This is an optimization exercise on Yosys and OpenROAD, whose aim is small area, a short achievable clock period and few clock cycles per item, not a production implementation. Where RTL was checked, it was by simulation tests only, not by an equivalence proof against the original. Some runs may be left out. An edit can pass the tests and still lose a function that they never use. Only the layout flow was run in run 12; the RTL was not checked for function there.

run_1/layers.png
(1.5 px per um) Only two layers are drawn.
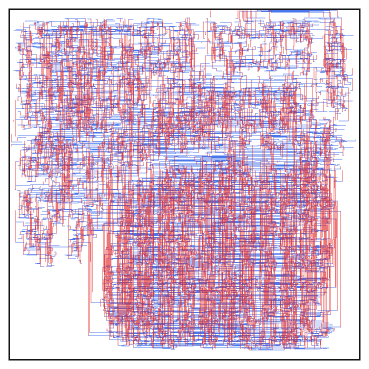
run_1/ir_map.png
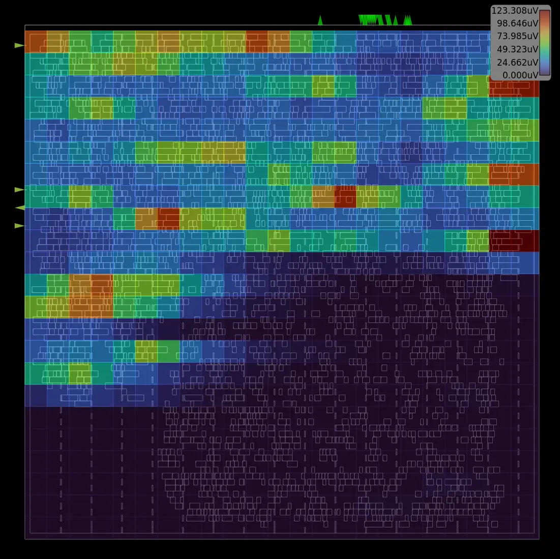
run_1/floorplan.png
(2 px per um) Pins as bars on the die edge.
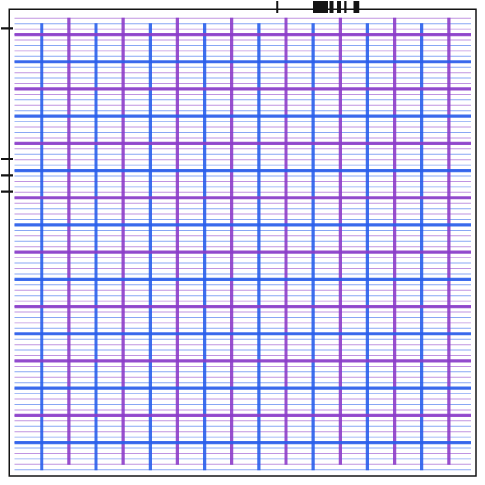
run_1/clock_wires.png
(2 px per um)
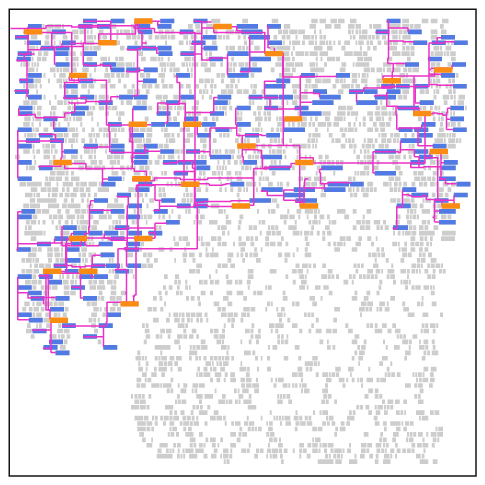
## flow/design.v

```verilog
module carryLA(	
	input  wire [2:0] A,
  input  wire [2:0] B,
	input  wire 			Cin,
	output wire [2:0] Cout,
	output wire [2:0] S
);
	wire   [2:0] P, G;
	assign P[0] = A[0] ^ B[0];
	assign G[0] = A[0] & B[0];
	assign P[1] = A[1] ^ B[1];
	assign G[1] = A[1] & B[1];
	assign P[2] = A[2] ^ B[2];
	assign G[2] = A[2] & B[2];
	assign Cout[0] = (Cin & P[0]) | G[0];
	assign Cout[1] = (Cin & P[0] & P[1]) | (G[0] & P[1]) | G[1];
	assign Cout[2] = (Cin & P[0] & P[1] & P[2]) | (G[0] & P[1] & P[2]) | (G[1] & P[2]) | G[2];
	assign S[0] = Cin ^ P[0];
	assign S[1] = Cout[0] ^ P[1];
	assign S[2] = Cout[1] ^ P[2];
endmodule
`timescale 1ns / 1ps
module adder_15b(
  input  wire [14:0]      A,
  input  wire [14:0]      B,
  input  wire             Cin,
  output wire [14:0]      S,
  output wire             overflow
);
  wire [14:0] C;
  carryLA CLA0 (.A(A[2:0]),   .B(B[2:0]),   .Cin(Cin),   .Cout(C[2:0]),   .S(S[2:0]));
  carryLA CLA1 (.A(A[5:3]),   .B(B[5:3]),   .Cin(C[2]),  .Cout(C[5:3]),   .S(S[5:3]));
  carryLA CLA2 (.A(A[8:6]),   .B(B[8:6]),   .Cin(C[5]),  .Cout(C[8:6]),   .S(S[8:6]));
  carryLA CLA3 (.A(A[11:9]),  .B(B[11:9]),  .Cin(C[8]),  .Cout(C[11:9]),  .S(S[11:9]));
  carryLA CLA4 (.A(A[14:12]), .B(B[14:12]), .Cin(C[11]), .Cout(C[14:12]), .S(S[14:12]));
  assign overflow = C[13] ^ C[14];
endmodule
`timescale 1ns / 1ps
module adder_7b(
  input  wire [6:0]      A,
  input  wire [6:0]      B,
  input  wire            Cin,
  output wire [6:0]      S,
  output wire            overflow
);
  wire [6:0]  C;
  wire        P, G;
  carryLA CLA5 (.A(A[2:0]), .B(B[2:0]), .Cin(Cin),  .Cout(C[2:0]), .S(S[2:0]));
  carryLA CLA6 (.A(A[5:3]), .B(B[5:3]), .Cin(C[2]), .Cout(C[5:3]), .S(S[5:3]));
  assign P = A[6] ^ B[6];
  assign S[6] = C[5] ^ P;
  assign G = A[6] & B[6];
  assign C[6] = (C[5] & P) | G;
  assign overflow = C[5] ^ C[6];
endmodule
module mux_31 (
  input  wire             sel1,
  input  wire             sel0,
  input  wire [1:0]       in10,
  input  wire [1:0]       in01,
  input  wire [1:0]       in00,
  output wire [1:0]       out
);
  assign out = sel1? in10 : (sel0? in01: in00);
endmodule
module mux_1b (
  input  wire             sel,
  input  wire             in0,
  input  wire             in1,
  output wire             out
);
  assign out = sel? in1 : in0;
endmodule
module mux_15b (
  input  wire             sel,
  input  wire [14:0]       in0,
  input  wire [14:0]       in1,
  output wire [14:0]       out
);
  assign out = sel? in1 : in0;
endmodule
module mux_accum (
  input  wire             l1,
  input  wire [14:0]      accum1,
  input  wire [6:0]       accum2,
  output reg [14:0]       out
);
  always @(*) begin
    out [14:7]        = accum1 [14:7];
    if (l1)
      out [6:0]       = accum1 [6:0];
    else 
      out [6:0]       = accum2 [6:0];
  end
endmodule
module gated_reg (
  input  wire             clk,
  input  wire             rst15,
  input  wire             rst7,
  input  wire             en,
  input  wire [14:0]      din,
  output wire [14:0]      dout
);
  reg  [14:7]             q_hi;
  reg  [6:0]              q_lo;
  always @(posedge clk) begin
    if (~rst7)
      q_hi       <= 8'b0;
    else if (en)
      q_hi       <= din[14:7];
  end
  always @(posedge clk) begin
    if (~rst7) 
      q_lo       <= 7'b0;
    else
      q_lo       <= din[6:0];
  end
  assign dout = {q_hi & {8{rst7}}, q_lo};
endmodule
module regfile(
  input  wire         rst,
  input  wire         clk,
  input  wire         wen,
  input  wire         ren,
  input  wire [6:0]   waddr,
  input  wire [6:0]   raddr,
  input  wire         wdata,
  output reg          rdata
);
  reg [83:0]          mem;
  always @(posedge clk) begin
      if(~rst) begin
          mem[83:0]   <= 84'b0;
      end else begin
        if (wen)
          mem[waddr]  <= wdata;
        if (ren)
          rdata       <= mem[raddr];
      end
  end
endmodule
`timescale 1ns / 1ps
module compute_unit_top(
  input  wire       clk,
  input  wire       rst,
  input  wire [2:0] layer,
  input  wire       g_reg_rst7,
  input  wire       rf_wen,
  input  wire       rf_ren,
  input  wire [6:0] rf_waddr,
  input  wire [6:0] rf_raddr,
  input  wire [8:0] d9,
  input  wire       w,
  output wire        bin_class
);
  wire   logic_0, logic_1;
  assign logic_0 = 1'b0;
  assign logic_1 = 1'b1;
  wire [14:0] gated_reg_q;
  wire d1;
  wire   l1, lo2,  lend;
  assign {lend, lo2, l1} = layer;
  wire [14:0] d9_ext, n_d9_ext;
  assign      d9_ext   = {6'b000000, d9};
  assign      n_d9_ext = -d9_ext;
  wire [14:0] adder15_A, adder15_B;
  assign adder15_A = gated_reg_q;
  mux_15b mux_15b (
    .sel(w),
    .in0(n_d9_ext),
    .in1(d9_ext),
    .out(adder15_B)
  );
  wire [14:0] accum1;
  wire        overflow15, overflow7;
  adder_15b adder_15b(
    .A(adder15_A),
    .B(adder15_B),
    .Cin(logic_0),
    .S(accum1),
    .overflow(overflow15)
  );
  wire   mux_31_sel1, mux_31_sel0;
  wire [1:0]  mux_31_in10, mux_31_in01, mux_31_in00;
  wire   xor_lo2_w;
  wire [6:0] adder7_A, adder7_B;
  assign xor_lo2_w   = lo2 ^ w;
  assign mux_31_sel1 = ~ xor_lo2_w & d1;
  assign mux_31_sel0 = xor_lo2_w & d1;
  assign mux_31_in10 = 2'b11;
  assign mux_31_in01 = 2'b01;
  assign mux_31_in00 = 2'b00;
  mux_31 mux_31 (
    .sel1   (mux_31_sel1),
    .sel0   (mux_31_sel0),
    .in10   (mux_31_in10),
    .in01   (mux_31_in01),
    .in00   (mux_31_in00),
    .out    (adder7_A[1:0])
  );
  assign adder7_A[6:2] = {adder7_A[1], adder7_A[1], adder7_A[1], adder7_A[1], adder7_A[1]};
  assign adder7_B = gated_reg_q[6:0];
  wire [6:0]  accum2;
  adder_7b adder_7b(
    .A(adder7_A),
    .B(adder7_B),
    .Cin(logic_0),
    .S(accum2),
    .overflow(overflow7)
  );
  wire [14:0] g_reg_in;
  mux_accum mux_accum (
    .l1(l1),
    .accum1(accum1),
    .accum2(accum2),
    .out(g_reg_in)
  );
  gated_reg g_reg (
    .clk(clk),
    .rst15(rst),
    .rst7(g_reg_rst7),
    .en(l1),
    .din(g_reg_in),
    .dout(gated_reg_q)
  );
  wire   HS_in, HS_out;
  assign HS_out = ~HS_in;
  mux_1b mux_1b (
    .sel(l1),
    .in0(gated_reg_q[6]),
    .in1(gated_reg_q[14]),
    .out(HS_in)
  );
  regfile regfile(
    .rst(rst),
    .clk(clk),
    .wen(rf_wen),
    .ren(rf_ren),
    .waddr(rf_waddr),
    .raddr(rf_raddr),
    .wdata(HS_out),
    .rdata(d1)
  ); 
  mux_1b binary_class (
    .sel(lend),
    .in0(logic_0),
    .in1(gated_reg_q[6]),
    .out(bin_class)
  );
endmodule
`timescale 1ns / 1ps
module dmem_addr_gen(
  input                  clk,
  input                  rst,
  input                  en,
  output reg  [6:0]      dmem_addr
);
  reg [2:0]     start_block;
  reg [2:0]     sub_block;
  reg [2:0]     nxt_start_block;
  reg [2:0]     nxt_sub_block;
  reg [1:0]     sub_block_counter;
  reg [3:0]     in_sub_block_counter;
  reg [1:0]     wait_bw_block;
  always @(*) begin
    dmem_addr   = (sub_block<<4) + in_sub_block_counter;
    case(sub_block)
      3'b000: nxt_sub_block   = 3'b011;
      3'b001: nxt_sub_block   = 3'b100;
      3'b010: nxt_sub_block   = 3'b101;
      3'b011: nxt_sub_block   = 3'b110;
      3'b100: nxt_sub_block   = 3'b000;
      3'b101: nxt_sub_block   = 3'b001;
      3'b110: nxt_sub_block   = 3'b010;
      default: nxt_sub_block  = 3'b000;
    endcase
    case(start_block)
      3'b000: nxt_start_block = 3'b001;
      3'b001: nxt_start_block = 3'b010;
      3'b010: nxt_start_block = 3'b011;
      3'b011: nxt_start_block = 3'b100;
      3'b100: nxt_start_block = 3'b101;
      3'b101: nxt_start_block = 3'b110;
      3'b110: nxt_start_block = 3'b000;
      default: nxt_start_block = 3'b000;
    endcase
  end
  always @(posedge clk) begin
    if(~rst) begin
      start_block           <= 0;
      sub_block             <= 0;
      sub_block_counter     <= 0;
      in_sub_block_counter  <= 0;
      wait_bw_block         <= 0;
    end else if (en) begin
      if (wait_bw_block) begin
        wait_bw_block       <= wait_bw_block + 1;
        if(wait_bw_block[0] & wait_bw_block[1]) begin
          start_block           <= nxt_start_block;
          sub_block             <= nxt_start_block;
          sub_block_counter     <= 0;
          in_sub_block_counter  <= 0;
        end
      end else begin 
        if (in_sub_block_counter == 4'b1111) begin
          if (sub_block_counter == 2'b10) begin
            wait_bw_block         <= 2;
          end else begin
            in_sub_block_counter  <= in_sub_block_counter + 1;
            sub_block_counter     <= sub_block_counter + 1;
            sub_block             <= nxt_sub_block;
          end
        end else 
          in_sub_block_counter    <= in_sub_block_counter + 1;
      end
    end
  end
endmodule
`timescale 1ns / 1ps
module rip_counter_7b(
  input             clk,
  input             rst,
  input             en,
  input [6:0]       end_count,
  output wire       fin,
  output wire [6:0] cur_count
);
  reg               fin_q;
  reg [6:0]         count_q;
  always @(posedge clk) begin
    if(~rst) begin
      count_q     <= 0;
      fin_q       <= 0;
    end else begin
      if(en) begin
        if (count_q == end_count) begin
          fin_q   <= 1;
        end else begin
          fin_q   <= 0;
          count_q <= count_q + 1;
        end
      end
    end
  end
  assign fin       = fin_q & rst;
  assign cur_count = count_q & {7{rst}};
endmodule
`timescale 1ns / 1ps
module rip_counter_7b_v2(
  input             clk,
  input             rst,
  input             en,
  input [6:0]       start_count,
  input [6:0]       end_count,
  output wire       fin,
  output wire [6:0] cur_count
);
  reg               fin_q;
  reg [6:0]         count_q;
  always @(posedge clk) begin
    if(~rst) begin
      count_q     <= start_count;
      fin_q       <= 0;
    end else begin
      if(en) begin
        if (count_q == end_count) begin
          fin_q   <= 1;
        end else begin
          fin_q   <= 0;
          count_q <= count_q + 1;
        end
      end
    end
  end
  assign fin       = fin_q & rst;
  assign cur_count = rst ? count_q : start_count;
endmodule
`timescale 1ns / 1ps
module rf_waddr_gen(
  input             clk,
  input             rst,
  input             en,
  input             tick,
  input [6:0]       end_count,
  output wire [6:0] cur_count
);
  reg               tick_d;
  reg [6:0]         count_q;
  wire              step;
  wire [6:0]        stepped;
  assign step      = tick & ~tick_d;
  assign stepped   = (en && (count_q != end_count)) ? count_q + 7'd1 : count_q;
  assign cur_count = ~rst ? 7'd0 : (step ? stepped : count_q);
  always @(posedge clk) begin
    tick_d  <= tick;
    count_q <= cur_count;
  end
endmodule
`timescale 1ns / 1ps
module rip_counter_13b(
  input                  clk,
  input                  rst,
  input                  en,
  input [12:0]           end_count,
  input [12:0]           end_sub_count,
  output reg             fin,
  output reg             fin_sub,
  output reg [12:0]      cur_count
);
  always @(posedge clk) begin
    if(~rst) begin
      cur_count   <= 0;
      fin         <= 0;
      fin_sub     <= 0;
    end else begin
      if(en) begin
        if (cur_count == end_count) begin
          fin     <= 1;
        end else if(cur_count == end_sub_count) begin
          if(~fin_sub)
            fin_sub <= 1;
          else
            fin_sub <= 0;
        end else begin
          fin       <= 0;
          fin_sub   <= 0;
          cur_count <= cur_count + 1;
        end
      end
    end
  end
endmodule
`timescale 1ns / 1ps
module rip_counter_16b(
  input                   clk,
  input                   rst,
  input                   en,
  input [15:0]            end_count,
  output reg              fin
  ,output reg  [15:0]             cur_count
);
  always @(posedge clk) begin
    if(~rst) begin
      cur_count   <= 0;
      fin         <= 0;
    end else begin
      if(en) begin
        if (cur_count == end_count) begin
          fin     <= 1;
        end else begin
          fin     <= 0;
        end
        cur_count <= cur_count + 1;
      end
    end
  end
endmodule
`timescale 1ns / 1ps
module controller(
  input  wire         clk,
  input  wire         rst,
  input  wire         start_in,
  output reg          done,
  output reg [2:0]    layer,
  output reg          cu_rst,
  output reg          g_reg_rst7,
  output reg          rf_wen,
  output reg          rf_ren,
  output wire [6:0]   rf_waddr,
  output wire [6:0]   rf_raddr,
  output wire [6:0]   dmem_addr,
  output wire [12:0]  wmem_addr
  ,output wire [15:0] cur_time_count
);
  localparam time_bw_frame      = 4997;  
  localparam time_to_1st_frame  = 9;     
  localparam addr_wmem_layer1   = 2879;  
  localparam addr_wmem_layer2   = 4319;  
  localparam addr_wmem_layer3   = 4583;  
  localparam addr_wmem_layer_o1 = 4594;  
  localparam addr_wmem_layer_o2 = 4605;  
  localparam time_layer1   = 2997;
  localparam time_layer2   = 4485;
  localparam time_layer3   = 4771;
  localparam time_layer_o1 = 4784; 
  localparam time_layer_o2 = 4797;
  localparam end_rf_waddr_layer1   = 59;
  localparam end_rf_waddr_layer2   = 83;
  localparam end_rf_waddr_layer3   = 10;
  localparam neutron_lin           = 48;
  localparam neutron_l1            = 60;
  localparam neutron_l2            = 24;
  localparam neutron_l3            = 11;
  reg                 start;
  reg                 layer1;
  reg                 layer2;
  reg                 layer3;
  reg                 layer_o1;
  reg                 layer_o2;
  reg                 layer_end;
  reg                 flag_1st_layer2;
  reg                 flag_1st_layer3;
  reg                 flag_1st_layero;
  reg                 flag_cu_rst;
  wire                rf_clk;
  reg                 rst_rf_clk;
  reg                 en_rf_clk;
  reg [6:0]           endcount_rf_clk;
  reg                 rst_rf_counter_waddr;
  reg                 en_rf_counter_waddr;
  reg  [6:0]          endcount_rf_counter_waddr;
  wire                fin_rf_counter_waddr;
  reg                 rst_rf_counter_raddr;
  reg                 en_rf_counter_raddr;
  reg  [6:0]          startcount_rf_counter_raddr;
  reg  [6:0]          endcount_rf_counter_raddr;
  wire                fin_rf_counter_raddr;
  reg                 rst_dmem_counter;
  reg                 en_dmem_counter;
  reg                 rst_wmem_counter;
  reg                 en_wmem_counter;
  wire                fin_wmem_counter;
  wire                fin_wmem_subcounter;
  reg  [12:0]         end_wmem_counter;
  wire [12:0]         wire_end_wmem_counter;
  assign              wire_end_wmem_counter = end_wmem_counter;
  reg  [12:0]         end_wmem_subcounter;
  wire [12:0]         wire_end_wmem_subcounter;
  assign              wire_end_wmem_subcounter = end_wmem_subcounter;
  reg                 rst_time_counter;
  reg                 en_time_counter;
  wire                fin_time_counter;
  reg [15:0]          wait_time;
  wire [15:0]         wire_wait_time;
  assign              wire_wait_time = wait_time;
  reg                 wait_for_1st_frame;
  always @(posedge clk) begin
    if (~rst)
      done                  <= 0;
    else
      done                  <= layer_o2 & fin_time_counter;
  end
  always @(posedge clk) begin
    if (~rst) begin
      wait_for_1st_frame    <= 1;
      rst_rf_clk            <= 0;
      rst_rf_counter_waddr  <= 0;
      rst_rf_counter_raddr  <= 0;
      rst_dmem_counter      <= 0;
      rst_wmem_counter      <= 0;
      rst_time_counter      <= 0;
      en_rf_clk             <= 0;
      en_rf_counter_waddr   <= 0;
      en_rf_counter_raddr   <= 0;
      en_dmem_counter       <= 0;
      en_wmem_counter       <= 0;
      en_time_counter       <= 0;
      wait_time             <= time_to_1st_frame;
      endcount_rf_clk           <= 0;
      endcount_rf_counter_waddr <= 0;
      endcount_rf_counter_raddr <= 0;
      startcount_rf_counter_raddr<=0;
      flag_cu_rst           <= 0;
      cu_rst                <= 0;
      g_reg_rst7            <= 0;
      {start, layer1, layer2, layer3, layer_o1, layer_o2, layer_end} <= 0;
      layer                 <= 3'b000;
      rf_wen                <= 0;
      rf_ren                <= 0;
    end else if (wait_for_1st_frame) begin
      rst_time_counter      <= 1;
      en_time_counter       <= 1;
      if (start_in) begin
        wait_for_1st_frame  <= 0;
        start               <= 1;
        rst_time_counter    <= 0;
      end
    end else if (start) begin
      rst_rf_clk            <= 1;
      rst_rf_counter_waddr  <= 1;
      rst_rf_counter_raddr  <= 1;
      rst_dmem_counter      <= 1;
      rst_wmem_counter      <= 1;
      rst_time_counter      <= 1;
      start                 <= 0;
      layer1                <= 1;
      layer                 <= 3'b001;
      en_dmem_counter       <= 1;
      en_wmem_counter       <= 1;
      end_wmem_subcounter   <= 1;
      end_wmem_counter      <= addr_wmem_layer1;
      end_wmem_subcounter   <= neutron_lin - 1;
      endcount_rf_counter_waddr   <= end_rf_waddr_layer1;
      en_time_counter       <= 1;
      wait_time             <= time_layer1;
      endcount_rf_clk       <= 49;
    end else if (layer1) begin  
      en_rf_clk             <= 1;
      en_rf_counter_waddr   <= 1;
      if (fin_time_counter) begin
        en_dmem_counter   <= 0;
        rst_dmem_counter  <= 0;
        layer1            <= 0;
        layer2            <= 1;
        layer             <= 3'b000;
        g_reg_rst7        <= 0;
        rf_wen            <= 1;
        endcount_rf_counter_waddr <= end_rf_waddr_layer2;
        endcount_rf_counter_raddr <= end_rf_waddr_layer1;
        end_wmem_counter    <= addr_wmem_layer2;
        end_wmem_subcounter <= 2939; 
        wait_time           <= time_layer2;
        rst_rf_clk        <= 0;
        endcount_rf_clk   <= 0;
        flag_1st_layer2   <= 1;
        rf_ren            <= 1;
      end else begin
        if(rf_clk) begin
          rst_rf_clk          <= 0;
          endcount_rf_clk     <= 47;  
        end else
          rst_rf_clk  <= 1;
        if(fin_wmem_subcounter) begin
          end_wmem_subcounter <= end_wmem_subcounter + neutron_lin;
          flag_cu_rst         <= 1;
          rf_wen              <= 1;
        end else if(flag_cu_rst) begin
          flag_cu_rst         <= 0;
          cu_rst              <= 0;
          g_reg_rst7          <= 0;
          rf_wen              <= 0;
        end else if (~cu_rst) begin
          cu_rst              <= 1;
          g_reg_rst7          <= 1;
        end
      end
    end else if (layer2) begin
      flag_1st_layer2     <= 0;
      en_rf_counter_raddr <= 1;
      endcount_rf_counter_waddr   <= end_rf_waddr_layer2;
      if (fin_time_counter) begin
        layer2              <= 0;
        layer3              <= 1;
        g_reg_rst7          <= 0;
        rf_wen              <= 1;
        endcount_rf_counter_raddr <= end_rf_waddr_layer2;
        end_wmem_counter    <= addr_wmem_layer3;
        end_wmem_subcounter <= 4343;  
        wait_time           <= time_layer3;
        rst_rf_clk        <= 0;
        endcount_rf_clk   <= 25;
        flag_1st_layer3   <= 1;
        startcount_rf_counter_raddr <= 60;
      end else begin
        if(rf_clk) begin
          rst_rf_clk          <= 0;
          endcount_rf_clk     <= 59;  
        end else begin
          rst_rf_clk  <= 1;
        end
        if(fin_wmem_subcounter) begin
          end_wmem_subcounter <= end_wmem_subcounter + neutron_l1;
          flag_cu_rst         <= 1;
          rf_wen              <= 1;
          rst_rf_counter_raddr<= 0;
        end else if(flag_cu_rst) begin
          flag_cu_rst         <= 0;
          cu_rst              <= 0;
          g_reg_rst7          <= 0;
          rf_wen              <= 0;
          rst_rf_counter_raddr<= 1;
        end else begin
          rf_wen              <= 0;
          if(~flag_1st_layer2) begin
            cu_rst              <= 1;
            g_reg_rst7          <= 1;
          end
        end
      end
    end else if (layer3) begin
      if (fin_time_counter) begin
        layer3              <= 0;
        layer_o1            <= 1;
        g_reg_rst7          <= 0;
        rf_wen              <= 1;
        en_rf_counter_waddr <= 0;
        startcount_rf_counter_raddr <= 0;
        rst_rf_counter_raddr<= 0;
        endcount_rf_counter_raddr <= end_rf_waddr_layer3;
        end_wmem_counter    <= addr_wmem_layer_o2;
        wait_time           <= time_layer_o1;
        end_wmem_subcounter <= 4594;
        flag_1st_layero   <= 1;
      end else begin
        if(rf_clk) begin
          rst_rf_clk          <= 0;
          endcount_rf_clk     <= 23;  
        end else begin 
          rst_rf_clk  <= 1;
        end
        if(fin_wmem_subcounter) begin
          end_wmem_subcounter <= end_wmem_subcounter + neutron_l2;
          flag_cu_rst         <= 1;
          rf_wen              <= 1;
          rst_rf_counter_raddr<= 0;
        end else if(flag_cu_rst) begin
          flag_cu_rst         <= 0;
          cu_rst              <= 0;
          g_reg_rst7          <= 0;
          rf_wen              <= 0;
          rst_rf_counter_raddr<= 1;
        end else begin
          if (~flag_1st_layer3) begin
            cu_rst              <= 1;
            g_reg_rst7          <= 1;
            rst_rf_counter_waddr<= 1;
          end else begin
            flag_1st_layer3     <= 0;
            rf_wen              <= 0;
            rst_rf_counter_waddr<= 0;
            endcount_rf_counter_waddr   <= end_rf_waddr_layer3;
          end
        end
      end
    end else if (layer_o1) begin
      rf_wen                <= 0;
      flag_1st_layero       <= 0;
      if (fin_time_counter) begin
        layer_o1            <= 0;
        layer_o2            <= 1;
        layer               <= 3'b010;
        wait_time           <= time_layer_o2;
        end_wmem_subcounter <= end_wmem_counter;
      end else begin
        if(~flag_1st_layero) begin
          g_reg_rst7        <= 1;
        end
        if (rf_raddr == 10) begin
          rst_rf_counter_raddr <= 0;
        end else begin
          rst_rf_counter_raddr <= 1;
        end
      end
    end else if (layer_o2) begin
      rst_rf_counter_raddr  <= 1;
      if (fin_time_counter) begin
        layer_o2            <= 0;
        layer_end           <= 1;
        rf_ren              <= 0;
        en_wmem_counter     <= 0;
        layer               <= 3'b100;
        wait_time           <= time_bw_frame;
      end
    end else if (layer_end) begin
        if (start_in) begin
          layer             <= 3'b000;
          start             <= 1;
          layer_end         <= 0;
          g_reg_rst7        <= 0;
          cu_rst            <= 0;
          rst_dmem_counter  <= 0;
          rst_wmem_counter  <= 0;
          rst_time_counter  <= 0;
          rst_rf_counter_raddr  <= 0;
          rst_rf_counter_waddr  <= 0;
          en_rf_counter_raddr   <= 0;
        end
    end
  end
  rip_counter_7b rf_clock(
    .clk(clk),
    .rst(rst_rf_clk),
    .en(en_rf_clk),
    .end_count(endcount_rf_clk),
    .fin(rf_clk),
    .cur_count()
  );
  rf_waddr_gen rf_waddr_gen(
    .clk(clk),
    .rst(rst_rf_counter_waddr),
    .en(en_rf_counter_waddr),
    .tick(rf_clk),
    .end_count(endcount_rf_counter_waddr),
    .cur_count(rf_waddr)
  );
  rip_counter_7b_v2 rf_raddr_gen(
    .clk(clk),
    .rst(rst_rf_counter_raddr),
    .en(en_rf_counter_raddr),
    .start_count(startcount_rf_counter_raddr),
    .end_count(endcount_rf_counter_raddr),
    .fin(),
    .cur_count(rf_raddr)
  );
  dmem_addr_gen dmem_addr_gen(
    .clk(clk),
    .rst(rst_dmem_counter),
    .en(en_dmem_counter),
    .dmem_addr(dmem_addr)
  );
  rip_counter_13b wmem_addr_gen(
    .clk(clk),
    .rst(rst_wmem_counter),
    .en(en_wmem_counter),
    .end_count(wire_end_wmem_counter),
    .end_sub_count(wire_end_wmem_subcounter),
    .fin(fin_wmem_counter),
    .fin_sub(fin_wmem_subcounter),
    .cur_count(wmem_addr)
  );
  rip_counter_16b global_time_counter (
    .clk(clk),
    .rst(rst_time_counter),
    .en(en_time_counter),
    .end_count(wire_wait_time),
    .fin(fin_time_counter)
    ,.cur_count(cur_time_count)
  );
endmodule
`timescale 1ns / 1ps
module wmem(
  input  wire         clk,
  input  wire         rst,
  input  wire [12:0]  addr,
  output reg          data
);
  reg                 mem [0:4605];
  initial $readmemh("wmem.hex", mem);
  always @ (posedge clk) begin
    data    <= mem[addr];
  end
endmodule
`timescale 1ns / 1ps
module bmlp_top(
  input  wire         clk,
  input  wire         rst,
  input  wire         start,
  output wire [6:0]   dmem_addr,
  input  wire [8:0]   dmem_data,
  output wire         done,
  output wire         bin_class
);
  wire [2:0]   layer;
  wire         cu_rst, g_reg_rst7, rf_wen, rf_ren;
  wire [6:0]   rf_waddr, rf_raddr;
  wire [12:0]  wmem_addr;
  wire [15:0]  cur_time_count;
  wire         wmem_data;
  controller controller1(
    .clk(clk),
    .rst(rst),
    .start_in(start),
    .done(done),
    .layer(layer),
    .cu_rst(cu_rst),
    .g_reg_rst7(g_reg_rst7),
    .rf_wen(rf_wen),
    .rf_ren(rf_ren),
    .rf_waddr(rf_waddr),
    .rf_raddr(rf_raddr),
    .dmem_addr(dmem_addr),
    .wmem_addr(wmem_addr),
    .cur_time_count(cur_time_count)
  );
  compute_unit_top computing_unit_top1 (
    .clk(clk),
    .rst(rst),
    .layer(layer),
    .g_reg_rst7(g_reg_rst7),
    .rf_wen(rf_wen),
    .rf_ren(rf_ren),
    .rf_waddr(rf_waddr),
    .rf_raddr(rf_raddr),
    .d9(dmem_data),
    .w(wmem_data),
    .bin_class(bin_class)
  );
  wmem wmem1(
    .clk(clk),
    .rst(rst),
    .addr(wmem_addr),
    .data(wmem_data)
  );
endmodule
```

## flow/wmem.hex

```
0
0
0
1
0
0
0
0
0
0
0
1
1
0
1
1
1
0
0
1
1
0
0
1
0
1
0
0
0
1
1
0
1
1
1
0
1
0
0
0
0
0
1
1
1
1
1
1
1
0
0
1
1
0
1
0
1
0
0
0
0
0
0
1
1
1
1
1
1
1
0
0
1
0
1
1
1
0
1
1
1
0
0
0
1
0
0
0
0
0
0
0
1
1
0
0
0
0
1
1
0
1
1
1
0
1
0
0
1
1
0
0
0
1
0
1
1
0
0
0
0
0
1
1
0
1
1
0
1
0
0
1
0
1
0
0
1
1
1
1
0
0
0
1
0
0
0
0
0
0
1
0
1
1
1
0
1
1
1
0
0
0
0
0
1
0
1
1
0
1
1
1
1
1
1
0
0
1
0
1
0
0
0
0
0
1
1
0
0
1
0
0
0
0
0
0
1
1
0
1
0
1
0
0
1
0
0
1
0
0
0
0
0
1
0
1
1
1
0
1
0
1
0
1
0
0
1
0
0
1
1
0
1
1
0
1
1
0
0
0
0
0
0
0
0
0
0
0
0
1
1
0
1
0
0
0
0
0
0
0
0
1
0
1
0
0
1
0
0
0
0
1
1
0
1
0
1
1
0
1
1
1
1
1
1
1
1
0
0
0
0
0
0
1
1
1
1
1
1
0
0
0
1
0
1
1
1
0
1
0
1
0
1
1
1
1
0
0
1
0
1
0
0
1
1
0
1
1
1
0
0
0
1
1
0
1
1
0
1
1
0
1
0
1
1
0
1
0
1
0
1
0
0
1
0
0
1
0
0
1
1
0
0
0
1
1
1
0
1
0
1
0
1
1
0
0
1
1
0
1
1
1
1
1
0
1
1
0
0
0
0
1
1
0
0
1
1
0
1
1
0
0
0
0
1
1
1
1
0
0
1
0
1
0
0
1
1
0
0
0
1
1
0
0
0
1
0
1
1
0
0
0
0
1
1
1
1
0
1
1
0
0
1
1
1
0
0
1
1
1
0
1
0
1
1
0
0
0
1
1
0
0
1
0
0
1
0
0
0
1
0
0
1
1
1
0
1
0
0
1
0
0
1
0
0
1
1
1
0
1
0
1
0
0
1
0
0
0
1
0
1
1
1
0
1
0
1
1
0
1
1
1
0
1
1
1
0
1
1
1
1
0
1
1
0
0
0
0
1
1
0
1
1
0
0
0
0
1
0
1
1
1
0
0
1
1
0
0
1
1
0
1
1
1
0
0
0
1
1
1
0
0
1
0
0
0
0
1
0
1
0
1
1
1
1
0
1
0
1
1
1
0
0
0
1
1
0
1
1
1
1
0
1
1
1
1
0
0
1
0
1
1
1
0
1
1
1
1
0
1
1
1
0
1
1
0
1
0
1
0
0
0
0
1
0
1
1
1
1
0
1
1
0
1
0
1
1
0
0
0
0
1
0
0
0
1
1
0
1
1
1
1
0
0
1
0
1
0
0
1
0
0
1
1
1
1
1
0
1
1
0
1
0
1
0
0
0
1
1
0
1
1
1
0
0
1
0
0
0
0
1
0
0
0
1
1
1
1
1
1
1
1
0
0
1
0
0
1
0
0
0
1
0
0
0
0
0
1
1
1
0
1
1
1
1
0
1
0
1
0
1
0
1
1
1
0
1
0
1
0
1
1
1
0
1
0
0
0
1
0
0
1
0
0
0
0
1
1
0
1
0
1
1
0
1
0
0
0
0
0
0
1
0
0
1
1
0
0
1
1
0
0
0
0
1
1
1
0
0
0
1
0
0
1
1
1
0
1
1
0
1
1
1
1
1
1
1
1
0
0
1
0
1
1
1
0
0
0
1
1
1
0
0
1
1
1
1
0
1
1
0
1
1
0
0
1
1
1
1
1
0
1
1
0
1
1
0
1
1
0
1
0
1
0
1
0
1
1
1
0
1
0
1
0
1
1
0
1
0
0
1
0
0
1
1
1
1
1
0
0
0
1
0
0
1
1
1
0
1
0
0
1
1
1
1
1
1
1
0
0
1
0
1
0
1
1
0
1
1
1
0
0
0
1
0
0
0
0
1
1
1
0
1
1
0
1
0
1
1
0
0
0
0
0
1
0
1
1
1
1
0
1
1
0
1
0
1
1
0
0
0
0
0
0
1
0
1
1
0
0
1
1
0
1
1
1
1
0
0
1
1
0
0
0
1
0
0
0
0
1
0
1
1
1
0
1
1
0
0
1
1
1
0
1
0
1
0
1
1
0
1
0
1
1
0
1
0
1
0
0
0
1
1
0
0
0
0
1
1
0
0
1
1
0
0
1
1
1
1
0
1
1
0
1
1
1
0
1
1
1
0
1
1
1
0
1
0
0
0
1
0
1
0
1
1
1
1
1
0
1
1
0
0
1
0
0
1
0
1
0
1
1
1
1
0
1
1
0
1
1
1
1
1
0
0
1
0
1
0
0
0
1
1
0
1
0
0
0
1
0
1
0
1
1
0
0
0
0
0
0
0
0
1
1
0
1
1
1
0
0
0
1
1
0
1
0
0
1
0
0
1
1
0
0
0
0
0
0
1
1
1
0
1
1
0
1
0
1
0
1
1
1
0
0
0
1
0
1
0
0
0
0
0
1
0
0
0
1
1
1
1
1
0
0
0
0
0
1
1
0
1
0
0
0
1
1
1
0
0
1
1
0
1
0
1
0
1
1
0
0
0
0
1
1
0
1
0
0
0
1
0
0
0
1
0
1
1
0
0
1
0
1
1
1
1
1
1
1
1
0
0
1
0
1
1
0
1
0
0
1
1
1
0
0
0
1
0
0
1
1
1
0
1
0
0
1
1
0
1
1
0
1
1
0
1
1
0
1
1
0
1
1
1
0
1
0
0
1
0
0
0
1
1
0
0
1
0
1
0
1
1
1
1
0
1
0
0
1
0
0
0
0
1
1
1
1
1
0
0
0
0
1
0
1
0
1
1
0
0
0
1
1
1
0
1
0
0
1
1
1
1
0
1
0
0
1
0
1
0
1
1
1
0
0
0
1
1
0
1
0
1
0
1
1
1
0
1
0
0
0
0
1
0
1
0
1
1
1
0
1
0
1
0
0
1
1
0
1
1
1
0
1
1
0
0
0
1
0
1
1
0
1
0
1
0
1
1
0
1
0
1
0
0
1
1
0
0
1
0
1
1
1
1
0
1
1
1
1
0
0
1
1
1
1
1
1
1
1
0
1
0
0
0
0
0
1
0
1
0
1
0
1
0
1
0
0
0
1
1
0
0
0
1
0
1
1
0
1
1
0
0
0
0
1
1
0
0
1
0
0
1
1
0
1
1
1
1
0
0
1
0
0
1
1
0
0
0
1
0
1
1
0
0
1
0
0
1
0
0
0
0
0
0
0
1
0
0
1
1
0
1
0
1
0
0
1
0
1
1
0
0
0
0
0
1
0
1
0
0
0
1
1
0
1
1
0
0
0
0
0
0
1
0
1
0
0
0
0
0
0
0
0
1
0
1
1
1
0
0
0
1
0
1
1
0
1
1
1
0
1
1
0
1
0
1
1
1
0
1
0
0
1
1
0
1
0
1
1
1
0
1
0
0
0
0
1
0
1
1
1
1
1
1
1
0
1
0
1
0
0
1
1
0
1
0
0
0
1
1
1
0
0
1
1
0
1
1
0
1
0
0
1
1
1
0
0
0
0
0
0
0
1
1
1
1
1
1
1
1
0
1
1
1
0
1
0
1
0
1
0
0
1
1
1
1
1
1
1
1
0
1
1
1
0
0
1
1
1
0
1
1
1
0
1
0
0
1
1
1
1
0
0
0
0
1
0
1
0
0
0
1
0
1
0
1
0
0
1
0
1
0
0
0
0
1
1
1
0
0
0
1
1
0
1
1
0
0
0
0
1
0
1
1
0
0
1
0
1
0
0
0
0
1
0
1
0
1
1
1
1
0
1
1
1
0
1
0
0
0
0
1
1
0
1
1
0
1
1
0
0
0
1
0
0
0
1
0
0
0
1
1
1
1
1
1
0
1
0
1
1
1
0
1
1
0
1
1
0
1
1
0
0
0
0
0
1
0
1
1
1
1
0
1
0
0
1
1
0
0
1
1
0
0
1
0
0
0
1
1
0
1
1
0
1
1
1
1
0
0
1
1
0
1
1
1
0
1
1
0
1
1
0
1
0
1
1
0
1
1
0
1
1
0
1
0
0
0
1
0
1
0
1
1
0
0
0
1
0
1
1
0
0
1
0
1
0
0
1
1
0
0
0
0
0
1
1
0
1
0
1
1
1
0
1
1
1
0
1
1
0
1
0
0
1
1
0
0
1
0
1
0
0
1
1
0
1
1
0
0
1
0
1
0
1
1
0
1
1
0
0
0
1
1
1
1
1
1
0
1
0
0
0
0
0
0
1
1
0
1
0
1
1
1
1
1
1
0
1
1
0
0
0
0
1
1
0
1
0
1
0
0
0
1
1
0
1
0
0
0
0
0
0
1
0
0
1
0
0
0
1
1
0
0
0
0
0
0
0
1
1
0
1
1
1
0
1
1
1
0
1
1
1
0
1
0
0
0
1
1
1
1
0
0
0
0
1
1
0
0
1
0
0
0
0
0
0
1
0
0
1
0
0
0
0
1
0
1
0
1
1
1
1
0
1
0
0
1
1
0
1
1
0
0
0
1
1
1
1
1
0
0
0
1
1
1
1
0
1
1
1
0
1
1
0
1
1
0
0
0
0
0
0
1
1
1
1
0
0
0
1
0
1
1
1
1
0
1
0
1
1
1
1
1
0
1
0
0
1
1
1
1
1
1
0
0
1
0
1
0
0
0
0
0
0
0
1
1
0
0
1
0
1
0
0
1
0
0
0
1
1
0
0
1
1
0
1
0
0
1
0
1
1
0
1
1
1
0
1
1
0
1
0
0
1
0
1
0
1
1
0
0
1
1
1
1
1
1
1
1
0
0
1
1
1
1
1
1
1
0
0
1
0
1
1
0
0
0
1
1
0
0
1
1
1
0
0
0
0
1
0
1
0
1
0
1
1
0
1
0
0
1
0
1
0
1
1
0
0
1
0
1
0
1
0
1
0
1
1
0
0
1
0
0
0
0
1
0
1
0
0
0
1
1
0
0
0
0
0
0
1
1
0
0
1
1
0
0
0
0
1
0
1
0
0
0
1
1
0
1
1
0
1
0
1
1
1
0
0
0
1
1
0
0
1
1
1
0
1
1
1
0
0
1
1
1
1
1
1
1
0
1
0
0
1
1
1
0
0
1
0
0
1
0
0
0
1
1
1
0
1
1
0
0
1
1
0
1
0
1
0
1
1
1
1
1
0
0
0
1
1
0
0
0
0
1
0
1
1
0
1
0
1
0
1
1
1
1
0
0
0
0
1
0
1
1
1
0
0
1
0
1
1
0
0
1
1
0
0
1
0
0
0
0
1
1
0
1
0
1
0
1
0
1
1
1
0
0
1
0
1
1
0
1
0
1
0
1
1
0
0
1
0
1
1
0
1
1
1
1
1
1
0
1
1
0
0
0
0
1
0
1
1
1
1
0
0
1
0
1
0
1
1
1
0
0
1
0
1
1
1
0
0
1
0
0
0
1
0
0
1
0
1
0
0
1
0
1
0
0
1
0
1
1
1
0
0
0
1
0
1
1
1
1
1
1
1
0
1
0
1
0
0
1
0
0
1
0
1
1
1
0
1
1
0
0
0
0
0
1
1
0
0
0
0
1
1
1
1
1
1
1
1
1
1
0
0
0
1
0
1
0
1
1
1
0
1
1
0
0
0
0
0
1
1
1
1
0
1
1
0
0
1
0
1
0
0
0
1
0
0
1
1
0
1
0
0
0
0
1
0
0
0
1
0
0
1
1
0
0
1
0
1
1
0
1
1
1
0
1
1
0
0
1
1
0
1
1
0
1
1
0
0
1
1
1
0
1
1
0
0
0
0
0
1
0
0
0
1
1
0
0
0
1
1
1
0
1
1
1
1
0
0
1
1
1
0
0
1
1
0
0
0
1
0
1
1
0
0
0
0
1
1
0
0
0
1
1
0
0
0
0
0
0
1
1
0
0
0
0
1
0
1
0
1
1
1
1
1
1
1
1
1
0
1
0
0
1
0
0
1
1
1
0
1
1
0
1
1
1
0
1
1
0
0
0
0
0
0
1
1
1
1
1
1
1
1
1
0
1
1
0
0
1
0
1
0
0
1
0
1
1
0
0
0
0
0
1
1
0
1
0
0
0
0
0
0
1
1
0
1
0
0
0
0
1
0
1
0
0
0
1
1
0
0
0
1
0
1
1
0
0
1
1
0
0
1
0
0
0
1
1
0
0
1
1
0
1
1
1
1
0
0
1
0
1
0
1
0
0
0
0
1
1
1
1
0
1
1
0
1
0
1
0
1
1
0
0
1
1
1
0
1
0
0
0
1
0
1
1
0
0
1
1
1
1
1
1
1
0
1
0
1
1
1
1
0
0
0
1
1
1
0
1
1
1
0
0
0
0
0
1
1
1
1
0
0
1
0
0
0
0
0
0
1
1
0
1
1
0
1
0
0
0
0
1
1
1
0
0
1
0
1
0
0
1
1
1
1
0
0
1
1
1
0
1
1
1
0
1
0
1
0
1
1
1
1
1
0
1
0
1
1
1
1
1
1
0
1
0
1
0
1
1
1
1
0
1
0
1
0
0
0
0
0
0
1
1
1
1
1
0
0
1
0
1
0
1
1
1
1
0
1
0
1
1
1
0
1
1
1
1
1
1
0
1
0
1
0
1
1
1
0
1
0
1
0
0
1
1
1
0
1
1
0
0
0
1
0
1
0
1
0
0
1
0
0
1
1
1
0
1
0
0
1
0
1
0
0
0
1
1
0
0
0
1
1
1
0
0
0
0
1
0
1
0
1
1
1
1
1
0
1
1
0
1
0
1
0
0
0
0
1
1
0
1
0
1
1
0
0
1
0
0
0
1
0
1
0
0
1
0
0
1
0
0
0
0
1
0
0
1
0
1
0
1
1
0
0
1
1
1
1
0
0
1
0
0
1
1
1
1
0
1
0
0
1
0
1
0
1
1
1
1
1
1
0
0
0
0
1
1
0
1
1
1
1
1
1
1
1
0
0
0
1
1
0
1
0
1
1
1
1
0
1
0
1
1
1
1
0
1
0
0
1
1
0
0
0
0
1
1
0
0
1
1
1
0
0
1
0
0
0
0
1
0
0
0
1
1
0
1
0
0
1
0
0
1
1
1
0
0
0
1
0
1
1
0
1
0
0
0
1
0
0
0
0
0
1
0
1
0
0
1
1
1
1
0
0
0
1
1
0
1
1
0
1
0
1
1
1
0
1
1
0
1
0
0
1
0
0
1
1
0
1
1
0
1
0
0
0
1
1
1
0
1
0
1
1
0
0
0
0
0
0
0
1
1
0
1
0
1
1
0
0
1
1
1
0
1
1
1
0
1
0
0
0
0
0
0
1
1
0
1
0
1
1
0
1
1
0
0
1
1
1
0
0
1
1
1
0
0
1
1
1
1
1
0
1
0
1
1
0
0
0
0
0
0
1
1
0
0
1
0
0
0
1
0
0
1
0
0
0
0
0
1
0
1
0
0
1
1
0
1
1
0
0
0
0
0
1
1
0
1
1
0
1
0
1
1
0
1
1
0
1
0
0
0
1
0
0
1
0
1
0
1
1
1
1
0
0
1
0
1
0
1
0
0
0
1
1
1
1
1
1
1
1
1
1
0
1
1
1
1
0
1
0
0
1
0
1
1
1
0
1
1
1
1
0
1
1
1
1
1
0
1
0
1
1
1
0
0
1
0
1
0
1
0
1
0
1
0
0
1
1
0
1
1
0
1
1
0
0
1
1
0
1
0
1
0
0
0
1
0
0
1
0
1
1
0
1
0
1
0
0
0
1
1
1
0
0
0
0
1
1
0
0
0
0
1
1
0
0
1
1
0
0
1
1
0
1
0
1
0
1
1
0
0
1
1
1
0
0
0
1
0
1
0
1
1
0
1
1
1
1
0
0
0
0
1
0
0
0
1
0
0
1
1
1
0
0
0
0
0
1
0
1
0
1
0
0
0
0
0
0
0
0
1
1
1
0
0
1
1
0
0
0
0
1
0
0
0
1
1
1
0
1
0
1
1
1
1
1
0
0
1
0
0
1
0
0
0
0
0
0
0
0
0
1
1
1
1
0
0
0
1
1
0
1
0
0
1
1
1
1
0
0
0
1
1
0
0
0
1
0
0
0
1
0
1
1
0
0
0
1
0
1
1
1
1
1
1
0
0
1
1
1
1
1
0
0
1
1
0
0
1
0
0
0
1
1
1
1
0
0
0
1
1
0
1
0
1
0
0
1
0
0
1
0
1
0
1
0
0
1
0
0
1
1
1
0
0
1
0
0
1
1
1
1
1
0
0
1
0
1
0
0
1
0
0
0
0
0
1
1
0
1
0
0
1
1
0
1
0
1
1
1
0
1
1
1
1
1
0
0
1
0
1
0
0
0
1
1
0
1
0
0
1
1
1
0
1
0
1
0
0
1
1
0
0
0
1
1
0
1
1
1
0
1
0
0
0
1
0
0
1
1
1
1
1
1
1
1
0
0
1
0
1
1
0
0
1
0
0
1
0
0
1
1
1
0
0
0
1
1
0
1
1
0
1
1
0
1
1
1
1
1
1
0
0
1
1
0
1
1
0
0
0
0
0
0
1
0
0
0
1
0
1
0
0
0
1
0
1
0
0
0
1
1
0
1
1
0
1
0
1
0
0
0
1
0
0
1
1
0
1
0
0
1
0
1
1
0
1
0
0
1
0
1
1
1
0
1
1
1
1
1
1
1
0
0
1
0
0
1
0
1
1
0
0
1
1
1
0
0
1
0
1
1
0
1
1
1
1
0
1
1
0
1
1
1
1
1
0
1
0
0
1
0
0
1
1
0
1
0
0
0
0
1
0
0
1
0
1
0
1
1
0
0
1
1
1
1
0
0
1
0
1
1
1
1
0
0
0
0
1
0
1
0
0
1
0
0
0
1
1
0
0
1
0
1
0
0
1
0
1
0
0
1
0
0
1
0
0
1
1
0
0
0
0
1
1
0
0
1
0
0
1
1
1
1
1
0
1
0
0
1
1
0
1
0
1
1
0
0
0
0
1
0
0
0
0
0
1
1
1
0
1
1
0
0
1
1
0
1
0
1
1
1
0
1
0
1
1
1
1
0
1
1
0
1
1
1
0
1
0
0
1
0
1
0
1
0
1
1
1
1
1
0
0
0
0
0
0
1
0
0
0
1
1
0
0
0
0
0
1
1
1
0
0
1
1
1
1
1
1
1
0
0
0
0
0
1
1
0
0
0
0
0
0
1
1
1
0
1
1
0
1
1
0
1
1
1
1
0
0
0
1
0
0
0
0
1
1
1
1
0
1
1
1
0
1
0
1
1
1
1
0
0
0
0
1
0
1
1
0
1
1
1
0
0
0
1
0
0
0
1
1
0
0
1
0
1
1
1
0
1
1
1
0
0
0
0
1
0
1
1
0
1
1
0
1
1
1
1
0
1
0
1
1
0
0
0
0
0
1
1
1
0
1
0
0
1
1
1
0
0
1
1
0
0
0
1
0
0
0
1
0
0
0
0
1
1
0
1
0
1
0
1
0
1
1
0
1
1
1
1
1
0
0
1
0
1
1
1
0
0
1
0
0
0
1
0
1
0
0
1
1
1
0
1
1
0
1
1
1
1
0
1
0
1
1
0
0
0
0
1
1
1
0
1
0
0
1
1
0
0
0
1
1
0
1
1
1
0
1
0
0
0
0
1
1
0
0
0
0
1
1
0
0
1
0
1
0
0
0
1
0
1
0
1
1
0
0
0
0
0
0
0
0
0
0
1
0
1
0
1
0
0
1
0
1
0
1
0
1
1
0
1
1
0
0
1
1
0
1
1
1
0
1
1
1
0
0
1
0
0
1
1
0
1
0
0
1
1
0
1
1
0
0
0
0
0
0
1
0
0
0
0
1
0
1
1
1
1
0
1
0
1
0
0
1
1
0
1
0
0
1
0
1
1
0
0
1
0
0
1
1
0
1
1
1
0
0
1
0
1
1
1
1
1
0
1
1
0
0
0
0
0
0
1
1
0
0
1
1
0
1
0
1
1
1
1
1
1
1
1
1
0
0
0
1
0
1
1
0
0
0
1
1
0
1
1
0
0
1
1
1
0
0
1
0
0
0
0
0
0
1
0
1
0
0
0
1
1
1
1
0
1
1
1
1
1
0
0
0
1
0
1
0
0
1
1
0
1
1
1
0
0
1
1
1
0
0
1
0
1
1
1
1
1
1
0
0
1
1
0
0
0
0
1
0
1
1
0
1
0
```

## flow/run.sh

```bash
#!/bin/bash
# synth_recipe.tcl (not shown) runs the flow's synth.tcl, then flattens the netlist and writes it again
# the make line also repeats each setting of config.mk as NAME=value (left out here)
make -C /OpenROAD-flow-scripts/flow DESIGN_CONFIG=/design/flow/config.mk WORK_HOME=/design/flow/orfs CLKGATE_MAP_FILE= SYNTH_SCRIPT=/design/flow/synth_recipe.tcl finish
```

## flow/config.mk

```make
export PLATFORM = sky130hd
export DESIGN_NAME = bmlp_top
export DESIGN_NICKNAME = bmlp_top
export VERILOG_FILES = /design/flow/design.v
export SDC_FILE = /design/flow/constraint.sdc
export NUM_CORES = 4
export LEC_CHECK = 0
export CAP_MARGIN = 20
export CORE_MARGIN = 2
export CORE_UTILIZATION = 40
export SLEW_MARGIN = 20
export SYNTH_MEMORY_MAX_BITS = 8192
```

## flow/constraint.sdc

```tcl
create_clock -name core_clock -period 8.0 [get_ports {clk}]
set_input_delay 1.6000 -clock core_clock [delete_from_list [all_inputs] [get_ports {clk}]]
set_output_delay 1.6000 -clock core_clock [all_outputs]
set_load 0.01 [all_outputs]
```

==> results.py, run 1 <==
metrics = {
    "timing": {
        "max_slew_margin_pct": 16.3,
        "hold_slack_ns": 0.456,
        "final-max-slew-violation-count": 0,
        "final_hold_violations": 0,
        "layout_worst_path_cycle_share_pct": 77.3,
        "timing.final.crit_period_ns": 6.18,
        "setup_viol": 0,
        "tightest_slew_ns": 1.25,
        "max_freq_ghz": 0.162,
    },
    "synth": {
        "synth_top_flop_cell": "sky130_fd_sc_hd__dfxtp_1",
        "count_of_flip_flops_with_a_built_in_enable_after_synthesis": 29,
        "net_count_after_synthesis": 2878,
        "synthesis.instances": 2785,
        "async_reset_ff_share_pct": 0,
        "synth_most_common_cell": "sky130_fd_sc_hd__nand2_1",
        "synth_area_per_cell_sq_um": 7.51,
    },
    "min_path": {
        "hold-path-cell-count": 2,
        "timing.hold.worst_endpoint": "computing_unit_top1.regfile.mem[26]$_SDFFE_PN0P_",
        "holdCritStartpoint": "computing_unit_top1.regfile.mem[26]$_SDFFE_PN0P_",
    },
    "setup_path": {
        "crit_path_max_fanout": 4,
        "worstSetupEndpoint": "computing_unit_top1.g_reg.q_hi[14]$_SDFFE_PN0P_",
        "critical_path.n_buffers_inverters": 2,
        "cp_common_cell": "sky130_fd_sc_hd__ha_1",
        "rr_startpoint": "controller1.wmem_addr_gen.cur_count[1]$_SDFFE_PN0P_",
        "crit_path_end_kind": "flop",
        "r2r_end": "wmem1.data$_DFF_P_",
        "worst_endpoint_required_time_ns": 8.45,
        "category_of_the_critical_setup_timing_path": "input pin to flop",
    },
    "cells_and_area": {
        "final_core_utilization_pct": 43.2,
        "final.fill_count": 5364,
        "layout_common_cells": "sky130_fd_sc_hd__nand2_1 (284), sky130_fd_sc_hd__dfxtp_1 (213), sky130_fd_sc_hd__a21oi_1 (198), sky130_fd_sc_hd__nor2_1 (196), sky130_fd_sc_hd__o21ai_0 (173)",
        "num-nets-final": 2729,
        "final_design_area_no_fill_sq_um": 22200,
        "layout.cells.most_common": "sky130_fd_sc_hd__nand2_1",
    },
    "clock_network": {
        "clock_slew_at_reported_path_ffs_ns": 0.06,
        "cts_inserted_buffers": 27,
        "clock_tree.root_cell": "sky130_fd_sc_hd__clkbuf_16",
    },
    "drt": {
        "final_antenna_net_count": 0,
        "wirelength_um": 98500,
        "detail_route.wl_per_cell_um": 29.5,
    },
    "placement": {
        "place.port_buffers": 20,
        "hpwl_um": 68200,
        "gp_congestion": 1.06,
    },
    "die": {
        "dieHeight_um": 233,
        "io_pins": 21,
        "initial_utilization_pct": 40.6,
    },
    "grt": {
        "globalRoute.totalOverflow": 0,
        "global_route.usage.total_pct": 35.5,
        "grt_first_pass_wirelength_um": 145000,
        "first_global_vias": 21300,
    },
    "outcome": {
        "status": "complete, no violations",
    },
}
Testbench counts for the RTL of run 1, summed over its fixed seeds: cycles 614,536, items 128.
About layers.png:
legend:
  M1:
    colour: blue
    wire_length: 41.2 mm
  M2:
    colour: red
    wire_length: 39.6 mm

About ir_map.png:

About floorplan.png:
legend:
  VDD:
    colour: purple
  VSS:
    colour: blue
met5 straps: 16
met1 rails: 84
rows: 83

About clock_wires.png:
legend:
  flip-flops:
    colour: blue
    count: 247
  clock wires:
    colour: magenta
    length: 3530 um
  clock-net drivers:
    colour: orange
    count: 27
routed clock nets: 28

[run 1: stage by stage]
stage | setup slack [ns]
2_1_floorplan | 2.17
3_3_place_gp | 1.22
3_5_place_dp | 1.23
4_1_cts | 1.81
5_1_grt | 1.36
6_report | 1.82
[run 1: layout make-up]
cell class / instances / area (sq um) / area share, %
sequential: 247 / 5250 / 23.6
inverter: 70 / 268 / 1.20
clock inverter: 11 / 87.6 / 0.394
timing repair buffer: 80 / 673 / 3.03
clock buffer: 39 / 781 / 3.51
tap: 680 / 851 / 3.83
antenna: 2 / 5.00 / 0.0225
multi-input combinational: 2210 / 14300 / 64.4
[run 1: routing by layer]
metal	share of wire, %	GRT usage, %	vias up
met5	0.027	0	-
met4	5.5	15.6	4
met3	12	11.4	387
met2	40	50.4	1557
met1	42	48.6	11000
li1	-	-	9965
[run 1: flip-flops by register name (all words and copies together) (netlist names), 2 cells and up]
register and cells:
computing_unit_top1.g_reg.q_hi 8, computing_unit_top1.g_reg.q_lo 7, computing_unit_top1.regfile.mem 84, controller1.dmem_addr_gen.in_sub_block_counter 4, controller1.dmem_addr_gen.start_block 3, controller1.dmem_addr_gen.sub_block 3
controller1.dmem_addr_gen.sub_block_counter 2, controller1.dmem_addr_gen.wait_bw_block 2, controller1.end_wmem_counter 5, controller1.end_wmem_subcounter 13, controller1.endcount_rf_clk 6, controller1.endcount_rf_counter_raddr 5
controller1.endcount_rf_counter_waddr 5, controller1.global_time_counter.cur_count 16, controller1.layer 3, controller1.rf_clock.count_q 7, controller1.rf_raddr_gen.count_q 7, controller1.rf_waddr_gen.count_q 7
controller1.wait_time 11, controller1.wmem_addr_gen.cur_count 13
[run 1: cell families (layout without fill, tap and decap cells)]
family | after synthesis | after routing | synth area share [%]
AND/OR/NAND/NOR | 1032 | 1032 | 24.4
buffers and inverters | 328 | 200 | 6.60
AO/OA/AOI/OAI | 875 | 875 | 28.7
XOR/XNOR | 125 | 125 | 5.31
flip-flops | 247 | 247 | 25.0
adder cells (fa/ha/maj) | 81 | 81 | 5.10
other | 0 | 2 | 0
multiplexers | 97 | 97 | 4.91
## Run 2: files that changed since run 1, shown whole
removed: flow/wmem.hex
==> flow/design.v <==
`timescale 1ns / 1ps
module bmlp_top(
  input  wire       clk,
  input  wire       rst,
  input  wire       start,
  output reg  [6:0] dmem_addr,
  input  wire [8:0] dmem_data,
  output reg        done,
  output reg        bin_class
);
  reg        busy;
  reg  [7:0] k;           
  reg  [8:0] d;           
  reg  [26:0] w;          
  reg  [9:0] lo_init;     
  reg  [9:0] hi_init;
  reg  [59:0] b1;         
  always @(posedge clk) begin
    if (~rst) begin
      busy <= 1'b0; k <= 8'd0; done <= 1'b0; dmem_addr <= 7'd0;
    end else begin
      done <= 1'b0;
      if (~busy) begin
        k <= 8'd0;
        if (start) begin
          busy <= 1'b1; dmem_addr <= 7'd1;
        end
      end else begin
        k <= k + 8'd1;
        if (k == 8'd181) begin busy <= 1'b0; done <= 1'b1; end
        if (k <= 8'd141) begin
          if (dmem_addr[3:0] == 4'd15)
            dmem_addr <= {(dmem_addr[6:4] >= 3'd4) ? dmem_addr[6:4] - 3'd4 : dmem_addr[6:4] + 3'd3, 4'd0};
          else
            dmem_addr[3:0] <= dmem_addr[3:0] + 4'd1;
        end else
          dmem_addr <= 7'd0;
      end
    end
  end
  always @(posedge clk) begin
    d <= dmem_data;
    lo_init[0] <= busy && (k == 8'd0);
    lo_init[1] <= busy && (k == 8'd16);
    lo_init[2] <= busy && (k == 8'd32);
    lo_init[3] <= busy && (k == 8'd48);
    lo_init[4] <= busy && (k == 8'd64);
    lo_init[5] <= busy && (k == 8'd80);
    lo_init[6] <= busy && (k == 8'd96);
    lo_init[7] <= busy && (k == 8'd112);
    lo_init[8] <= busy && (k == 8'd128);
    lo_init[9] <= busy && (k == 8'd144);
    hi_init <= lo_init;
  end
  reg [26:0] wrom;
  always @(*) begin
    case (k)
      8'd0: wrom = 27'h62;
      8'd1: wrom = 27'hf4;
      8'd2: wrom = 27'h92;
      8'd3: wrom = 27'h6b;
      8'd4: wrom = 27'hd8;
      8'd5: wrom = 27'h146;
      8'd6: wrom = 27'h1b4;
      8'd7: wrom = 27'h62;
      8'd8: wrom = 27'hb6;
      8'd9: wrom = 27'hbc;
      8'd10: wrom = 27'h9e;
      8'd11: wrom = 27'h1c1;
      8'd12: wrom = 27'hd3;
      8'd13: wrom = 27'h14c;
      8'd14: wrom = 27'h6b;
      8'd15: wrom = 27'h101;
      8'd16: wrom = 27'h301a1;
      8'd17: wrom = 27'h2219a;
      8'd18: wrom = 27'h2ad0c;
      8'd19: wrom = 27'h1d959;
      8'd20: wrom = 27'h2496b;
      8'd21: wrom = 27'h3b510;
      8'd22: wrom = 27'h147bc;
      8'd23: wrom = 27'h34d5f;
      8'd24: wrom = 27'haaa6;
      8'd25: wrom = 27'h24f9d;
      8'd26: wrom = 27'hca0c;
      8'd27: wrom = 27'h3d4bc;
      8'd28: wrom = 27'h24b06;
      8'd29: wrom = 27'h18aaf;
      8'd30: wrom = 27'h1865b;
      8'd31: wrom = 27'h3d998;
      8'd32: wrom = 27'h1d37987;
      8'd33: wrom = 27'h17b91d9;
      8'd34: wrom = 27'h9d4bb;
      8'd35: wrom = 27'h21b793c;
      8'd36: wrom = 27'h18ef23;
      8'd37: wrom = 27'h1950c1a;
      8'd38: wrom = 27'h1bc6f50;
      8'd39: wrom = 27'h22fcb84;
      8'd40: wrom = 27'h2a42562;
      8'd41: wrom = 27'h17edaaa;
      8'd42: wrom = 27'h1f75fd1;
      8'd43: wrom = 27'h148a7eb;
      8'd44: wrom = 27'h248da73;
      8'd45: wrom = 27'h3432e5f;
      8'd46: wrom = 27'h3d6668f;
      8'd47: wrom = 27'h1e3cc5f;
      8'd48: wrom = 27'h24799c0;
      8'd49: wrom = 27'h2afd6d2;
      8'd50: wrom = 27'h346ddc3;
      8'd51: wrom = 27'h3738637;
      8'd52: wrom = 27'h165e8e2;
      8'd53: wrom = 27'h11ad4a1;
      8'd54: wrom = 27'h35cbd67;
      8'd55: wrom = 27'h3124577;
      8'd56: wrom = 27'h3ee1c78;
      8'd57: wrom = 27'h3e8a49;
      8'd58: wrom = 27'h17fbee6;
      8'd59: wrom = 27'h28de50e;
      8'd60: wrom = 27'h22098fb;
      8'd61: wrom = 27'h150f3a9;
      8'd62: wrom = 27'h15ea9b0;
      8'd63: wrom = 27'h1f2c0d2;
      8'd64: wrom = 27'h2ecb466;
      8'd65: wrom = 27'h71997f;
      8'd66: wrom = 27'h36075dc;
      8'd67: wrom = 27'h25c6463;
      8'd68: wrom = 27'h64b4e9;
      8'd69: wrom = 27'h1104102;
      8'd70: wrom = 27'h5d68a6;
      8'd71: wrom = 27'h6c18f8;
      8'd72: wrom = 27'h2dc1c90;
      8'd73: wrom = 27'h3a8c744;
      8'd74: wrom = 27'h1191b0f;
      8'd75: wrom = 27'h1f0fc9f;
      8'd76: wrom = 27'hec0600;
      8'd77: wrom = 27'h3fd7da5;
      8'd78: wrom = 27'h3017597;
      8'd79: wrom = 27'hdca8b0;
      8'd80: wrom = 27'h224fd25;
      8'd81: wrom = 27'h2f97576;
      8'd82: wrom = 27'h51825fc;
      8'd83: wrom = 27'h5f5351d;
      8'd84: wrom = 27'h6f5103c;
      8'd85: wrom = 27'h7006247;
      8'd86: wrom = 27'h5555d8c;
      8'd87: wrom = 27'h4a9f27c;
      8'd88: wrom = 27'h65ddd23;
      8'd89: wrom = 27'h4804c8b;
      8'd90: wrom = 27'h5317f57;
      8'd91: wrom = 27'h149a8b9;
      8'd92: wrom = 27'h578c426;
      8'd93: wrom = 27'h7103c0c;
      8'd94: wrom = 27'h3b90ccc;
      8'd95: wrom = 27'h6d077b;
      8'd96: wrom = 27'h6b40aa6;
      8'd97: wrom = 27'h65b486;
      8'd98: wrom = 27'h7d53ec8;
      8'd99: wrom = 27'h1e4ec8e;
      8'd100: wrom = 27'h3fd42e3;
      8'd101: wrom = 27'h59d16d9;
      8'd102: wrom = 27'h27864a4;
      8'd103: wrom = 27'h7e8b2b1;
      8'd104: wrom = 27'h7f5c680;
      8'd105: wrom = 27'h1e172cf;
      8'd106: wrom = 27'h2dfe64;
      8'd107: wrom = 27'h384d206;
      8'd108: wrom = 27'h15d7a27;
      8'd109: wrom = 27'h261cace;
      8'd110: wrom = 27'h7441240;
      8'd111: wrom = 27'h57ce4e9;
      8'd112: wrom = 27'h2cc003a;
      8'd113: wrom = 27'h4c00086;
      8'd114: wrom = 27'h2400090;
      8'd115: wrom = 27'he00098;
      8'd116: wrom = 27'h2bc0056;
      8'd117: wrom = 27'h258008f;
      8'd118: wrom = 27'h1a000ec;
      8'd119: wrom = 27'h190002b;
      8'd120: wrom = 27'h700005f;
      8'd121: wrom = 27'h518002b;
      8'd122: wrom = 27'h2300058;
      8'd123: wrom = 27'h6c8007d;
      8'd124: wrom = 27'h3c00ac;
      8'd125: wrom = 27'h34400f7;
      8'd126: wrom = 27'h2200096;
      8'd127: wrom = 27'h3e000bf;
      8'd128: wrom = 27'h64;
      8'd129: wrom = 27'hbc;
      8'd130: wrom = 27'hdb;
      8'd131: wrom = 27'h20;
      8'd132: wrom = 27'h7c;
      8'd133: wrom = 27'hc1;
      8'd134: wrom = 27'h35;
      8'd135: wrom = 27'h9a;
      8'd136: wrom = 27'h5d;
      8'd137: wrom = 27'h2f;
      8'd138: wrom = 27'h70;
      8'd139: wrom = 27'h87;
      8'd140: wrom = 27'h47;
      8'd141: wrom = 27'h3e;
      8'd142: wrom = 27'hd2;
      8'd143: wrom = 27'ha0;
      default: wrom = 27'h0;
    endcase
  end
  always @(posedge clk) w <= wrom;
  reg [8:0] lo_0; reg c_0; reg [5:0] hi_0;
  wire [8:0] x_0 = d ^ {9{~w[0]}};
  always @(posedge clk) {c_0, lo_0} <= {1'b0, (lo_init[0] ? 9'd26 : (lo_init[3] ? 9'd25 : (lo_init[6] ? 9'd28 : lo_0)))} + {1'b0, x_0};
  always @(posedge clk) hi_0 <= (hi_init[0] ? 6'd38 : (hi_init[3] ? 6'd39 : (hi_init[6] ? 6'd36 : hi_0))) + {5'd0, c_0};
  always @(posedge clk) if (hi_init[3]) b1[0] <= ~hi_0[5];
  always @(posedge clk) if (hi_init[6]) b1[2] <= ~hi_0[5];
  always @(posedge clk) if (hi_init[9]) b1[4] <= ~hi_0[5];
  reg [8:0] lo_1; reg c_1; reg [5:0] hi_1;
  wire [8:0] x_1 = d ^ {9{~w[1]}};
  always @(posedge clk) {c_1, lo_1} <= {1'b0, (lo_init[0] ? 9'd21 : (lo_init[3] ? 9'd23 : (lo_init[6] ? 9'd23 : lo_1)))} + {1'b0, x_1};
  always @(posedge clk) hi_1 <= (hi_init[0] ? 6'd43 : (hi_init[3] ? 6'd41 : (hi_init[6] ? 6'd41 : hi_1))) + {5'd0, c_1};
  always @(posedge clk) if (hi_init[3]) b1[7] <= ~hi_1[5];
  always @(posedge clk) if (hi_init[6]) b1[9] <= ~hi_1[5];
  always @(posedge clk) if (hi_init[9]) b1[11] <= ~hi_1[5];
  reg [8:0] lo_2; reg c_2; reg [5:0] hi_2;
  wire [8:0] x_2 = d ^ {9{~w[2]}};
  always @(posedge clk) {c_2, lo_2} <= {1'b0, (lo_init[0] ? 9'd26 : (lo_init[3] ? 9'd22 : (lo_init[6] ? 9'd20 : lo_2)))} + {1'b0, x_2};
  always @(posedge clk) hi_2 <= (hi_init[0] ? 6'd38 : (hi_init[3] ? 6'd42 : (hi_init[6] ? 6'd44 : hi_2))) + {5'd0, c_2};
  always @(posedge clk) if (hi_init[3]) b1[14] <= ~hi_2[5];
  always @(posedge clk) if (hi_init[6]) b1[16] <= ~hi_2[5];
  always @(posedge clk) if (hi_init[9]) b1[18] <= ~hi_2[5];
  reg [8:0] lo_3; reg c_3; reg [5:0] hi_3;
  wire [8:0] x_3 = d ^ {9{~w[3]}};
  always @(posedge clk) {c_3, lo_3} <= {1'b0, (lo_init[0] ? 9'd21 : (lo_init[3] ? 9'd27 : (lo_init[6] ? 9'd24 : lo_3)))} + {1'b0, x_3};
  always @(posedge clk) hi_3 <= (hi_init[0] ? 6'd43 : (hi_init[3] ? 6'd37 : (hi_init[6] ? 6'd40 : hi_3))) + {5'd0, c_3};
  always @(posedge clk) if (hi_init[3]) b1[21] <= ~hi_3[5];
  always @(posedge clk) if (hi_init[6]) b1[23] <= ~hi_3[5];
  always @(posedge clk) if (hi_init[9]) b1[25] <= ~hi_3[5];
  reg [8:0] lo_4; reg c_4; reg [5:0] hi_4;
  wire [8:0] x_4 = d ^ {9{~w[4]}};
  always @(posedge clk) {c_4, lo_4} <= {1'b0, (lo_init[0] ? 9'd22 : (lo_init[3] ? 9'd26 : (lo_init[6] ? 9'd27 : lo_4)))} + {1'b0, x_4};
  always @(posedge clk) hi_4 <= (hi_init[0] ? 6'd42 : (hi_init[3] ? 6'd38 : (hi_init[6] ? 6'd37 : hi_4))) + {5'd0, c_4};
  always @(posedge clk) if (hi_init[3]) b1[28] <= ~hi_4[5];
  always @(posedge clk) if (hi_init[6]) b1[30] <= ~hi_4[5];
  always @(posedge clk) if (hi_init[9]) b1[32] <= ~hi_4[5];
  reg [8:0] lo_5; reg c_5; reg [5:0] hi_5;
  wire [8:0] x_5 = d ^ {9{~w[5]}};
  always @(posedge clk) {c_5, lo_5} <= {1'b0, (lo_init[0] ? 9'd27 : (lo_init[3] ? 9'd21 : (lo_init[6] ? 9'd24 : lo_5)))} + {1'b0, x_5};
  always @(posedge clk) hi_5 <= (hi_init[0] ? 6'd37 : (hi_init[3] ? 6'd43 : (hi_init[6] ? 6'd40 : hi_5))) + {5'd0, c_5};
  always @(posedge clk) if (hi_init[3]) b1[35] <= ~hi_5[5];
  always @(posedge clk) if (hi_init[6]) b1[37] <= ~hi_5[5];
  always @(posedge clk) if (hi_init[9]) b1[39] <= ~hi_5[5];
  reg [8:0] lo_6; reg c_6; reg [5:0] hi_6;
  wire [8:0] x_6 = d ^ {9{~w[6]}};
  always @(posedge clk) {c_6, lo_6} <= {1'b0, (lo_init[0] ? 9'd26 : (lo_init[3] ? 9'd23 : (lo_init[6] ? 9'd26 : lo_6)))} + {1'b0, x_6};
  always @(posedge clk) hi_6 <= (hi_init[0] ? 6'd38 : (hi_init[3] ? 6'd41 : (hi_init[6] ? 6'd38 : hi_6))) + {5'd0, c_6};
  always @(posedge clk) if (hi_init[3]) b1[42] <= ~hi_6[5];
  always @(posedge clk) if (hi_init[6]) b1[44] <= ~hi_6[5];
  always @(posedge clk) if (hi_init[9]) b1[46] <= ~hi_6[5];
  reg [8:0] lo_7; reg c_7; reg [5:0] hi_7;
  wire [8:0] x_7 = d ^ {9{~w[7]}};
  always @(posedge clk) {c_7, lo_7} <= {1'b0, (lo_init[0] ? 9'd23 : (lo_init[3] ? 9'd24 : (lo_init[6] ? 9'd20 : lo_7)))} + {1'b0, x_7};
  always @(posedge clk) hi_7 <= (hi_init[0] ? 6'd41 : (hi_init[3] ? 6'd40 : (hi_init[6] ? 6'd44 : hi_7))) + {5'd0, c_7};
  always @(posedge clk) if (hi_init[3]) b1[49] <= ~hi_7[5];
  always @(posedge clk) if (hi_init[6]) b1[51] <= ~hi_7[5];
  always @(posedge clk) if (hi_init[9]) b1[53] <= ~hi_7[5];
  reg [8:0] lo_8; reg c_8; reg [5:0] hi_8;
  wire [8:0] x_8 = d ^ {9{~w[8]}};
  always @(posedge clk) {c_8, lo_8} <= {1'b0, (lo_init[0] ? 9'd23 : (lo_init[3] ? 9'd26 : lo_8))} + {1'b0, x_8};
  always @(posedge clk) hi_8 <= (hi_init[0] ? 6'd41 : (hi_init[3] ? 6'd38 : hi_8)) + {5'd0, c_8};
  always @(posedge clk) if (hi_init[3]) b1[56] <= ~hi_8[5];
  always @(posedge clk) if (hi_init[6]) b1[58] <= ~hi_8[5];
  reg [8:0] lo_9; reg c_9; reg [5:0] hi_9;
  wire [8:0] x_9 = d ^ {9{~w[9]}};
  always @(posedge clk) {c_9, lo_9} <= {1'b0, (lo_init[1] ? 9'd27 : (lo_init[4] ? 9'd29 : lo_9))} + {1'b0, x_9};
  always @(posedge clk) hi_9 <= (hi_init[1] ? 6'd37 : (hi_init[4] ? 6'd35 : hi_9)) + {5'd0, c_9};
  always @(posedge clk) if (hi_init[4]) b1[3] <= ~hi_9[5];
  always @(posedge clk) if (hi_init[7]) b1[5] <= ~hi_9[5];
  reg [8:0] lo_10; reg c_10; reg [5:0] hi_10;
  wire [8:0] x_10 = d ^ {9{~w[10]}};
  always @(posedge clk) {c_10, lo_10} <= {1'b0, (lo_init[1] ? 9'd22 : (lo_init[4] ? 9'd18 : lo_10))} + {1'b0, x_10};
  always @(posedge clk) hi_10 <= (hi_init[1] ? 6'd42 : (hi_init[4] ? 6'd46 : hi_10)) + {5'd0, c_10};
  always @(posedge clk) if (hi_init[4]) b1[10] <= ~hi_10[5];
  always @(posedge clk) if (hi_init[7]) b1[12] <= ~hi_10[5];
  reg [8:0] lo_11; reg c_11; reg [5:0] hi_11;
  wire [8:0] x_11 = d ^ {9{~w[11]}};
  always @(posedge clk) {c_11, lo_11} <= {1'b0, (lo_init[1] ? 9'd18 : (lo_init[4] ? 9'd26 : lo_11))} + {1'b0, x_11};
  always @(posedge clk) hi_11 <= (hi_init[1] ? 6'd46 : (hi_init[4] ? 6'd38 : hi_11)) + {5'd0, c_11};
  always @(posedge clk) if (hi_init[4]) b1[17] <= ~hi_11[5];
  always @(posedge clk) if (hi_init[7]) b1[19] <= ~hi_11[5];
  reg [8:0] lo_12; reg c_12; reg [5:0] hi_12;
  wire [8:0] x_12 = d ^ {9{~w[12]}};
  always @(posedge clk) {c_12, lo_12} <= {1'b0, (lo_init[1] ? 9'd28 : (lo_init[4] ? 9'd20 : lo_12))} + {1'b0, x_12};
  always @(posedge clk) hi_12 <= (hi_init[1] ? 6'd36 : (hi_init[4] ? 6'd44 : hi_12)) + {5'd0, c_12};
  always @(posedge clk) if (hi_init[4]) b1[24] <= ~hi_12[5];
  always @(posedge clk) if (hi_init[7]) b1[26] <= ~hi_12[5];
  reg [8:0] lo_13; reg c_13; reg [5:0] hi_13;
  wire [8:0] x_13 = d ^ {9{~w[13]}};
  always @(posedge clk) {c_13, lo_13} <= {1'b0, (lo_init[1] ? 9'd30 : (lo_init[4] ? 9'd21 : lo_13))} + {1'b0, x_13};
  always @(posedge clk) hi_13 <= (hi_init[1] ? 6'd34 : (hi_init[4] ? 6'd43 : hi_13)) + {5'd0, c_13};
  always @(posedge clk) if (hi_init[4]) b1[31] <= ~hi_13[5];
  always @(posedge clk) if (hi_init[7]) b1[33] <= ~hi_13[5];
  reg [8:0] lo_14; reg c_14; reg [5:0] hi_14;
  wire [8:0] x_14 = d ^ {9{~w[14]}};
  always @(posedge clk) {c_14, lo_14} <= {1'b0, (lo_init[1] ? 9'd20 : (lo_init[4] ? 9'd21 : lo_14))} + {1'b0, x_14};
  always @(posedge clk) hi_14 <= (hi_init[1] ? 6'd44 : (hi_init[4] ? 6'd43 : hi_14)) + {5'd0, c_14};
  always @(posedge clk) if (hi_init[4]) b1[38] <= ~hi_14[5];
  always @(posedge clk) if (hi_init[7]) b1[40] <= ~hi_14[5];
  reg [8:0] lo_15; reg c_15; reg [5:0] hi_15;
  wire [8:0] x_15 = d ^ {9{~w[15]}};
  always @(posedge clk) {c_15, lo_15} <= {1'b0, (lo_init[1] ? 9'd17 : (lo_init[4] ? 9'd29 : lo_15))} + {1'b0, x_15};
  always @(posedge clk) hi_15 <= (hi_init[1] ? 6'd47 : (hi_init[4] ? 6'd35 : hi_15)) + {5'd0, c_15};
  always @(posedge clk) if (hi_init[4]) b1[45] <= ~hi_15[5];
  always @(posedge clk) if (hi_init[7]) b1[47] <= ~hi_15[5];
  reg [8:0] lo_16; reg c_16; reg [5:0] hi_16;
  wire [8:0] x_16 = d ^ {9{~w[16]}};
  always @(posedge clk) {c_16, lo_16} <= {1'b0, (lo_init[1] ? 9'd24 : (lo_init[4] ? 9'd24 : lo_16))} + {1'b0, x_16};
  always @(posedge clk) hi_16 <= (hi_init[1] ? 6'd40 : (hi_init[4] ? 6'd40 : hi_16)) + {5'd0, c_16};
  always @(posedge clk) if (hi_init[4]) b1[52] <= ~hi_16[5];
  always @(posedge clk) if (hi_init[7]) b1[54] <= ~hi_16[5];
  reg [6:0] lo_17;
  wire [6:0] x_17 = d[6:0] ^ {7{~w[17]}};
  always @(posedge clk) lo_17 <= (lo_init[1] ? 7'd18 : lo_17) + x_17;
  always @(posedge clk) if (lo_init[4]) b1[59] <= ~lo_17[6];
  reg [8:0] lo_18; reg c_18; reg [5:0] hi_18;
  wire [8:0] x_18 = d ^ {9{~w[18]}};
  always @(posedge clk) {c_18, lo_18} <= {1'b0, (lo_init[2] ? 9'd22 : (lo_init[5] ? 9'd26 : lo_18))} + {1'b0, x_18};
  always @(posedge clk) hi_18 <= (hi_init[2] ? 6'd42 : (hi_init[5] ? 6'd38 : hi_18)) + {5'd0, c_18};
  always @(posedge clk) if (hi_init[5]) b1[6] <= ~hi_18[5];
  always @(posedge clk) if (hi_init[8]) b1[1] <= ~hi_18[5];
  reg [8:0] lo_19; reg c_19; reg [5:0] hi_19;
  wire [8:0] x_19 = d ^ {9{~w[19]}};
  always @(posedge clk) {c_19, lo_19} <= {1'b0, (lo_init[2] ? 9'd21 : (lo_init[5] ? 9'd27 : lo_19))} + {1'b0, x_19};
  always @(posedge clk) hi_19 <= (hi_init[2] ? 6'd43 : (hi_init[5] ? 6'd37 : hi_19)) + {5'd0, c_19};
  always @(posedge clk) if (hi_init[5]) b1[13] <= ~hi_19[5];
  always @(posedge clk) if (hi_init[8]) b1[8] <= ~hi_19[5];
  reg [8:0] lo_20; reg c_20; reg [5:0] hi_20;
  wire [8:0] x_20 = d ^ {9{~w[20]}};
  always @(posedge clk) {c_20, lo_20} <= {1'b0, (lo_init[2] ? 9'd21 : (lo_init[5] ? 9'd24 : lo_20))} + {1'b0, x_20};
  always @(posedge clk) hi_20 <= (hi_init[2] ? 6'd43 : (hi_init[5] ? 6'd40 : hi_20)) + {5'd0, c_20};
  always @(posedge clk) if (hi_init[5]) b1[20] <= ~hi_20[5];
  always @(posedge clk) if (hi_init[8]) b1[15] <= ~hi_20[5];
  reg [8:0] lo_21; reg c_21; reg [5:0] hi_21;
  wire [8:0] x_21 = d ^ {9{~w[21]}};
  always @(posedge clk) {c_21, lo_21} <= {1'b0, (lo_init[2] ? 9'd24 : (lo_init[5] ? 9'd21 : lo_21))} + {1'b0, x_21};
  always @(posedge clk) hi_21 <= (hi_init[2] ? 6'd40 : (hi_init[5] ? 6'd43 : hi_21)) + {5'd0, c_21};
  always @(posedge clk) if (hi_init[5]) b1[27] <= ~hi_21[5];
  always @(posedge clk) if (hi_init[8]) b1[22] <= ~hi_21[5];
  reg [8:0] lo_22; reg c_22; reg [5:0] hi_22;
  wire [8:0] x_22 = d ^ {9{~w[22]}};
  always @(posedge clk) {c_22, lo_22} <= {1'b0, (lo_init[2] ? 9'd17 : (lo_init[5] ? 9'd20 : lo_22))} + {1'b0, x_22};
  always @(posedge clk) hi_22 <= (hi_init[2] ? 6'd47 : (hi_init[5] ? 6'd44 : hi_22)) + {5'd0, c_22};
  always @(posedge clk) if (hi_init[5]) b1[34] <= ~hi_22[5];
  always @(posedge clk) if (hi_init[8]) b1[29] <= ~hi_22[5];
  reg [8:0] lo_23; reg c_23; reg [5:0] hi_23;
  wire [8:0] x_23 = d ^ {9{~w[23]}};
  always @(posedge clk) {c_23, lo_23} <= {1'b0, (lo_init[2] ? 9'd30 : (lo_init[5] ? 9'd25 : lo_23))} + {1'b0, x_23};
  always @(posedge clk) hi_23 <= (hi_init[2] ? 6'd34 : (hi_init[5] ? 6'd39 : hi_23)) + {5'd0, c_23};
  always @(posedge clk) if (hi_init[5]) b1[41] <= ~hi_23[5];
  always @(posedge clk) if (hi_init[8]) b1[36] <= ~hi_23[5];
  reg [8:0] lo_24; reg c_24; reg [5:0] hi_24;
  wire [8:0] x_24 = d ^ {9{~w[24]}};
  always @(posedge clk) {c_24, lo_24} <= {1'b0, (lo_init[2] ? 9'd20 : (lo_init[5] ? 9'd22 : lo_24))} + {1'b0, x_24};
  always @(posedge clk) hi_24 <= (hi_init[2] ? 6'd44 : (hi_init[5] ? 6'd42 : hi_24)) + {5'd0, c_24};
  always @(posedge clk) if (hi_init[5]) b1[48] <= ~hi_24[5];
  always @(posedge clk) if (hi_init[8]) b1[43] <= ~hi_24[5];
  reg [8:0] lo_25; reg c_25; reg [5:0] hi_25;
  wire [8:0] x_25 = d ^ {9{~w[25]}};
  always @(posedge clk) {c_25, lo_25} <= {1'b0, (lo_init[2] ? 9'd26 : (lo_init[5] ? 9'd22 : lo_25))} + {1'b0, x_25};
  always @(posedge clk) hi_25 <= (hi_init[2] ? 6'd38 : (hi_init[5] ? 6'd42 : hi_25)) + {5'd0, c_25};
  always @(posedge clk) if (hi_init[5]) b1[55] <= ~hi_25[5];
  always @(posedge clk) if (hi_init[8]) b1[50] <= ~hi_25[5];
  reg [8:0] lo_26; reg c_26; reg [5:0] hi_26;
  wire [8:0] x_26 = d ^ {9{~w[26]}};
  always @(posedge clk) {c_26, lo_26} <= {1'b0, (lo_init[5] ? 9'd26 : lo_26)} + {1'b0, x_26};
  always @(posedge clk) hi_26 <= (hi_init[5] ? 6'd38 : hi_26) + {5'd0, c_26};
  always @(posedge clk) if (hi_init[8]) b1[57] <= ~hi_26[5];
  reg  [23:0] b2;
  reg  [5:0]  b3;
  reg  [59:0] pw;
  always @(*) begin
    case (k)
      8'd147: pw = 60'hfffffffffffffff;  
      8'd148: pw = 60'h5dcf29c2d813c1d;  
      8'd149: pw = 60'heebd4f815eafd7d;  
      8'd150: pw = 60'h1c62972546e5757;  
      8'd151: pw = 60'hcd484944d615bea;  
      8'd152: pw = 60'h7af58ff61fa9793;  
      8'd153: pw = 60'ha08b4725884e619;  
      8'd154: pw = 60'h580d716c96eb63c;  
      8'd155: pw = 60'h606be739b581773;  
      8'd156: pw = 60'h3d48b6b60d94122;  
      8'd157: pw = 60'haa9d7dee97bff15;  
      8'd158: pw = 60'hb330c38ad22b36c;  
      8'd159: pw = 60'h700a83910f6a39a;  
      8'd160: pw = 60'h63cb1e0093eb886;  
      8'd161: pw = 60'h52563c4cf9fa344;  
      8'd162: pw = 60'h14fbacb04a7c9c9;  
      8'd163: pw = 60'h724d3fc8bb195cb;  
      8'd164: pw = 60'h456c51440d9fb6c;  
      8'd165: pw = 60'heded39a4fee9696;  
      8'd166: pw = 60'ha6250f4f352164b;  
      8'd167: pw = 60'h37043597c986494;  
      8'd168: pw = 60'h9c1881f54bb7aeb;  
      8'd169: pw = 60'hf5de11edb8183f;  
      8'd170: pw = 60'h5c1af6d0ee988ed;  
      8'd171: pw = 60'hb944e9f6ab088ce;  
      8'd173: pw = 60'hffffff;  
      8'd174: pw = 60'hbd61d3;  
      8'd175: pw = 60'h1ba186;  
      8'd176: pw = 60'h515801;  
      8'd177: pw = 60'h52ad9b;  
      8'd178: pw = 60'h10bd4d;  
      8'd179: pw = 60'hd819af;  
      8'd180: pw = 60'hc53739;  
      default: pw = 60'h0;
    endcase
  end
  wire sel3 = (k >= 8'd173);
  wire [59:0] pin = (sel3 ? {36'd0, b2} : b1) & pw;
  wire ps1 = pin[0] ^ pin[1] ^ pin[2];
  wire pc2 = (pin[0] & pin[1]) | (pin[0] & pin[2]) | (pin[1] & pin[2]);
  wire ps3 = pin[3] ^ pin[4] ^ pin[5];
  wire pc4 = (pin[3] & pin[4]) | (pin[3] & pin[5]) | (pin[4] & pin[5]);
  wire ps5 = pin[6] ^ pin[7] ^ pin[8];
  wire pc6 = (pin[6] & pin[7]) | (pin[6] & pin[8]) | (pin[7] & pin[8]);
  wire ps7 = pin[9] ^ pin[10] ^ pin[11];
  wire pc8 = (pin[9] & pin[10]) | (pin[9] & pin[11]) | (pin[10] & pin[11]);
  wire ps9 = pin[12] ^ pin[13] ^ pin[14];
  wire pc10 = (pin[12] & pin[13]) | (pin[12] & pin[14]) | (pin[13] & pin[14]);
  wire ps11 = ps1 ^ ps3 ^ ps5;
  wire pc12 = (ps1 & ps3) | (ps1 & ps5) | (ps3 & ps5);
  wire ps13 = ps7 ^ ps9 ^ ps11;
  wire pc14 = (ps7 & ps9) | (ps7 & ps11) | (ps9 & ps11);
  wire ps15 = pc2 ^ pc4 ^ pc6;
  wire pc16 = (pc2 & pc4) | (pc2 & pc6) | (pc4 & pc6);
  wire ps17 = pc8 ^ pc10 ^ pc12;
  wire pc18 = (pc8 & pc10) | (pc8 & pc12) | (pc10 & pc12);
  wire ps19 = pc14 ^ ps15 ^ ps17;
  wire pc20 = (pc14 & ps15) | (pc14 & ps17) | (ps15 & ps17);
  wire ps21 = pc16 ^ pc18 ^ pc20;
  wire pc22 = (pc16 & pc18) | (pc16 & pc20) | (pc18 & pc20);
  wire [3:0] pcw_0 = {pc22, ps21, ps19, ps13};
  wire ps23 = pin[15] ^ pin[16] ^ pin[17];
  wire pc24 = (pin[15] & pin[16]) | (pin[15] & pin[17]) | (pin[16] & pin[17]);
  wire ps25 = pin[18] ^ pin[19] ^ pin[20];
  wire pc26 = (pin[18] & pin[19]) | (pin[18] & pin[20]) | (pin[19] & pin[20]);
  wire ps27 = pin[21] ^ pin[22] ^ pin[23];
  wire pc28 = (pin[21] & pin[22]) | (pin[21] & pin[23]) | (pin[22] & pin[23]);
  wire ps29 = pin[24] ^ pin[25] ^ pin[26];
  wire pc30 = (pin[24] & pin[25]) | (pin[24] & pin[26]) | (pin[25] & pin[26]);
  wire ps31 = pin[27] ^ pin[28] ^ pin[29];
  wire pc32 = (pin[27] & pin[28]) | (pin[27] & pin[29]) | (pin[28] & pin[29]);
  wire ps33 = ps23 ^ ps25 ^ ps27;
  wire pc34 = (ps23 & ps25) | (ps23 & ps27) | (ps25 & ps27);
  wire ps35 = ps29 ^ ps31 ^ ps33;
  wire pc36 = (ps29 & ps31) | (ps29 & ps33) | (ps31 & ps33);
  wire ps37 = pc24 ^ pc26 ^ pc28;
  wire pc38 = (pc24 & pc26) | (pc24 & pc28) | (pc26 & pc28);
  wire ps39 = pc30 ^ pc32 ^ pc34;
  wire pc40 = (pc30 & pc32) | (pc30 & pc34) | (pc32 & pc34);
  wire ps41 = pc36 ^ ps37 ^ ps39;
  wire pc42 = (pc36 & ps37) | (pc36 & ps39) | (ps37 & ps39);
  wire ps43 = pc38 ^ pc40 ^ pc42;
  wire pc44 = (pc38 & pc40) | (pc38 & pc42) | (pc40 & pc42);
  wire [3:0] pcw_1 = {pc44, ps43, ps41, ps35};
  wire ps45 = pin[30] ^ pin[31] ^ pin[32];
  wire pc46 = (pin[30] & pin[31]) | (pin[30] & pin[32]) | (pin[31] & pin[32]);
  wire ps47 = pin[33] ^ pin[34] ^ pin[35];
  wire pc48 = (pin[33] & pin[34]) | (pin[33] & pin[35]) | (pin[34] & pin[35]);
  wire ps49 = pin[36] ^ pin[37] ^ pin[38];
  wire pc50 = (pin[36] & pin[37]) | (pin[36] & pin[38]) | (pin[37] & pin[38]);
  wire ps51 = pin[39] ^ pin[40] ^ pin[41];
  wire pc52 = (pin[39] & pin[40]) | (pin[39] & pin[41]) | (pin[40] & pin[41]);
  wire ps53 = pin[42] ^ pin[43] ^ pin[44];
  wire pc54 = (pin[42] & pin[43]) | (pin[42] & pin[44]) | (pin[43] & pin[44]);
  wire ps55 = ps45 ^ ps47 ^ ps49;
  wire pc56 = (ps45 & ps47) | (ps45 & ps49) | (ps47 & ps49);
  wire ps57 = ps51 ^ ps53 ^ ps55;
  wire pc58 = (ps51 & ps53) | (ps51 & ps55) | (ps53 & ps55);
  wire ps59 = pc46 ^ pc48 ^ pc50;
  wire pc60 = (pc46 & pc48) | (pc46 & pc50) | (pc48 & pc50);
  wire ps61 = pc52 ^ pc54 ^ pc56;
  wire pc62 = (pc52 & pc54) | (pc52 & pc56) | (pc54 & pc56);
  wire ps63 = pc58 ^ ps59 ^ ps61;
  wire pc64 = (pc58 & ps59) | (pc58 & ps61) | (ps59 & ps61);
  wire ps65 = pc60 ^ pc62 ^ pc64;
  wire pc66 = (pc60 & pc62) | (pc60 & pc64) | (pc62 & pc64);
  wire [3:0] pcw_2 = {pc66, ps65, ps63, ps57};
  wire ps67 = pin[45] ^ pin[46] ^ pin[47];
  wire pc68 = (pin[45] & pin[46]) | (pin[45] & pin[47]) | (pin[46] & pin[47]);
  wire ps69 = pin[48] ^ pin[49] ^ pin[50];
  wire pc70 = (pin[48] & pin[49]) | (pin[48] & pin[50]) | (pin[49] & pin[50]);
  wire ps71 = pin[51] ^ pin[52] ^ pin[53];
  wire pc72 = (pin[51] & pin[52]) | (pin[51] & pin[53]) | (pin[52] & pin[53]);
  wire ps73 = pin[54] ^ pin[55] ^ pin[56];
  wire pc74 = (pin[54] & pin[55]) | (pin[54] & pin[56]) | (pin[55] & pin[56]);
  wire ps75 = pin[57] ^ pin[58] ^ pin[59];
  wire pc76 = (pin[57] & pin[58]) | (pin[57] & pin[59]) | (pin[58] & pin[59]);
  wire ps77 = ps67 ^ ps69 ^ ps71;
  wire pc78 = (ps67 & ps69) | (ps67 & ps71) | (ps69 & ps71);
  wire ps79 = ps73 ^ ps75 ^ ps77;
  wire pc80 = (ps73 & ps75) | (ps73 & ps77) | (ps75 & ps77);
  wire ps81 = pc68 ^ pc70 ^ pc72;
  wire pc82 = (pc68 & pc70) | (pc68 & pc72) | (pc70 & pc72);
  wire ps83 = pc74 ^ pc76 ^ pc78;
  wire pc84 = (pc74 & pc76) | (pc74 & pc78) | (pc76 & pc78);
  wire ps85 = pc80 ^ ps81 ^ ps83;
  wire pc86 = (pc80 & ps81) | (pc80 & ps83) | (ps81 & ps83);
  wire ps87 = pc82 ^ pc84 ^ pc86;
  wire pc88 = (pc82 & pc84) | (pc82 & pc86) | (pc84 & pc86);
  wire [3:0] pcw_3 = {pc88, ps87, ps85, ps79};
  reg [3:0] pca0, pca1, pca2, pca3;
  reg       st_thr, st_l2, st_l3, st_last;
  always @(posedge clk) begin
    pca0 <= pcw_0; pca1 <= pcw_1; pca2 <= pcw_2; pca3 <= pcw_3;
    st_thr <= (k == 8'd147) || (k == 8'd173);
    st_l2  <= (k >= 8'd148) && (k <= 8'd171);
    st_l3  <= (k >= 8'd174) && (k <= 8'd180);
  end
  wire [5:0] pcs = pca0 + pca1 + pca2 + pca3;
  reg  [5:0] thr;
  wire       res = ({pcs, 1'b0} >= {1'b0, thr});
  always @(posedge clk) begin
    if (st_thr) thr <= pcs;
    if (st_l2) b2 <= {b2[22:0], res};
    if (st_l3) b3 <= {b3[4:0], res};
  end
  wire [6:0] v3 = {b3, res};
  wire [2:0] pos3 = v3[5] + v3[4] + v3[3] + v3[2] + v3[0];
  wire [1:0] neg3 = v3[6] + v3[1];
  always @(posedge clk) if (busy && k == 8'd181) bin_class <= (pos3 < {1'b0, neg3});
endmodule
==> run 2 against run 1 <==
Net effect:
- clock skew down 0.0040 ns
- sequential share of layout area grew 8.0 points
- final cell count is 64% higher
- routed wire length is 21% higher
- first-iteration DRC count is 0.47% lower
- flip-flop and latch count grew 365
- critical endpoint is now pca1[2]$_DFF_P_
- largest cell class unchanged
==> results.py, run 2 <==
metrics = {
    "outcome": {
        "status": "complete, no violations",
    },
    "placement": {
        "gp_congestion": 1.06,
        "post_dp_cell_area_sq_um": 39300,
        "place.port_buffers": 20,
        "hpwl_um": 81600,
    },
    "grt": {
        "grt_max_degree": 66,
        "grt_first_pass_wirelength_um": 182000,
        "grt_antenna_before_repair": 3,
        "first_global_vias": 30200,
        "globalRoute.totalOverflow": 0,
    },
    "timing": {
        "unrepaired_setup_endpoints_after_global_routing": "false",
        "timing.final.crit_period_ns": 6.02,
        "setup_viol": 0,
        "max_freq_ghz": 0.166,
        "max_slew_margin_pct": 26.5,
        "tns_ns": 0,
        "tightest_slew_ns": 1.10,
        "final_hold_violations": 0,
        "layout_worst_path_cycle_share_pct": 75.2,
        "final-max-slew-violation-count": 0,
        "hold_slack_ns": 0.331,
    },
    "cells_and_area": {
        "post_route_cells_drive_above_1_share_pct": 6.23,
        "area_added_between_synthesis_and_finish_pct": 9.70,
        "layout_top_registers": "b1 (60), w (27), b2 (24)",
        "layout.cells.most_common": "sky130_fd_sc_hd__dfxtp_1",
        "num-nets-final": 4569,
        "largest_register": "b1",
        "layout_common_cells": "sky130_fd_sc_hd__dfxtp_1 (502), sky130_fd_sc_hd__xnor2_1 (484), sky130_fd_sc_hd__nor2_1 (403), sky130_fd_sc_hd__ha_1 (322), sky130_fd_sc_hd__a21oi_1 (264)",
        "final.fill_count": 9297,
        "largest_reg_flops": 60,
        "final_design_area_no_fill_sq_um": 41800,
    },
    "clock_network": {
        "cts-hold-fix-buffers": 0,
        "postCtsSetupBuffers": 0,
        "clock_slew_at_reported_path_ffs_ns": 0.06,
        "cts_buffer_depth": 3,
        "h-tree-depth": 3,
        "cts_tree": "done",
        "clock_tree.root_cell": "sky130_fd_sc_hd__clkbuf_16",
        "clock_latency_ns": 0.65,
        "cts.sink_count": 612,
        "cts_inserted_buffers": 75,
        "post_cts_sizing_count": 0,
    },
    "drt": {
        "detail_route.vias_per_cell": 5.72,
        "final_antenna_net_count": 0,
        "post-route-drc-count": 0,
        "drt_pass1_iterations": 8,
        "number_of_drc_markers_in_iteration_0": 3424,
    },
    "die": {
        "core_region_sq_um": 94700,
        "initial_utilization_pct": 40.2,
        "dieHeight_um": 313,
        "io_pins": 21,
        "floorplan.die_area_sq_um": 97800,
        "floorplan.rows": 113,
        "die_w_um": 313,
    },
    "synth": {
        "synth_area_per_cell_sq_um": 8.97,
        "synthTopCellsByArea": "sky130_fd_sc_hd__dfxtp_1 (27%), sky130_fd_sc_hd__xnor2_1 (11%), sky130_fd_sc_hd__ha_1 (11%)",
        "yosys_warnings": 1,
        "synth_top_flop_cell": "sky130_fd_sc_hd__dfxtp_1",
        "count_of_flip_flops_with_a_built_in_enable_after_synthesis": 97,
        "async_reset_ff_share_pct": 0,
        "synth-seq-area-share_pct": 34.7,
        "synth.largest_area_cell": "sky130_fd_sc_hd__dfxtp_1",
        "ys_ff_latch": 612,
        "synthesis.instances": 4252,
        "synth_most_common_cell": "sky130_fd_sc_hd__dfxtp_1",
        "netlist-cell-type-count": 95,
        "syn-cell-area_sq_um": 38100,
        "net_count_after_synthesis": 4670,
        "netlist.area_leader.share_pct": 27.0,
        "post_synth_most_frequent_cells": "sky130_fd_sc_hd__dfxtp_1 (515), sky130_fd_sc_hd__xnor2_1 (484), sky130_fd_sc_hd__nor2_1 (405), sky130_fd_sc_hd__ha_1 (322), sky130_fd_sc_hd__a21oi_1 (264)",
    },
    "setup_path": {
        "crit_path_max_fanout": 21,
        "critPathSlowestCell": "sky130_fd_sc_hd__ha_1",
        "crit_path_end_kind": "flop",
        "cp_cell_sequence": "buf_4, inv_1, ha_1, nor2b_1, nand2_1, a31oi_1, nor4_1, or3_1, fa_1, inv_1, fa_1, fa_1, fa_1, fa_1",
        "worst_endpoint_required_time_ns": 8.51,
        "cp_data_arrival_time_ns": 6.53,
        "cp_common_cell": "sky130_fd_sc_hd__fa_1",
        "path_delay_family": "adder cells",
        "category_of_the_critical_setup_timing_path": "flop to flop",
        "setup.reg_to_reg.worst_slack_ns": 1.98,
        "critical_path.n_buffers_inverters": 3,
        "worstSetupStartpointType": "flop",
        "crit_path_max_incr_delay_ns": 0.77,
    },
    "run": {
        "max_cap_viol_count": 0,
    },
    "min_path": {
        "holdCritPathClass": "flop to flop",
    },
}
Testbench counts for the RTL of run 2, summed over its fixed seeds: cycles 23,432, items 128.
[run 2: through the flow]
stage	instances	util (%)	worst slack [ns]
after floorplan	4252	-	2.91
after global placement	5339	41.5	2.28
after detailed placement	5339	41.5	2.18
after CTS	5471	44.1	2.17
after global routing	5471	44.1	1.77
final	5472	44.2	1.98
[run 2: worst paths after layout]
path                                         start                 end  cells after the start
worst max-delay path               k[0]$_SDFF_PN0_     pca1[2]$_DFF_P_                     14
worst min register to register  lo_init[8]$_DFF_P_  hi_init[8]$_DFF_P_                      0
worst max register to register     k[0]$_SDFF_PN0_     pca1[2]$_DFF_P_                     14
worst min-delay path            lo_init[8]$_DFF_P_  hi_init[8]$_DFF_P_                      0
[run 2: final cells by class]
cell class	instances	area [sq um]	area share (%)
Sequential cell	612	13200	31.7
Clock inverter	32	377	0.900
Tap cell	1265	1580	3.78
Inverter	166	623	1.49
Antenna cell	1	2.50	0.00598
Clock buffer	100	2150	5.15
Multi-Input combinational cell	3206	23100	55.3
Timing Repair Buffer	90	726	1.74
[run 2: per-layer routing]
metal,share of wire [%],vias to the layer above,routed length (um),global-route usage (%)
met1,44,14800,51900,32.0
li1,-,14700,-,-
met4,5.9,6,7020,12.9
met3,8.6,441,10200,5.86
met2,42,1381,49800,35.8
met5,0.038,-,45,0.0484
[run 2: cells by family (layout without fill, tap and decap cells)]
family          count (synthesis)  in the layout  share of synthesized area (%)
mux                             5              5                          0.200
other cells                     0              1                              0
buf+inv                       434            388                           4.74
fa+ha+maj                     406            406                           15.0
simple gates                 1266           1266                           16.5
flops                         612            612                           34.7
xor+xnor                      518            518                           11.9
compound gates               1011           1011                           17.0
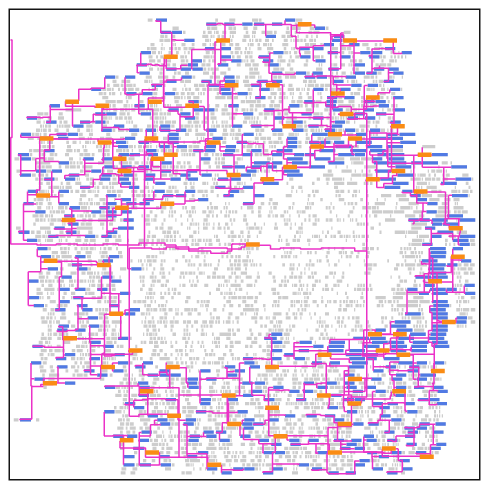
run_2/clock_wires.png
(1.5 px per um)
Clock Skew: 0.0295 ns

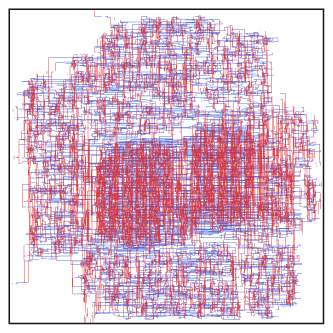
run_2/layers.png
(1 px per um) Only two layers are drawn.
legend:
  M1:
    colour: blue
    wire_length: 51.9 mm
  M2:
    colour: red
    wire_length: 49.8 mm
routed wire length: 119000 um
WL per Instance: 21.7 um
Tot GR Track Use: 24.0%
total via count after detailed routing: 31.3k

--- run 3 (changed files replaced; the others as in run 2) ---
==> flow/design.v <==
`timescale 1ns / 1ps
module bmlp_top(
  input  wire       clk,
  input  wire       rst,
  input  wire       start,
  output reg  [6:0] dmem_addr,
  input  wire [8:0] dmem_data,
  output reg        done,
  output reg        bin_class
);
  reg        busy;
  reg  [7:0] k;           
  reg  [5:0] o;           
  reg  [8:0] d;           
  reg  [9:0] init0;       
  reg  [9:0] init1;
  reg  [9:0] init2;
  reg  [9:0] init3;
  reg  [2:0] dd1;       
  reg  [2:0] dd2;       
  reg  [59:0] b1;         
  reg [2:0] dd_2_1; always @(posedge clk) dd_2_1 <= d[8:6];
  always @(posedge clk) begin
    if (~rst) begin
      busy <= 1'b0; k <= 8'd0; done <= 1'b0; dmem_addr <= 7'd0;
    end else begin
      done <= 1'b0;
      if (~busy) begin
        k <= 8'd0;
        if (start) begin
          busy <= 1'b1; dmem_addr <= 7'd1;
        end
      end else begin
        k <= k + 8'd1;
        if (o == 6'd34) begin busy <= 1'b0; done <= 1'b1; end
        if (k <= 8'd141) begin
          if (dmem_addr[3:0] == 4'd15)
            dmem_addr <= {(dmem_addr[6:4] >= 3'd4) ? dmem_addr[6:4] - 3'd4 : dmem_addr[6:4] + 3'd3, 4'd0};
          else
            dmem_addr[3:0] <= dmem_addr[3:0] + 4'd1;
        end else
          dmem_addr <= 7'd0;
      end
    end
  end
  always @(posedge clk) begin
    o <= ~busy ? 6'd63 : (k == 8'd147) ? 6'd0 : (o == 6'd63) ? 6'd63 : o + 6'd1;
    d <= dmem_data;
    init0[0] <= busy && (k == 8'd0);
    init0[1] <= busy && (k == 8'd16);
    init0[2] <= busy && (k == 8'd32);
    init0[3] <= busy && (k == 8'd48);
    init0[4] <= busy && (k == 8'd64);
    init0[5] <= busy && (k == 8'd80);
    init0[6] <= busy && (k == 8'd96);
    init0[7] <= busy && (k == 8'd112);
    init0[8] <= busy && (k == 8'd128);
    init0[9] <= busy && (k == 8'd144);
    init1 <= init0;
    init2 <= init1;
    init3 <= init2;
    dd1 <= d[5:3];
    dd2 <= dd_2_1;
  end
  reg [26:0] wrom;
  always @(*) begin
    case (k)
      8'd0: wrom = 27'h62;
      8'd1: wrom = 27'hf4;
      8'd2: wrom = 27'h92;
      8'd3: wrom = 27'h6b;
      8'd4: wrom = 27'hd8;
      8'd5: wrom = 27'h146;
      8'd6: wrom = 27'h1b4;
      8'd7: wrom = 27'h62;
      8'd8: wrom = 27'hb6;
      8'd9: wrom = 27'hbc;
      8'd10: wrom = 27'h9e;
      8'd11: wrom = 27'h1c1;
      8'd12: wrom = 27'hd3;
      8'd13: wrom = 27'h14c;
      8'd14: wrom = 27'h6b;
      8'd15: wrom = 27'h101;
      8'd16: wrom = 27'h301a1;
      8'd17: wrom = 27'h2219a;
      8'd18: wrom = 27'h2ad0c;
      8'd19: wrom = 27'h1d959;
      8'd20: wrom = 27'h2496b;
      8'd21: wrom = 27'h3b510;
      8'd22: wrom = 27'h147bc;
      8'd23: wrom = 27'h34d5f;
      8'd24: wrom = 27'haaa6;
      8'd25: wrom = 27'h24f9d;
      8'd26: wrom = 27'hca0c;
      8'd27: wrom = 27'h3d4bc;
      8'd28: wrom = 27'h24b06;
      8'd29: wrom = 27'h18aaf;
      8'd30: wrom = 27'h1865b;
      8'd31: wrom = 27'h3d998;
      8'd32: wrom = 27'h1d37987;
      8'd33: wrom = 27'h17b91d9;
      8'd34: wrom = 27'h9d4bb;
      8'd35: wrom = 27'h21b793c;
      8'd36: wrom = 27'h18ef23;
      8'd37: wrom = 27'h1950c1a;
      8'd38: wrom = 27'h1bc6f50;
      8'd39: wrom = 27'h22fcb84;
      8'd40: wrom = 27'h2a42562;
      8'd41: wrom = 27'h17edaaa;
      8'd42: wrom = 27'h1f75fd1;
      8'd43: wrom = 27'h148a7eb;
      8'd44: wrom = 27'h248da73;
      8'd45: wrom = 27'h3432e5f;
      8'd46: wrom = 27'h3d6668f;
      8'd47: wrom = 27'h1e3cc5f;
      8'd48: wrom = 27'h24799c0;
      8'd49: wrom = 27'h2afd6d2;
      8'd50: wrom = 27'h346ddc3;
      8'd51: wrom = 27'h3738637;
      8'd52: wrom = 27'h165e8e2;
      8'd53: wrom = 27'h11ad4a1;
      8'd54: wrom = 27'h35cbd67;
      8'd55: wrom = 27'h3124577;
      8'd56: wrom = 27'h3ee1c78;
      8'd57: wrom = 27'h3e8a49;
      8'd58: wrom = 27'h17fbee6;
      8'd59: wrom = 27'h28de50e;
      8'd60: wrom = 27'h22098fb;
      8'd61: wrom = 27'h150f3a9;
      8'd62: wrom = 27'h15ea9b0;
      8'd63: wrom = 27'h1f2c0d2;
      8'd64: wrom = 27'h2ecb466;
      8'd65: wrom = 27'h71997f;
      8'd66: wrom = 27'h36075dc;
      8'd67: wrom = 27'h25c6463;
      8'd68: wrom = 27'h64b4e9;
      8'd69: wrom = 27'h1104102;
      8'd70: wrom = 27'h5d68a6;
      8'd71: wrom = 27'h6c18f8;
      8'd72: wrom = 27'h2dc1c90;
      8'd73: wrom = 27'h3a8c744;
      8'd74: wrom = 27'h1191b0f;
      8'd75: wrom = 27'h1f0fc9f;
      8'd76: wrom = 27'hec0600;
      8'd77: wrom = 27'h3fd7da5;
      8'd78: wrom = 27'h3017597;
      8'd79: wrom = 27'hdca8b0;
      8'd80: wrom = 27'h224fd25;
      8'd81: wrom = 27'h2f97576;
      8'd82: wrom = 27'h51825fc;
      8'd83: wrom = 27'h5f5351d;
      8'd84: wrom = 27'h6f5103c;
      8'd85: wrom = 27'h7006247;
      8'd86: wrom = 27'h5555d8c;
      8'd87: wrom = 27'h4a9f27c;
      8'd88: wrom = 27'h65ddd23;
      8'd89: wrom = 27'h4804c8b;
      8'd90: wrom = 27'h5317f57;
      8'd91: wrom = 27'h149a8b9;
      8'd92: wrom = 27'h578c426;
      8'd93: wrom = 27'h7103c0c;
      8'd94: wrom = 27'h3b90ccc;
      8'd95: wrom = 27'h6d077b;
      8'd96: wrom = 27'h6b40aa6;
      8'd97: wrom = 27'h65b486;
      8'd98: wrom = 27'h7d53ec8;
      8'd99: wrom = 27'h1e4ec8e;
      8'd100: wrom = 27'h3fd42e3;
      8'd101: wrom = 27'h59d16d9;
      8'd102: wrom = 27'h27864a4;
      8'd103: wrom = 27'h7e8b2b1;
      8'd104: wrom = 27'h7f5c680;
      8'd105: wrom = 27'h1e172cf;
      8'd106: wrom = 27'h2dfe64;
      8'd107: wrom = 27'h384d206;
      8'd108: wrom = 27'h15d7a27;
      8'd109: wrom = 27'h261cace;
      8'd110: wrom = 27'h7441240;
      8'd111: wrom = 27'h57ce4e9;
      8'd112: wrom = 27'h2cc003a;
      8'd113: wrom = 27'h4c00086;
      8'd114: wrom = 27'h2400090;
      8'd115: wrom = 27'he00098;
      8'd116: wrom = 27'h2bc0056;
      8'd117: wrom = 27'h258008f;
      8'd118: wrom = 27'h1a000ec;
      8'd119: wrom = 27'h190002b;
      8'd120: wrom = 27'h700005f;
      8'd121: wrom = 27'h518002b;
      8'd122: wrom = 27'h2300058;
      8'd123: wrom = 27'h6c8007d;
      8'd124: wrom = 27'h3c00ac;
      8'd125: wrom = 27'h34400f7;
      8'd126: wrom = 27'h2200096;
      8'd127: wrom = 27'h3e000bf;
      8'd128: wrom = 27'h64;
      8'd129: wrom = 27'hbc;
      8'd130: wrom = 27'hdb;
      8'd131: wrom = 27'h20;
      8'd132: wrom = 27'h7c;
      8'd133: wrom = 27'hc1;
      8'd134: wrom = 27'h35;
      8'd135: wrom = 27'h9a;
      8'd136: wrom = 27'h5d;
      8'd137: wrom = 27'h2f;
      8'd138: wrom = 27'h70;
      8'd139: wrom = 27'h87;
      8'd140: wrom = 27'h47;
      8'd141: wrom = 27'h3e;
      8'd142: wrom = 27'hd2;
      8'd143: wrom = 27'ha0;
      default: wrom = 27'h0;
    endcase
  end
  reg [26:0] w0;
  reg [26:0] w1;
  reg [26:0] w2;
  always @(posedge clk) begin
    w0 <= wrom;
    w1 <= w0;
    w2 <= w1;
  end
  reg [2:0] a0_0;
  reg cy0_0;
  always @(posedge clk) {cy0_0, a0_0} <= {1'b0, (init0[0] ? 3'd2 : (init0[3] ? 3'd1 : (init0[6] ? 3'd4 : a0_0)))} + {1'b0, (d[2:0] ^ {3{~w0[0]}})};
  reg [2:0] a0_1;
  reg cy0_1;
  always @(posedge clk) {cy0_1, a0_1} <= {1'b0, (init1[0] ? 3'd3 : (init1[3] ? 3'd3 : (init1[6] ? 3'd3 : a0_1)))} + {1'b0, (dd1[2:0] ^ {3{~w1[0]}})} + {3'd0, cy0_0};
  reg [2:0] a0_2;
  reg cy0_2;
  always @(posedge clk) {cy0_2, a0_2} <= {1'b0, (init2[0] ? 3'd0 : (init2[3] ? 3'd0 : (init2[6] ? 3'd0 : a0_2)))} + {1'b0, (dd2[2:0] ^ {3{~w2[0]}})} + {3'd0, cy0_1};
  reg [5:0] hi0;
  always @(posedge clk) hi0 <= (init3[0] ? 6'd38 : (init3[3] ? 6'd39 : (init3[6] ? 6'd36 : hi0))) + {5'd0, cy0_2};
  always @(posedge clk) if (init3[3]) b1[0] <= ~hi0[5];
  always @(posedge clk) if (init3[6]) b1[2] <= ~hi0[5];
  always @(posedge clk) if (init3[9]) b1[4] <= ~hi0[5];
  reg [2:0] a1_0;
  reg cy1_0;
  always @(posedge clk) {cy1_0, a1_0} <= {1'b0, (init0[0] ? 3'd5 : (init0[3] ? 3'd7 : (init0[6] ? 3'd7 : a1_0)))} + {1'b0, (d[2:0] ^ {3{~w0[1]}})};
  reg [2:0] a1_1;
  reg cy1_1;
  always @(posedge clk) {cy1_1, a1_1} <= {1'b0, (init1[0] ? 3'd2 : (init1[3] ? 3'd2 : (init1[6] ? 3'd2 : a1_1)))} + {1'b0, (dd1[2:0] ^ {3{~w1[1]}})} + {3'd0, cy1_0};
  reg [2:0] a1_2;
  reg cy1_2;
  always @(posedge clk) {cy1_2, a1_2} <= {1'b0, (init2[0] ? 3'd0 : (init2[3] ? 3'd0 : (init2[6] ? 3'd0 : a1_2)))} + {1'b0, (dd2[2:0] ^ {3{~w2[1]}})} + {3'd0, cy1_1};
  reg [5:0] hi1;
  always @(posedge clk) hi1 <= (init3[0] ? 6'd43 : (init3[3] ? 6'd41 : (init3[6] ? 6'd41 : hi1))) + {5'd0, cy1_2};
  always @(posedge clk) if (init3[3]) b1[7] <= ~hi1[5];
  always @(posedge clk) if (init3[6]) b1[9] <= ~hi1[5];
  always @(posedge clk) if (init3[9]) b1[11] <= ~hi1[5];
  reg [2:0] a2_0;
  reg cy2_0;
  always @(posedge clk) {cy2_0, a2_0} <= {1'b0, (init0[0] ? 3'd2 : (init0[3] ? 3'd6 : (init0[6] ? 3'd4 : a2_0)))} + {1'b0, (d[2:0] ^ {3{~w0[2]}})};
  reg [2:0] a2_1;
  reg cy2_1;
  always @(posedge clk) {cy2_1, a2_1} <= {1'b0, (init1[0] ? 3'd3 : (init1[3] ? 3'd2 : (init1[6] ? 3'd2 : a2_1)))} + {1'b0, (dd1[2:0] ^ {3{~w1[2]}})} + {3'd0, cy2_0};
  reg [2:0] a2_2;
  reg cy2_2;
  always @(posedge clk) {cy2_2, a2_2} <= {1'b0, (init2[0] ? 3'd0 : (init2[3] ? 3'd0 : (init2[6] ? 3'd0 : a2_2)))} + {1'b0, (dd2[2:0] ^ {3{~w2[2]}})} + {3'd0, cy2_1};
  reg [5:0] hi2;
  always @(posedge clk) hi2 <= (init3[0] ? 6'd38 : (init3[3] ? 6'd42 : (init3[6] ? 6'd44 : hi2))) + {5'd0, cy2_2};
  always @(posedge clk) if (init3[3]) b1[14] <= ~hi2[5];
  always @(posedge clk) if (init3[6]) b1[16] <= ~hi2[5];
  always @(posedge clk) if (init3[9]) b1[18] <= ~hi2[5];
  reg [2:0] a3_0;
  reg cy3_0;
  always @(posedge clk) {cy3_0, a3_0} <= {1'b0, (init0[0] ? 3'd5 : (init0[3] ? 3'd3 : (init0[6] ? 3'd0 : a3_0)))} + {1'b0, (d[2:0] ^ {3{~w0[3]}})};
  reg [2:0] a3_1;
  reg cy3_1;
  always @(posedge clk) {cy3_1, a3_1} <= {1'b0, (init1[0] ? 3'd2 : (init1[3] ? 3'd3 : (init1[6] ? 3'd3 : a3_1)))} + {1'b0, (dd1[2:0] ^ {3{~w1[3]}})} + {3'd0, cy3_0};
  reg [2:0] a3_2;
  reg cy3_2;
  always @(posedge clk) {cy3_2, a3_2} <= {1'b0, (init2[0] ? 3'd0 : (init2[3] ? 3'd0 : (init2[6] ? 3'd0 : a3_2)))} + {1'b0, (dd2[2:0] ^ {3{~w2[3]}})} + {3'd0, cy3_1};
  reg [5:0] hi3;
  always @(posedge clk) hi3 <= (init3[0] ? 6'd43 : (init3[3] ? 6'd37 : (init3[6] ? 6'd40 : hi3))) + {5'd0, cy3_2};
  always @(posedge clk) if (init3[3]) b1[21] <= ~hi3[5];
  always @(posedge clk) if (init3[6]) b1[23] <= ~hi3[5];
  always @(posedge clk) if (init3[9]) b1[25] <= ~hi3[5];
  reg [2:0] a4_0;
  reg cy4_0;
  always @(posedge clk) {cy4_0, a4_0} <= {1'b0, (init0[0] ? 3'd6 : (init0[3] ? 3'd2 : (init0[6] ? 3'd3 : a4_0)))} + {1'b0, (d[2:0] ^ {3{~w0[4]}})};
  reg [2:0] a4_1;
  reg cy4_1;
  always @(posedge clk) {cy4_1, a4_1} <= {1'b0, (init1[0] ? 3'd2 : (init1[3] ? 3'd3 : (init1[6] ? 3'd3 : a4_1)))} + {1'b0, (dd1[2:0] ^ {3{~w1[4]}})} + {3'd0, cy4_0};
  reg [2:0] a4_2;
  reg cy4_2;
  always @(posedge clk) {cy4_2, a4_2} <= {1'b0, (init2[0] ? 3'd0 : (init2[3] ? 3'd0 : (init2[6] ? 3'd0 : a4_2)))} + {1'b0, (dd2[2:0] ^ {3{~w2[4]}})} + {3'd0, cy4_1};
  reg [5:0] hi4;
  always @(posedge clk) hi4 <= (init3[0] ? 6'd42 : (init3[3] ? 6'd38 : (init3[6] ? 6'd37 : hi4))) + {5'd0, cy4_2};
  always @(posedge clk) if (init3[3]) b1[28] <= ~hi4[5];
  always @(posedge clk) if (init3[6]) b1[30] <= ~hi4[5];
  always @(posedge clk) if (init3[9]) b1[32] <= ~hi4[5];
  reg [2:0] a5_0;
  reg cy5_0;
  always @(posedge clk) {cy5_0, a5_0} <= {1'b0, (init0[0] ? 3'd3 : (init0[3] ? 3'd5 : (init0[6] ? 3'd0 : a5_0)))} + {1'b0, (d[2:0] ^ {3{~w0[5]}})};
  reg [2:0] a5_1;
  reg cy5_1;
  always @(posedge clk) {cy5_1, a5_1} <= {1'b0, (init1[0] ? 3'd3 : (init1[3] ? 3'd2 : (init1[6] ? 3'd3 : a5_1)))} + {1'b0, (dd1[2:0] ^ {3{~w1[5]}})} + {3'd0, cy5_0};
  reg [2:0] a5_2;
  reg cy5_2;
  always @(posedge clk) {cy5_2, a5_2} <= {1'b0, (init2[0] ? 3'd0 : (init2[3] ? 3'd0 : (init2[6] ? 3'd0 : a5_2)))} + {1'b0, (dd2[2:0] ^ {3{~w2[5]}})} + {3'd0, cy5_1};
  reg [5:0] hi5;
  always @(posedge clk) hi5 <= (init3[0] ? 6'd37 : (init3[3] ? 6'd43 : (init3[6] ? 6'd40 : hi5))) + {5'd0, cy5_2};
  always @(posedge clk) if (init3[3]) b1[35] <= ~hi5[5];
  always @(posedge clk) if (init3[6]) b1[37] <= ~hi5[5];
  always @(posedge clk) if (init3[9]) b1[39] <= ~hi5[5];
  reg [2:0] a6_0;
  reg cy6_0;
  always @(posedge clk) {cy6_0, a6_0} <= {1'b0, (init0[0] ? 3'd2 : (init0[3] ? 3'd7 : (init0[6] ? 3'd2 : a6_0)))} + {1'b0, (d[2:0] ^ {3{~w0[6]}})};
  reg [2:0] a6_1;
  reg cy6_1;
  always @(posedge clk) {cy6_1, a6_1} <= {1'b0, (init1[0] ? 3'd3 : (init1[3] ? 3'd2 : (init1[6] ? 3'd3 : a6_1)))} + {1'b0, (dd1[2:0] ^ {3{~w1[6]}})} + {3'd0, cy6_0};
  reg [2:0] a6_2;
  reg cy6_2;
  always @(posedge clk) {cy6_2, a6_2} <= {1'b0, (init2[0] ? 3'd0 : (init2[3] ? 3'd0 : (init2[6] ? 3'd0 : a6_2)))} + {1'b0, (dd2[2:0] ^ {3{~w2[6]}})} + {3'd0, cy6_1};
  reg [5:0] hi6;
  always @(posedge clk) hi6 <= (init3[0] ? 6'd38 : (init3[3] ? 6'd41 : (init3[6] ? 6'd38 : hi6))) + {5'd0, cy6_2};
  always @(posedge clk) if (init3[3]) b1[42] <= ~hi6[5];
  always @(posedge clk) if (init3[6]) b1[44] <= ~hi6[5];
  always @(posedge clk) if (init3[9]) b1[46] <= ~hi6[5];
  reg [2:0] a7_0;
  reg cy7_0;
  always @(posedge clk) {cy7_0, a7_0} <= {1'b0, (init0[0] ? 3'd7 : (init0[3] ? 3'd0 : (init0[6] ? 3'd4 : a7_0)))} + {1'b0, (d[2:0] ^ {3{~w0[7]}})};
  reg [2:0] a7_1;
  reg cy7_1;
  always @(posedge clk) {cy7_1, a7_1} <= {1'b0, (init1[0] ? 3'd2 : (init1[3] ? 3'd3 : (init1[6] ? 3'd2 : a7_1)))} + {1'b0, (dd1[2:0] ^ {3{~w1[7]}})} + {3'd0, cy7_0};
  reg [2:0] a7_2;
  reg cy7_2;
  always @(posedge clk) {cy7_2, a7_2} <= {1'b0, (init2[0] ? 3'd0 : (init2[3] ? 3'd0 : (init2[6] ? 3'd0 : a7_2)))} + {1'b0, (dd2[2:0] ^ {3{~w2[7]}})} + {3'd0, cy7_1};
  reg [5:0] hi7;
  always @(posedge clk) hi7 <= (init3[0] ? 6'd41 : (init3[3] ? 6'd40 : (init3[6] ? 6'd44 : hi7))) + {5'd0, cy7_2};
  always @(posedge clk) if (init3[3]) b1[49] <= ~hi7[5];
  always @(posedge clk) if (init3[6]) b1[51] <= ~hi7[5];
  always @(posedge clk) if (init3[9]) b1[53] <= ~hi7[5];
  reg [2:0] a8_0;
  reg cy8_0;
  always @(posedge clk) {cy8_0, a8_0} <= {1'b0, (init0[0] ? 3'd7 : (init0[3] ? 3'd2 : a8_0))} + {1'b0, (d[2:0] ^ {3{~w0[8]}})};
  reg [2:0] a8_1;
  reg cy8_1;
  always @(posedge clk) {cy8_1, a8_1} <= {1'b0, (init1[0] ? 3'd2 : (init1[3] ? 3'd3 : a8_1))} + {1'b0, (dd1[2:0] ^ {3{~w1[8]}})} + {3'd0, cy8_0};
  reg [2:0] a8_2;
  reg cy8_2;
  always @(posedge clk) {cy8_2, a8_2} <= {1'b0, (init2[0] ? 3'd0 : (init2[3] ? 3'd0 : a8_2))} + {1'b0, (dd2[2:0] ^ {3{~w2[8]}})} + {3'd0, cy8_1};
  reg [5:0] hi8;
  always @(posedge clk) hi8 <= (init3[0] ? 6'd41 : (init3[3] ? 6'd38 : hi8)) + {5'd0, cy8_2};
  always @(posedge clk) if (init3[3]) b1[56] <= ~hi8[5];
  always @(posedge clk) if (init3[6]) b1[58] <= ~hi8[5];
  reg [2:0] a9_0;
  reg cy9_0;
  always @(posedge clk) {cy9_0, a9_0} <= {1'b0, (init0[1] ? 3'd3 : (init0[4] ? 3'd5 : a9_0))} + {1'b0, (d[2:0] ^ {3{~w0[9]}})};
  reg [2:0] a9_1;
  reg cy9_1;
  always @(posedge clk) {cy9_1, a9_1} <= {1'b0, (init1[1] ? 3'd3 : (init1[4] ? 3'd3 : a9_1))} + {1'b0, (dd1[2:0] ^ {3{~w1[9]}})} + {3'd0, cy9_0};
  reg [2:0] a9_2;
  reg cy9_2;
  always @(posedge clk) {cy9_2, a9_2} <= {1'b0, (init2[1] ? 3'd0 : (init2[4] ? 3'd0 : a9_2))} + {1'b0, (dd2[2:0] ^ {3{~w2[9]}})} + {3'd0, cy9_1};
  reg [5:0] hi9;
  always @(posedge clk) hi9 <= (init3[1] ? 6'd37 : (init3[4] ? 6'd35 : hi9)) + {5'd0, cy9_2};
  always @(posedge clk) if (init3[4]) b1[3] <= ~hi9[5];
  always @(posedge clk) if (init3[7]) b1[5] <= ~hi9[5];
  reg [2:0] a10_0;
  reg cy10_0;
  always @(posedge clk) {cy10_0, a10_0} <= {1'b0, (init0[1] ? 3'd6 : (init0[4] ? 3'd2 : a10_0))} + {1'b0, (d[2:0] ^ {3{~w0[10]}})};
  reg [2:0] a10_1;
  reg cy10_1;
  always @(posedge clk) {cy10_1, a10_1} <= {1'b0, (init1[1] ? 3'd2 : (init1[4] ? 3'd2 : a10_1))} + {1'b0, (dd1[2:0] ^ {3{~w1[10]}})} + {3'd0, cy10_0};
  reg [2:0] a10_2;
  reg cy10_2;
  always @(posedge clk) {cy10_2, a10_2} <= {1'b0, (init2[1] ? 3'd0 : (init2[4] ? 3'd0 : a10_2))} + {1'b0, (dd2[2:0] ^ {3{~w2[10]}})} + {3'd0, cy10_1};
  reg [5:0] hi10;
  always @(posedge clk) hi10 <= (init3[1] ? 6'd42 : (init3[4] ? 6'd46 : hi10)) + {5'd0, cy10_2};
  always @(posedge clk) if (init3[4]) b1[10] <= ~hi10[5];
  always @(posedge clk) if (init3[7]) b1[12] <= ~hi10[5];
  reg [2:0] a11_0;
  reg cy11_0;
  always @(posedge clk) {cy11_0, a11_0} <= {1'b0, (init0[1] ? 3'd2 : (init0[4] ? 3'd2 : a11_0))} + {1'b0, (d[2:0] ^ {3{~w0[11]}})};
  reg [2:0] a11_1;
  reg cy11_1;
  always @(posedge clk) {cy11_1, a11_1} <= {1'b0, (init1[1] ? 3'd2 : (init1[4] ? 3'd3 : a11_1))} + {1'b0, (dd1[2:0] ^ {3{~w1[11]}})} + {3'd0, cy11_0};
  reg [2:0] a11_2;
  reg cy11_2;
  always @(posedge clk) {cy11_2, a11_2} <= {1'b0, (init2[1] ? 3'd0 : (init2[4] ? 3'd0 : a11_2))} + {1'b0, (dd2[2:0] ^ {3{~w2[11]}})} + {3'd0, cy11_1};
  reg [5:0] hi11;
  always @(posedge clk) hi11 <= (init3[1] ? 6'd46 : (init3[4] ? 6'd38 : hi11)) + {5'd0, cy11_2};
  always @(posedge clk) if (init3[4]) b1[17] <= ~hi11[5];
  always @(posedge clk) if (init3[7]) b1[19] <= ~hi11[5];
  reg [2:0] a12_0;
  reg cy12_0;
  always @(posedge clk) {cy12_0, a12_0} <= {1'b0, (init0[1] ? 3'd4 : (init0[4] ? 3'd4 : a12_0))} + {1'b0, (d[2:0] ^ {3{~w0[12]}})};
  reg [2:0] a12_1;
  reg cy12_1;
  always @(posedge clk) {cy12_1, a12_1} <= {1'b0, (init1[1] ? 3'd3 : (init1[4] ? 3'd2 : a12_1))} + {1'b0, (dd1[2:0] ^ {3{~w1[12]}})} + {3'd0, cy12_0};
  reg [2:0] a12_2;
  reg cy12_2;
  always @(posedge clk) {cy12_2, a12_2} <= {1'b0, (init2[1] ? 3'd0 : (init2[4] ? 3'd0 : a12_2))} + {1'b0, (dd2[2:0] ^ {3{~w2[12]}})} + {3'd0, cy12_1};
  reg [5:0] hi12;
  always @(posedge clk) hi12 <= (init3[1] ? 6'd36 : (init3[4] ? 6'd44 : hi12)) + {5'd0, cy12_2};
  always @(posedge clk) if (init3[4]) b1[24] <= ~hi12[5];
  always @(posedge clk) if (init3[7]) b1[26] <= ~hi12[5];
  reg [2:0] a13_0;
  reg cy13_0;
  always @(posedge clk) {cy13_0, a13_0} <= {1'b0, (init0[1] ? 3'd6 : (init0[4] ? 3'd5 : a13_0))} + {1'b0, (d[2:0] ^ {3{~w0[13]}})};
  reg [2:0] a13_1;
  reg cy13_1;
  always @(posedge clk) {cy13_1, a13_1} <= {1'b0, (init1[1] ? 3'd3 : (init1[4] ? 3'd2 : a13_1))} + {1'b0, (dd1[2:0] ^ {3{~w1[13]}})} + {3'd0, cy13_0};
  reg [2:0] a13_2;
  reg cy13_2;
  always @(posedge clk) {cy13_2, a13_2} <= {1'b0, (init2[1] ? 3'd0 : (init2[4] ? 3'd0 : a13_2))} + {1'b0, (dd2[2:0] ^ {3{~w2[13]}})} + {3'd0, cy13_1};
  reg [5:0] hi13;
  always @(posedge clk) hi13 <= (init3[1] ? 6'd34 : (init3[4] ? 6'd43 : hi13)) + {5'd0, cy13_2};
  always @(posedge clk) if (init3[4]) b1[31] <= ~hi13[5];
  always @(posedge clk) if (init3[7]) b1[33] <= ~hi13[5];
  reg [2:0] a14_0;
  reg cy14_0;
  always @(posedge clk) {cy14_0, a14_0} <= {1'b0, (init0[1] ? 3'd4 : (init0[4] ? 3'd5 : a14_0))} + {1'b0, (d[2:0] ^ {3{~w0[14]}})};
  reg [2:0] a14_1;
  reg cy14_1;
  always @(posedge clk) {cy14_1, a14_1} <= {1'b0, (init1[1] ? 3'd2 : (init1[4] ? 3'd2 : a14_1))} + {1'b0, (dd1[2:0] ^ {3{~w1[14]}})} + {3'd0, cy14_0};
  reg [2:0] a14_2;
  reg cy14_2;
  always @(posedge clk) {cy14_2, a14_2} <= {1'b0, (init2[1] ? 3'd0 : (init2[4] ? 3'd0 : a14_2))} + {1'b0, (dd2[2:0] ^ {3{~w2[14]}})} + {3'd0, cy14_1};
  reg [5:0] hi14;
  always @(posedge clk) hi14 <= (init3[1] ? 6'd44 : (init3[4] ? 6'd43 : hi14)) + {5'd0, cy14_2};
  always @(posedge clk) if (init3[4]) b1[38] <= ~hi14[5];
  always @(posedge clk) if (init3[7]) b1[40] <= ~hi14[5];
  reg [2:0] a15_0;
  reg cy15_0;
  always @(posedge clk) {cy15_0, a15_0} <= {1'b0, (init0[1] ? 3'd1 : (init0[4] ? 3'd5 : a15_0))} + {1'b0, (d[2:0] ^ {3{~w0[15]}})};
  reg [2:0] a15_1;
  reg cy15_1;
  always @(posedge clk) {cy15_1, a15_1} <= {1'b0, (init1[1] ? 3'd2 : (init1[4] ? 3'd3 : a15_1))} + {1'b0, (dd1[2:0] ^ {3{~w1[15]}})} + {3'd0, cy15_0};
  reg [2:0] a15_2;
  reg cy15_2;
  always @(posedge clk) {cy15_2, a15_2} <= {1'b0, (init2[1] ? 3'd0 : (init2[4] ? 3'd0 : a15_2))} + {1'b0, (dd2[2:0] ^ {3{~w2[15]}})} + {3'd0, cy15_1};
  reg [5:0] hi15;
  always @(posedge clk) hi15 <= (init3[1] ? 6'd47 : (init3[4] ? 6'd35 : hi15)) + {5'd0, cy15_2};
  always @(posedge clk) if (init3[4]) b1[45] <= ~hi15[5];
  always @(posedge clk) if (init3[7]) b1[47] <= ~hi15[5];
  reg [2:0] a16_0;
  reg cy16_0;
  always @(posedge clk) {cy16_0, a16_0} <= {1'b0, (init0[1] ? 3'd0 : (init0[4] ? 3'd0 : a16_0))} + {1'b0, (d[2:0] ^ {3{~w0[16]}})};
  reg [2:0] a16_1;
  reg cy16_1;
  always @(posedge clk) {cy16_1, a16_1} <= {1'b0, (init1[1] ? 3'd3 : (init1[4] ? 3'd3 : a16_1))} + {1'b0, (dd1[2:0] ^ {3{~w1[16]}})} + {3'd0, cy16_0};
  reg [2:0] a16_2;
  reg cy16_2;
  always @(posedge clk) {cy16_2, a16_2} <= {1'b0, (init2[1] ? 3'd0 : (init2[4] ? 3'd0 : a16_2))} + {1'b0, (dd2[2:0] ^ {3{~w2[16]}})} + {3'd0, cy16_1};
  reg [5:0] hi16;
  always @(posedge clk) hi16 <= (init3[1] ? 6'd40 : (init3[4] ? 6'd40 : hi16)) + {5'd0, cy16_2};
  always @(posedge clk) if (init3[4]) b1[52] <= ~hi16[5];
  always @(posedge clk) if (init3[7]) b1[54] <= ~hi16[5];
  reg [2:0] a17_0;
  reg cy17_0;
  always @(posedge clk) {cy17_0, a17_0} <= {1'b0, (init0[1] ? 3'd2 : a17_0)} + {1'b0, (d[2:0] ^ {3{~w0[17]}})};
  reg [2:0] a17_1;
  reg cy17_1;
  always @(posedge clk) {cy17_1, a17_1} <= {1'b0, (init1[1] ? 3'd2 : a17_1)} + {1'b0, (dd1[2:0] ^ {3{~w1[17]}})} + {3'd0, cy17_0};
  reg [0:0] a17_2;
  always @(posedge clk) a17_2 <= (init2[1] ? 1'd0 : a17_2) + (dd2[0:0] ^ {1{~w2[17]}}) + cy17_1;
  always @(posedge clk) if (init2[4]) b1[59] <= ~a17_2[0];
  reg [2:0] a18_0;
  reg cy18_0;
  always @(posedge clk) {cy18_0, a18_0} <= {1'b0, (init0[2] ? 3'd6 : (init0[5] ? 3'd2 : a18_0))} + {1'b0, (d[2:0] ^ {3{~w0[18]}})};
  reg [2:0] a18_1;
  reg cy18_1;
  always @(posedge clk) {cy18_1, a18_1} <= {1'b0, (init1[2] ? 3'd2 : (init1[5] ? 3'd3 : a18_1))} + {1'b0, (dd1[2:0] ^ {3{~w1[18]}})} + {3'd0, cy18_0};
  reg [2:0] a18_2;
  reg cy18_2;
  always @(posedge clk) {cy18_2, a18_2} <= {1'b0, (init2[2] ? 3'd0 : (init2[5] ? 3'd0 : a18_2))} + {1'b0, (dd2[2:0] ^ {3{~w2[18]}})} + {3'd0, cy18_1};
  reg [5:0] hi18;
  always @(posedge clk) hi18 <= (init3[2] ? 6'd42 : (init3[5] ? 6'd38 : hi18)) + {5'd0, cy18_2};
  always @(posedge clk) if (init3[5]) b1[6] <= ~hi18[5];
  always @(posedge clk) if (init3[8]) b1[1] <= ~hi18[5];
  reg [2:0] a19_0;
  reg cy19_0;
  always @(posedge clk) {cy19_0, a19_0} <= {1'b0, (init0[2] ? 3'd5 : (init0[5] ? 3'd3 : a19_0))} + {1'b0, (d[2:0] ^ {3{~w0[19]}})};
  reg [2:0] a19_1;
  reg cy19_1;
  always @(posedge clk) {cy19_1, a19_1} <= {1'b0, (init1[2] ? 3'd2 : (init1[5] ? 3'd3 : a19_1))} + {1'b0, (dd1[2:0] ^ {3{~w1[19]}})} + {3'd0, cy19_0};
  reg [2:0] a19_2;
  reg cy19_2;
  always @(posedge clk) {cy19_2, a19_2} <= {1'b0, (init2[2] ? 3'd0 : (init2[5] ? 3'd0 : a19_2))} + {1'b0, (dd2[2:0] ^ {3{~w2[19]}})} + {3'd0, cy19_1};
  reg [5:0] hi19;
  always @(posedge clk) hi19 <= (init3[2] ? 6'd43 : (init3[5] ? 6'd37 : hi19)) + {5'd0, cy19_2};
  always @(posedge clk) if (init3[5]) b1[13] <= ~hi19[5];
  always @(posedge clk) if (init3[8]) b1[8] <= ~hi19[5];
  reg [2:0] a20_0;
  reg cy20_0;
  always @(posedge clk) {cy20_0, a20_0} <= {1'b0, (init0[2] ? 3'd5 : (init0[5] ? 3'd0 : a20_0))} + {1'b0, (d[2:0] ^ {3{~w0[20]}})};
  reg [2:0] a20_1;
  reg cy20_1;
  always @(posedge clk) {cy20_1, a20_1} <= {1'b0, (init1[2] ? 3'd2 : (init1[5] ? 3'd3 : a20_1))} + {1'b0, (dd1[2:0] ^ {3{~w1[20]}})} + {3'd0, cy20_0};
  reg [2:0] a20_2;
  reg cy20_2;
  always @(posedge clk) {cy20_2, a20_2} <= {1'b0, (init2[2] ? 3'd0 : (init2[5] ? 3'd0 : a20_2))} + {1'b0, (dd2[2:0] ^ {3{~w2[20]}})} + {3'd0, cy20_1};
  reg [5:0] hi20;
  always @(posedge clk) hi20 <= (init3[2] ? 6'd43 : (init3[5] ? 6'd40 : hi20)) + {5'd0, cy20_2};
  always @(posedge clk) if (init3[5]) b1[20] <= ~hi20[5];
  always @(posedge clk) if (init3[8]) b1[15] <= ~hi20[5];
  reg [2:0] a21_0;
  reg cy21_0;
  always @(posedge clk) {cy21_0, a21_0} <= {1'b0, (init0[2] ? 3'd0 : (init0[5] ? 3'd5 : a21_0))} + {1'b0, (d[2:0] ^ {3{~w0[21]}})};
  reg [2:0] a21_1;
  reg cy21_1;
  always @(posedge clk) {cy21_1, a21_1} <= {1'b0, (init1[2] ? 3'd3 : (init1[5] ? 3'd2 : a21_1))} + {1'b0, (dd1[2:0] ^ {3{~w1[21]}})} + {3'd0, cy21_0};
  reg [2:0] a21_2;
  reg cy21_2;
  always @(posedge clk) {cy21_2, a21_2} <= {1'b0, (init2[2] ? 3'd0 : (init2[5] ? 3'd0 : a21_2))} + {1'b0, (dd2[2:0] ^ {3{~w2[21]}})} + {3'd0, cy21_1};
  reg [5:0] hi21;
  always @(posedge clk) hi21 <= (init3[2] ? 6'd40 : (init3[5] ? 6'd43 : hi21)) + {5'd0, cy21_2};
  always @(posedge clk) if (init3[5]) b1[27] <= ~hi21[5];
  always @(posedge clk) if (init3[8]) b1[22] <= ~hi21[5];
  reg [2:0] a22_0;
  reg cy22_0;
  always @(posedge clk) {cy22_0, a22_0} <= {1'b0, (init0[2] ? 3'd1 : (init0[5] ? 3'd4 : a22_0))} + {1'b0, (d[2:0] ^ {3{~w0[22]}})};
  reg [2:0] a22_1;
  reg cy22_1;
  always @(posedge clk) {cy22_1, a22_1} <= {1'b0, (init1[2] ? 3'd2 : (init1[5] ? 3'd2 : a22_1))} + {1'b0, (dd1[2:0] ^ {3{~w1[22]}})} + {3'd0, cy22_0};
  reg [2:0] a22_2;
  reg cy22_2;
  always @(posedge clk) {cy22_2, a22_2} <= {1'b0, (init2[2] ? 3'd0 : (init2[5] ? 3'd0 : a22_2))} + {1'b0, (dd2[2:0] ^ {3{~w2[22]}})} + {3'd0, cy22_1};
  reg [5:0] hi22;
  always @(posedge clk) hi22 <= (init3[2] ? 6'd47 : (init3[5] ? 6'd44 : hi22)) + {5'd0, cy22_2};
  always @(posedge clk) if (init3[5]) b1[34] <= ~hi22[5];
  always @(posedge clk) if (init3[8]) b1[29] <= ~hi22[5];
  reg [2:0] a23_0;
  reg cy23_0;
  always @(posedge clk) {cy23_0, a23_0} <= {1'b0, (init0[2] ? 3'd6 : (init0[5] ? 3'd1 : a23_0))} + {1'b0, (d[2:0] ^ {3{~w0[23]}})};
  reg [2:0] a23_1;
  reg cy23_1;
  always @(posedge clk) {cy23_1, a23_1} <= {1'b0, (init1[2] ? 3'd3 : (init1[5] ? 3'd3 : a23_1))} + {1'b0, (dd1[2:0] ^ {3{~w1[23]}})} + {3'd0, cy23_0};
  reg [2:0] a23_2;
  reg cy23_2;
  always @(posedge clk) {cy23_2, a23_2} <= {1'b0, (init2[2] ? 3'd0 : (init2[5] ? 3'd0 : a23_2))} + {1'b0, (dd2[2:0] ^ {3{~w2[23]}})} + {3'd0, cy23_1};
  reg [5:0] hi23;
  always @(posedge clk) hi23 <= (init3[2] ? 6'd34 : (init3[5] ? 6'd39 : hi23)) + {5'd0, cy23_2};
  always @(posedge clk) if (init3[5]) b1[41] <= ~hi23[5];
  always @(posedge clk) if (init3[8]) b1[36] <= ~hi23[5];
  reg [2:0] a24_0;
  reg cy24_0;
  always @(posedge clk) {cy24_0, a24_0} <= {1'b0, (init0[2] ? 3'd4 : (init0[5] ? 3'd6 : a24_0))} + {1'b0, (d[2:0] ^ {3{~w0[24]}})};
  reg [2:0] a24_1;
  reg cy24_1;
  always @(posedge clk) {cy24_1, a24_1} <= {1'b0, (init1[2] ? 3'd2 : (init1[5] ? 3'd2 : a24_1))} + {1'b0, (dd1[2:0] ^ {3{~w1[24]}})} + {3'd0, cy24_0};
  reg [2:0] a24_2;
  reg cy24_2;
  always @(posedge clk) {cy24_2, a24_2} <= {1'b0, (init2[2] ? 3'd0 : (init2[5] ? 3'd0 : a24_2))} + {1'b0, (dd2[2:0] ^ {3{~w2[24]}})} + {3'd0, cy24_1};
  reg [5:0] hi24;
  always @(posedge clk) hi24 <= (init3[2] ? 6'd44 : (init3[5] ? 6'd42 : hi24)) + {5'd0, cy24_2};
  always @(posedge clk) if (init3[5]) b1[48] <= ~hi24[5];
  always @(posedge clk) if (init3[8]) b1[43] <= ~hi24[5];
  reg [2:0] a25_0;
  reg cy25_0;
  always @(posedge clk) {cy25_0, a25_0} <= {1'b0, (init0[2] ? 3'd2 : (init0[5] ? 3'd6 : a25_0))} + {1'b0, (d[2:0] ^ {3{~w0[25]}})};
  reg [2:0] a25_1;
  reg cy25_1;
  always @(posedge clk) {cy25_1, a25_1} <= {1'b0, (init1[2] ? 3'd3 : (init1[5] ? 3'd2 : a25_1))} + {1'b0, (dd1[2:0] ^ {3{~w1[25]}})} + {3'd0, cy25_0};
  reg [2:0] a25_2;
  reg cy25_2;
  always @(posedge clk) {cy25_2, a25_2} <= {1'b0, (init2[2] ? 3'd0 : (init2[5] ? 3'd0 : a25_2))} + {1'b0, (dd2[2:0] ^ {3{~w2[25]}})} + {3'd0, cy25_1};
  reg [5:0] hi25;
  always @(posedge clk) hi25 <= (init3[2] ? 6'd38 : (init3[5] ? 6'd42 : hi25)) + {5'd0, cy25_2};
  always @(posedge clk) if (init3[5]) b1[55] <= ~hi25[5];
  always @(posedge clk) if (init3[8]) b1[50] <= ~hi25[5];
  reg [2:0] a26_0;
  reg cy26_0;
  always @(posedge clk) {cy26_0, a26_0} <= {1'b0, (init0[5] ? 3'd2 : a26_0)} + {1'b0, (d[2:0] ^ {3{~w0[26]}})};
  reg [2:0] a26_1;
  reg cy26_1;
  always @(posedge clk) {cy26_1, a26_1} <= {1'b0, (init1[5] ? 3'd3 : a26_1)} + {1'b0, (dd1[2:0] ^ {3{~w1[26]}})} + {3'd0, cy26_0};
  reg [2:0] a26_2;
  reg cy26_2;
  always @(posedge clk) {cy26_2, a26_2} <= {1'b0, (init2[5] ? 3'd0 : a26_2)} + {1'b0, (dd2[2:0] ^ {3{~w2[26]}})} + {3'd0, cy26_1};
  reg [5:0] hi26;
  always @(posedge clk) hi26 <= (init3[5] ? 6'd38 : hi26) + {5'd0, cy26_2};
  always @(posedge clk) if (init3[8]) b1[57] <= ~hi26[5];
  reg  [23:0] b2;
  reg  [5:0]  b3;
  reg  [59:0] prom;
  always @(*) begin
    case (o)
      6'd0: prom = 60'hfffffffffffffff;  
      6'd1: prom = 60'h5dcf29c2d813c1d;  
      6'd2: prom = 60'heebd4f815eafd7d;  
      6'd3: prom = 60'h1c62972546e5757;  
      6'd4: prom = 60'hcd484944d615bea;  
      6'd5: prom = 60'h7af58ff61fa9793;  
      6'd6: prom = 60'ha08b4725884e619;  
      6'd7: prom = 60'h580d716c96eb63c;  
      6'd8: prom = 60'h606be739b581773;  
      6'd9: prom = 60'h3d48b6b60d94122;  
      6'd10: prom = 60'haa9d7dee97bff15;  
      6'd11: prom = 60'hb330c38ad22b36c;  
      6'd12: prom = 60'h700a83910f6a39a;  
      6'd13: prom = 60'h63cb1e0093eb886;  
      6'd14: prom = 60'h52563c4cf9fa344;  
      6'd15: prom = 60'h14fbacb04a7c9c9;  
      6'd16: prom = 60'h724d3fc8bb195cb;  
      6'd17: prom = 60'h456c51440d9fb6c;  
      6'd18: prom = 60'heded39a4fee9696;  
      6'd19: prom = 60'ha6250f4f352164b;  
      6'd20: prom = 60'h37043597c986494;  
      6'd21: prom = 60'h9c1881f54bb7aeb;  
      6'd22: prom = 60'hf5de11edb8183f;  
      6'd23: prom = 60'h5c1af6d0ee988ed;  
      6'd24: prom = 60'hb944e9f6ab088ce;  
      6'd26: prom = 60'hbd61d3;  
      6'd27: prom = 60'h1ba186;  
      6'd28: prom = 60'h515801;  
      6'd29: prom = 60'h52ad9b;  
      6'd30: prom = 60'h10bd4d;  
      6'd31: prom = 60'hd819af;  
      6'd32: prom = 60'hc53739;  
      default: prom = 60'h0;
    endcase
  end
  reg [59:0] pw;
  always @(posedge clk) pw <= prom;
  reg sel3;
  always @(posedge clk) sel3 <= (o >= 6'd26) && (o != 6'd63);
  wire [59:0] pin = (sel3 ? {36'd0, b2} : b1) & pw;
  wire ps1 = pin[0] ^ pin[1] ^ pin[2];
  wire pc2 = (pin[0] & pin[1]) | (pin[0] & pin[2]) | (pin[1] & pin[2]);
  wire ps3 = pin[3] ^ pin[4] ^ pin[5];
  wire pc4 = (pin[3] & pin[4]) | (pin[3] & pin[5]) | (pin[4] & pin[5]);
  wire ps5 = pin[6] ^ pin[7] ^ pin[8];
  wire pc6 = (pin[6] & pin[7]) | (pin[6] & pin[8]) | (pin[7] & pin[8]);
  wire ps7 = pin[9] ^ pin[10] ^ pin[11];
  wire pc8 = (pin[9] & pin[10]) | (pin[9] & pin[11]) | (pin[10] & pin[11]);
  wire ps9 = pin[12] ^ pin[13] ^ pin[14];
  wire pc10 = (pin[12] & pin[13]) | (pin[12] & pin[14]) | (pin[13] & pin[14]);
  wire ps11 = ps1 ^ ps3 ^ ps5;
  wire pc12 = (ps1 & ps3) | (ps1 & ps5) | (ps3 & ps5);
  wire ps13 = ps7 ^ ps9 ^ ps11;
  wire pc14 = (ps7 & ps9) | (ps7 & ps11) | (ps9 & ps11);
  wire ps15 = pc2 ^ pc4 ^ pc6;
  wire pc16 = (pc2 & pc4) | (pc2 & pc6) | (pc4 & pc6);
  wire ps17 = pc8 ^ pc10 ^ pc12;
  wire pc18 = (pc8 & pc10) | (pc8 & pc12) | (pc10 & pc12);
  wire ps19 = pc14 ^ ps15 ^ ps17;
  wire pc20 = (pc14 & ps15) | (pc14 & ps17) | (ps15 & ps17);
  wire ps21 = pc16 ^ pc18 ^ pc20;
  wire pc22 = (pc16 & pc18) | (pc16 & pc20) | (pc18 & pc20);
  wire [3:0] pcw_0 = {pc22, ps21, ps19, ps13};
  wire ps23 = pin[15] ^ pin[16] ^ pin[17];
  wire pc24 = (pin[15] & pin[16]) | (pin[15] & pin[17]) | (pin[16] & pin[17]);
  wire ps25 = pin[18] ^ pin[19] ^ pin[20];
  wire pc26 = (pin[18] & pin[19]) | (pin[18] & pin[20]) | (pin[19] & pin[20]);
  wire ps27 = pin[21] ^ pin[22] ^ pin[23];
  wire pc28 = (pin[21] & pin[22]) | (pin[21] & pin[23]) | (pin[22] & pin[23]);
  wire ps29 = pin[24] ^ pin[25] ^ pin[26];
  wire pc30 = (pin[24] & pin[25]) | (pin[24] & pin[26]) | (pin[25] & pin[26]);
  wire ps31 = pin[27] ^ pin[28] ^ pin[29];
  wire pc32 = (pin[27] & pin[28]) | (pin[27] & pin[29]) | (pin[28] & pin[29]);
  wire ps33 = ps23 ^ ps25 ^ ps27;
  wire pc34 = (ps23 & ps25) | (ps23 & ps27) | (ps25 & ps27);
  wire ps35 = ps29 ^ ps31 ^ ps33;
  wire pc36 = (ps29 & ps31) | (ps29 & ps33) | (ps31 & ps33);
  wire ps37 = pc24 ^ pc26 ^ pc28;
  wire pc38 = (pc24 & pc26) | (pc24 & pc28) | (pc26 & pc28);
  wire ps39 = pc30 ^ pc32 ^ pc34;
  wire pc40 = (pc30 & pc32) | (pc30 & pc34) | (pc32 & pc34);
  wire ps41 = pc36 ^ ps37 ^ ps39;
  wire pc42 = (pc36 & ps37) | (pc36 & ps39) | (ps37 & ps39);
  wire ps43 = pc38 ^ pc40 ^ pc42;
  wire pc44 = (pc38 & pc40) | (pc38 & pc42) | (pc40 & pc42);
  wire [3:0] pcw_1 = {pc44, ps43, ps41, ps35};
  wire ps45 = pin[30] ^ pin[31] ^ pin[32];
  wire pc46 = (pin[30] & pin[31]) | (pin[30] & pin[32]) | (pin[31] & pin[32]);
  wire ps47 = pin[33] ^ pin[34] ^ pin[35];
  wire pc48 = (pin[33] & pin[34]) | (pin[33] & pin[35]) | (pin[34] & pin[35]);
  wire ps49 = pin[36] ^ pin[37] ^ pin[38];
  wire pc50 = (pin[36] & pin[37]) | (pin[36] & pin[38]) | (pin[37] & pin[38]);
  wire ps51 = pin[39] ^ pin[40] ^ pin[41];
  wire pc52 = (pin[39] & pin[40]) | (pin[39] & pin[41]) | (pin[40] & pin[41]);
  wire ps53 = pin[42] ^ pin[43] ^ pin[44];
  wire pc54 = (pin[42] & pin[43]) | (pin[42] & pin[44]) | (pin[43] & pin[44]);
  wire ps55 = ps45 ^ ps47 ^ ps49;
  wire pc56 = (ps45 & ps47) | (ps45 & ps49) | (ps47 & ps49);
  wire ps57 = ps51 ^ ps53 ^ ps55;
  wire pc58 = (ps51 & ps53) | (ps51 & ps55) | (ps53 & ps55);
  wire ps59 = pc46 ^ pc48 ^ pc50;
  wire pc60 = (pc46 & pc48) | (pc46 & pc50) | (pc48 & pc50);
  wire ps61 = pc52 ^ pc54 ^ pc56;
  wire pc62 = (pc52 & pc54) | (pc52 & pc56) | (pc54 & pc56);
  wire ps63 = pc58 ^ ps59 ^ ps61;
  wire pc64 = (pc58 & ps59) | (pc58 & ps61) | (ps59 & ps61);
  wire ps65 = pc60 ^ pc62 ^ pc64;
  wire pc66 = (pc60 & pc62) | (pc60 & pc64) | (pc62 & pc64);
  wire [3:0] pcw_2 = {pc66, ps65, ps63, ps57};
  wire ps67 = pin[45] ^ pin[46] ^ pin[47];
  wire pc68 = (pin[45] & pin[46]) | (pin[45] & pin[47]) | (pin[46] & pin[47]);
  wire ps69 = pin[48] ^ pin[49] ^ pin[50];
  wire pc70 = (pin[48] & pin[49]) | (pin[48] & pin[50]) | (pin[49] & pin[50]);
  wire ps71 = pin[51] ^ pin[52] ^ pin[53];
  wire pc72 = (pin[51] & pin[52]) | (pin[51] & pin[53]) | (pin[52] & pin[53]);
  wire ps73 = pin[54] ^ pin[55] ^ pin[56];
  wire pc74 = (pin[54] & pin[55]) | (pin[54] & pin[56]) | (pin[55] & pin[56]);
  wire ps75 = pin[57] ^ pin[58] ^ pin[59];
  wire pc76 = (pin[57] & pin[58]) | (pin[57] & pin[59]) | (pin[58] & pin[59]);
  wire ps77 = ps67 ^ ps69 ^ ps71;
  wire pc78 = (ps67 & ps69) | (ps67 & ps71) | (ps69 & ps71);
  wire ps79 = ps73 ^ ps75 ^ ps77;
  wire pc80 = (ps73 & ps75) | (ps73 & ps77) | (ps75 & ps77);
  wire ps81 = pc68 ^ pc70 ^ pc72;
  wire pc82 = (pc68 & pc70) | (pc68 & pc72) | (pc70 & pc72);
  wire ps83 = pc74 ^ pc76 ^ pc78;
  wire pc84 = (pc74 & pc76) | (pc74 & pc78) | (pc76 & pc78);
  wire ps85 = pc80 ^ ps81 ^ ps83;
  wire pc86 = (pc80 & ps81) | (pc80 & ps83) | (ps81 & ps83);
  wire ps87 = pc82 ^ pc84 ^ pc86;
  wire pc88 = (pc82 & pc84) | (pc82 & pc86) | (pc84 & pc86);
  wire [3:0] pcw_3 = {pc88, ps87, ps85, ps79};
  reg [3:0] pca0, pca1, pca2, pca3;
  reg       st_thr, st_l2, st_l3, st_last;
  always @(posedge clk) begin
    pca0 <= pcw_0; pca1 <= pcw_1; pca2 <= pcw_2; pca3 <= pcw_3;
    st_thr <= (o == 6'd1);
    st_l2  <= (o >= 6'd2) && (o <= 6'd25);
    st_l3  <= (o >= 6'd27) && (o <= 6'd33);
  end
  wire [5:0] pcs = pca0 + pca1 + pca2 + pca3;
  reg  [5:0] thr;
  reg  [4:0] ones2;       
  wire       res = ({pcs, 1'b0} >= {1'b0, thr});
  always @(posedge clk) begin
    if (st_thr) begin thr <= pcs; ones2 <= 5'd0; end
    if (st_l2) begin b2 <= {b2[22:0], res}; ones2 <= ones2 + {4'd0, res}; end
    if (st_l2 && o == 6'd26) thr <= {1'b0, ones2 + {4'd0, res}};
    if (st_l3) b3 <= {b3[4:0], res};
  end
  wire [6:0] v3 = {b3, res};
  wire [2:0] pos3 = v3[5] + v3[4] + v3[3] + v3[2] + v3[0];
  wire [1:0] neg3 = v3[6] + v3[1];
  always @(posedge clk) if (o == 6'd34) bin_class <= (pos3 < {1'b0, neg3});
endmodule
==> run 3 against run 2 <==
Net effect:
- critical path type unchanged
- worst setup slack improved by 1.6 ns
- flip-flop and latch count rose by 209
- synthesized cell count fell by 3.1%
- still clean
- non-clock buffer count fell by 20
- fmax rose by 35%
- clock skew fell by 0.0011 ns
- die area rose by 9.1%
- core utilization rose by 0.47 points
==> results.py, run 3 <==
metrics = {
    "outcome": {
        "status": "complete, no violations",
    },
    "synth": {
        "synth.largest_area_cell": "sky130_fd_sc_hd__dfxtp_1",
        "synthesis.instances": 4119,
        "synth_most_common_cell": "sky130_fd_sc_hd__dfxtp_1",
        "async_reset_ff_share_pct": 0,
        "synth-seq-area-share_pct": 41.9,
        "post_synth_most_frequent_cells": "sky130_fd_sc_hd__dfxtp_1 (720), sky130_fd_sc_hd__xnor2_1 (325), sky130_fd_sc_hd__nor2_1 (292), sky130_fd_sc_hd__ha_1 (283), sky130_fd_sc_hd__inv_1 (237)",
        "ys_ff_latch": 821,
        "netlist.area_leader.share_pct": 34.6,
        "net_count_after_synthesis": 4604,
        "count_of_flip_flops_with_a_built_in_enable_after_synthesis": 101,
        "yosys_warnings": 1,
        "synth_top_flop_cell": "sky130_fd_sc_hd__dfxtp_1",
        "syn-cell-area_sq_um": 41600,
        "synth_area_per_cell_sq_um": 10.1,
    },
    "setup_path": {
        "worstSetupStartpointType": "flop",
        "critical_path.n_buffers_inverters": 3,
        "crit_path_max_fanout": 4,
        "worstSetupPathDepth": 14,
        "crit_path_max_incr_delay_ns": 0.54,
        "category_of_the_critical_setup_timing_path": "flop to flop",
        "cp_cell_sequence": "inv_1, fa_1, inv_1, fa_1, ha_1, fa_1, ha_1, o21a_1, o211ai_1, nand4b_1, fa_1, inv_1, fa_1, o31a_1",
        "critPathSlowestCell": "sky130_fd_sc_hd__fa_1",
        "crit_path_end_kind": "flop",
        "cp_data_arrival_time_ns": 4.87,
        "worst_endpoint_required_time_ns": 8.41,
        "cp_common_cell": "sky130_fd_sc_hd__fa_1",
    },
    "drt": {
        "detail_route.wl_per_cell_um": 19.6,
        "final_antenna_net_count": 0,
        "wirelength_um": 108000,
        "vias": 29000,
        "post-route-drc-count": 0,
    },
    "cells_and_area": {
        "layout_top_registers": "b1 (60), pw (60)",
        "post_route_cells_drive_above_1_share_pct": 6.83,
        "num-nets-final": 4539,
        "layout_common_cells": "sky130_fd_sc_hd__dfxtp_1 (704), sky130_fd_sc_hd__xnor2_1 (325), sky130_fd_sc_hd__nor2_1 (292), sky130_fd_sc_hd__ha_1 (283), sky130_fd_sc_hd__inv_1 (236)",
        "antenna-diode-count": 0,
        "layout.cells.most_common": "sky130_fd_sc_hd__dfxtp_1",
        "final.fill_count": 9739,
    },
    "placement": {
        "post_dp_cell_area_sq_um": 43000,
        "place_ws_ns": 3.49,
        "place.port_buffers": 20,
        "gp_congestion": 1.02,
    },
    "die": {
        "floorplan.die_area_sq_um": 107000,
        "initial_utilization_pct": 40.3,
        "io_pins": 21,
        "dieHeight_um": 327,
        "die_w_um": 327,
        "core_region_sq_um": 103000,
        "floorplan.rows": 118,
    },
    "clock_network": {
        "clock_tree.root_cell": "sky130_fd_sc_hd__clkbuf_16",
        "cts.sink_count": 821,
        "cts-hold-fix-buffers": 0,
        "cts_inserted_buffers": 91,
        "h-tree-depth": 3,
        "cts_buffer_depth": 3,
    },
    "grt": {
        "grt_first_pass_wirelength_um": 170000,
        "global_route.usage.total_pct": 20.1,
        "first_global_vias": 28900,
        "grt_antenna_before_repair": 2,
        "grt_max_degree": 89,
    },
    "timing": {
        "max_freq_ghz": 0.224,
        "final-max-slew-violation-count": 0,
        "unrepaired_setup_endpoints_after_global_routing": "false",
        "setup_slack_ns": 3.54,
        "final_hold_violations": 0,
        "setup_viol": 0,
        "max_slew_margin_pct": 27.3,
        "tns_ns": 0,
    },
    "min_path": {
        "holdCritPathClass": "flop to flop",
        "hold-path-cell-count": 0,
    },
    "run": {
        "max_cap_viol_count": 0,
    },
}
Testbench counts for the RTL of run 3, summed over its fixed seeds: cycles 23,560, items 128.
==> run 3: routing by layer <==
layer  GRT usage (%)  up-vias  wire (um)
met5               0        -         10
met1            27.7    13800      48300
li1                -    13800          -
met4            8.94        2       4800
met2            30.8     1077      47200
met3            3.75      315       7510
==> run 3: kinds of logic after synthesis <==
logic type,Yosys count,share of synthesized area [%]
flip-flops,821,41.9
multiplexers,37,1.01
AO/OA/AOI/OAI,791,12.7
XOR/XNOR,418,8.79
buffers and inverters,468,4.48
adder cells (fa/ha/maj),473,17.6
AND/OR/NAND/NOR,1111,13.5
==> run 3: path summary, 6_finish.rpt <==
| check | from | end | slack [ns] |
|---|---|---|---|
| worst max-delay path | pca0[1]$_DFF_P_ | bin_class$_DFFE_PP_ | 3.54 |
| worst min-delay path | d[7]$_DFF_P_ | dd_2_1[1]$_DFF_P_ | 0.32 |
| worst max register to register | pca0[1]$_DFF_P_ | bin_class$_DFFE_PP_ | 3.54 |
| worst min register to register | d[7]$_DFF_P_ | dd_2_1[1]$_DFF_P_ | 0.32 |
==> run 3: layout make-up <==
type | instances | area share (%)
clock buffers | 124 | 5.67
clock inverters | 45 | 1.07
inverters | 240 | 1.95
multi-input cells | 2830 | 48.4
flip-flops and latches | 821 | 37.9
well taps | 1380 | 3.74
repair buffers | 70 | 1.25
==> run 3: through the flow <==
step                      hold slack [ns]  utilization (%)  cells
after global placement              0.311             41.6   5341
final                               0.324             44.6   5510
after floorplan                     0.310                -   4119
after detailed placement            0.312             41.6   5341
after CTS                           0.324             44.6   5510
after global routing                0.332             44.6   5510
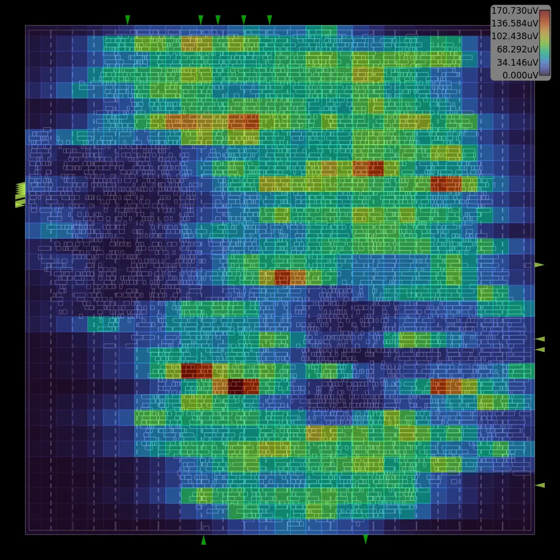
run_3/ir_map.png

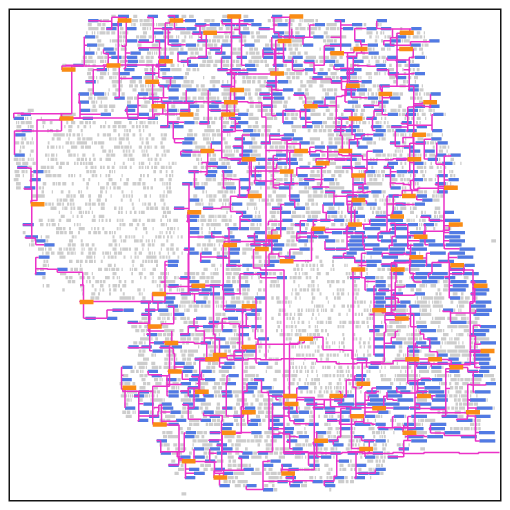
run_3/clock_wires.png
(1.5 px per um)
insertion delay to the later sink of the worst-skew pair: 0.67 ns
Clock Skew: 0.0285 ns

## Run 4: what changed since run 3
--- a/flow/config.mk
+++ b/flow/config.mk
@@ -6,7 +6,9 @@
 export NUM_CORES = 4
 export LEC_CHECK = 0
+export ABC_CLOCK_PERIOD_IN_PS = 3000
 export CAP_MARGIN = 20
 export CORE_MARGIN = 2
 export CORE_UTILIZATION = 40
+export SETUP_SLACK_MARGIN = 5
 export SLEW_MARGIN = 20
 export SYNTH_MEMORY_MAX_BITS = 8192
==> run 4 against run 3 <==
Net effect:
- still clean on timing, DRC and antenna
- core utilization grew 0.53 points
- non-clock buffer count rose by 12
- critical path depth stayed put
- global-route usage shrank 0.080 points
- area after synthesis stayed put
- final cell count up 0.25%
- cell area up 1.2%
==> results.py, run 4 <==
metrics = {
    "setup_path": {
        "cp_cell_sequence": "inv_2, fa_1, inv_1, fa_1, ha_2, fa_1, ha_1, o21a_1, o211ai_1, nand4b_1, fa_2, inv_2, fa_1, o31a_1",
        "critical_path.n_buffers_inverters": 3,
        "crit_path_end_kind": "flop",
        "category_of_the_critical_setup_timing_path": "flop to flop",
        "crit_path_max_fanout": 3,
        "path_delay_family": "adder cells",
        "worstSetupStartpointType": "flop",
        "worst_endpoint_required_time_ns": 8.42,
        "cp_data_arrival_time_ns": 4.56,
        "worstSetupPathDepth": 14,
    },
    "drt": {
        "wirelength_um": 107000,
        "top_layer_used": "met4",
        "post-route-drc-count": 0,
        "detail_route.wl_per_cell_um": 19.4,
        "vias": 29200,
        "detail_route.vias_per_cell": 5.29,
        "met3_wirelength_um": 7820,
        "number_of_drc_markers_in_iteration_0": 2993,
        "wl_met1_um": 47300,
        "wl_met2_um": 46800,
    },
    "timing": {
        "final_hold_violations": 0,
        "final-max-slew-violation-count": 0,
        "tns_ns": 0,
        "tightest_slew_ns": 1.16,
    },
    "cells_and_area": {
        "post_route_cells_drive_above_1_share_pct": 8.88,
        "final.fill_count": 9722,
        "multi_input_area_sq_um": 22600,
        "num-nets-final": 4552,
    },
    "synth": {
        "synth_area_per_cell_sq_um": 10.1,
        "async_reset_ff_share_pct": 0,
        "netlist-cell-type-count": 88,
        "netlist.area_leader.share_pct": 34.6,
        "synth_top_flop_cell": "sky130_fd_sc_hd__dfxtp_1",
        "syn-cell-area_sq_um": 41600,
        "synthTopCellsByArea": "sky130_fd_sc_hd__dfxtp_1 (35%), sky130_fd_sc_hd__fa_1 (9.1%), sky130_fd_sc_hd__ha_1 (8.5%)",
        "post_synth_most_frequent_cells": "sky130_fd_sc_hd__dfxtp_1 (720), sky130_fd_sc_hd__xnor2_1 (325), sky130_fd_sc_hd__nor2_1 (292), sky130_fd_sc_hd__ha_1 (283), sky130_fd_sc_hd__inv_1 (237)",
        "ys_ff_latch": 821,
        "synth.largest_area_cell": "sky130_fd_sc_hd__dfxtp_1",
        "synthesis.instances": 4119,
    },
    "placement": {
        "place.port_buffers": 20,
        "hpwl_um": 74100,
        "gp_congestion": 1.04,
    },
    "clock_network": {
        "cts-hold-fix-buffers": 0,
        "cts_inserted_buffers": 92,
        "clock_tree.root_cell": "sky130_fd_sc_hd__clkbuf_16",
    },
    "die": {
        "initial_utilization_pct": 40.3,
        "die_w_um": 327,
    },
    "grt": {
        "first_global_vias": 29300,
        "grt_max_degree": 103,
        "groute.layer.met1.usage_pct": 27.1,
        "grt_first_pass_wirelength_um": 170000,
    },
    "outcome": {
        "status": "complete, no violations",
    },
}
==> run 4: stage by stage <==
| stage | std cells | setup WS [ns] | instance area [sq um] | utilization, % |
|---|---|---|---|---|
| 2_1_floorplan | 4119 | 3.96 | 41800 | - |
| 3_3_place_gp | 5337 | 3.70 | 43100 | 41.7 |
| 3_5_place_dp | 5337 | 3.70 | 43100 | 41.7 |
| 4_1_cts | 5518 | 3.75 | 46600 | 45.0 |
| 5_1_grt | 5522 | 3.67 | 46600 | 45.1 |
| 6_report | 5524 | 3.86 | 46700 | 45.1 |
==> run 4: path summary, 6_finish.rpt <==
path / end / start / slack, ns
worst max-delay path: bin_class$_DFFE_PP_ / pca0[1]$_DFF_P_ / 3.86
worst min-delay path: dd1[2]$_DFF_P_ / d[5]$_DFF_P_ / 0.33
worst max register to register: bin_class$_DFFE_PP_ / pca0[1]$_DFF_P_ / 3.86
worst min register to register: dd1[2]$_DFF_P_ / d[5]$_DFF_P_ / 0.33
==> run 4: cells by family (layout without fill, tap and decap cells) <==
| kind of cell | after synthesis | count (layout) | share of synthesized area, % |
|---|---|---|---|
| other cells | 0 | 2 | 0 |
| buf+inv | 468 | 491 | 4.48 |
| compound gates | 791 | 791 | 12.7 |
| flops | 821 | 821 | 41.9 |
| fa+ha+maj | 473 | 473 | 17.6 |
| mux | 37 | 37 | 1.01 |
| simple gates | 1111 | 1111 | 13.5 |
| xor+xnor | 418 | 418 | 8.79 |
==> run 4: repair_timing <==
action / in CTS / in global routing
pin swaps: 13 / 7
resized for setup: 58 / 24
cloned: 3 / 0
buffers inserted: 9 / 4
endpoints found under the setup margin: 85 / 70
==> run 4: area by class of cell <==
class	instances	area share (%)
clock inverters	39	1.13
multi-input cells	2830	48.4
inverters	240	1.95
repair buffers	82	1.67
well taps	1380	3.70
clock buffers	130	5.67
flip-flops and latches	821	37.5
diodes	2	0.0107
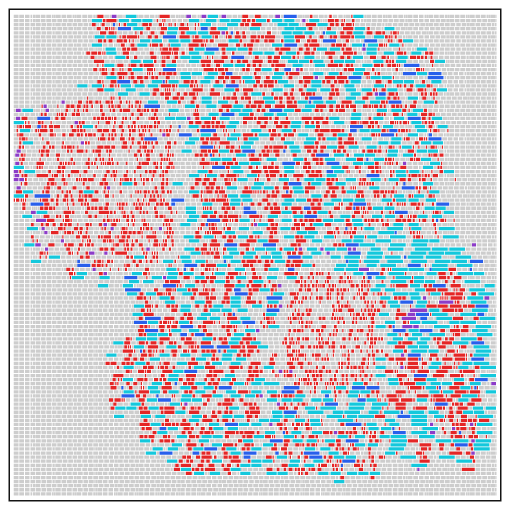
run_4/class_map.png
(1.5 px per um) Fill, decap, tap and diode cells in grey.
legend:
  sequential cells:
    colour: cyan
    cells: 821
    share_of_their_area: 39%
  remaining buffers and delay cells:
    colour: purple
    cells: 82
    share_of_their_area: 1.7%
  clock drivers and dummy loads:
    colour: blue
    cells: 169
    share_of_their_area: 7.1%
  remaining logic cells:
    colour: red
    cells: 3070
    share_of_their_area: 52%
final standard cell utilization of the core: 45.1%
total number of placement rows: 118
Core Region: 103000 sq um
flip-flop and latch share of the layout cell area: 37.5%

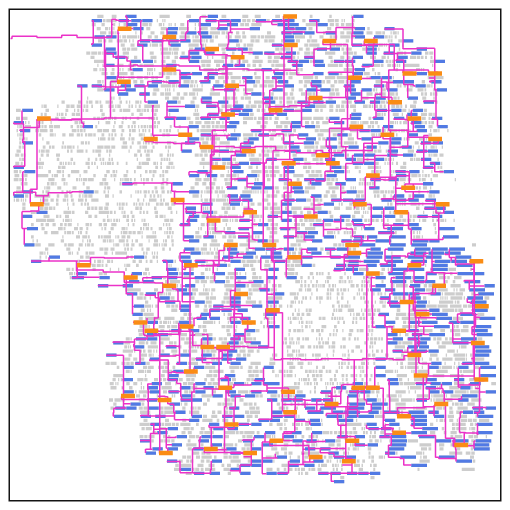
run_4/clock_wires.png
(1.5 px per um)
legend:
  clock-net drivers:
    colour: orange
    count: 92
  clock wires:
    colour: magenta
    length: 10500 um
  flip-flops:
    colour: blue
    count: 821
routed clock nets: 93

## Run 5: what changed since run 4
--- a/flow/design.v
+++ b/flow/design.v
@@ -33,5 +33,5 @@
       end else begin
         k <= k + 8'd1;
-        if (o == 6'd34) begin busy <= 1'b0; done <= 1'b1; end
+        if (o == 6'd37) begin busy <= 1'b0; done <= 1'b1; end
         if (k <= 8'd141) begin
           if (dmem_addr[3:0] == 4'd15)
@@ -576,5 +576,5 @@
   always @(posedge clk) if (init3[8]) b1[57] <= ~hi26[5];
   reg  [23:0] b2;
-  reg  [5:0]  b3;
+  reg  [6:0]  b3;
   reg  [59:0] prom;
   always @(*) begin
@@ -605,11 +605,11 @@
       6'd23: prom = 60'h5c1af6d0ee988ed;  
       6'd24: prom = 60'hb944e9f6ab088ce;  
-      6'd26: prom = 60'hbd61d3;  
-      6'd27: prom = 60'h1ba186;  
-      6'd28: prom = 60'h515801;  
-      6'd29: prom = 60'h52ad9b;  
-      6'd30: prom = 60'h10bd4d;  
-      6'd31: prom = 60'hd819af;  
-      6'd32: prom = 60'hc53739;  
+      6'd27: prom = 60'hbd61d3;  
+      6'd28: prom = 60'h1ba186;  
+      6'd29: prom = 60'h515801;  
+      6'd30: prom = 60'h52ad9b;  
+      6'd31: prom = 60'h10bd4d;  
+      6'd32: prom = 60'hd819af;  
+      6'd33: prom = 60'hc53739;  
       default: prom = 60'h0;
     endcase
@@ -618,119 +618,186 @@
   always @(posedge clk) pw <= prom;
   reg sel3;
-  always @(posedge clk) sel3 <= (o >= 6'd26) && (o != 6'd63);
+  always @(posedge clk) sel3 <= (o >= 6'd27) && (o != 6'd63);
   wire [59:0] pin = (sel3 ? {36'd0, b2} : b1) & pw;
+  reg [2:0] pq [0:8];
   wire ps1 = pin[0] ^ pin[1] ^ pin[2];
   wire pc2 = (pin[0] & pin[1]) | (pin[0] & pin[2]) | (pin[1] & pin[2]);
   wire ps3 = pin[3] ^ pin[4] ^ pin[5];
   wire pc4 = (pin[3] & pin[4]) | (pin[3] & pin[5]) | (pin[4] & pin[5]);
-  wire ps5 = pin[6] ^ pin[7] ^ pin[8];
-  wire pc6 = (pin[6] & pin[7]) | (pin[6] & pin[8]) | (pin[7] & pin[8]);
-  wire ps7 = pin[9] ^ pin[10] ^ pin[11];
-  wire pc8 = (pin[9] & pin[10]) | (pin[9] & pin[11]) | (pin[10] & pin[11]);
-  wire ps9 = pin[12] ^ pin[13] ^ pin[14];
-  wire pc10 = (pin[12] & pin[13]) | (pin[12] & pin[14]) | (pin[13] & pin[14]);
-  wire ps11 = ps1 ^ ps3 ^ ps5;
-  wire pc12 = (ps1 & ps3) | (ps1 & ps5) | (ps3 & ps5);
-  wire ps13 = ps7 ^ ps9 ^ ps11;
-  wire pc14 = (ps7 & ps9) | (ps7 & ps11) | (ps9 & ps11);
-  wire ps15 = pc2 ^ pc4 ^ pc6;
-  wire pc16 = (pc2 & pc4) | (pc2 & pc6) | (pc4 & pc6);
-  wire ps17 = pc8 ^ pc10 ^ pc12;
-  wire pc18 = (pc8 & pc10) | (pc8 & pc12) | (pc10 & pc12);
-  wire ps19 = pc14 ^ ps15 ^ ps17;
-  wire pc20 = (pc14 & ps15) | (pc14 & ps17) | (ps15 & ps17);
-  wire ps21 = pc16 ^ pc18 ^ pc20;
-  wire pc22 = (pc16 & pc18) | (pc16 & pc20) | (pc18 & pc20);
-  wire [3:0] pcw_0 = {pc22, ps21, ps19, ps13};
-  wire ps23 = pin[15] ^ pin[16] ^ pin[17];
-  wire pc24 = (pin[15] & pin[16]) | (pin[15] & pin[17]) | (pin[16] & pin[17]);
-  wire ps25 = pin[18] ^ pin[19] ^ pin[20];
-  wire pc26 = (pin[18] & pin[19]) | (pin[18] & pin[20]) | (pin[19] & pin[20]);
-  wire ps27 = pin[21] ^ pin[22] ^ pin[23];
-  wire pc28 = (pin[21] & pin[22]) | (pin[21] & pin[23]) | (pin[22] & pin[23]);
-  wire ps29 = pin[24] ^ pin[25] ^ pin[26];
-  wire pc30 = (pin[24] & pin[25]) | (pin[24] & pin[26]) | (pin[25] & pin[26]);
-  wire ps31 = pin[27] ^ pin[28] ^ pin[29];
-  wire pc32 = (pin[27] & pin[28]) | (pin[27] & pin[29]) | (pin[28] & pin[29]);
-  wire ps33 = ps23 ^ ps25 ^ ps27;
-  wire pc34 = (ps23 & ps25) | (ps23 & ps27) | (ps25 & ps27);
-  wire ps35 = ps29 ^ ps31 ^ ps33;
-  wire pc36 = (ps29 & ps31) | (ps29 & ps33) | (ps31 & ps33);
-  wire ps37 = pc24 ^ pc26 ^ pc28;
-  wire pc38 = (pc24 & pc26) | (pc24 & pc28) | (pc26 & pc28);
-  wire ps39 = pc30 ^ pc32 ^ pc34;
-  wire pc40 = (pc30 & pc32) | (pc30 & pc34) | (pc32 & pc34);
-  wire ps41 = pc36 ^ ps37 ^ ps39;
-  wire pc42 = (pc36 & ps37) | (pc36 & ps39) | (ps37 & ps39);
-  wire ps43 = pc38 ^ pc40 ^ pc42;
-  wire pc44 = (pc38 & pc40) | (pc38 & pc42) | (pc40 & pc42);
-  wire [3:0] pcw_1 = {pc44, ps43, ps41, ps35};
-  wire ps45 = pin[30] ^ pin[31] ^ pin[32];
-  wire pc46 = (pin[30] & pin[31]) | (pin[30] & pin[32]) | (pin[31] & pin[32]);
-  wire ps47 = pin[33] ^ pin[34] ^ pin[35];
-  wire pc48 = (pin[33] & pin[34]) | (pin[33] & pin[35]) | (pin[34] & pin[35]);
-  wire ps49 = pin[36] ^ pin[37] ^ pin[38];
-  wire pc50 = (pin[36] & pin[37]) | (pin[36] & pin[38]) | (pin[37] & pin[38]);
-  wire ps51 = pin[39] ^ pin[40] ^ pin[41];
-  wire pc52 = (pin[39] & pin[40]) | (pin[39] & pin[41]) | (pin[40] & pin[41]);
-  wire ps53 = pin[42] ^ pin[43] ^ pin[44];
-  wire pc54 = (pin[42] & pin[43]) | (pin[42] & pin[44]) | (pin[43] & pin[44]);
-  wire ps55 = ps45 ^ ps47 ^ ps49;
-  wire pc56 = (ps45 & ps47) | (ps45 & ps49) | (ps47 & ps49);
-  wire ps57 = ps51 ^ ps53 ^ ps55;
-  wire pc58 = (ps51 & ps53) | (ps51 & ps55) | (ps53 & ps55);
-  wire ps59 = pc46 ^ pc48 ^ pc50;
-  wire pc60 = (pc46 & pc48) | (pc46 & pc50) | (pc48 & pc50);
-  wire ps61 = pc52 ^ pc54 ^ pc56;
-  wire pc62 = (pc52 & pc54) | (pc52 & pc56) | (pc54 & pc56);
-  wire ps63 = pc58 ^ ps59 ^ ps61;
-  wire pc64 = (pc58 & ps59) | (pc58 & ps61) | (ps59 & ps61);
-  wire ps65 = pc60 ^ pc62 ^ pc64;
-  wire pc66 = (pc60 & pc62) | (pc60 & pc64) | (pc62 & pc64);
-  wire [3:0] pcw_2 = {pc66, ps65, ps63, ps57};
-  wire ps67 = pin[45] ^ pin[46] ^ pin[47];
-  wire pc68 = (pin[45] & pin[46]) | (pin[45] & pin[47]) | (pin[46] & pin[47]);
-  wire ps69 = pin[48] ^ pin[49] ^ pin[50];
-  wire pc70 = (pin[48] & pin[49]) | (pin[48] & pin[50]) | (pin[49] & pin[50]);
-  wire ps71 = pin[51] ^ pin[52] ^ pin[53];
-  wire pc72 = (pin[51] & pin[52]) | (pin[51] & pin[53]) | (pin[52] & pin[53]);
-  wire ps73 = pin[54] ^ pin[55] ^ pin[56];
-  wire pc74 = (pin[54] & pin[55]) | (pin[54] & pin[56]) | (pin[55] & pin[56]);
-  wire ps75 = pin[57] ^ pin[58] ^ pin[59];
-  wire pc76 = (pin[57] & pin[58]) | (pin[57] & pin[59]) | (pin[58] & pin[59]);
-  wire ps77 = ps67 ^ ps69 ^ ps71;
-  wire pc78 = (ps67 & ps69) | (ps67 & ps71) | (ps69 & ps71);
-  wire ps79 = ps73 ^ ps75 ^ ps77;
-  wire pc80 = (ps73 & ps75) | (ps73 & ps77) | (ps75 & ps77);
-  wire ps81 = pc68 ^ pc70 ^ pc72;
-  wire pc82 = (pc68 & pc70) | (pc68 & pc72) | (pc70 & pc72);
-  wire ps83 = pc74 ^ pc76 ^ pc78;
-  wire pc84 = (pc74 & pc76) | (pc74 & pc78) | (pc76 & pc78);
-  wire ps85 = pc80 ^ ps81 ^ ps83;
-  wire pc86 = (pc80 & ps81) | (pc80 & ps83) | (ps81 & ps83);
-  wire ps87 = pc82 ^ pc84 ^ pc86;
-  wire pc88 = (pc82 & pc84) | (pc82 & pc86) | (pc84 & pc86);
-  wire [3:0] pcw_3 = {pc88, ps87, ps85, ps79};
-  reg [3:0] pca0, pca1, pca2, pca3;
-  reg       st_thr, st_l2, st_l3, st_last;
+  wire ps5 = ps1 ^ ps3 ^ pin[6];
+  wire pc6 = (ps1 & ps3) | (ps1 & pin[6]) | (ps3 & pin[6]);
+  wire ps7 = pc2 ^ pc4;
+  wire pc8 = pc2 & pc4;
+  wire ps9 = pc6 ^ ps7;
+  wire pc10 = pc6 & ps7;
+  wire ps11 = pc10 ^ pc8;
+  wire pc12 = pc10 & pc8;
+  always @(posedge clk) pq[0] <= {ps11, ps9, ps5};
+  wire ps13 = pin[7] ^ pin[8] ^ pin[9];
+  wire pc14 = (pin[7] & pin[8]) | (pin[7] & pin[9]) | (pin[8] & pin[9]);
+  wire ps15 = pin[10] ^ pin[11] ^ pin[12];
+  wire pc16 = (pin[10] & pin[11]) | (pin[10] & pin[12]) | (pin[11] & pin[12]);
+  wire ps17 = ps13 ^ ps15 ^ pin[13];
+  wire pc18 = (ps13 & ps15) | (ps13 & pin[13]) | (ps15 & pin[13]);
+  wire ps19 = pc14 ^ pc16;
+  wire pc20 = pc14 & pc16;
+  wire ps21 = pc18 ^ ps19;
+  wire pc22 = pc18 & ps19;
+  wire ps23 = pc22 ^ pc20;
+  wire pc24 = pc22 & pc20;
+  always @(posedge clk) pq[1] <= {ps23, ps21, ps17};
+  wire ps25 = pin[14] ^ pin[15] ^ pin[16];
+  wire pc26 = (pin[14] & pin[15]) | (pin[14] & pin[16]) | (pin[15] & pin[16]);
+  wire ps27 = pin[17] ^ pin[18] ^ pin[19];
+  wire pc28 = (pin[17] & pin[18]) | (pin[17] & pin[19]) | (pin[18] & pin[19]);
+  wire ps29 = ps25 ^ ps27 ^ pin[20];
+  wire pc30 = (ps25 & ps27) | (ps25 & pin[20]) | (ps27 & pin[20]);
+  wire ps31 = pc26 ^ pc28;
+  wire pc32 = pc26 & pc28;
+  wire ps33 = pc30 ^ ps31;
+  wire pc34 = pc30 & ps31;
+  wire ps35 = pc34 ^ pc32;
+  wire pc36 = pc34 & pc32;
+  always @(posedge clk) pq[2] <= {ps35, ps33, ps29};
+  wire ps37 = pin[21] ^ pin[22] ^ pin[23];
+  wire pc38 = (pin[21] & pin[22]) | (pin[21] & pin[23]) | (pin[22] & pin[23]);
+  wire ps39 = pin[24] ^ pin[25] ^ pin[26];
+  wire pc40 = (pin[24] & pin[25]) | (pin[24] & pin[26]) | (pin[25] & pin[26]);
+  wire ps41 = ps37 ^ ps39 ^ pin[27];
+  wire pc42 = (ps37 & ps39) | (ps37 & pin[27]) | (ps39 & pin[27]);
+  wire ps43 = pc38 ^ pc40;
+  wire pc44 = pc38 & pc40;
+  wire ps45 = pc42 ^ ps43;
+  wire pc46 = pc42 & ps43;
+  wire ps47 = pc46 ^ pc44;
+  wire pc48 = pc46 & pc44;
+  always @(posedge clk) pq[3] <= {ps47, ps45, ps41};
+  wire ps49 = pin[28] ^ pin[29] ^ pin[30];
+  wire pc50 = (pin[28] & pin[29]) | (pin[28] & pin[30]) | (pin[29] & pin[30]);
+  wire ps51 = pin[31] ^ pin[32] ^ pin[33];
+  wire pc52 = (pin[31] & pin[32]) | (pin[31] & pin[33]) | (pin[32] & pin[33]);
+  wire ps53 = ps49 ^ ps51 ^ pin[34];
+  wire pc54 = (ps49 & ps51) | (ps49 & pin[34]) | (ps51 & pin[34]);
+  wire ps55 = pc50 ^ pc52;
+  wire pc56 = pc50 & pc52;
+  wire ps57 = pc54 ^ ps55;
+  wire pc58 = pc54 & ps55;
+  wire ps59 = pc58 ^ pc56;
+  wire pc60 = pc58 & pc56;
+  always @(posedge clk) pq[4] <= {ps59, ps57, ps53};
+  wire ps61 = pin[35] ^ pin[36] ^ pin[37];
+  wire pc62 = (pin[35] & pin[36]) | (pin[35] & pin[37]) | (pin[36] & pin[37]);
+  wire ps63 = pin[38] ^ pin[39] ^ pin[40];
+  wire pc64 = (pin[38] & pin[39]) | (pin[38] & pin[40]) | (pin[39] & pin[40]);
+  wire ps65 = ps61 ^ ps63 ^ pin[41];
+  wire pc66 = (ps61 & ps63) | (ps61 & pin[41]) | (ps63 & pin[41]);
+  wire ps67 = pc62 ^ pc64;
+  wire pc68 = pc62 & pc64;
+  wire ps69 = pc66 ^ ps67;
+  wire pc70 = pc66 & ps67;
+  wire ps71 = pc70 ^ pc68;
+  wire pc72 = pc70 & pc68;
+  always @(posedge clk) pq[5] <= {ps71, ps69, ps65};
+  wire ps73 = pin[42] ^ pin[43] ^ pin[44];
+  wire pc74 = (pin[42] & pin[43]) | (pin[42] & pin[44]) | (pin[43] & pin[44]);
+  wire ps75 = pin[45] ^ pin[46] ^ pin[47];
+  wire pc76 = (pin[45] & pin[46]) | (pin[45] & pin[47]) | (pin[46] & pin[47]);
+  wire ps77 = ps73 ^ ps75 ^ pin[48];
+  wire pc78 = (ps73 & ps75) | (ps73 & pin[48]) | (ps75 & pin[48]);
+  wire ps79 = pc74 ^ pc76;
+  wire pc80 = pc74 & pc76;
+  wire ps81 = pc78 ^ ps79;
+  wire pc82 = pc78 & ps79;
+  wire ps83 = pc82 ^ pc80;
+  wire pc84 = pc82 & pc80;
+  always @(posedge clk) pq[6] <= {ps83, ps81, ps77};
+  wire ps85 = pin[49] ^ pin[50] ^ pin[51];
+  wire pc86 = (pin[49] & pin[50]) | (pin[49] & pin[51]) | (pin[50] & pin[51]);
+  wire ps87 = pin[52] ^ pin[53] ^ pin[54];
+  wire pc88 = (pin[52] & pin[53]) | (pin[52] & pin[54]) | (pin[53] & pin[54]);
+  wire ps89 = ps85 ^ ps87 ^ pin[55];
+  wire pc90 = (ps85 & ps87) | (ps85 & pin[55]) | (ps87 & pin[55]);
+  wire ps91 = pc86 ^ pc88;
+  wire pc92 = pc86 & pc88;
+  wire ps93 = pc90 ^ ps91;
+  wire pc94 = pc90 & ps91;
+  wire ps95 = pc94 ^ pc92;
+  wire pc96 = pc94 & pc92;
+  always @(posedge clk) pq[7] <= {ps95, ps93, ps89};
+  wire ps97 = pin[56] ^ pin[57] ^ pin[58];
+  wire pc98 = (pin[56] & pin[57]) | (pin[56] & pin[58]) | (pin[57] & pin[58]);
+  wire ps99 = ps97 ^ pin[59];
+  wire pc100 = ps97 & pin[59];
+  wire ps101 = pc100 ^ pc98;
+  wire pc102 = pc100 & pc98;
+  always @(posedge clk) pq[8] <= {pc102, ps101, ps99};
+  wire ps103 = pq[0][0] ^ pq[1][0] ^ pq[2][0];
+  wire pc104 = (pq[0][0] & pq[1][0]) | (pq[0][0] & pq[2][0]) | (pq[1][0] & pq[2][0]);
+  wire ps105 = pq[3][0] ^ pq[4][0] ^ pq[5][0];
+  wire pc106 = (pq[3][0] & pq[4][0]) | (pq[3][0] & pq[5][0]) | (pq[4][0] & pq[5][0]);
+  wire ps107 = pq[6][0] ^ pq[7][0] ^ pq[8][0];
+  wire pc108 = (pq[6][0] & pq[7][0]) | (pq[6][0] & pq[8][0]) | (pq[7][0] & pq[8][0]);
+  wire ps109 = pq[0][1] ^ pq[1][1] ^ pq[2][1];
+  wire pc110 = (pq[0][1] & pq[1][1]) | (pq[0][1] & pq[2][1]) | (pq[1][1] & pq[2][1]);
+  wire ps111 = pq[3][1] ^ pq[4][1] ^ pq[5][1];
+  wire pc112 = (pq[3][1] & pq[4][1]) | (pq[3][1] & pq[5][1]) | (pq[4][1] & pq[5][1]);
+  wire ps113 = pq[6][1] ^ pq[7][1] ^ pq[8][1];
+  wire pc114 = (pq[6][1] & pq[7][1]) | (pq[6][1] & pq[8][1]) | (pq[7][1] & pq[8][1]);
+  wire ps115 = pq[0][2] ^ pq[1][2] ^ pq[2][2];
+  wire pc116 = (pq[0][2] & pq[1][2]) | (pq[0][2] & pq[2][2]) | (pq[1][2] & pq[2][2]);
+  wire ps117 = pq[3][2] ^ pq[4][2] ^ pq[5][2];
+  wire pc118 = (pq[3][2] & pq[4][2]) | (pq[3][2] & pq[5][2]) | (pq[4][2] & pq[5][2]);
+  wire ps119 = pq[6][2] ^ pq[7][2] ^ pq[8][2];
+  wire pc120 = (pq[6][2] & pq[7][2]) | (pq[6][2] & pq[8][2]) | (pq[7][2] & pq[8][2]);
+  wire ps121 = ps103 ^ ps105 ^ ps107;
+  wire pc122 = (ps103 & ps105) | (ps103 & ps107) | (ps105 & ps107);
+  wire ps123 = pc104 ^ pc106 ^ pc108;
+  wire pc124 = (pc104 & pc106) | (pc104 & pc108) | (pc106 & pc108);
+  wire ps125 = ps109 ^ ps111 ^ ps113;
+  wire pc126 = (ps109 & ps111) | (ps109 & ps113) | (ps111 & ps113);
+  wire ps127 = pc110 ^ pc112 ^ pc114;
+  wire pc128 = (pc110 & pc112) | (pc110 & pc114) | (pc112 & pc114);
+  wire ps129 = ps115 ^ ps117 ^ ps119;
+  wire pc130 = (ps115 & ps117) | (ps115 & ps119) | (ps117 & ps119);
+  wire ps131 = pc116 ^ pc118 ^ pc120;
+  wire pc132 = (pc116 & pc118) | (pc116 & pc120) | (pc118 & pc120);
+  wire ps133 = pc122 ^ ps123 ^ ps125;
+  wire pc134 = (pc122 & ps123) | (pc122 & ps125) | (ps123 & ps125);
+  wire ps135 = pc124 ^ pc126 ^ ps127;
+  wire pc136 = (pc124 & pc126) | (pc124 & ps127) | (pc126 & ps127);
+  wire ps137 = pc128 ^ pc130 ^ ps131;
+  wire pc138 = (pc128 & pc130) | (pc128 & ps131) | (pc130 & ps131);
+  wire ps139 = pc134 ^ ps135 ^ ps129;
+  wire pc140 = (pc134 & ps135) | (pc134 & ps129) | (ps135 & ps129);
+  wire ps141 = pc136 ^ ps137;
+  wire pc142 = pc136 & ps137;
+  wire ps143 = pc138 ^ pc132;
+  wire pc144 = pc138 & pc132;
+  reg [5:0] px, py;
   always @(posedge clk) begin
-    pca0 <= pcw_0; pca1 <= pcw_1; pca2 <= pcw_2; pca3 <= pcw_3;
-    st_thr <= (o == 6'd1);
-    st_l2  <= (o >= 6'd2) && (o <= 6'd25);
-    st_l3  <= (o >= 6'd27) && (o <= 6'd33);
+    px <= {pc144, pc142, pc140, ps139, ps133, ps121};
+    py <= {1'b0, ps143, ps141, 1'b0, 1'b0, 1'b0};
+  end
+  reg st_thr, st_l2, st_l3;
+  always @(posedge clk) begin
+    st_thr <= (o == 6'd2);
+    st_l2  <= (o >= 6'd3) && (o <= 6'd26);
+    st_l3  <= (o >= 6'd29) && (o <= 6'd35);
   end
-  wire [5:0] pcs = pca0 + pca1 + pca2 + pca3;
   reg  [5:0] thr;
   reg  [4:0] ones2;       
-  wire       res = ({pcs, 1'b0} >= {1'b0, thr});
+  wire [5:0] tsel = st_l3 ? {1'b0, ones2} : thr;
+  wire [7:0] dsum = {1'b0, px, 1'b0} + {1'b0, py, 1'b0} + {2'b11, ~tsel} + 8'd1;
+  wire       res = ~dsum[7];
+  reg        st_l2d;
   always @(posedge clk) begin
-    if (st_thr) begin thr <= pcs; ones2 <= 5'd0; end
-    if (st_l2) begin b2 <= {b2[22:0], res}; ones2 <= ones2 + {4'd0, res}; end
-    if (st_l2 && o == 6'd26) thr <= {1'b0, ones2 + {4'd0, res}};
-    if (st_l3) b3 <= {b3[4:0], res};
+    st_l2d <= st_l2;
+    if (st_thr) begin thr <= px + py; ones2 <= 5'd0; end
+    if (st_l2) b2 <= {b2[22:0], res};
+    if (st_l2d) ones2 <= ones2 + {4'd0, b2[0]};
+    if (st_l3) b3 <= {b3[5:0], res};
   end
-  wire [6:0] v3 = {b3, res};
-  wire [2:0] pos3 = v3[5] + v3[4] + v3[3] + v3[2] + v3[0];
-  wire [1:0] neg3 = v3[6] + v3[1];
-  always @(posedge clk) if (o == 6'd34) bin_class <= (pos3 < {1'b0, neg3});
+  wire [2:0] pos3 = b3[5] + b3[4] + b3[3] + b3[2] + b3[0];
+  wire [1:0] neg3 = b3[6] + b3[1];
+  always @(posedge clk) if (o == 6'd37) bin_class <= (pos3 < {1'b0, neg3});
 endmodule
--- a/flow/config.mk
+++ b/flow/config.mk
@@ -6,9 +6,7 @@
 export NUM_CORES = 4
 export LEC_CHECK = 0
-export ABC_CLOCK_PERIOD_IN_PS = 3000
 export CAP_MARGIN = 20
 export CORE_MARGIN = 2
 export CORE_UTILIZATION = 40
-export SETUP_SLACK_MARGIN = 5
 export SLEW_MARGIN = 20
 export SYNTH_MEMORY_MAX_BITS = 8192
==> run 5 against run 4 <==
Net effect:
- routed wire length increased by 5.5%
- register-to-register slack better by 0.03 ns
- non-clock buffer count decreased by 11
==> results.py, run 5 <==
metrics = {
    "grt": {
        "globalRoute.totalOverflow": 0,
        "global_route.usage.total_pct": 20.5,
        "gr-max-usage-layer": "met2",
        "grt_antenna_before_repair": 1,
        "grt_max_degree": 87,
        "groute.layer.met1.usage_pct": 27.7,
        "global_route.usage.met2_pct": 31.1,
        "grt_first_pass_wirelength_um": 177000,
        "met3_global_route_usage_pct": 3.98,
    },
    "synth": {
        "synth-compound-area-share_pct": 12.1,
        "synth_area_per_cell_sq_um": 9.95,
        "synth_most_common_cell": "sky130_fd_sc_hd__dfxtp_1",
        "synth_mux_area_share_pct": 1.04,
        "synth-simple-area-share_pct": 13.6,
        "yosys_warnings": 2,
        "count_of_flip_flops_with_a_built_in_enable_after_synthesis": 103,
        "synth_top_flop_cell": "sky130_fd_sc_hd__dfxtp_1",
        "async_reset_ff_share_pct": 0,
        "post_synth_most_frequent_cells": "sky130_fd_sc_hd__dfxtp_1 (739), sky130_fd_sc_hd__inv_1 (352), sky130_fd_sc_hd__xnor2_1 (338), sky130_fd_sc_hd__ha_1 (288), sky130_fd_sc_hd__nor2_1 (261)",
        "net_count_after_synthesis": 4801,
        "post_synth_xor_area_fraction_pct": 8.56,
        "synth-seq-area-share_pct": 41.7,
        "ys_ff_latch": 842,
        "synthTopCellsByArea": "sky130_fd_sc_hd__dfxtp_1 (35%), sky130_fd_sc_hd__fa_1 (8.9%), sky130_fd_sc_hd__ha_1 (8.4%)",
        "synthesis.instances": 4310,
        "synth-adder-area-share_pct": 17.3,
        "syn-cell-area_sq_um": 42900,
        "dominant_combinational_cell_family_by_area_after_synthesis": "adder cells",
    },
    "setup_path": {
        "worstSetupEndpoint": "w0[19]$_SDFF_PP0_",
        "crit_path_max_fanout": 25,
        "worst_endpoint_required_time_ns": 8.56,
        "setup.reg_to_reg.worst_slack_ns": 3.89,
        "crit_path_end_kind": "flop",
        "rr_startpoint": "k[0]$_SDFF_PN0_",
        "cp_data_arrival_time_ns": 4.67,
        "startpoint": "k[0]$_SDFF_PN0_",
        "category_of_the_critical_setup_timing_path": "flop to flop",
        "r2r_end": "w0[19]$_SDFF_PP0_",
    },
    "die": {
        "floorplan.rows": 120,
        "io_pins": 21,
        "initial_utilization_pct": 40.2,
        "die_w_um": 331,
        "floorplan.die_area_sq_um": 110000,
        "dieHeight_um": 331,
        "core_region_sq_um": 107000,
    },
    "cells_and_area": {
        "area_added_between_synthesis_and_finish_pct": 10.8,
        "register_area_sq_um": 17900,
        "num-nets-final": 4736,
        "layout.cells.most_common": "sky130_fd_sc_hd__dfxtp_1",
        "final.fill_count": 10100,
        "layout_common_cells": "sky130_fd_sc_hd__dfxtp_1 (723), sky130_fd_sc_hd__inv_1 (352), sky130_fd_sc_hd__xnor2_1 (338), sky130_fd_sc_hd__ha_1 (288), sky130_fd_sc_hd__nor2_1 (260)",
        "multi_input_area_sq_um": 22600,
        "layout_top_registers": "b1 (60), pw (60)",
    },
    "clock_network": {
        "postCtsSetupBuffers": 0,
        "cts-hold-fix-buffers": 0,
        "cts.sink_count": 842,
        "cts_tree": "done",
        "clock_tree.root_cell": "sky130_fd_sc_hd__clkbuf_16",
        "cts_buffer_depth": 3,
        "h-tree-depth": 3,
        "cts_inserted_buffers": 95,
        "post_cts_sizing_count": 0,
        "clock_slew_at_reported_path_ffs_ns": 0.06,
    },
    "timing": {
        "final-max-slew-violation-count": 0,
        "timing.final.crit_period_ns": 4.11,
        "max_slew_margin_pct": 23.2,
        "layout_worst_path_cycle_share_pct": 51.4,
        "setup_viol": 0,
        "tightest_slew_ns": 1.12,
        "final_hold_violations": 0,
        "tns_ns": 0,
        "hold_slack_ns": 0.313,
    },
    "min_path": {
        "holdCritStartpoint": "d[5]$_DFF_P_",
        "timing.hold.worst_endpoint": "dd1[2]$_DFF_P_",
        "hold-path-cell-count": 0,
        "holdCritPathClass": "flop to flop",
    },
    "run": {
        "max_cap_viol_count": 0,
    },
    "drt": {
        "drt_pass1_iterations": 8,
        "detail_route.wl_per_cell_um": 19.7,
        "vias": 30300,
        "wirelength_um": 113000,
        "post-route-drc-count": 0,
        "top_layer_used": "met5",
        "wl_met2_um": 48800,
        "detail_route.vias_per_cell": 5.28,
        "final_antenna_net_count": 0,
        "wl_met1_um": 50300,
        "number_of_drc_markers_in_iteration_0": 2727,
        "met3_wirelength_um": 7890,
    },
    "placement": {
        "hpwl_um": 78300,
        "place.port_buffers": 20,
        "gp_congestion": 1.04,
    },
    "outcome": {
        "status": "complete, no violations",
    },
}
Testbench counts for the RTL of run 5, summed over its fixed seeds: cycles 23,944, items 128.
==> run 5: changes by cell type after synthesis, moves of 10 or more <==
cell / previous run / this run
sky130_fd_sc_hd__dfxtp_1: 720 / 739
sky130_fd_sc_hd__o22ai_1: 12 / 25
sky130_fd_sc_hd__clkbuf_1: 152 / 136
sky130_fd_sc_hd__inv_1: 237 / 352
sky130_fd_sc_hd__nand2b_1: 55 / 77
sky130_fd_sc_hd__and2_1: 148 / 138
sky130_fd_sc_hd__o21ai_0: 153 / 177
sky130_fd_sc_hd__a21o_1: 203 / 162
sky130_fd_sc_hd__nor2_1: 292 / 261
sky130_fd_sc_hd__xor2_1: 93 / 81
sky130_fd_sc_hd__nand2_1: 194 / 233
sky130_fd_sc_hd__buf_4: 2 / 16
sky130_fd_sc_hd__o211ai_1: 28 / 18
sky130_fd_sc_hd__xnor2_1: 325 / 338
==> run 5: layout make-up <==
class                      instances  area share, %
multi-input combinational       2878           47.6
sequential                       842           37.7
clock buffer                     140           5.77
tap                             1403           3.70
inverter                         357           2.82
timing repair buffer              71           1.23
clock inverter                    39           1.10
antenna                            1        0.00527
==> run 5: critical path: stages (launching register included) <==
cell	delay [ns]
sky130_fd_sc_hd__dfxtp_1	0.89
sky130_fd_sc_hd__inv_1	0.33
sky130_fd_sc_hd__ha_1	1.02
sky130_fd_sc_hd__nor2b_1	0.82
sky130_fd_sc_hd__o21ai_0	0.34
sky130_fd_sc_hd__a21oi_1	0.24
sky130_fd_sc_hd__nor3_1	0.07
sky130_fd_sc_hd__a311oi_1	0.29
==> run 5: cells by family after synthesis <==
logic type / count (synthesis)
simple gates: 1152
flops: 842
compound gates: 788
buf+inv: 590
fa+ha+maj: 479
xor+xnor: 419
mux: 40
==> run 5: metrics by stage <==
step                setup WS, ns  cell area (sq um)  instances  utilization [%]
finish                      3.89              47500       5731             44.5
floorplan                   5.28              42900       4310                -
global route                3.71              47500       5730             44.5
global placement            4.18              44200       5551             41.5
detailed placement          4.14              44200       5551             41.5
CTS                         4.12              47500       5730             44.5
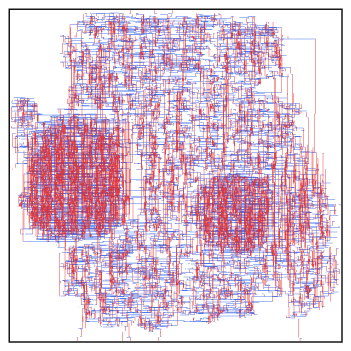
run_5/layers.png
(1 px per um) Only two layers are drawn.
legend:
  M2:
    colour: red
    wire_length: 48.8 mm
  M1:
    colour: blue
    wire_length: 50.3 mm

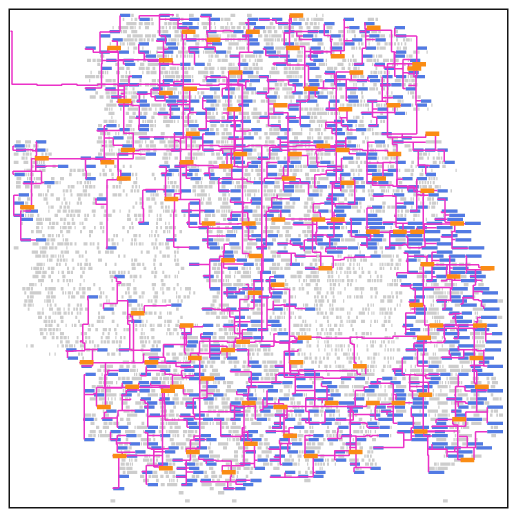
run_5/clock_wires.png
(1.5 px per um)
legend:
  clock wires:
    colour: magenta
    length: 11200 um
  clock-net drivers:
    colour: orange
    count: 95
  flip-flops:
    colour: blue
    count: 842
routed clock nets: 96
insertion delay to the later sink of the worst-skew pair: 0.68 ns
Clock Skew: 0.0399 ns

==> run 6: too many edits to list; what changed since run 5 <==
flow/design.v: 803 -> 1403 lines; modules unchanged: 0
  bmlp_top: edited, 802 -> 1402 lines
--- a/flow/config.mk
+++ b/flow/config.mk
@@ -6,7 +6,9 @@
 export NUM_CORES = 4
 export LEC_CHECK = 0
+export ABC_CLOCK_PERIOD_IN_PS = 2500
 export CAP_MARGIN = 20
 export CORE_MARGIN = 2
 export CORE_UTILIZATION = 40
+export SETUP_SLACK_MARGIN = 5
 export SLEW_MARGIN = 20
 export SYNTH_MEMORY_MAX_BITS = 8192
==> run 6 against run 5 <==
Net effect:
- worst setup slack gained 0.94 ns
- routed wire length shrank 2.0%
- die area shrank 6.6%
- critical endpoint is now w0[21]$_SDFF_PP0_
- first-iteration DRC count grew 15%
- clock skew grew 0.0025 ns
- register-to-register slack gained 0.94 ns
- core utilization grew 0.44 points
- critical path type unchanged
- critical path depth shrank 1
==> results.py, run 6 <==
metrics = {
    "drt": {
        "vias": 29800,
        "number_of_drc_markers_in_iteration_0": 3138,
        "post-route-drc-count": 0,
        "drt_pass1_iterations": 9,
        "detail_route.wl_per_cell_um": 20.2,
        "detail_route.vias_per_cell": 5.43,
        "wirelength_um": 111000,
    },
    "timing": {
        "max_slew_margin_pct": 25.3,
        "timing.final.crit_period_ns": 3.17,
        "final-max-slew-violation-count": 0,
        "max_freq_ghz": 0.316,
        "setup_viol": 0,
        "final_hold_violations": 0,
        "setup_slack_ns": 4.83,
        "tns_ns": 0,
        "layout_worst_path_cycle_share_pct": 39.6,
        "unrepaired_setup_endpoints_after_global_routing": "true",
    },
    "synth": {
        "synthTopCellsByArea": "sky130_fd_sc_hd__dfxtp_1 (30%), sky130_fd_sc_hd__ha_1 (9.0%), sky130_fd_sc_hd__xnor2_1 (8.3%)",
        "synthesis.instances": 4200,
        "netlist-cell-type-count": 90,
        "synth_top_flop_cell": "sky130_fd_sc_hd__dfxtp_1",
        "async_reset_ff_share_pct": 0,
        "post_synth_most_frequent_cells": "sky130_fd_sc_hd__dfxtp_1 (602), sky130_fd_sc_hd__xnor2_1 (380), sky130_fd_sc_hd__nor2_1 (345), sky130_fd_sc_hd__ha_1 (289), sky130_fd_sc_hd__inv_1 (279)",
        "yosys_warnings": 2,
        "ys_ff_latch": 705,
        "synth_area_per_cell_sq_um": 9.53,
        "netlist.area_leader.share_pct": 30.1,
        "synth-seq-area-share_pct": 37.8,
        "syn-cell-area_sq_um": 40000,
        "net_count_after_synthesis": 4666,
        "synth_most_common_cell": "sky130_fd_sc_hd__dfxtp_1",
    },
    "setup_path": {
        "startpoint": "k[0]$_SDFF_PN0_",
        "path_delay_family": "adder cells",
        "critical_path.n_buffers_inverters": 2,
        "rr_startpoint": "k[0]$_SDFF_PN0_",
        "worstSetupStartpointType": "flop",
        "critPathSlowestCell": "sky130_fd_sc_hd__ha_1",
        "crit_path_max_fanout": 10,
        "crit_path_max_incr_delay_ns": 0.72,
        "cp_data_arrival_time_ns": 3.63,
        "crit_path_end_kind": "flop",
        "worst_endpoint_required_time_ns": 8.46,
        "category_of_the_critical_setup_timing_path": "flop to flop",
    },
    "placement": {
        "place_ws_ns": 4.24,
        "hpwl_um": 73000,
        "place.port_buffers": 20,
        "gp_congestion": 1.00,
    },
    "die": {
        "die_w_um": 320,
        "floorplan.die_area_sq_um": 103000,
        "io_pins": 21,
        "floorplan.rows": 116,
        "dieHeight_um": 320,
        "core_region_sq_um": 99600,
        "initial_utilization_pct": 40.2,
    },
    "grt": {
        "grt_first_pass_wirelength_um": 173000,
        "globalRoute.totalOverflow": 0,
        "grt_antenna_before_repair": 1,
        "global_route.usage.total_pct": 21.6,
        "first_global_vias": 29300,
    },
    "cells_and_area": {
        "num-nets-final": 4595,
        "register_area_sq_um": 15200,
        "post_route_cells_drive_above_1_share_pct": 10.1,
        "area_added_between_synthesis_and_finish_pct": 11.9,
        "multi_input_area_sq_um": 23000,
        "final.fill_count": 9528,
    },
    "clock_network": {
        "cts-hold-fix-buffers": 0,
        "clock_tree.root_cell": "sky130_fd_sc_hd__clkbuf_16",
        "cts_inserted_buffers": 83,
        "cts_tree": "done",
        "clock_slew_at_reported_path_ffs_ns": 0.07,
    },
    "outcome": {
        "status": "complete, no violations",
    },
    "run": {
        "max_cap_viol_count": 0,
    },
    "min_path": {
        "holdCritStartpoint": "init0[7]$_DFF_P_",
    },
}
Testbench counts for the RTL of run 6, summed over its fixed seeds: cycles 23,688, items 128.
==> run 6: logic make-up after synthesis <==
kind of cell | Yosys count | synth area share (%)
simple gates | 1205 | 15.0
flops | 705 | 37.8
fa+ha+maj | 454 | 17.3
mux | 48 | 1.43
compound gates | 791 | 13.2
buf+inv | 557 | 5.61
xor+xnor | 440 | 9.63
==> run 6: through the flow <==
stage / instances / hold WS [ns] / instance area (sq um)
floorplan: 4200 / 0.310 / 40100
global placement: 5305 / 0.314 / 41200
detailed placement: 5305 / 0.318 / 41200
CTS: 5483 / 0.332 / 44500
global route: 5495 / 0.342 / 44800
finish: 5496 / 0.329 / 44800
==> run 6: cell type report <==
type	instances	share of cell area (%)
timing repair buffer	113	2.48
clock buffer	115	5.45
antenna	1	0.00559
clock inverter	38	0.718
multi-input combinational	2938	51.3
tap	1298	3.63
sequential	705	34.0
inverter	288	2.45
==> run 6: worst paths after layout <==
check / depth (start not counted) / end / slack, ns
worst max register to register: 6 / w0[21]$_SDFF_PP0_ / 4.83
worst min register to register: 0 / init1[7]$_DFF_P_ / 0.33
worst max-delay path: 6 / w0[21]$_SDFF_PP0_ / 4.83
worst min-delay path: 0 / init1[7]$_DFF_P_ / 0.33
==> run 6: metal layers <==
layer	track usage (%)	part of all wire, %
met5	0	0
met4	11.1	5.5
met3	4.20	7.1
met2	33.5	44
met1	28.5	44
==> run 6: timing repair <==
item	in CTS	in global routing
setup buffers	21	9
pin swaps	9	11
gates cloned	4	1
endpoints found under the setup margin	123	78
resized for setup	89	59
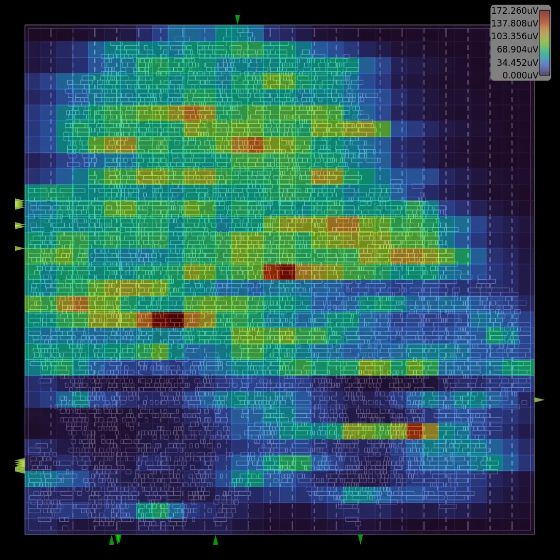
run_6/ir_map.png

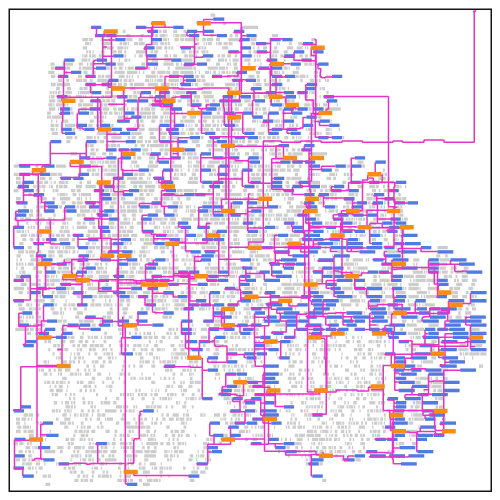
run_6/clock_wires.png
(1.5 px per um)
legend:
  clock wires:
    colour: magenta
    length: 10100 um
  clock-net drivers:
    colour: orange
    count: 83
  flip-flops:
    colour: blue
    count: 705
routed clock nets: 84
flops lie: all over the die
Clock Skew: 0.0424 ns
insertion delay to the later sink of the worst-skew pair: 0.67 ns

## Run 7: what changed since run 6
--- a/flow/config.mk
+++ b/flow/config.mk
@@ -6,9 +6,7 @@
 export NUM_CORES = 4
 export LEC_CHECK = 0
-export ABC_CLOCK_PERIOD_IN_PS = 2500
 export CAP_MARGIN = 20
 export CORE_MARGIN = 2
 export CORE_UTILIZATION = 40
-export SETUP_SLACK_MARGIN = 5
 export SLEW_MARGIN = 20
 export SYNTH_MEMORY_MAX_BITS = 8192
==> run 7 against run 6 <==
Net effect:
- area after synthesis stayed put
- first-iteration DRC count fell by 18%
- still clean
- synthesized cell count did not move
- count of clock-buffer cells in the layout fell by 7
- register-to-register slack got worse by 0.56 ns
==> results.py, run 7 <==
metrics = {
    "setup_path": {
        "cp_common_cell": "sky130_fd_sc_hd__a21o_1",
        "worstSetupStartpointType": "flop",
        "crit_path_max_fanout": 35,
        "cp_data_arrival_time_ns": 4.23,
        "worst_endpoint_required_time_ns": 8.51,
        "category_of_the_critical_setup_timing_path": "flop to flop",
        "crit_path_max_incr_delay_ns": 0.44,
        "startpoint": "init0[5]$_DFF_P_",
        "rr_startpoint": "init0[5]$_DFF_P_",
    },
    "drt": {
        "detail_route.wl_per_cell_um": 19.9,
        "final_antenna_net_count": 0,
        "post-route-drc-count": 0,
        "drt_pass1_iterations": 8,
        "detail_route.vias_per_cell": 5.44,
        "number_of_drc_markers_in_iteration_0": 2562,
    },
    "synth": {
        "count_of_flip_flops_with_a_built_in_enable_after_synthesis": 103,
        "synthesis.instances": 4200,
        "synth_area_per_cell_sq_um": 9.53,
        "post_synth_most_frequent_cells": "sky130_fd_sc_hd__dfxtp_1 (602), sky130_fd_sc_hd__xnor2_1 (380), sky130_fd_sc_hd__nor2_1 (345), sky130_fd_sc_hd__ha_1 (289), sky130_fd_sc_hd__inv_1 (279)",
        "post_synth_xor_area_fraction_pct": 9.63,
        "netlist-cell-type-count": 90,
        "synth-simple-area-share_pct": 15.0,
        "ys_ff_latch": 705,
        "dominant_combinational_cell_family_by_area_after_synthesis": "adder cells",
        "synth-adder-area-share_pct": 17.3,
        "net_count_after_synthesis": 4666,
        "synth_top_flop_cell": "sky130_fd_sc_hd__dfxtp_1",
        "synth-seq-area-share_pct": 37.8,
    },
    "timing": {
        "tns_ns": 0,
        "clock_skew_ns": 0.0402,
        "final_hold_violations": 0,
        "setup_viol": 0,
        "max_slew_margin_pct": 19.0,
        "setup_slack_ns": 4.27,
        "final-max-slew-violation-count": 0,
    },
    "clock_network": {
        "cts-hold-fix-buffers": 0,
        "h-tree-depth": 3,
        "cts_inserted_buffers": 80,
        "cts.sink_count": 705,
        "clock_slew_at_reported_path_ffs_ns": 0.06,
        "cts_buffer_depth": 3,
        "cts_tree": "done",
        "clock_tree.root_cell": "sky130_fd_sc_hd__clkbuf_16",
        "post_cts_sizing_count": 0,
        "clock_latency_ns": 0.66,
        "postCtsSetupBuffers": 0,
    },
    "die": {
        "initial_utilization_pct": 40.2,
        "core_region_sq_um": 99600,
        "die_w_um": 320,
        "io_pins": 21,
        "floorplan.die_area_sq_um": 103000,
        "dieHeight_um": 320,
    },
    "cells_and_area": {
        "final_cell_count_no_fill": 5453,
        "area_added_between_synthesis_and_finish_pct": 9.45,
        "num-nets-final": 4555,
        "post_route_cells_drive_above_1_share_pct": 7.05,
        "multi_input_area_sq_um": 22600,
        "layout_common_cells": "sky130_fd_sc_hd__dfxtp_1 (585), sky130_fd_sc_hd__xnor2_1 (380), sky130_fd_sc_hd__nor2_1 (342), sky130_fd_sc_hd__ha_1 (289), sky130_fd_sc_hd__inv_1 (279)",
        "register_area_sq_um": 15200,
        "layout_top_registers": "b1 (60), pw (60)",
    },
    "placement": {
        "place.port_buffers": 20,
        "post-place-cells": 5305,
        "gp_congestion": 1.06,
        "hpwl_um": 73400,
        "place_ws_ns": 4.26,
    },
    "grt": {
        "first_global_vias": 29300,
        "grt_max_degree": 98,
        "grt_first_pass_wirelength_um": 172000,
        "global_route.usage.total_pct": 21.3,
    },
    "run": {
        "max_cap_viol_count": 0,
    },
    "outcome": {
        "status": "complete, no violations",
    },
    "min_path": {
        "holdCritStartpoint": "init0[8]$_DFF_P_",
        "hold-path-cell-count": 0,
    },
}
[run 7: final cells by class]
cell class	instances	area share (%)
multi-input cells	2938	51.7
flip-flops and latches	705	34.6
clock buffers	108	5.21
well taps	1298	3.71
inverters	288	2.47
repair buffers	76	1.42
clock inverters	39	0.868
diodes	1	0.00571
[run 7: metal layers]
layer | vias up | share of wire [%] | global-route usage [%]
li1 | 14100 | - | -
met1 | 14100 | 44 | 28.3
met2 | 1157 | 44 | 33.6
met3 | 362 | 6.9 | 3.59
met4 | 0 | 5.3 | 10.4
met5 | - | 0 | 0
[run 7: cells by family after synthesis]
group / Yosys count
adders and majority gates: 454
xor gates and xnor gates: 440
and+or+nand+nor: 1205
AOI/OAI and AO/OA: 791
buffers and inverters: 557
muxes: 48
DFF: 705
[run 7: worst max-delay path, delay by kind of cell, from the launching register on]
family | cells | cell delay, ns
AND/OR/NAND/NOR | 3 | 0.53
adder cells (fa/ha/maj) | 3 | 1.05
buffers and inverters | 2 | 0.60
flip-flops | 1 | 0.32
AO/OA/AOI/OAI | 4 | 1.06
[run 7: final timing paths]
check / to / slack, ns
setup / recovery: a25_0[8]$_DFF_P_ / 4.27
hold / removal: init1[8]$_DFF_P_ / 0.33
setup reg to reg: a25_0[8]$_DFF_P_ / 4.27
hold reg to reg: init1[8]$_DFF_P_ / 0.33
[run 7: through the flow]
stage	cell area, sq um	utilization (%)	hold slack [ns]
2_1_floorplan	40000	-	0.310
3_3_place_gp	41100	41.3	0.311
3_5_place_dp	41100	41.3	0.313
4_1_cts	43800	44.0	0.332
5_1_grt	43800	44.0	0.339
6_report	43800	44.0	0.331
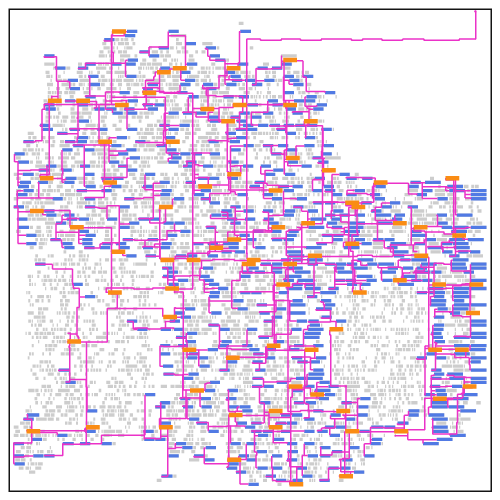
run_7/clock_wires.png
(1.5 px per um)
legend:
  clock-net drivers:
    colour: orange
    count: 80
  clock wires:
    colour: magenta
    length: 9710 um
  flip-flops:
    colour: blue
    count: 705
routed clock nets: 81

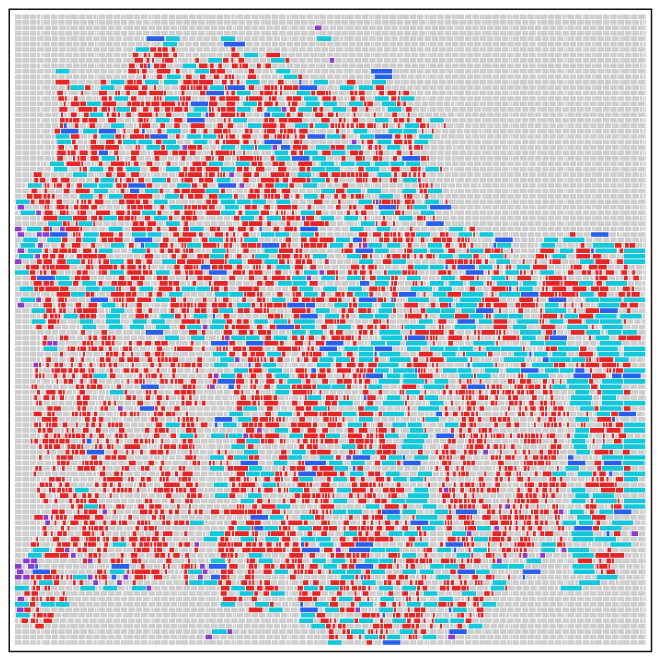
run_7/class_map.png
(2 px per um) Fill, decap, tap and diode cells in grey.
legend:
  remaining logic cells:
    colour: red
    cells: 3226
    share_of_their_area: 56%
  remaining buffers and delay cells:
    colour: purple
    cells: 76
    share_of_their_area: 1.5%
  clock drivers and dummy loads:
    colour: blue
    cells: 147
    share_of_their_area: 6.3%
  sequential cells:
    colour: cyan
    cells: 705
    share_of_their_area: 36%

## Run 8: what changed since run 7
--- a/flow/config.mk
+++ b/flow/config.mk
@@ -6,7 +6,9 @@
 export NUM_CORES = 4
 export LEC_CHECK = 0
+export ABC_CLOCK_PERIOD_IN_PS = 3000
 export CAP_MARGIN = 20
 export CORE_MARGIN = 2
 export CORE_UTILIZATION = 40
+export SETUP_SLACK_MARGIN = 5
 export SLEW_MARGIN = 20
 export SYNTH_MEMORY_MAX_BITS = 8192
==> run 8 against run 7 <==
Net effect:
- critical path type unchanged
- first-iteration DRC count rose by 22%
- routed wire length rose by 2.2%
- flip-flop and latch count unchanged
- clock skew is 0.0022 ns higher
- largest cell class unchanged
- worst setup slack better by 0.56 ns
- non-clock buffer count grew 37
==> results.py, run 8 <==
metrics = {
    "outcome": {
        "status": "complete, no violations",
    },
    "synth": {
        "netlist-cell-type-count": 90,
        "synthesis.instances": 4200,
        "synth-seq-area-share_pct": 37.8,
        "synth_area_per_cell_sq_um": 9.53,
        "async_reset_ff_share_pct": 0,
        "post_synth_most_frequent_cells": "sky130_fd_sc_hd__dfxtp_1 (602), sky130_fd_sc_hd__xnor2_1 (380), sky130_fd_sc_hd__nor2_1 (345), sky130_fd_sc_hd__ha_1 (289), sky130_fd_sc_hd__inv_1 (279)",
        "count_of_flip_flops_with_a_built_in_enable_after_synthesis": 103,
        "synth_most_common_cell": "sky130_fd_sc_hd__dfxtp_1",
        "synthTopCellsByArea": "sky130_fd_sc_hd__dfxtp_1 (30%), sky130_fd_sc_hd__ha_1 (9.0%), sky130_fd_sc_hd__xnor2_1 (8.3%)",
        "syn-cell-area_sq_um": 40000,
        "synth.largest_area_cell": "sky130_fd_sc_hd__dfxtp_1",
        "synth_top_flop_cell": "sky130_fd_sc_hd__dfxtp_1",
        "net_count_after_synthesis": 4666,
        "yosys_warnings": 2,
        "netlist.area_leader.share_pct": 30.1,
        "ys_ff_latch": 705,
    },
    "setup_path": {
        "crit_path_max_fanout": 10,
        "worstSetupStartpointType": "flop",
        "worstSetupEndpoint": "w0[21]$_SDFF_PP0_",
        "r2r_end": "w0[21]$_SDFF_PP0_",
        "worst_endpoint_required_time_ns": 8.46,
        "category_of_the_critical_setup_timing_path": "flop to flop",
        "setup.reg_to_reg.worst_slack_ns": 4.83,
        "cp_common_cell": "sky130_fd_sc_hd__inv_1",
        "crit_path_end_kind": "flop",
        "cp_cell_sequence": "inv_1, ha_1, inv_1, mux4_2, a21o_1, a221o_1",
        "critPathSlowestCell": "sky130_fd_sc_hd__ha_1",
        "r2r_cells": 6,
        "rr_startpoint": "k[0]$_SDFF_PN0_",
        "crit_path_max_incr_delay_ns": 0.72,
        "cp_data_arrival_time_ns": 3.63,
    },
    "timing": {
        "timing.final.crit_period_ns": 3.17,
        "layout_worst_path_cycle_share_pct": 39.6,
        "max_slew_margin_pct": 25.3,
        "clock_skew_ns": 0.0424,
        "tns_ns": 0,
        "final-max-slew-violation-count": 0,
        "tightest_slew_ns": 1.09,
        "setup_viol": 0,
        "final_hold_violations": 0,
        "unrepaired_setup_endpoints_after_global_routing": "true",
        "hold_slack_ns": 0.329,
        "max_freq_ghz": 0.316,
    },
    "clock_network": {
        "clock_latency_ns": 0.67,
        "cts_tree": "done",
        "clock_tree.root_cell": "sky130_fd_sc_hd__clkbuf_16",
        "cts-hold-fix-buffers": 0,
        "cts_buffer_depth": 3,
        "clock_slew_at_reported_path_ffs_ns": 0.07,
        "cts.sink_count": 705,
        "h-tree-depth": 3,
        "cts_inserted_buffers": 83,
    },
    "grt": {
        "grt_first_pass_wirelength_um": 173000,
        "grt_antenna_before_repair": 1,
        "grt_max_degree": 98,
        "first_global_vias": 29300,
        "globalRoute.totalOverflow": 0,
    },
    "die": {
        "dieHeight_um": 320,
        "floorplan.die_area_sq_um": 103000,
        "die_w_um": 320,
        "initial_utilization_pct": 40.2,
        "core_region_sq_um": 99600,
        "io_pins": 21,
    },
    "cells_and_area": {
        "layout_top_registers": "b1 (60), pw (60)",
        "area_added_between_synthesis_and_finish_pct": 11.9,
        "final.fill_count": 9528,
        "layout_common_cells": "sky130_fd_sc_hd__dfxtp_1 (554), sky130_fd_sc_hd__xnor2_1 (380), sky130_fd_sc_hd__nor2_1 (340), sky130_fd_sc_hd__ha_1 (283), sky130_fd_sc_hd__inv_1 (278)",
        "post_route_cells_drive_above_1_share_pct": 10.1,
        "layout.cells.most_common": "sky130_fd_sc_hd__dfxtp_1",
    },
    "drt": {
        "drt_pass1_iterations": 9,
        "detail_route.vias_per_cell": 5.43,
        "post-route-drc-count": 0,
        "number_of_drc_markers_in_iteration_0": 3138,
    },
    "placement": {
        "hpwl_um": 73000,
        "gp_congestion": 1.00,
        "place.port_buffers": 20,
    },
    "run": {
        "max_cap_viol_count": 0,
    },
}
==> run 8: worst min path at each step <==
stage          cells past startpoint        startpoint                to  slack, ns
2_1_floorplan                      0  init0[7]$_DFF_P_  init1[7]$_DFF_P_       0.31
3_3_place_gp                       0  init0[7]$_DFF_P_  init1[7]$_DFF_P_       0.31
3_5_place_dp                       0  init0[7]$_DFF_P_  init1[7]$_DFF_P_       0.32
4_1_cts                            0  init0[7]$_DFF_P_  init1[7]$_DFF_P_       0.33
5_1_grt                            0  init0[7]$_DFF_P_  init1[7]$_DFF_P_       0.34
6_report                           0  init0[7]$_DFF_P_  init1[7]$_DFF_P_       0.33
==> run 8: area by class of cell <==
class                           instances  area [sq um]  share of cell area, %
Tap cell                             1298          1620                   3.63
Clock buffer                          115          2440                   5.45
Sequential cell                       705         15200                   34.0
Antenna cell                            1          2.50                0.00559
Inverter                              288          1100                   2.45
Timing Repair Buffer                  113          1110                   2.48
Clock inverter                         38           322                  0.718
Multi-Input combinational cell       2938         23000                   51.3
==> run 8: cell families after synthesis <==
group	Yosys count	synth area share (%)
multiplexers	48	1.43
buffers and inverters	557	5.61
AND/OR/NAND/NOR	1205	15.0
adder cells (fa/ha/maj)	454	17.3
flip-flops	705	37.8
AO/OA/AOI/OAI	791	13.2
XOR/XNOR	440	9.63
==> run 8: routing by layer <==
metal	up-vias	wire, um	GRT usage (%)
met3	338	7930	4.20
met1	14200	48600	28.5
met4	0	6090	11.1
li1	14200	-	-
met2	1099	48300	33.5
met5	-	0	0
==> run 8: what timing repair did <==
item	CTS	global route
resized for setup	89	59
endpoints found under the hold margin	0	0
endpoints found under the setup margin	123	78
pin swaps	9	11
setup buffers	21	9
cloned	4	1
==> run 8: critical path, delay by kind of cell, from the launching register on <==
| family | cells | cell delay [ns] |
|---|---|---|
| buffers and inverters | 2 | 0.71 |
| flip-flops | 1 | 0.32 |
| AO/OA/AOI/OAI | 2 | 0.66 |
| adder cells (fa/ha/maj) | 1 | 0.72 |
| multiplexers | 1 | 0.55 |
==> run 8: metrics by stage <==
step / worst slack, ns / cells / instance area (sq um)
after global routing: 4.84 / 5495 / 44800
final: 4.83 / 5496 / 44800
after global placement: 4.27 / 5305 / 41200
after detailed placement: 4.24 / 5305 / 41200
after CTS: 4.95 / 5483 / 44500
after floorplan: 4.94 / 4200 / 40100
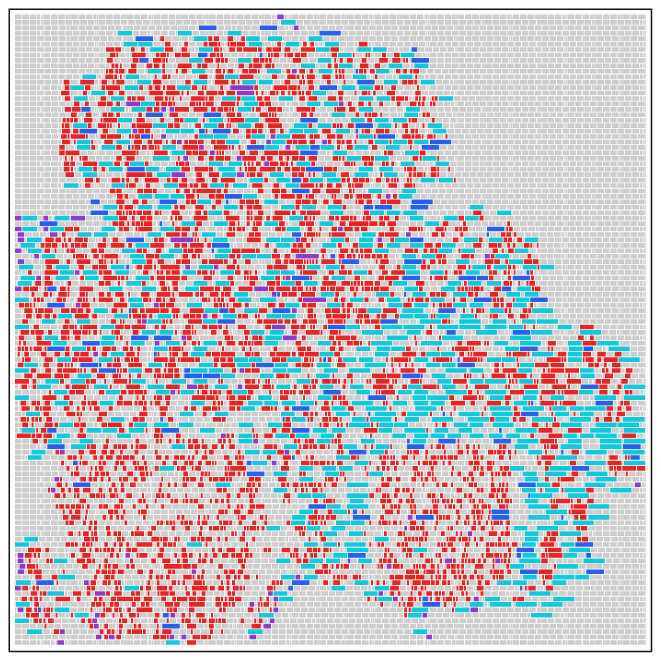
run_8/class_map.png
(2 px per um) Fill, decap, tap and diode cells in grey.
legend:
  remaining logic cells:
    colour: red
    cells: 3226
    share_of_their_area: 56%
  clock drivers and dummy loads:
    colour: blue
    cells: 153
    share_of_their_area: 6.4%
  remaining buffers and delay cells:
    colour: purple
    cells: 113
    share_of_their_area: 2.6%
  sequential cells:
    colour: cyan
    cells: 705
    share_of_their_area: 35%
total number of placement rows: 116
flip-flop and latch share of the layout cell area: 34.0%
final standard cell utilization of the core: 45.0%

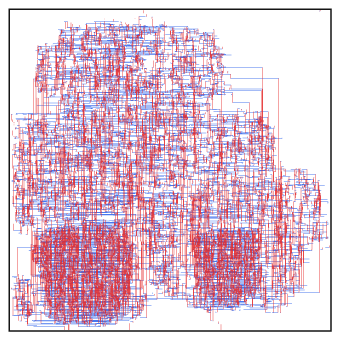
run_8/layers.png
(1 px per um) Only two layers are drawn.
legend:
  M2:
    colour: red
    wire_length: 48.3 mm
  M1:
    colour: blue
    wire_length: 48.6 mm
total via count after detailed routing: 29.8k
Tot GR Track Use: 21.6%
routed wire length: 111000 um
WL per Instance: 20.2 um

## Run 9: what changed since run 8
--- a/flow/config.mk
+++ b/flow/config.mk
@@ -9,5 +9,5 @@
 export CAP_MARGIN = 20
 export CORE_MARGIN = 2
-export CORE_UTILIZATION = 40
+export CORE_UTILIZATION = 60
 export SETUP_SLACK_MARGIN = 5
 export SLEW_MARGIN = 20
==> run 9 against run 8 <==
Net effect:
- largest cell class unchanged
- still clean on timing, DRC and antenna
- global-route usage increased by 12 points
- hold slack got worse by 0.0018 ns
==> results.py, run 9 <==
metrics = {
    "synth": {
        "yosys_warnings": 2,
        "ys_ff_latch": 705,
        "synthesis.instances": 4200,
        "synth_top_flop_cell": "sky130_fd_sc_hd__dfxtp_1",
        "synth-adder-area-share_pct": 17.3,
        "synth-compound-area-share_pct": 13.2,
        "synth-seq-area-share_pct": 37.8,
        "post_synth_xor_area_fraction_pct": 9.63,
        "net_count_after_synthesis": 4666,
        "dominant_combinational_cell_family_by_area_after_synthesis": "adder cells",
        "count_of_flip_flops_with_a_built_in_enable_after_synthesis": 103,
        "synth.largest_area_cell": "sky130_fd_sc_hd__dfxtp_1",
        "synthTopCellsByArea": "sky130_fd_sc_hd__dfxtp_1 (30%), sky130_fd_sc_hd__ha_1 (9.0%), sky130_fd_sc_hd__xnor2_1 (8.3%)",
        "synth_area_per_cell_sq_um": 9.53,
        "post_synth_most_frequent_cells": "sky130_fd_sc_hd__dfxtp_1 (602), sky130_fd_sc_hd__xnor2_1 (380), sky130_fd_sc_hd__nor2_1 (345), sky130_fd_sc_hd__ha_1 (289), sky130_fd_sc_hd__inv_1 (279)",
        "netlist.area_leader.share_pct": 30.1,
        "synth_most_common_cell": "sky130_fd_sc_hd__dfxtp_1",
        "synth_mux_area_share_pct": 1.43,
        "synth-simple-area-share_pct": 15.0,
        "netlist-cell-type-count": 90,
        "syn-cell-area_sq_um": 40000,
        "async_reset_ff_share_pct": 0,
    },
    "cells_and_area": {
        "post_route_cells_drive_above_1_share_pct": 10.3,
        "area_added_between_synthesis_and_finish_pct": 10.9,
        "layout_top_registers": "b1 (60), pw (60)",
        "layout_common_cells": "sky130_fd_sc_hd__dfxtp_1 (560), sky130_fd_sc_hd__xnor2_1 (380), sky130_fd_sc_hd__nor2_1 (340), sky130_fd_sc_hd__ha_1 (282), sky130_fd_sc_hd__inv_1 (277)",
        "num-nets-final": 4603,
        "layout.cells.most_common": "sky130_fd_sc_hd__dfxtp_1",
        "antenna-diode-count": 0,
        "final_cell_count_no_fill": 5064,
    },
    "die": {
        "dieHeight_um": 262,
        "io_pins": 21,
        "floorplan.die_area_sq_um": 68800,
        "floorplan.rows": 94,
        "initial_utilization_pct": 60.8,
        "die_w_um": 262,
        "core_region_sq_um": 65900,
    },
    "timing": {
        "max_slew_margin_pct": 25.2,
        "unrepaired_setup_endpoints_after_global_routing": "true",
        "hold_slack_ns": 0.327,
        "tightest_slew_ns": 1.12,
        "timing.final.crit_period_ns": 3.05,
        "tns_ns": 0,
        "max_freq_ghz": 0.327,
        "layout_worst_path_cycle_share_pct": 38.2,
        "final-max-slew-violation-count": 0,
        "setup_viol": 0,
        "final_hold_violations": 0,
    },
    "placement": {
        "post-place-cells": 4872,
        "hpwl_um": 78600,
        "gp_congestion": 1.03,
        "place.port_buffers": 20,
    },
    "drt": {
        "wirelength_um": 118000,
        "drt_pass1_iterations": 7,
        "number_of_drc_markers_in_iteration_0": 3284,
        "detail_route.vias_per_cell": 6.19,
        "post-route-drc-count": 0,
        "vias": 31300,
        "detail_route.wl_per_cell_um": 23.3,
        "final_antenna_net_count": 0,
    },
    "setup_path": {
        "worst_endpoint_required_time_ns": 8.52,
        "startpoint": "k[1]$_SDFF_PN0_",
        "category_of_the_critical_setup_timing_path": "flop to flop",
        "cp_data_arrival_time_ns": 3.58,
        "setup.reg_to_reg.worst_slack_ns": 4.95,
        "crit_path_max_fanout": 23,
        "rr_startpoint": "k[1]$_SDFF_PN0_",
        "crit_path_end_kind": "flop",
        "worstSetupStartpointType": "flop",
    },
    "clock_network": {
        "cts_tree": "done",
        "clock_slew_at_reported_path_ffs_ns": 0.06,
        "cts_buffer_depth": 3,
        "h-tree-depth": 3,
        "clock_latency_ns": 0.64,
        "cts-hold-fix-buffers": 0,
        "cts.sink_count": 705,
        "cts_inserted_buffers": 76,
        "clock_tree.root_cell": "sky130_fd_sc_hd__clkbuf_16",
    },
    "grt": {
        "first_global_vias": 31600,
        "global_route.usage.total_pct": 33.7,
        "globalRoute.totalOverflow": 0,
        "grt_first_pass_wirelength_um": 182000,
        "grt_antenna_before_repair": 1,
        "grt_max_degree": 121,
    },
    "run": {
        "max_cap_viol_count": 0,
    },
    "min_path": {
        "holdCritPathClass": "flop to flop",
        "holdCritStartpoint": "init0[9]$_DFF_P_",
    },
    "outcome": {
        "status": "complete, no violations",
    },
}
-- run 9: logic make-up after synthesis --
family	after synthesis
adders and majority gates	454
and+or+nand+nor	1205
xor gates and xnor gates	440
buffers and inverters	557
muxes	48
DFF	705
AOI/OAI and AO/OA	791
-- run 9: path summary, 6_finish.rpt --
check,endpoint,cells after the start
setup / recovery,w0[21]$_SDFF_PP0_,6
setup reg to reg,w0[21]$_SDFF_PP0_,6
hold reg to reg,init1[9]$_DFF_P_,0
hold / removal,init1[9]$_DFF_P_,0
-- run 9: per-layer routing --
layer  vias to the layer above  global-route usage [%]  wire length, um
met5                         -                       0                0
met3                       417                    6.98             9930
li1                      14100                       -                -
met1                     15300                    43.4            47400
met4                         0                    16.4             6630
met2                      1499                    53.9            54200
-- run 9: cell type report --
class	count	area, sq um
multi-input cells	2938	23000
well taps	864	1080
clock buffers	108	2250
inverters	288	1100
fillers	5049	21500
clock inverters	33	474
repair buffers	128	1250
flip-flops and latches	705	15200
-- run 9: repair_timing --
item,CTS,global route
pin swaps,8,27
endpoints found under the setup margin,163,65
setup buffers,20,26
gates resized for setup,100,61
cloned,4,0
-- run 9: metrics by stage --
stage / area [sq um] / setup slack (ns) / utilization (%)
after floorplan: 40100 / 4.94 / -
after global placement: 40600 / 4.36 / 61.7
after detailed placement: 40600 / 4.21 / 61.7
after CTS: 43900 / 4.94 / 66.7
after global routing: 44400 / 4.91 / 67.4
final: 44400 / 4.95 / 67.4
-- run 9: worst max-delay path, stage by stage (launching register included) --
cell                      delay [ns]
sky130_fd_sc_hd__dfxtp_1        0.31
sky130_fd_sc_hd__buf_4          0.27
sky130_fd_sc_hd__ha_1           0.71
sky130_fd_sc_hd__inv_1          0.47
sky130_fd_sc_hd__mux4_2         0.60
sky130_fd_sc_hd__a21o_1         0.27
sky130_fd_sc_hd__a221o_1        0.31
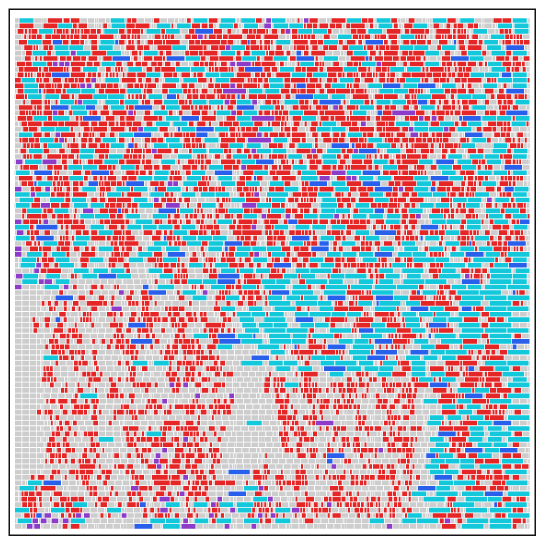
run_9/class_map.png
(2 px per um) Fill, decap, tap and diode cells in grey.
legend:
  remaining logic cells:
    colour: red
    cells: 3226
    share_of_their_area: 56%
  remaining buffers and delay cells:
    colour: purple
    cells: 128
    share_of_their_area: 2.9%
  clock drivers and dummy loads:
    colour: blue
    cells: 141
    share_of_their_area: 6.3%
  sequential cells:
    colour: cyan
    cells: 705
    share_of_their_area: 35%

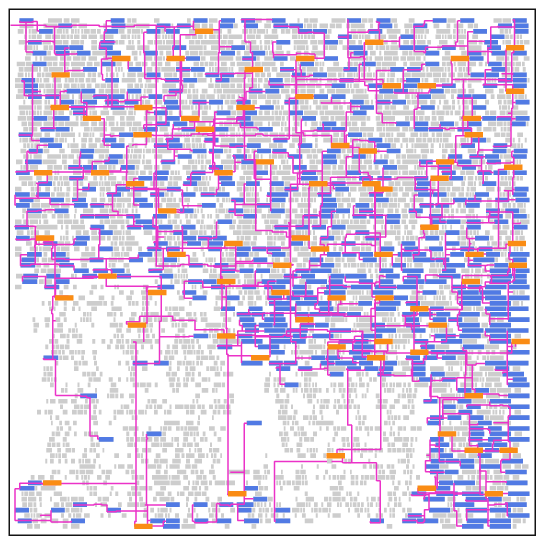
run_9/clock_wires.png
(2 px per um)
Clock Skew: 0.0254 ns

## Run 10: what changed since run 9
--- a/flow/config.mk
+++ b/flow/config.mk
@@ -10,4 +10,5 @@
 export CORE_MARGIN = 2
 export CORE_UTILIZATION = 60
+export CTS_BUF_LIST = sky130_fd_sc_hd__clkbuf_8
 export SETUP_SLACK_MARGIN = 5
 export SLEW_MARGIN = 20
==> run 10 against run 9 <==
Net effect:
- still clean on timing, DRC and antenna
- flip-flop and latch count stayed put
- hold slack worse by 0.0016 ns
- critical path type unchanged
==> results.py, run 10 <==
metrics = {
    "cells_and_area": {
        "final.fill_count": 5080,
        "num-nets-final": 4652,
        "layout.cells.most_common": "sky130_fd_sc_hd__dfxtp_1",
        "post_route_cells_drive_above_1_share_pct": 12.1,
        "layout_top_registers": "b1 (60), pw (60)",
    },
    "clock_network": {
        "cts-hold-fix-buffers": 0,
        "cts_inserted_buffers": 114,
        "clock_slew_at_reported_path_ffs_ns": 0.06,
        "clock_latency_ns": 0.76,
        "cts.sink_count": 705,
        "clock_tree.root_cell": "sky130_fd_sc_hd__clkbuf_8",
    },
    "grt": {
        "global_route.usage.total_pct": 33.5,
        "grt_max_degree": 121,
        "first_global_vias": 31800,
        "grt_first_pass_wirelength_um": 181000,
    },
    "outcome": {
        "status": "complete, no violations",
    },
    "die": {
        "initial_utilization_pct": 60.8,
        "dieHeight_um": 262,
        "io_pins": 21,
    },
    "setup_path": {
        "crit_path_end_kind": "flop",
        "cp_data_arrival_time_ns": 3.54,
        "setup.reg_to_reg.worst_slack_ns": 5.01,
        "cp_cell_sequence": "inv_1, ha_1, nand2b_1, nand2_1, nor2_1, o21ai_0, o211ai_1",
        "critPathSlowestCell": "sky130_fd_sc_hd__ha_1",
        "worst_endpoint_required_time_ns": 8.56,
        "worstSetupStartpointType": "flop",
        "path_delay_family": "adder cells",
        "critical_path.n_buffers_inverters": 1,
        "rr_startpoint": "o[0]$_SDFF_PN1_",
    },
    "timing": {
        "clock_skew_ns": 0.0582,
        "unrepaired_setup_endpoints_after_global_routing": "true",
        "max_freq_ghz": 0.335,
        "setup_viol": 0,
        "max_slew_margin_pct": 29.9,
        "final-max-slew-violation-count": 0,
    },
    "drt": {
        "drt_pass1_iterations": 8,
        "post-route-drc-count": 0,
    },
    "placement": {
        "place.port_buffers": 20,
    },
    "synth": {
        "synth-seq-area-share_pct": 37.8,
        "netlist-cell-type-count": 90,
        "count_of_flip_flops_with_a_built_in_enable_after_synthesis": 103,
        "synth_area_per_cell_sq_um": 9.53,
        "async_reset_ff_share_pct": 0,
    },
    "min_path": {
        "timing.hold.worst_endpoint": "init1[9]$_DFF_P_",
    },
}
[run 10: metal layers]
metal / global-route usage (%) / routed length, um / part of all wire, %
met1: 43.1 / 47900 / 41
met2: 53.6 / 54600 / 46
met3: 7.41 / 9690 / 8.2
met4: 16.4 / 6030 / 5.1
met5: 0 / 13 / 0.011
[run 10: worst max-delay path by stage]
stage	from	end	slack, ns	depth (start not counted)
floorplan	w0[14]$_SDFF_PP0_	a14_0[8]$_DFF_P_	4.94	10
global placement	init0[5]$_DFF_P_	a18_0[8]$_DFF_P_	4.36	10
detailed placement	init0[5]$_DFF_P_	a18_0[8]$_DFF_P_	4.21	10
CTS	d[0]$_DFF_P_	a18_0[8]$_DFF_P_	4.94	11
global route	init0[3]$_DFF_P_	a2_0[8]$_DFF_P_	4.98	11
finish	o[0]$_SDFF_PN1_	pw[7]$_DFF_P_	5.01	7
[run 10: final cells by class]
class | instances | area [sq um] | share of cell area [%]
repair buffers | 139 | 1380 | 3.10
flip-flops and latches | 705 | 15200 | 34.3
well taps | 864 | 1080 | 2.43
multi-input cells | 2938 | 23000 | 51.9
inverters | 288 | 1100 | 2.47
clock buffers | 141 | 1940 | 4.37
diodes | 2 | 5.00 | 0.0113
clock inverters | 75 | 624 | 1.41
[run 10: cell families after synthesis]
| logic type | after synthesis | synth area share (%) |
|---|---|---|
| and+or+nand+nor | 1205 | 15.0 |
| adders and majority gates | 454 | 17.3 |
| xor gates and xnor gates | 440 | 9.63 |
| DFF | 705 | 37.8 |
| buffers and inverters | 557 | 5.61 |
| muxes | 48 | 1.43 |
| AOI/OAI and AO/OA | 791 | 13.2 |
[run 10: stage by stage]
stage          area, sq um  instances  hold slack (ns)  setup slack (ns)
6_report             44400       5152            0.325              5.01
2_1_floorplan        40100       4200            0.310              4.94
3_3_place_gp         40600       4872            0.313              4.36
4_1_cts              43900       5121            0.319              4.94
5_1_grt              44400       5151            0.342              4.98
3_5_place_dp         40600       4872            0.313              4.21
[run 10: repair_timing]
item                       4_1_cts  5_1_grt
cloned                           4        0
pin swaps                       12       36
setup endpoints to repair      161       76
buffers inserted                29       27
gates resized for setup        133       75
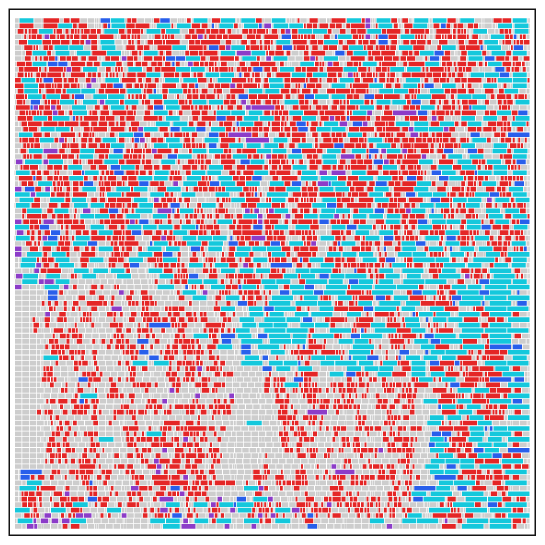
run_10/class_map.png
(2 px per um) Fill, decap, tap and diode cells in grey.
summed area of non-filler cells in the final layout: 44400 sq um
flip-flop and latch share of the layout cell area: 34.3%
Core Region: 65900 sq um
final standard cell utilization of the core: 67.4%

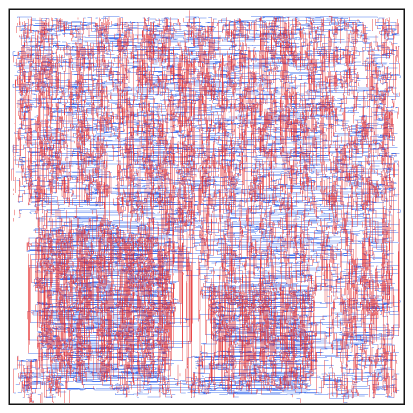
run_10/layers.png
(1.5 px per um) Only two layers are drawn.
routed wire length: 118000 um
total via count after detailed routing: 31.5k

## Run 11: what changed since run 10
--- a/flow/config.mk
+++ b/flow/config.mk
@@ -10,5 +10,6 @@
 export CORE_MARGIN = 2
 export CORE_UTILIZATION = 60
-export CTS_BUF_LIST = sky130_fd_sc_hd__clkbuf_8
+export CTS_BUF_LIST = sky130_fd_sc_hd__clkbuf_4 sky130_fd_sc_hd__clkbuf_8
+export CTS_CLUSTER_SIZE = 30
 export SETUP_SLACK_MARGIN = 5
 export SLEW_MARGIN = 20
==> run 11 against run 10 <==
Net effect:
- register-to-register slack about the same
- non-clock buffer count grew 6
- critical path type unchanged
==> results.py, run 11 <==
metrics = {
    "outcome": {
        "status": "complete, no violations",
    },
    "drt": {
        "drt_pass1_iterations": 8,
        "detail_route.vias_per_cell": 6.10,
        "wirelength_um": 119000,
        "vias": 31400,
    },
    "grt": {
        "grt_max_degree": 121,
        "global_route.usage.total_pct": 33.7,
        "first_global_vias": 32000,
    },
    "synth": {
        "synth-seq-area-share_pct": 37.8,
        "synth_area_per_cell_sq_um": 9.53,
        "netlist.area_leader.share_pct": 30.1,
        "synthTopCellsByArea": "sky130_fd_sc_hd__dfxtp_1 (30%), sky130_fd_sc_hd__ha_1 (9.0%), sky130_fd_sc_hd__xnor2_1 (8.3%)",
        "async_reset_ff_share_pct": 0,
        "post_synth_most_frequent_cells": "sky130_fd_sc_hd__dfxtp_1 (602), sky130_fd_sc_hd__xnor2_1 (380), sky130_fd_sc_hd__nor2_1 (345), sky130_fd_sc_hd__ha_1 (289), sky130_fd_sc_hd__inv_1 (279)",
        "synth.largest_area_cell": "sky130_fd_sc_hd__dfxtp_1",
    },
    "run": {
        "max_cap_viol_count": 0,
    },
    "timing": {
        "timing.final.crit_period_ns": 2.98,
        "max_freq_ghz": 0.335,
        "tightest_slew_ns": 1.04,
        "unrepaired_setup_endpoints_after_global_routing": "true",
        "hold_slack_ns": 0.325,
        "final_hold_violations": 0,
        "tns_ns": 0,
    },
    "cells_and_area": {
        "layout.cells.most_common": "sky130_fd_sc_hd__dfxtp_1",
        "num-nets-final": 4658,
        "layout_common_cells": "sky130_fd_sc_hd__dfxtp_1 (556), sky130_fd_sc_hd__xnor2_1 (379), sky130_fd_sc_hd__nor2_1 (340), sky130_fd_sc_hd__inv_1 (277), sky130_fd_sc_hd__ha_1 (276)",
        "area_added_between_synthesis_and_finish_pct": 11.4,
        "final_core_utilization_pct": 67.7,
    },
    "clock_network": {
        "cts_tree": "done",
        "clock_tree.root_cell": "sky130_fd_sc_hd__clkbuf_8",
        "clock_slew_at_reported_path_ffs_ns": 0.06,
        "clock_latency_ns": 0.76,
    },
    "placement": {
        "post-place-cells": 4872,
    },
    "setup_path": {
        "crit_path_max_incr_delay_ns": 0.78,
        "cp_cell_sequence": "inv_1, ha_1, nand2b_1, nand2_1, nor2_1, o21ai_0, o211ai_1",
        "r2r_end": "pw[7]$_DFF_P_",
        "startpoint": "o[0]$_SDFF_PN1_",
    },
    "min_path": {
        "holdCritPathClass": "flop to flop",
    },
}
==> run 11: changes by cell type in the layout (fill, tap and decap cells not counted), sizes merged <==
cell and delta:
clkinvlp -1, bufbuf +2, inv -35, clkinv +1
buf +4, clkbuf +35
==> run 11: kinds of logic after synthesis <==
family / after synthesis / share of synthesized area (%)
AOI/OAI and AO/OA: 791 / 13.2
buffers and inverters: 557 / 5.61
and+or+nand+nor: 1205 / 15.0
adders and majority gates: 454 / 17.3
xor gates and xnor gates: 440 / 9.63
DFF: 705 / 37.8
muxes: 48 / 1.43
==> run 11: worst min path at each step <==
stage / depth (start not counted) / slack (ns) / endpoint / startpoint
final: 0 / 0.32 / init1[9]$_DFF_P_ / init0[9]$_DFF_P_
after global routing: 0 / 0.34 / init1[7]$_DFF_P_ / init0[7]$_DFF_P_
after CTS: 0 / 0.32 / init1[8]$_DFF_P_ / init0[8]$_DFF_P_
after detailed placement: 0 / 0.31 / init1[9]$_DFF_P_ / init0[9]$_DFF_P_
after global placement: 0 / 0.31 / init1[7]$_DFF_P_ / init0[7]$_DFF_P_
after floorplan: 0 / 0.31 / init1[7]$_DFF_P_ / init0[7]$_DFF_P_
==> run 11: routing by layer <==
metal	wire length [um]	GRT usage (%)
met1	48000	43.0
met2	54300	53.8
met3	9760	7.34
met4	6730	17.6
met5	0	0
==> run 11: area by class of cell <==
cell class,count,area share [%]
Multi-Input combinational cell,2938,51.6
Sequential cell,705,34.2
Clock buffer,176,4.94
Timing Repair Buffer,145,3.27
Inverter,288,2.46
Tap cell,864,2.42
Clock inverter,40,1.11
Antenna cell,2,0.0112
==> run 11: worst max-delay path: cells and delay by family (launching register included) <==
kind | cells | cell delay, ns
AND/OR/NAND/NOR | 3 | 0.64
AO/OA/AOI/OAI | 2 | 0.45
buffers and inverters | 1 | 0.34
adder cells (fa/ha/maj) | 1 | 0.78
flip-flops | 1 | 0.59
==> run 11: timing repair <==
item                       in CTS  in global routing
cloned                          6                  0
buffers inserted               33                 27
gates resized for setup       129                 77
setup endpoints to repair     162                 80
pin swaps                      13                 35
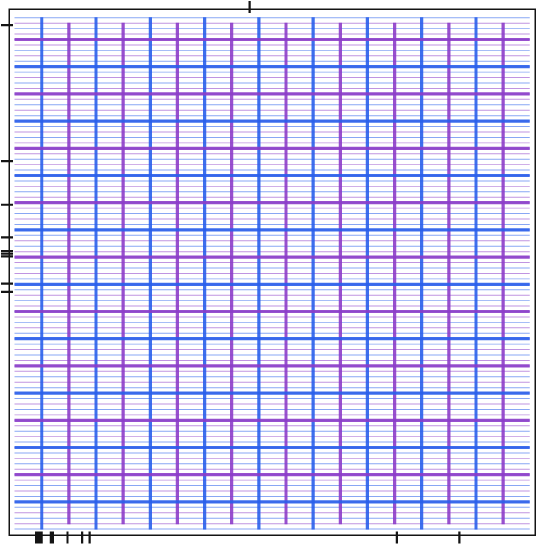
run_11/floorplan.png
(2 px per um) Pins as bars on the die edge.
horizontal die dimension: 262 um
Die Y-Extent: 262 um

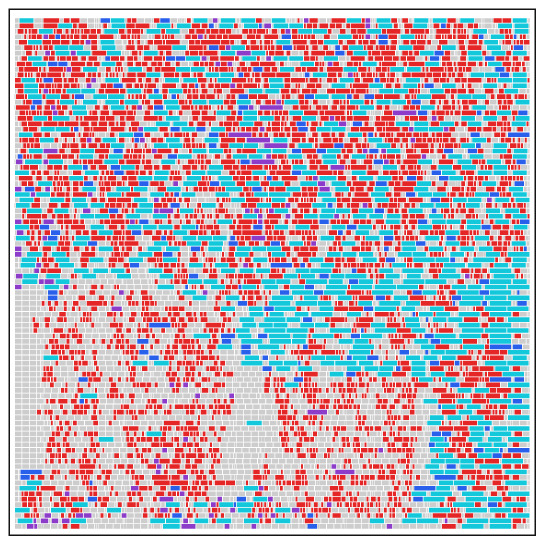
run_11/class_map.png
(2 px per um) Fill, decap, tap and diode cells in grey.
legend:
  remaining buffers and delay cells:
    colour: purple
    cells: 145
    share_of_their_area: 3.3%
  clock drivers and dummy loads:
    colour: blue
    cells: 216
    share_of_their_area: 6.2%
  sequential cells:
    colour: cyan
    cells: 705
    share_of_their_area: 35%
  remaining logic cells:
    colour: red
    cells: 3226
    share_of_their_area: 55%
total number of placement rows: 94
summed area of non-filler cells in the final layout: 44600 sq um

## Run 12: what changed since run 11
--- a/flow/design.v
+++ b/flow/design.v
@@ -10,4 +10,6 @@
 );
   reg        busy;
+  reg  [7:0] ka;
+  reg  [5:0] oa;
   reg  [7:0] k;           
   reg  [5:0] o;           
@@ -42,4 +44,6 @@
     o <= ~busy ? 6'd63 : (k == 8'd145) ? 6'd0 : (o == 6'd63) ? 6'd63 : o + 6'd1;
     d <= dmem_data;
+    ka <= (start & ~busy) ? 8'd0 : ka + 8'd1;       
+    oa <= (k == 8'd145) ? 6'd0 : oa + 6'd1;           
     init0[0] <= busy && (k == 8'd0);
     init0[1] <= busy && (k == 8'd16);
@@ -56,5 +60,5 @@
   reg [26:0] wrom;
   always @(*) begin
-    case (k)
+    case (ka)
       8'd0: wrom = 27'h62;
       8'd1: wrom = 27'hf4;
@@ -1179,5 +1183,5 @@
   reg  [59:0] prom;
   always @(*) begin
-    case (o)
+    case (oa)
       6'd0: prom = 60'hfffffffffffffff;  
       6'd1: prom = 60'h5dcf29c2d813c1d;  
--- a/flow/config.mk
+++ b/flow/config.mk
@@ -10,6 +10,4 @@
 export CORE_MARGIN = 2
 export CORE_UTILIZATION = 60
-export CTS_BUF_LIST = sky130_fd_sc_hd__clkbuf_4 sky130_fd_sc_hd__clkbuf_8
-export CTS_CLUSTER_SIZE = 30
 export SETUP_SLACK_MARGIN = 5
 export SLEW_MARGIN = 20
==> run 12 against run 11 <==
Net effect:
- synthesized cell count is 2.1% higher
- critical path type unchanged
- flip-flop and latch count up 14
- still clean
- via count fell by 2.8%
- highest routed layer unchanged
- worst setup slack got worse by 0.080 ns
- count of clock-buffer cells in the layout is 66 lower
- first-iteration DRC count is 21% lower
==> results.py, run 12 <==
metrics = {
    "timing": {
        "final_hold_violations": 0,
        "clock_skew_ns": 0.0276,
        "setup_viol": 0,
        "tightest_slew_ns": 1.09,
        "layout_worst_path_cycle_share_pct": 38.3,
        "final-max-slew-violation-count": 0,
        "max_slew_margin_pct": 27.0,
        "tns_ns": 0,
        "hold_slack_ns": 0.327,
        "unrepaired_setup_endpoints_after_global_routing": "true",
        "setup_slack_ns": 4.94,
    },
    "placement": {
        "post_dp_cell_area_sq_um": 41300,
        "gp_congestion": 1.06,
        "post-place-cells": 4961,
    },
    "clock_network": {
        "cts.sink_count": 719,
        "cts_inserted_buffers": 79,
        "clock_tree.root_cell": "sky130_fd_sc_hd__clkbuf_16",
        "cts_tree": "done",
        "clock_latency_ns": 0.63,
        "clock_slew_at_reported_path_ffs_ns": 0.06,
        "cts_buffer_depth": 3,
    },
    "synth": {
        "synth_most_common_cell": "sky130_fd_sc_hd__dfxtp_1",
        "netlist-cell-type-count": 84,
        "synth-seq-area-share_pct": 38.0,
        "ys_ff_latch": 719,
        "synth_area_per_cell_sq_um": 9.48,
        "yosys_warnings": 2,
        "synthesis.instances": 4288,
        "async_reset_ff_share_pct": 0,
        "net_count_after_synthesis": 4764,
        "synth_top_flop_cell": "sky130_fd_sc_hd__dfxtp_1",
        "synth.largest_area_cell": "sky130_fd_sc_hd__dfxtp_1",
        "syn-cell-area_sq_um": 40600,
    },
    "setup_path": {
        "critPathSlowestCell": "sky130_fd_sc_hd__dfxtp_2",
        "cp_data_arrival_time_ns": 3.63,
        "crit_path_end_kind": "flop",
        "cp_cell_sequence": "inv_1, fa_1, nand2b_1, o22ai_1, or4_1, o211ai_1, o21a_1",
        "critical_path.n_buffers_inverters": 1,
        "crit_path_max_fanout": 29,
        "worst_endpoint_required_time_ns": 8.56,
        "worstSetupPathDepth": 7,
        "path_delay_family": "simple AND/OR/NAND/NOR gates",
    },
    "die": {
        "floorplan.rows": 95,
        "dieHeight_um": 264,
        "io_pins": 21,
        "core_region_sq_um": 67200,
        "initial_utilization_pct": 60.5,
    },
    "cells_and_area": {
        "final_cell_count_no_fill": 5172,
        "post_route_cells_drive_above_1_share_pct": 10.0,
        "layout_top_registers": "b1 (60), pw (60)",
        "num-nets-final": 4710,
        "layout.cells.most_common": "sky130_fd_sc_hd__dfxtp_1",
    },
    "grt": {
        "global_route.usage.total_pct": 30.8,
        "grt_first_pass_wirelength_um": 169000,
        "grt_max_degree": 96,
        "first_global_vias": 30000,
        "grt_antenna_before_repair": 2,
    },
    "drt": {
        "final_antenna_net_count": 0,
        "detail_route.wl_per_cell_um": 21.0,
        "number_of_drc_markers_in_iteration_0": 2899,
        "post-route-drc-count": 0,
        "drt_pass1_iterations": 9,
    },
    "min_path": {
        "holdCritPathClass": "flop to flop",
    },
    "run": {
        "max_cap_viol_count": 0,
    },
    "outcome": {
        "status": "complete, no violations",
    },
}
==> run 12: area by class of cell <==
| type | count | area, sq um |
|---|---|---|
| antenna | 1 | 2.50 |
| timing repair buffer | 136 | 1400 |
| tap | 873 | 1090 |
| multi-input combinational | 3006 | 23400 |
| clock buffer | 110 | 2340 |
| clock inverter | 35 | 472 |
| inverter | 292 | 1100 |
| fill | 5358 | 21800 |
| sequential | 719 | 15500 |
==> run 12: repair_timing <==
action	4_1_cts	5_1_grt
setup buffers	31	25
resized for setup	96	68
pin swaps	12	33
endpoints found under the setup margin	114	69
gates cloned	5	4
==> run 12: worst reg2reg max path, stage by stage, from the launching register on <==
cell and delay, ns:
sky130_fd_sc_hd__dfxtp_2 0.68, sky130_fd_sc_hd__inv_1 0.47, sky130_fd_sc_hd__fa_1 0.61, sky130_fd_sc_hd__nand2b_1 0.24, sky130_fd_sc_hd__o22ai_1 0.17, sky130_fd_sc_hd__or4_1 0.55, sky130_fd_sc_hd__o211ai_1 0.11, sky130_fd_sc_hd__o21a_1 0.17
==> run 12: logic make-up (layout without fill, tap and decap cells) <==
| logic type | Yosys count | after routing | share of synthesized area, % |
|---|---|---|---|
| AOI/OAI and AO/OA | 804 | 804 | 13.0 |
| and+or+nand+nor | 1237 | 1237 | 15.1 |
| other | 0 | 1 | 0 |
| muxes | 50 | 50 | 1.54 |
| buffers and inverters | 563 | 573 | 5.41 |
| DFF | 719 | 719 | 38.0 |
| xor gates and xnor gates | 451 | 451 | 9.72 |
| adders and majority gates | 464 | 464 | 17.4 |
==> run 12: path summary, 6_finish.rpt <==
kind | from | end | slack, ns
worst min register to register | init0[7]$_DFF_P_ | init1[7]$_DFF_P_ | 0.33
worst min-delay path | init0[7]$_DFF_P_ | init1[7]$_DFF_P_ | 0.33
worst max-delay path | ka[2]$_SDFF_PP0_ | w0[3]$_DFF_P_ | 4.94
worst max register to register | ka[2]$_SDFF_PP0_ | w0[3]$_DFF_P_ | 4.94
==> run 12: layer usage <==
metal	global-route usage [%]	vias up	routed length, um
li1	-	14500	-
met1	40.9	14500	46200
met2	49.0	1284	48800
met3	5.47	346	7800
met4	14.4	0	5590
met5	0	-	0
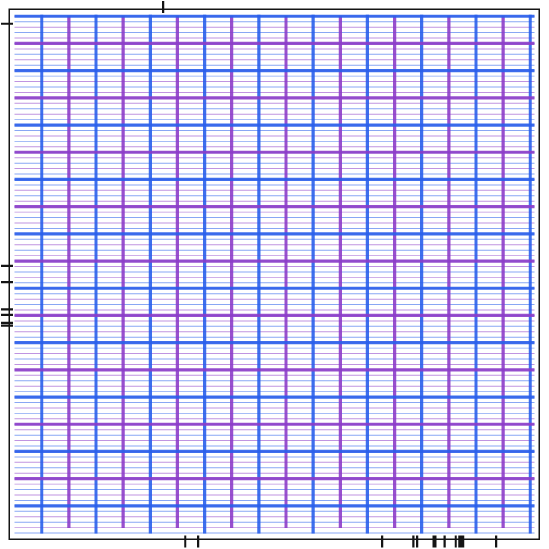
run_12/floorplan.png
(2 px per um) Pins as bars on the die edge.
legend:
  VDD:
    colour: purple
  VSS:
    colour: blue
signal pins: 21
rows: 95

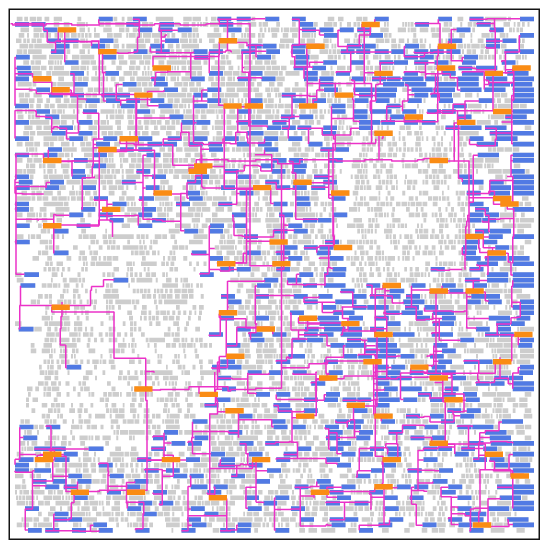
run_12/clock_wires.png
(2 px per um)
legend:
  clock wires:
    colour: magenta
    length: 8920 um
  clock-net drivers:
    colour: orange
    count: 79
  flip-flops:
    colour: blue
    count: 719
routed clock nets: 80
flops lie: all over the die


==> notes/layouts.md <==
Pictures saved along the way, in no particular order.

Cells coloured by class.
image #1
(1.5 px per um) Fill, decap, tap and diode cells in grey.
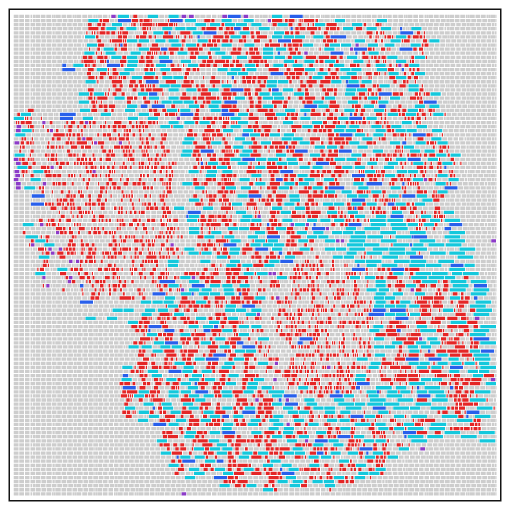
image #2
(1.5 px per um) Fill, decap, tap and diode cells in grey.
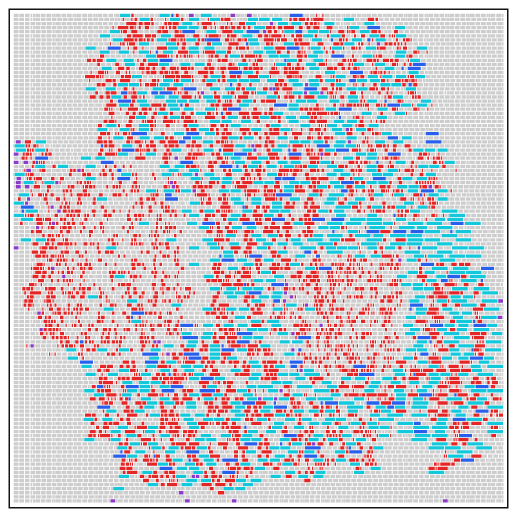
image #3
(2 px per um) Fill, decap, tap and diode cells in grey.
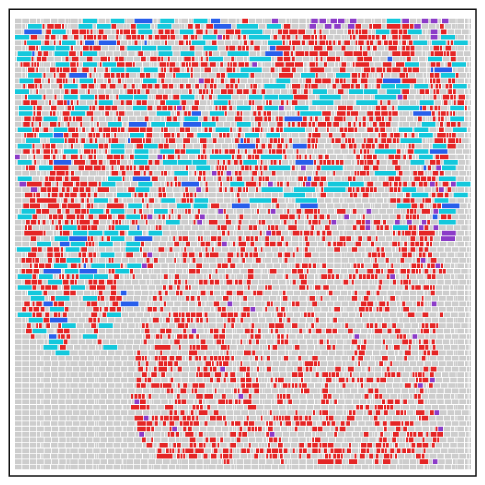
image #4
(2 px per um) Fill, decap, tap and diode cells in grey.
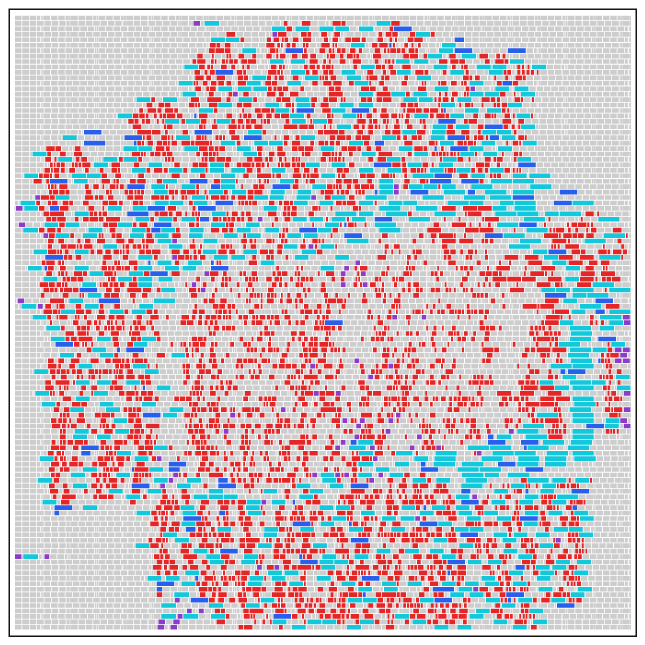
image #5
(2 px per um) Fill, decap, tap and diode cells in grey.
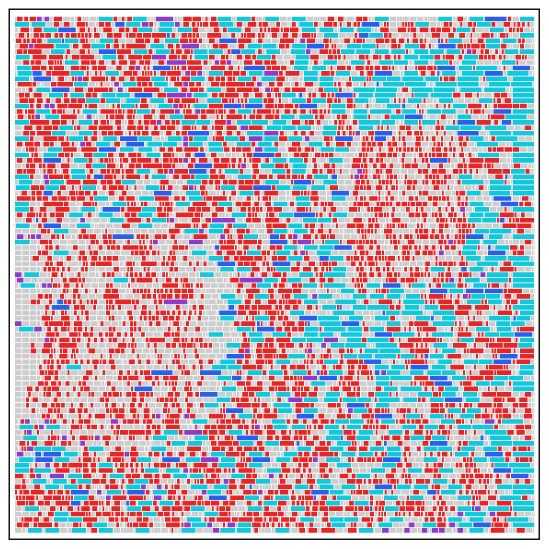
- image #5 = run 12
- image #3 = run 1
- image #4 = run 2
- image #1 = run 3
- image #2 = run 5
Of these, fewest sequential cells: image #3

Key to image #1:
legend:
  remaining logic cells:
    colour: red
    cells: 3070
    share_of_their_area: 52%
  sequential cells:
    colour: cyan
    cells: 821
    share_of_their_area: 39%
  remaining buffers and delay cells:
    colour: purple
    cells: 70
    share_of_their_area: 1.3%
  clock drivers and dummy loads:
    colour: blue
    cells: 169
    share_of_their_area: 7.0%

-- separate check: timing with driven ports --
In the flow no input, the clock included, has a driving cell. The finished layouts below were timed again as built, in two steps.
Step 1 sets driving cells, clkbuf_16 on the clock port and buf_2 on the other inputs (assumed; they add their load-dependent delay and slew).
Step 2 moves the port delays by t, midway between the first and last clock arrival at a register: inputs arrive t later, outputs are due t later. That takes back most of the time a late clock gives input paths.
Three values: ideal ports, drivers, drivers and shift; two values: the first two.
run	t (ns)	setup slack, ns	cell pins on the clock port's net
run 1	0.625	1.817 / 1.851 / 1.226	1
run 2	0.704	1.981 / 1.981 / 1.981	1
run 3	0.720	3.536 / 3.536 / 3.536	1
run 4	0.724	3.859 / 3.859 / 3.859	1
run 5	0.734	3.891 / 3.891 / 3.891	1
run 6	0.712	4.831 / 4.831 / 4.614	1
run 7	0.707	4.273 / 4.273 / 4.273	1
run 8	0.712	4.831 / 4.831 / 4.614	1
run 9	0.698	4.945 / 4.945 / 4.598	1
run 10	0.799	5.015 / 4.988 / 4.586	1
run 11	0.799	5.018 / 4.989 / 4.584	1
run 12	0.686	4.938 / 4.938 / 4.938	1
After both steps every run listed still meets setup and hold. The setup slack of run 1, which loses most, moves by +0.034 ns with the drivers and by -0.591 ns with both steps.
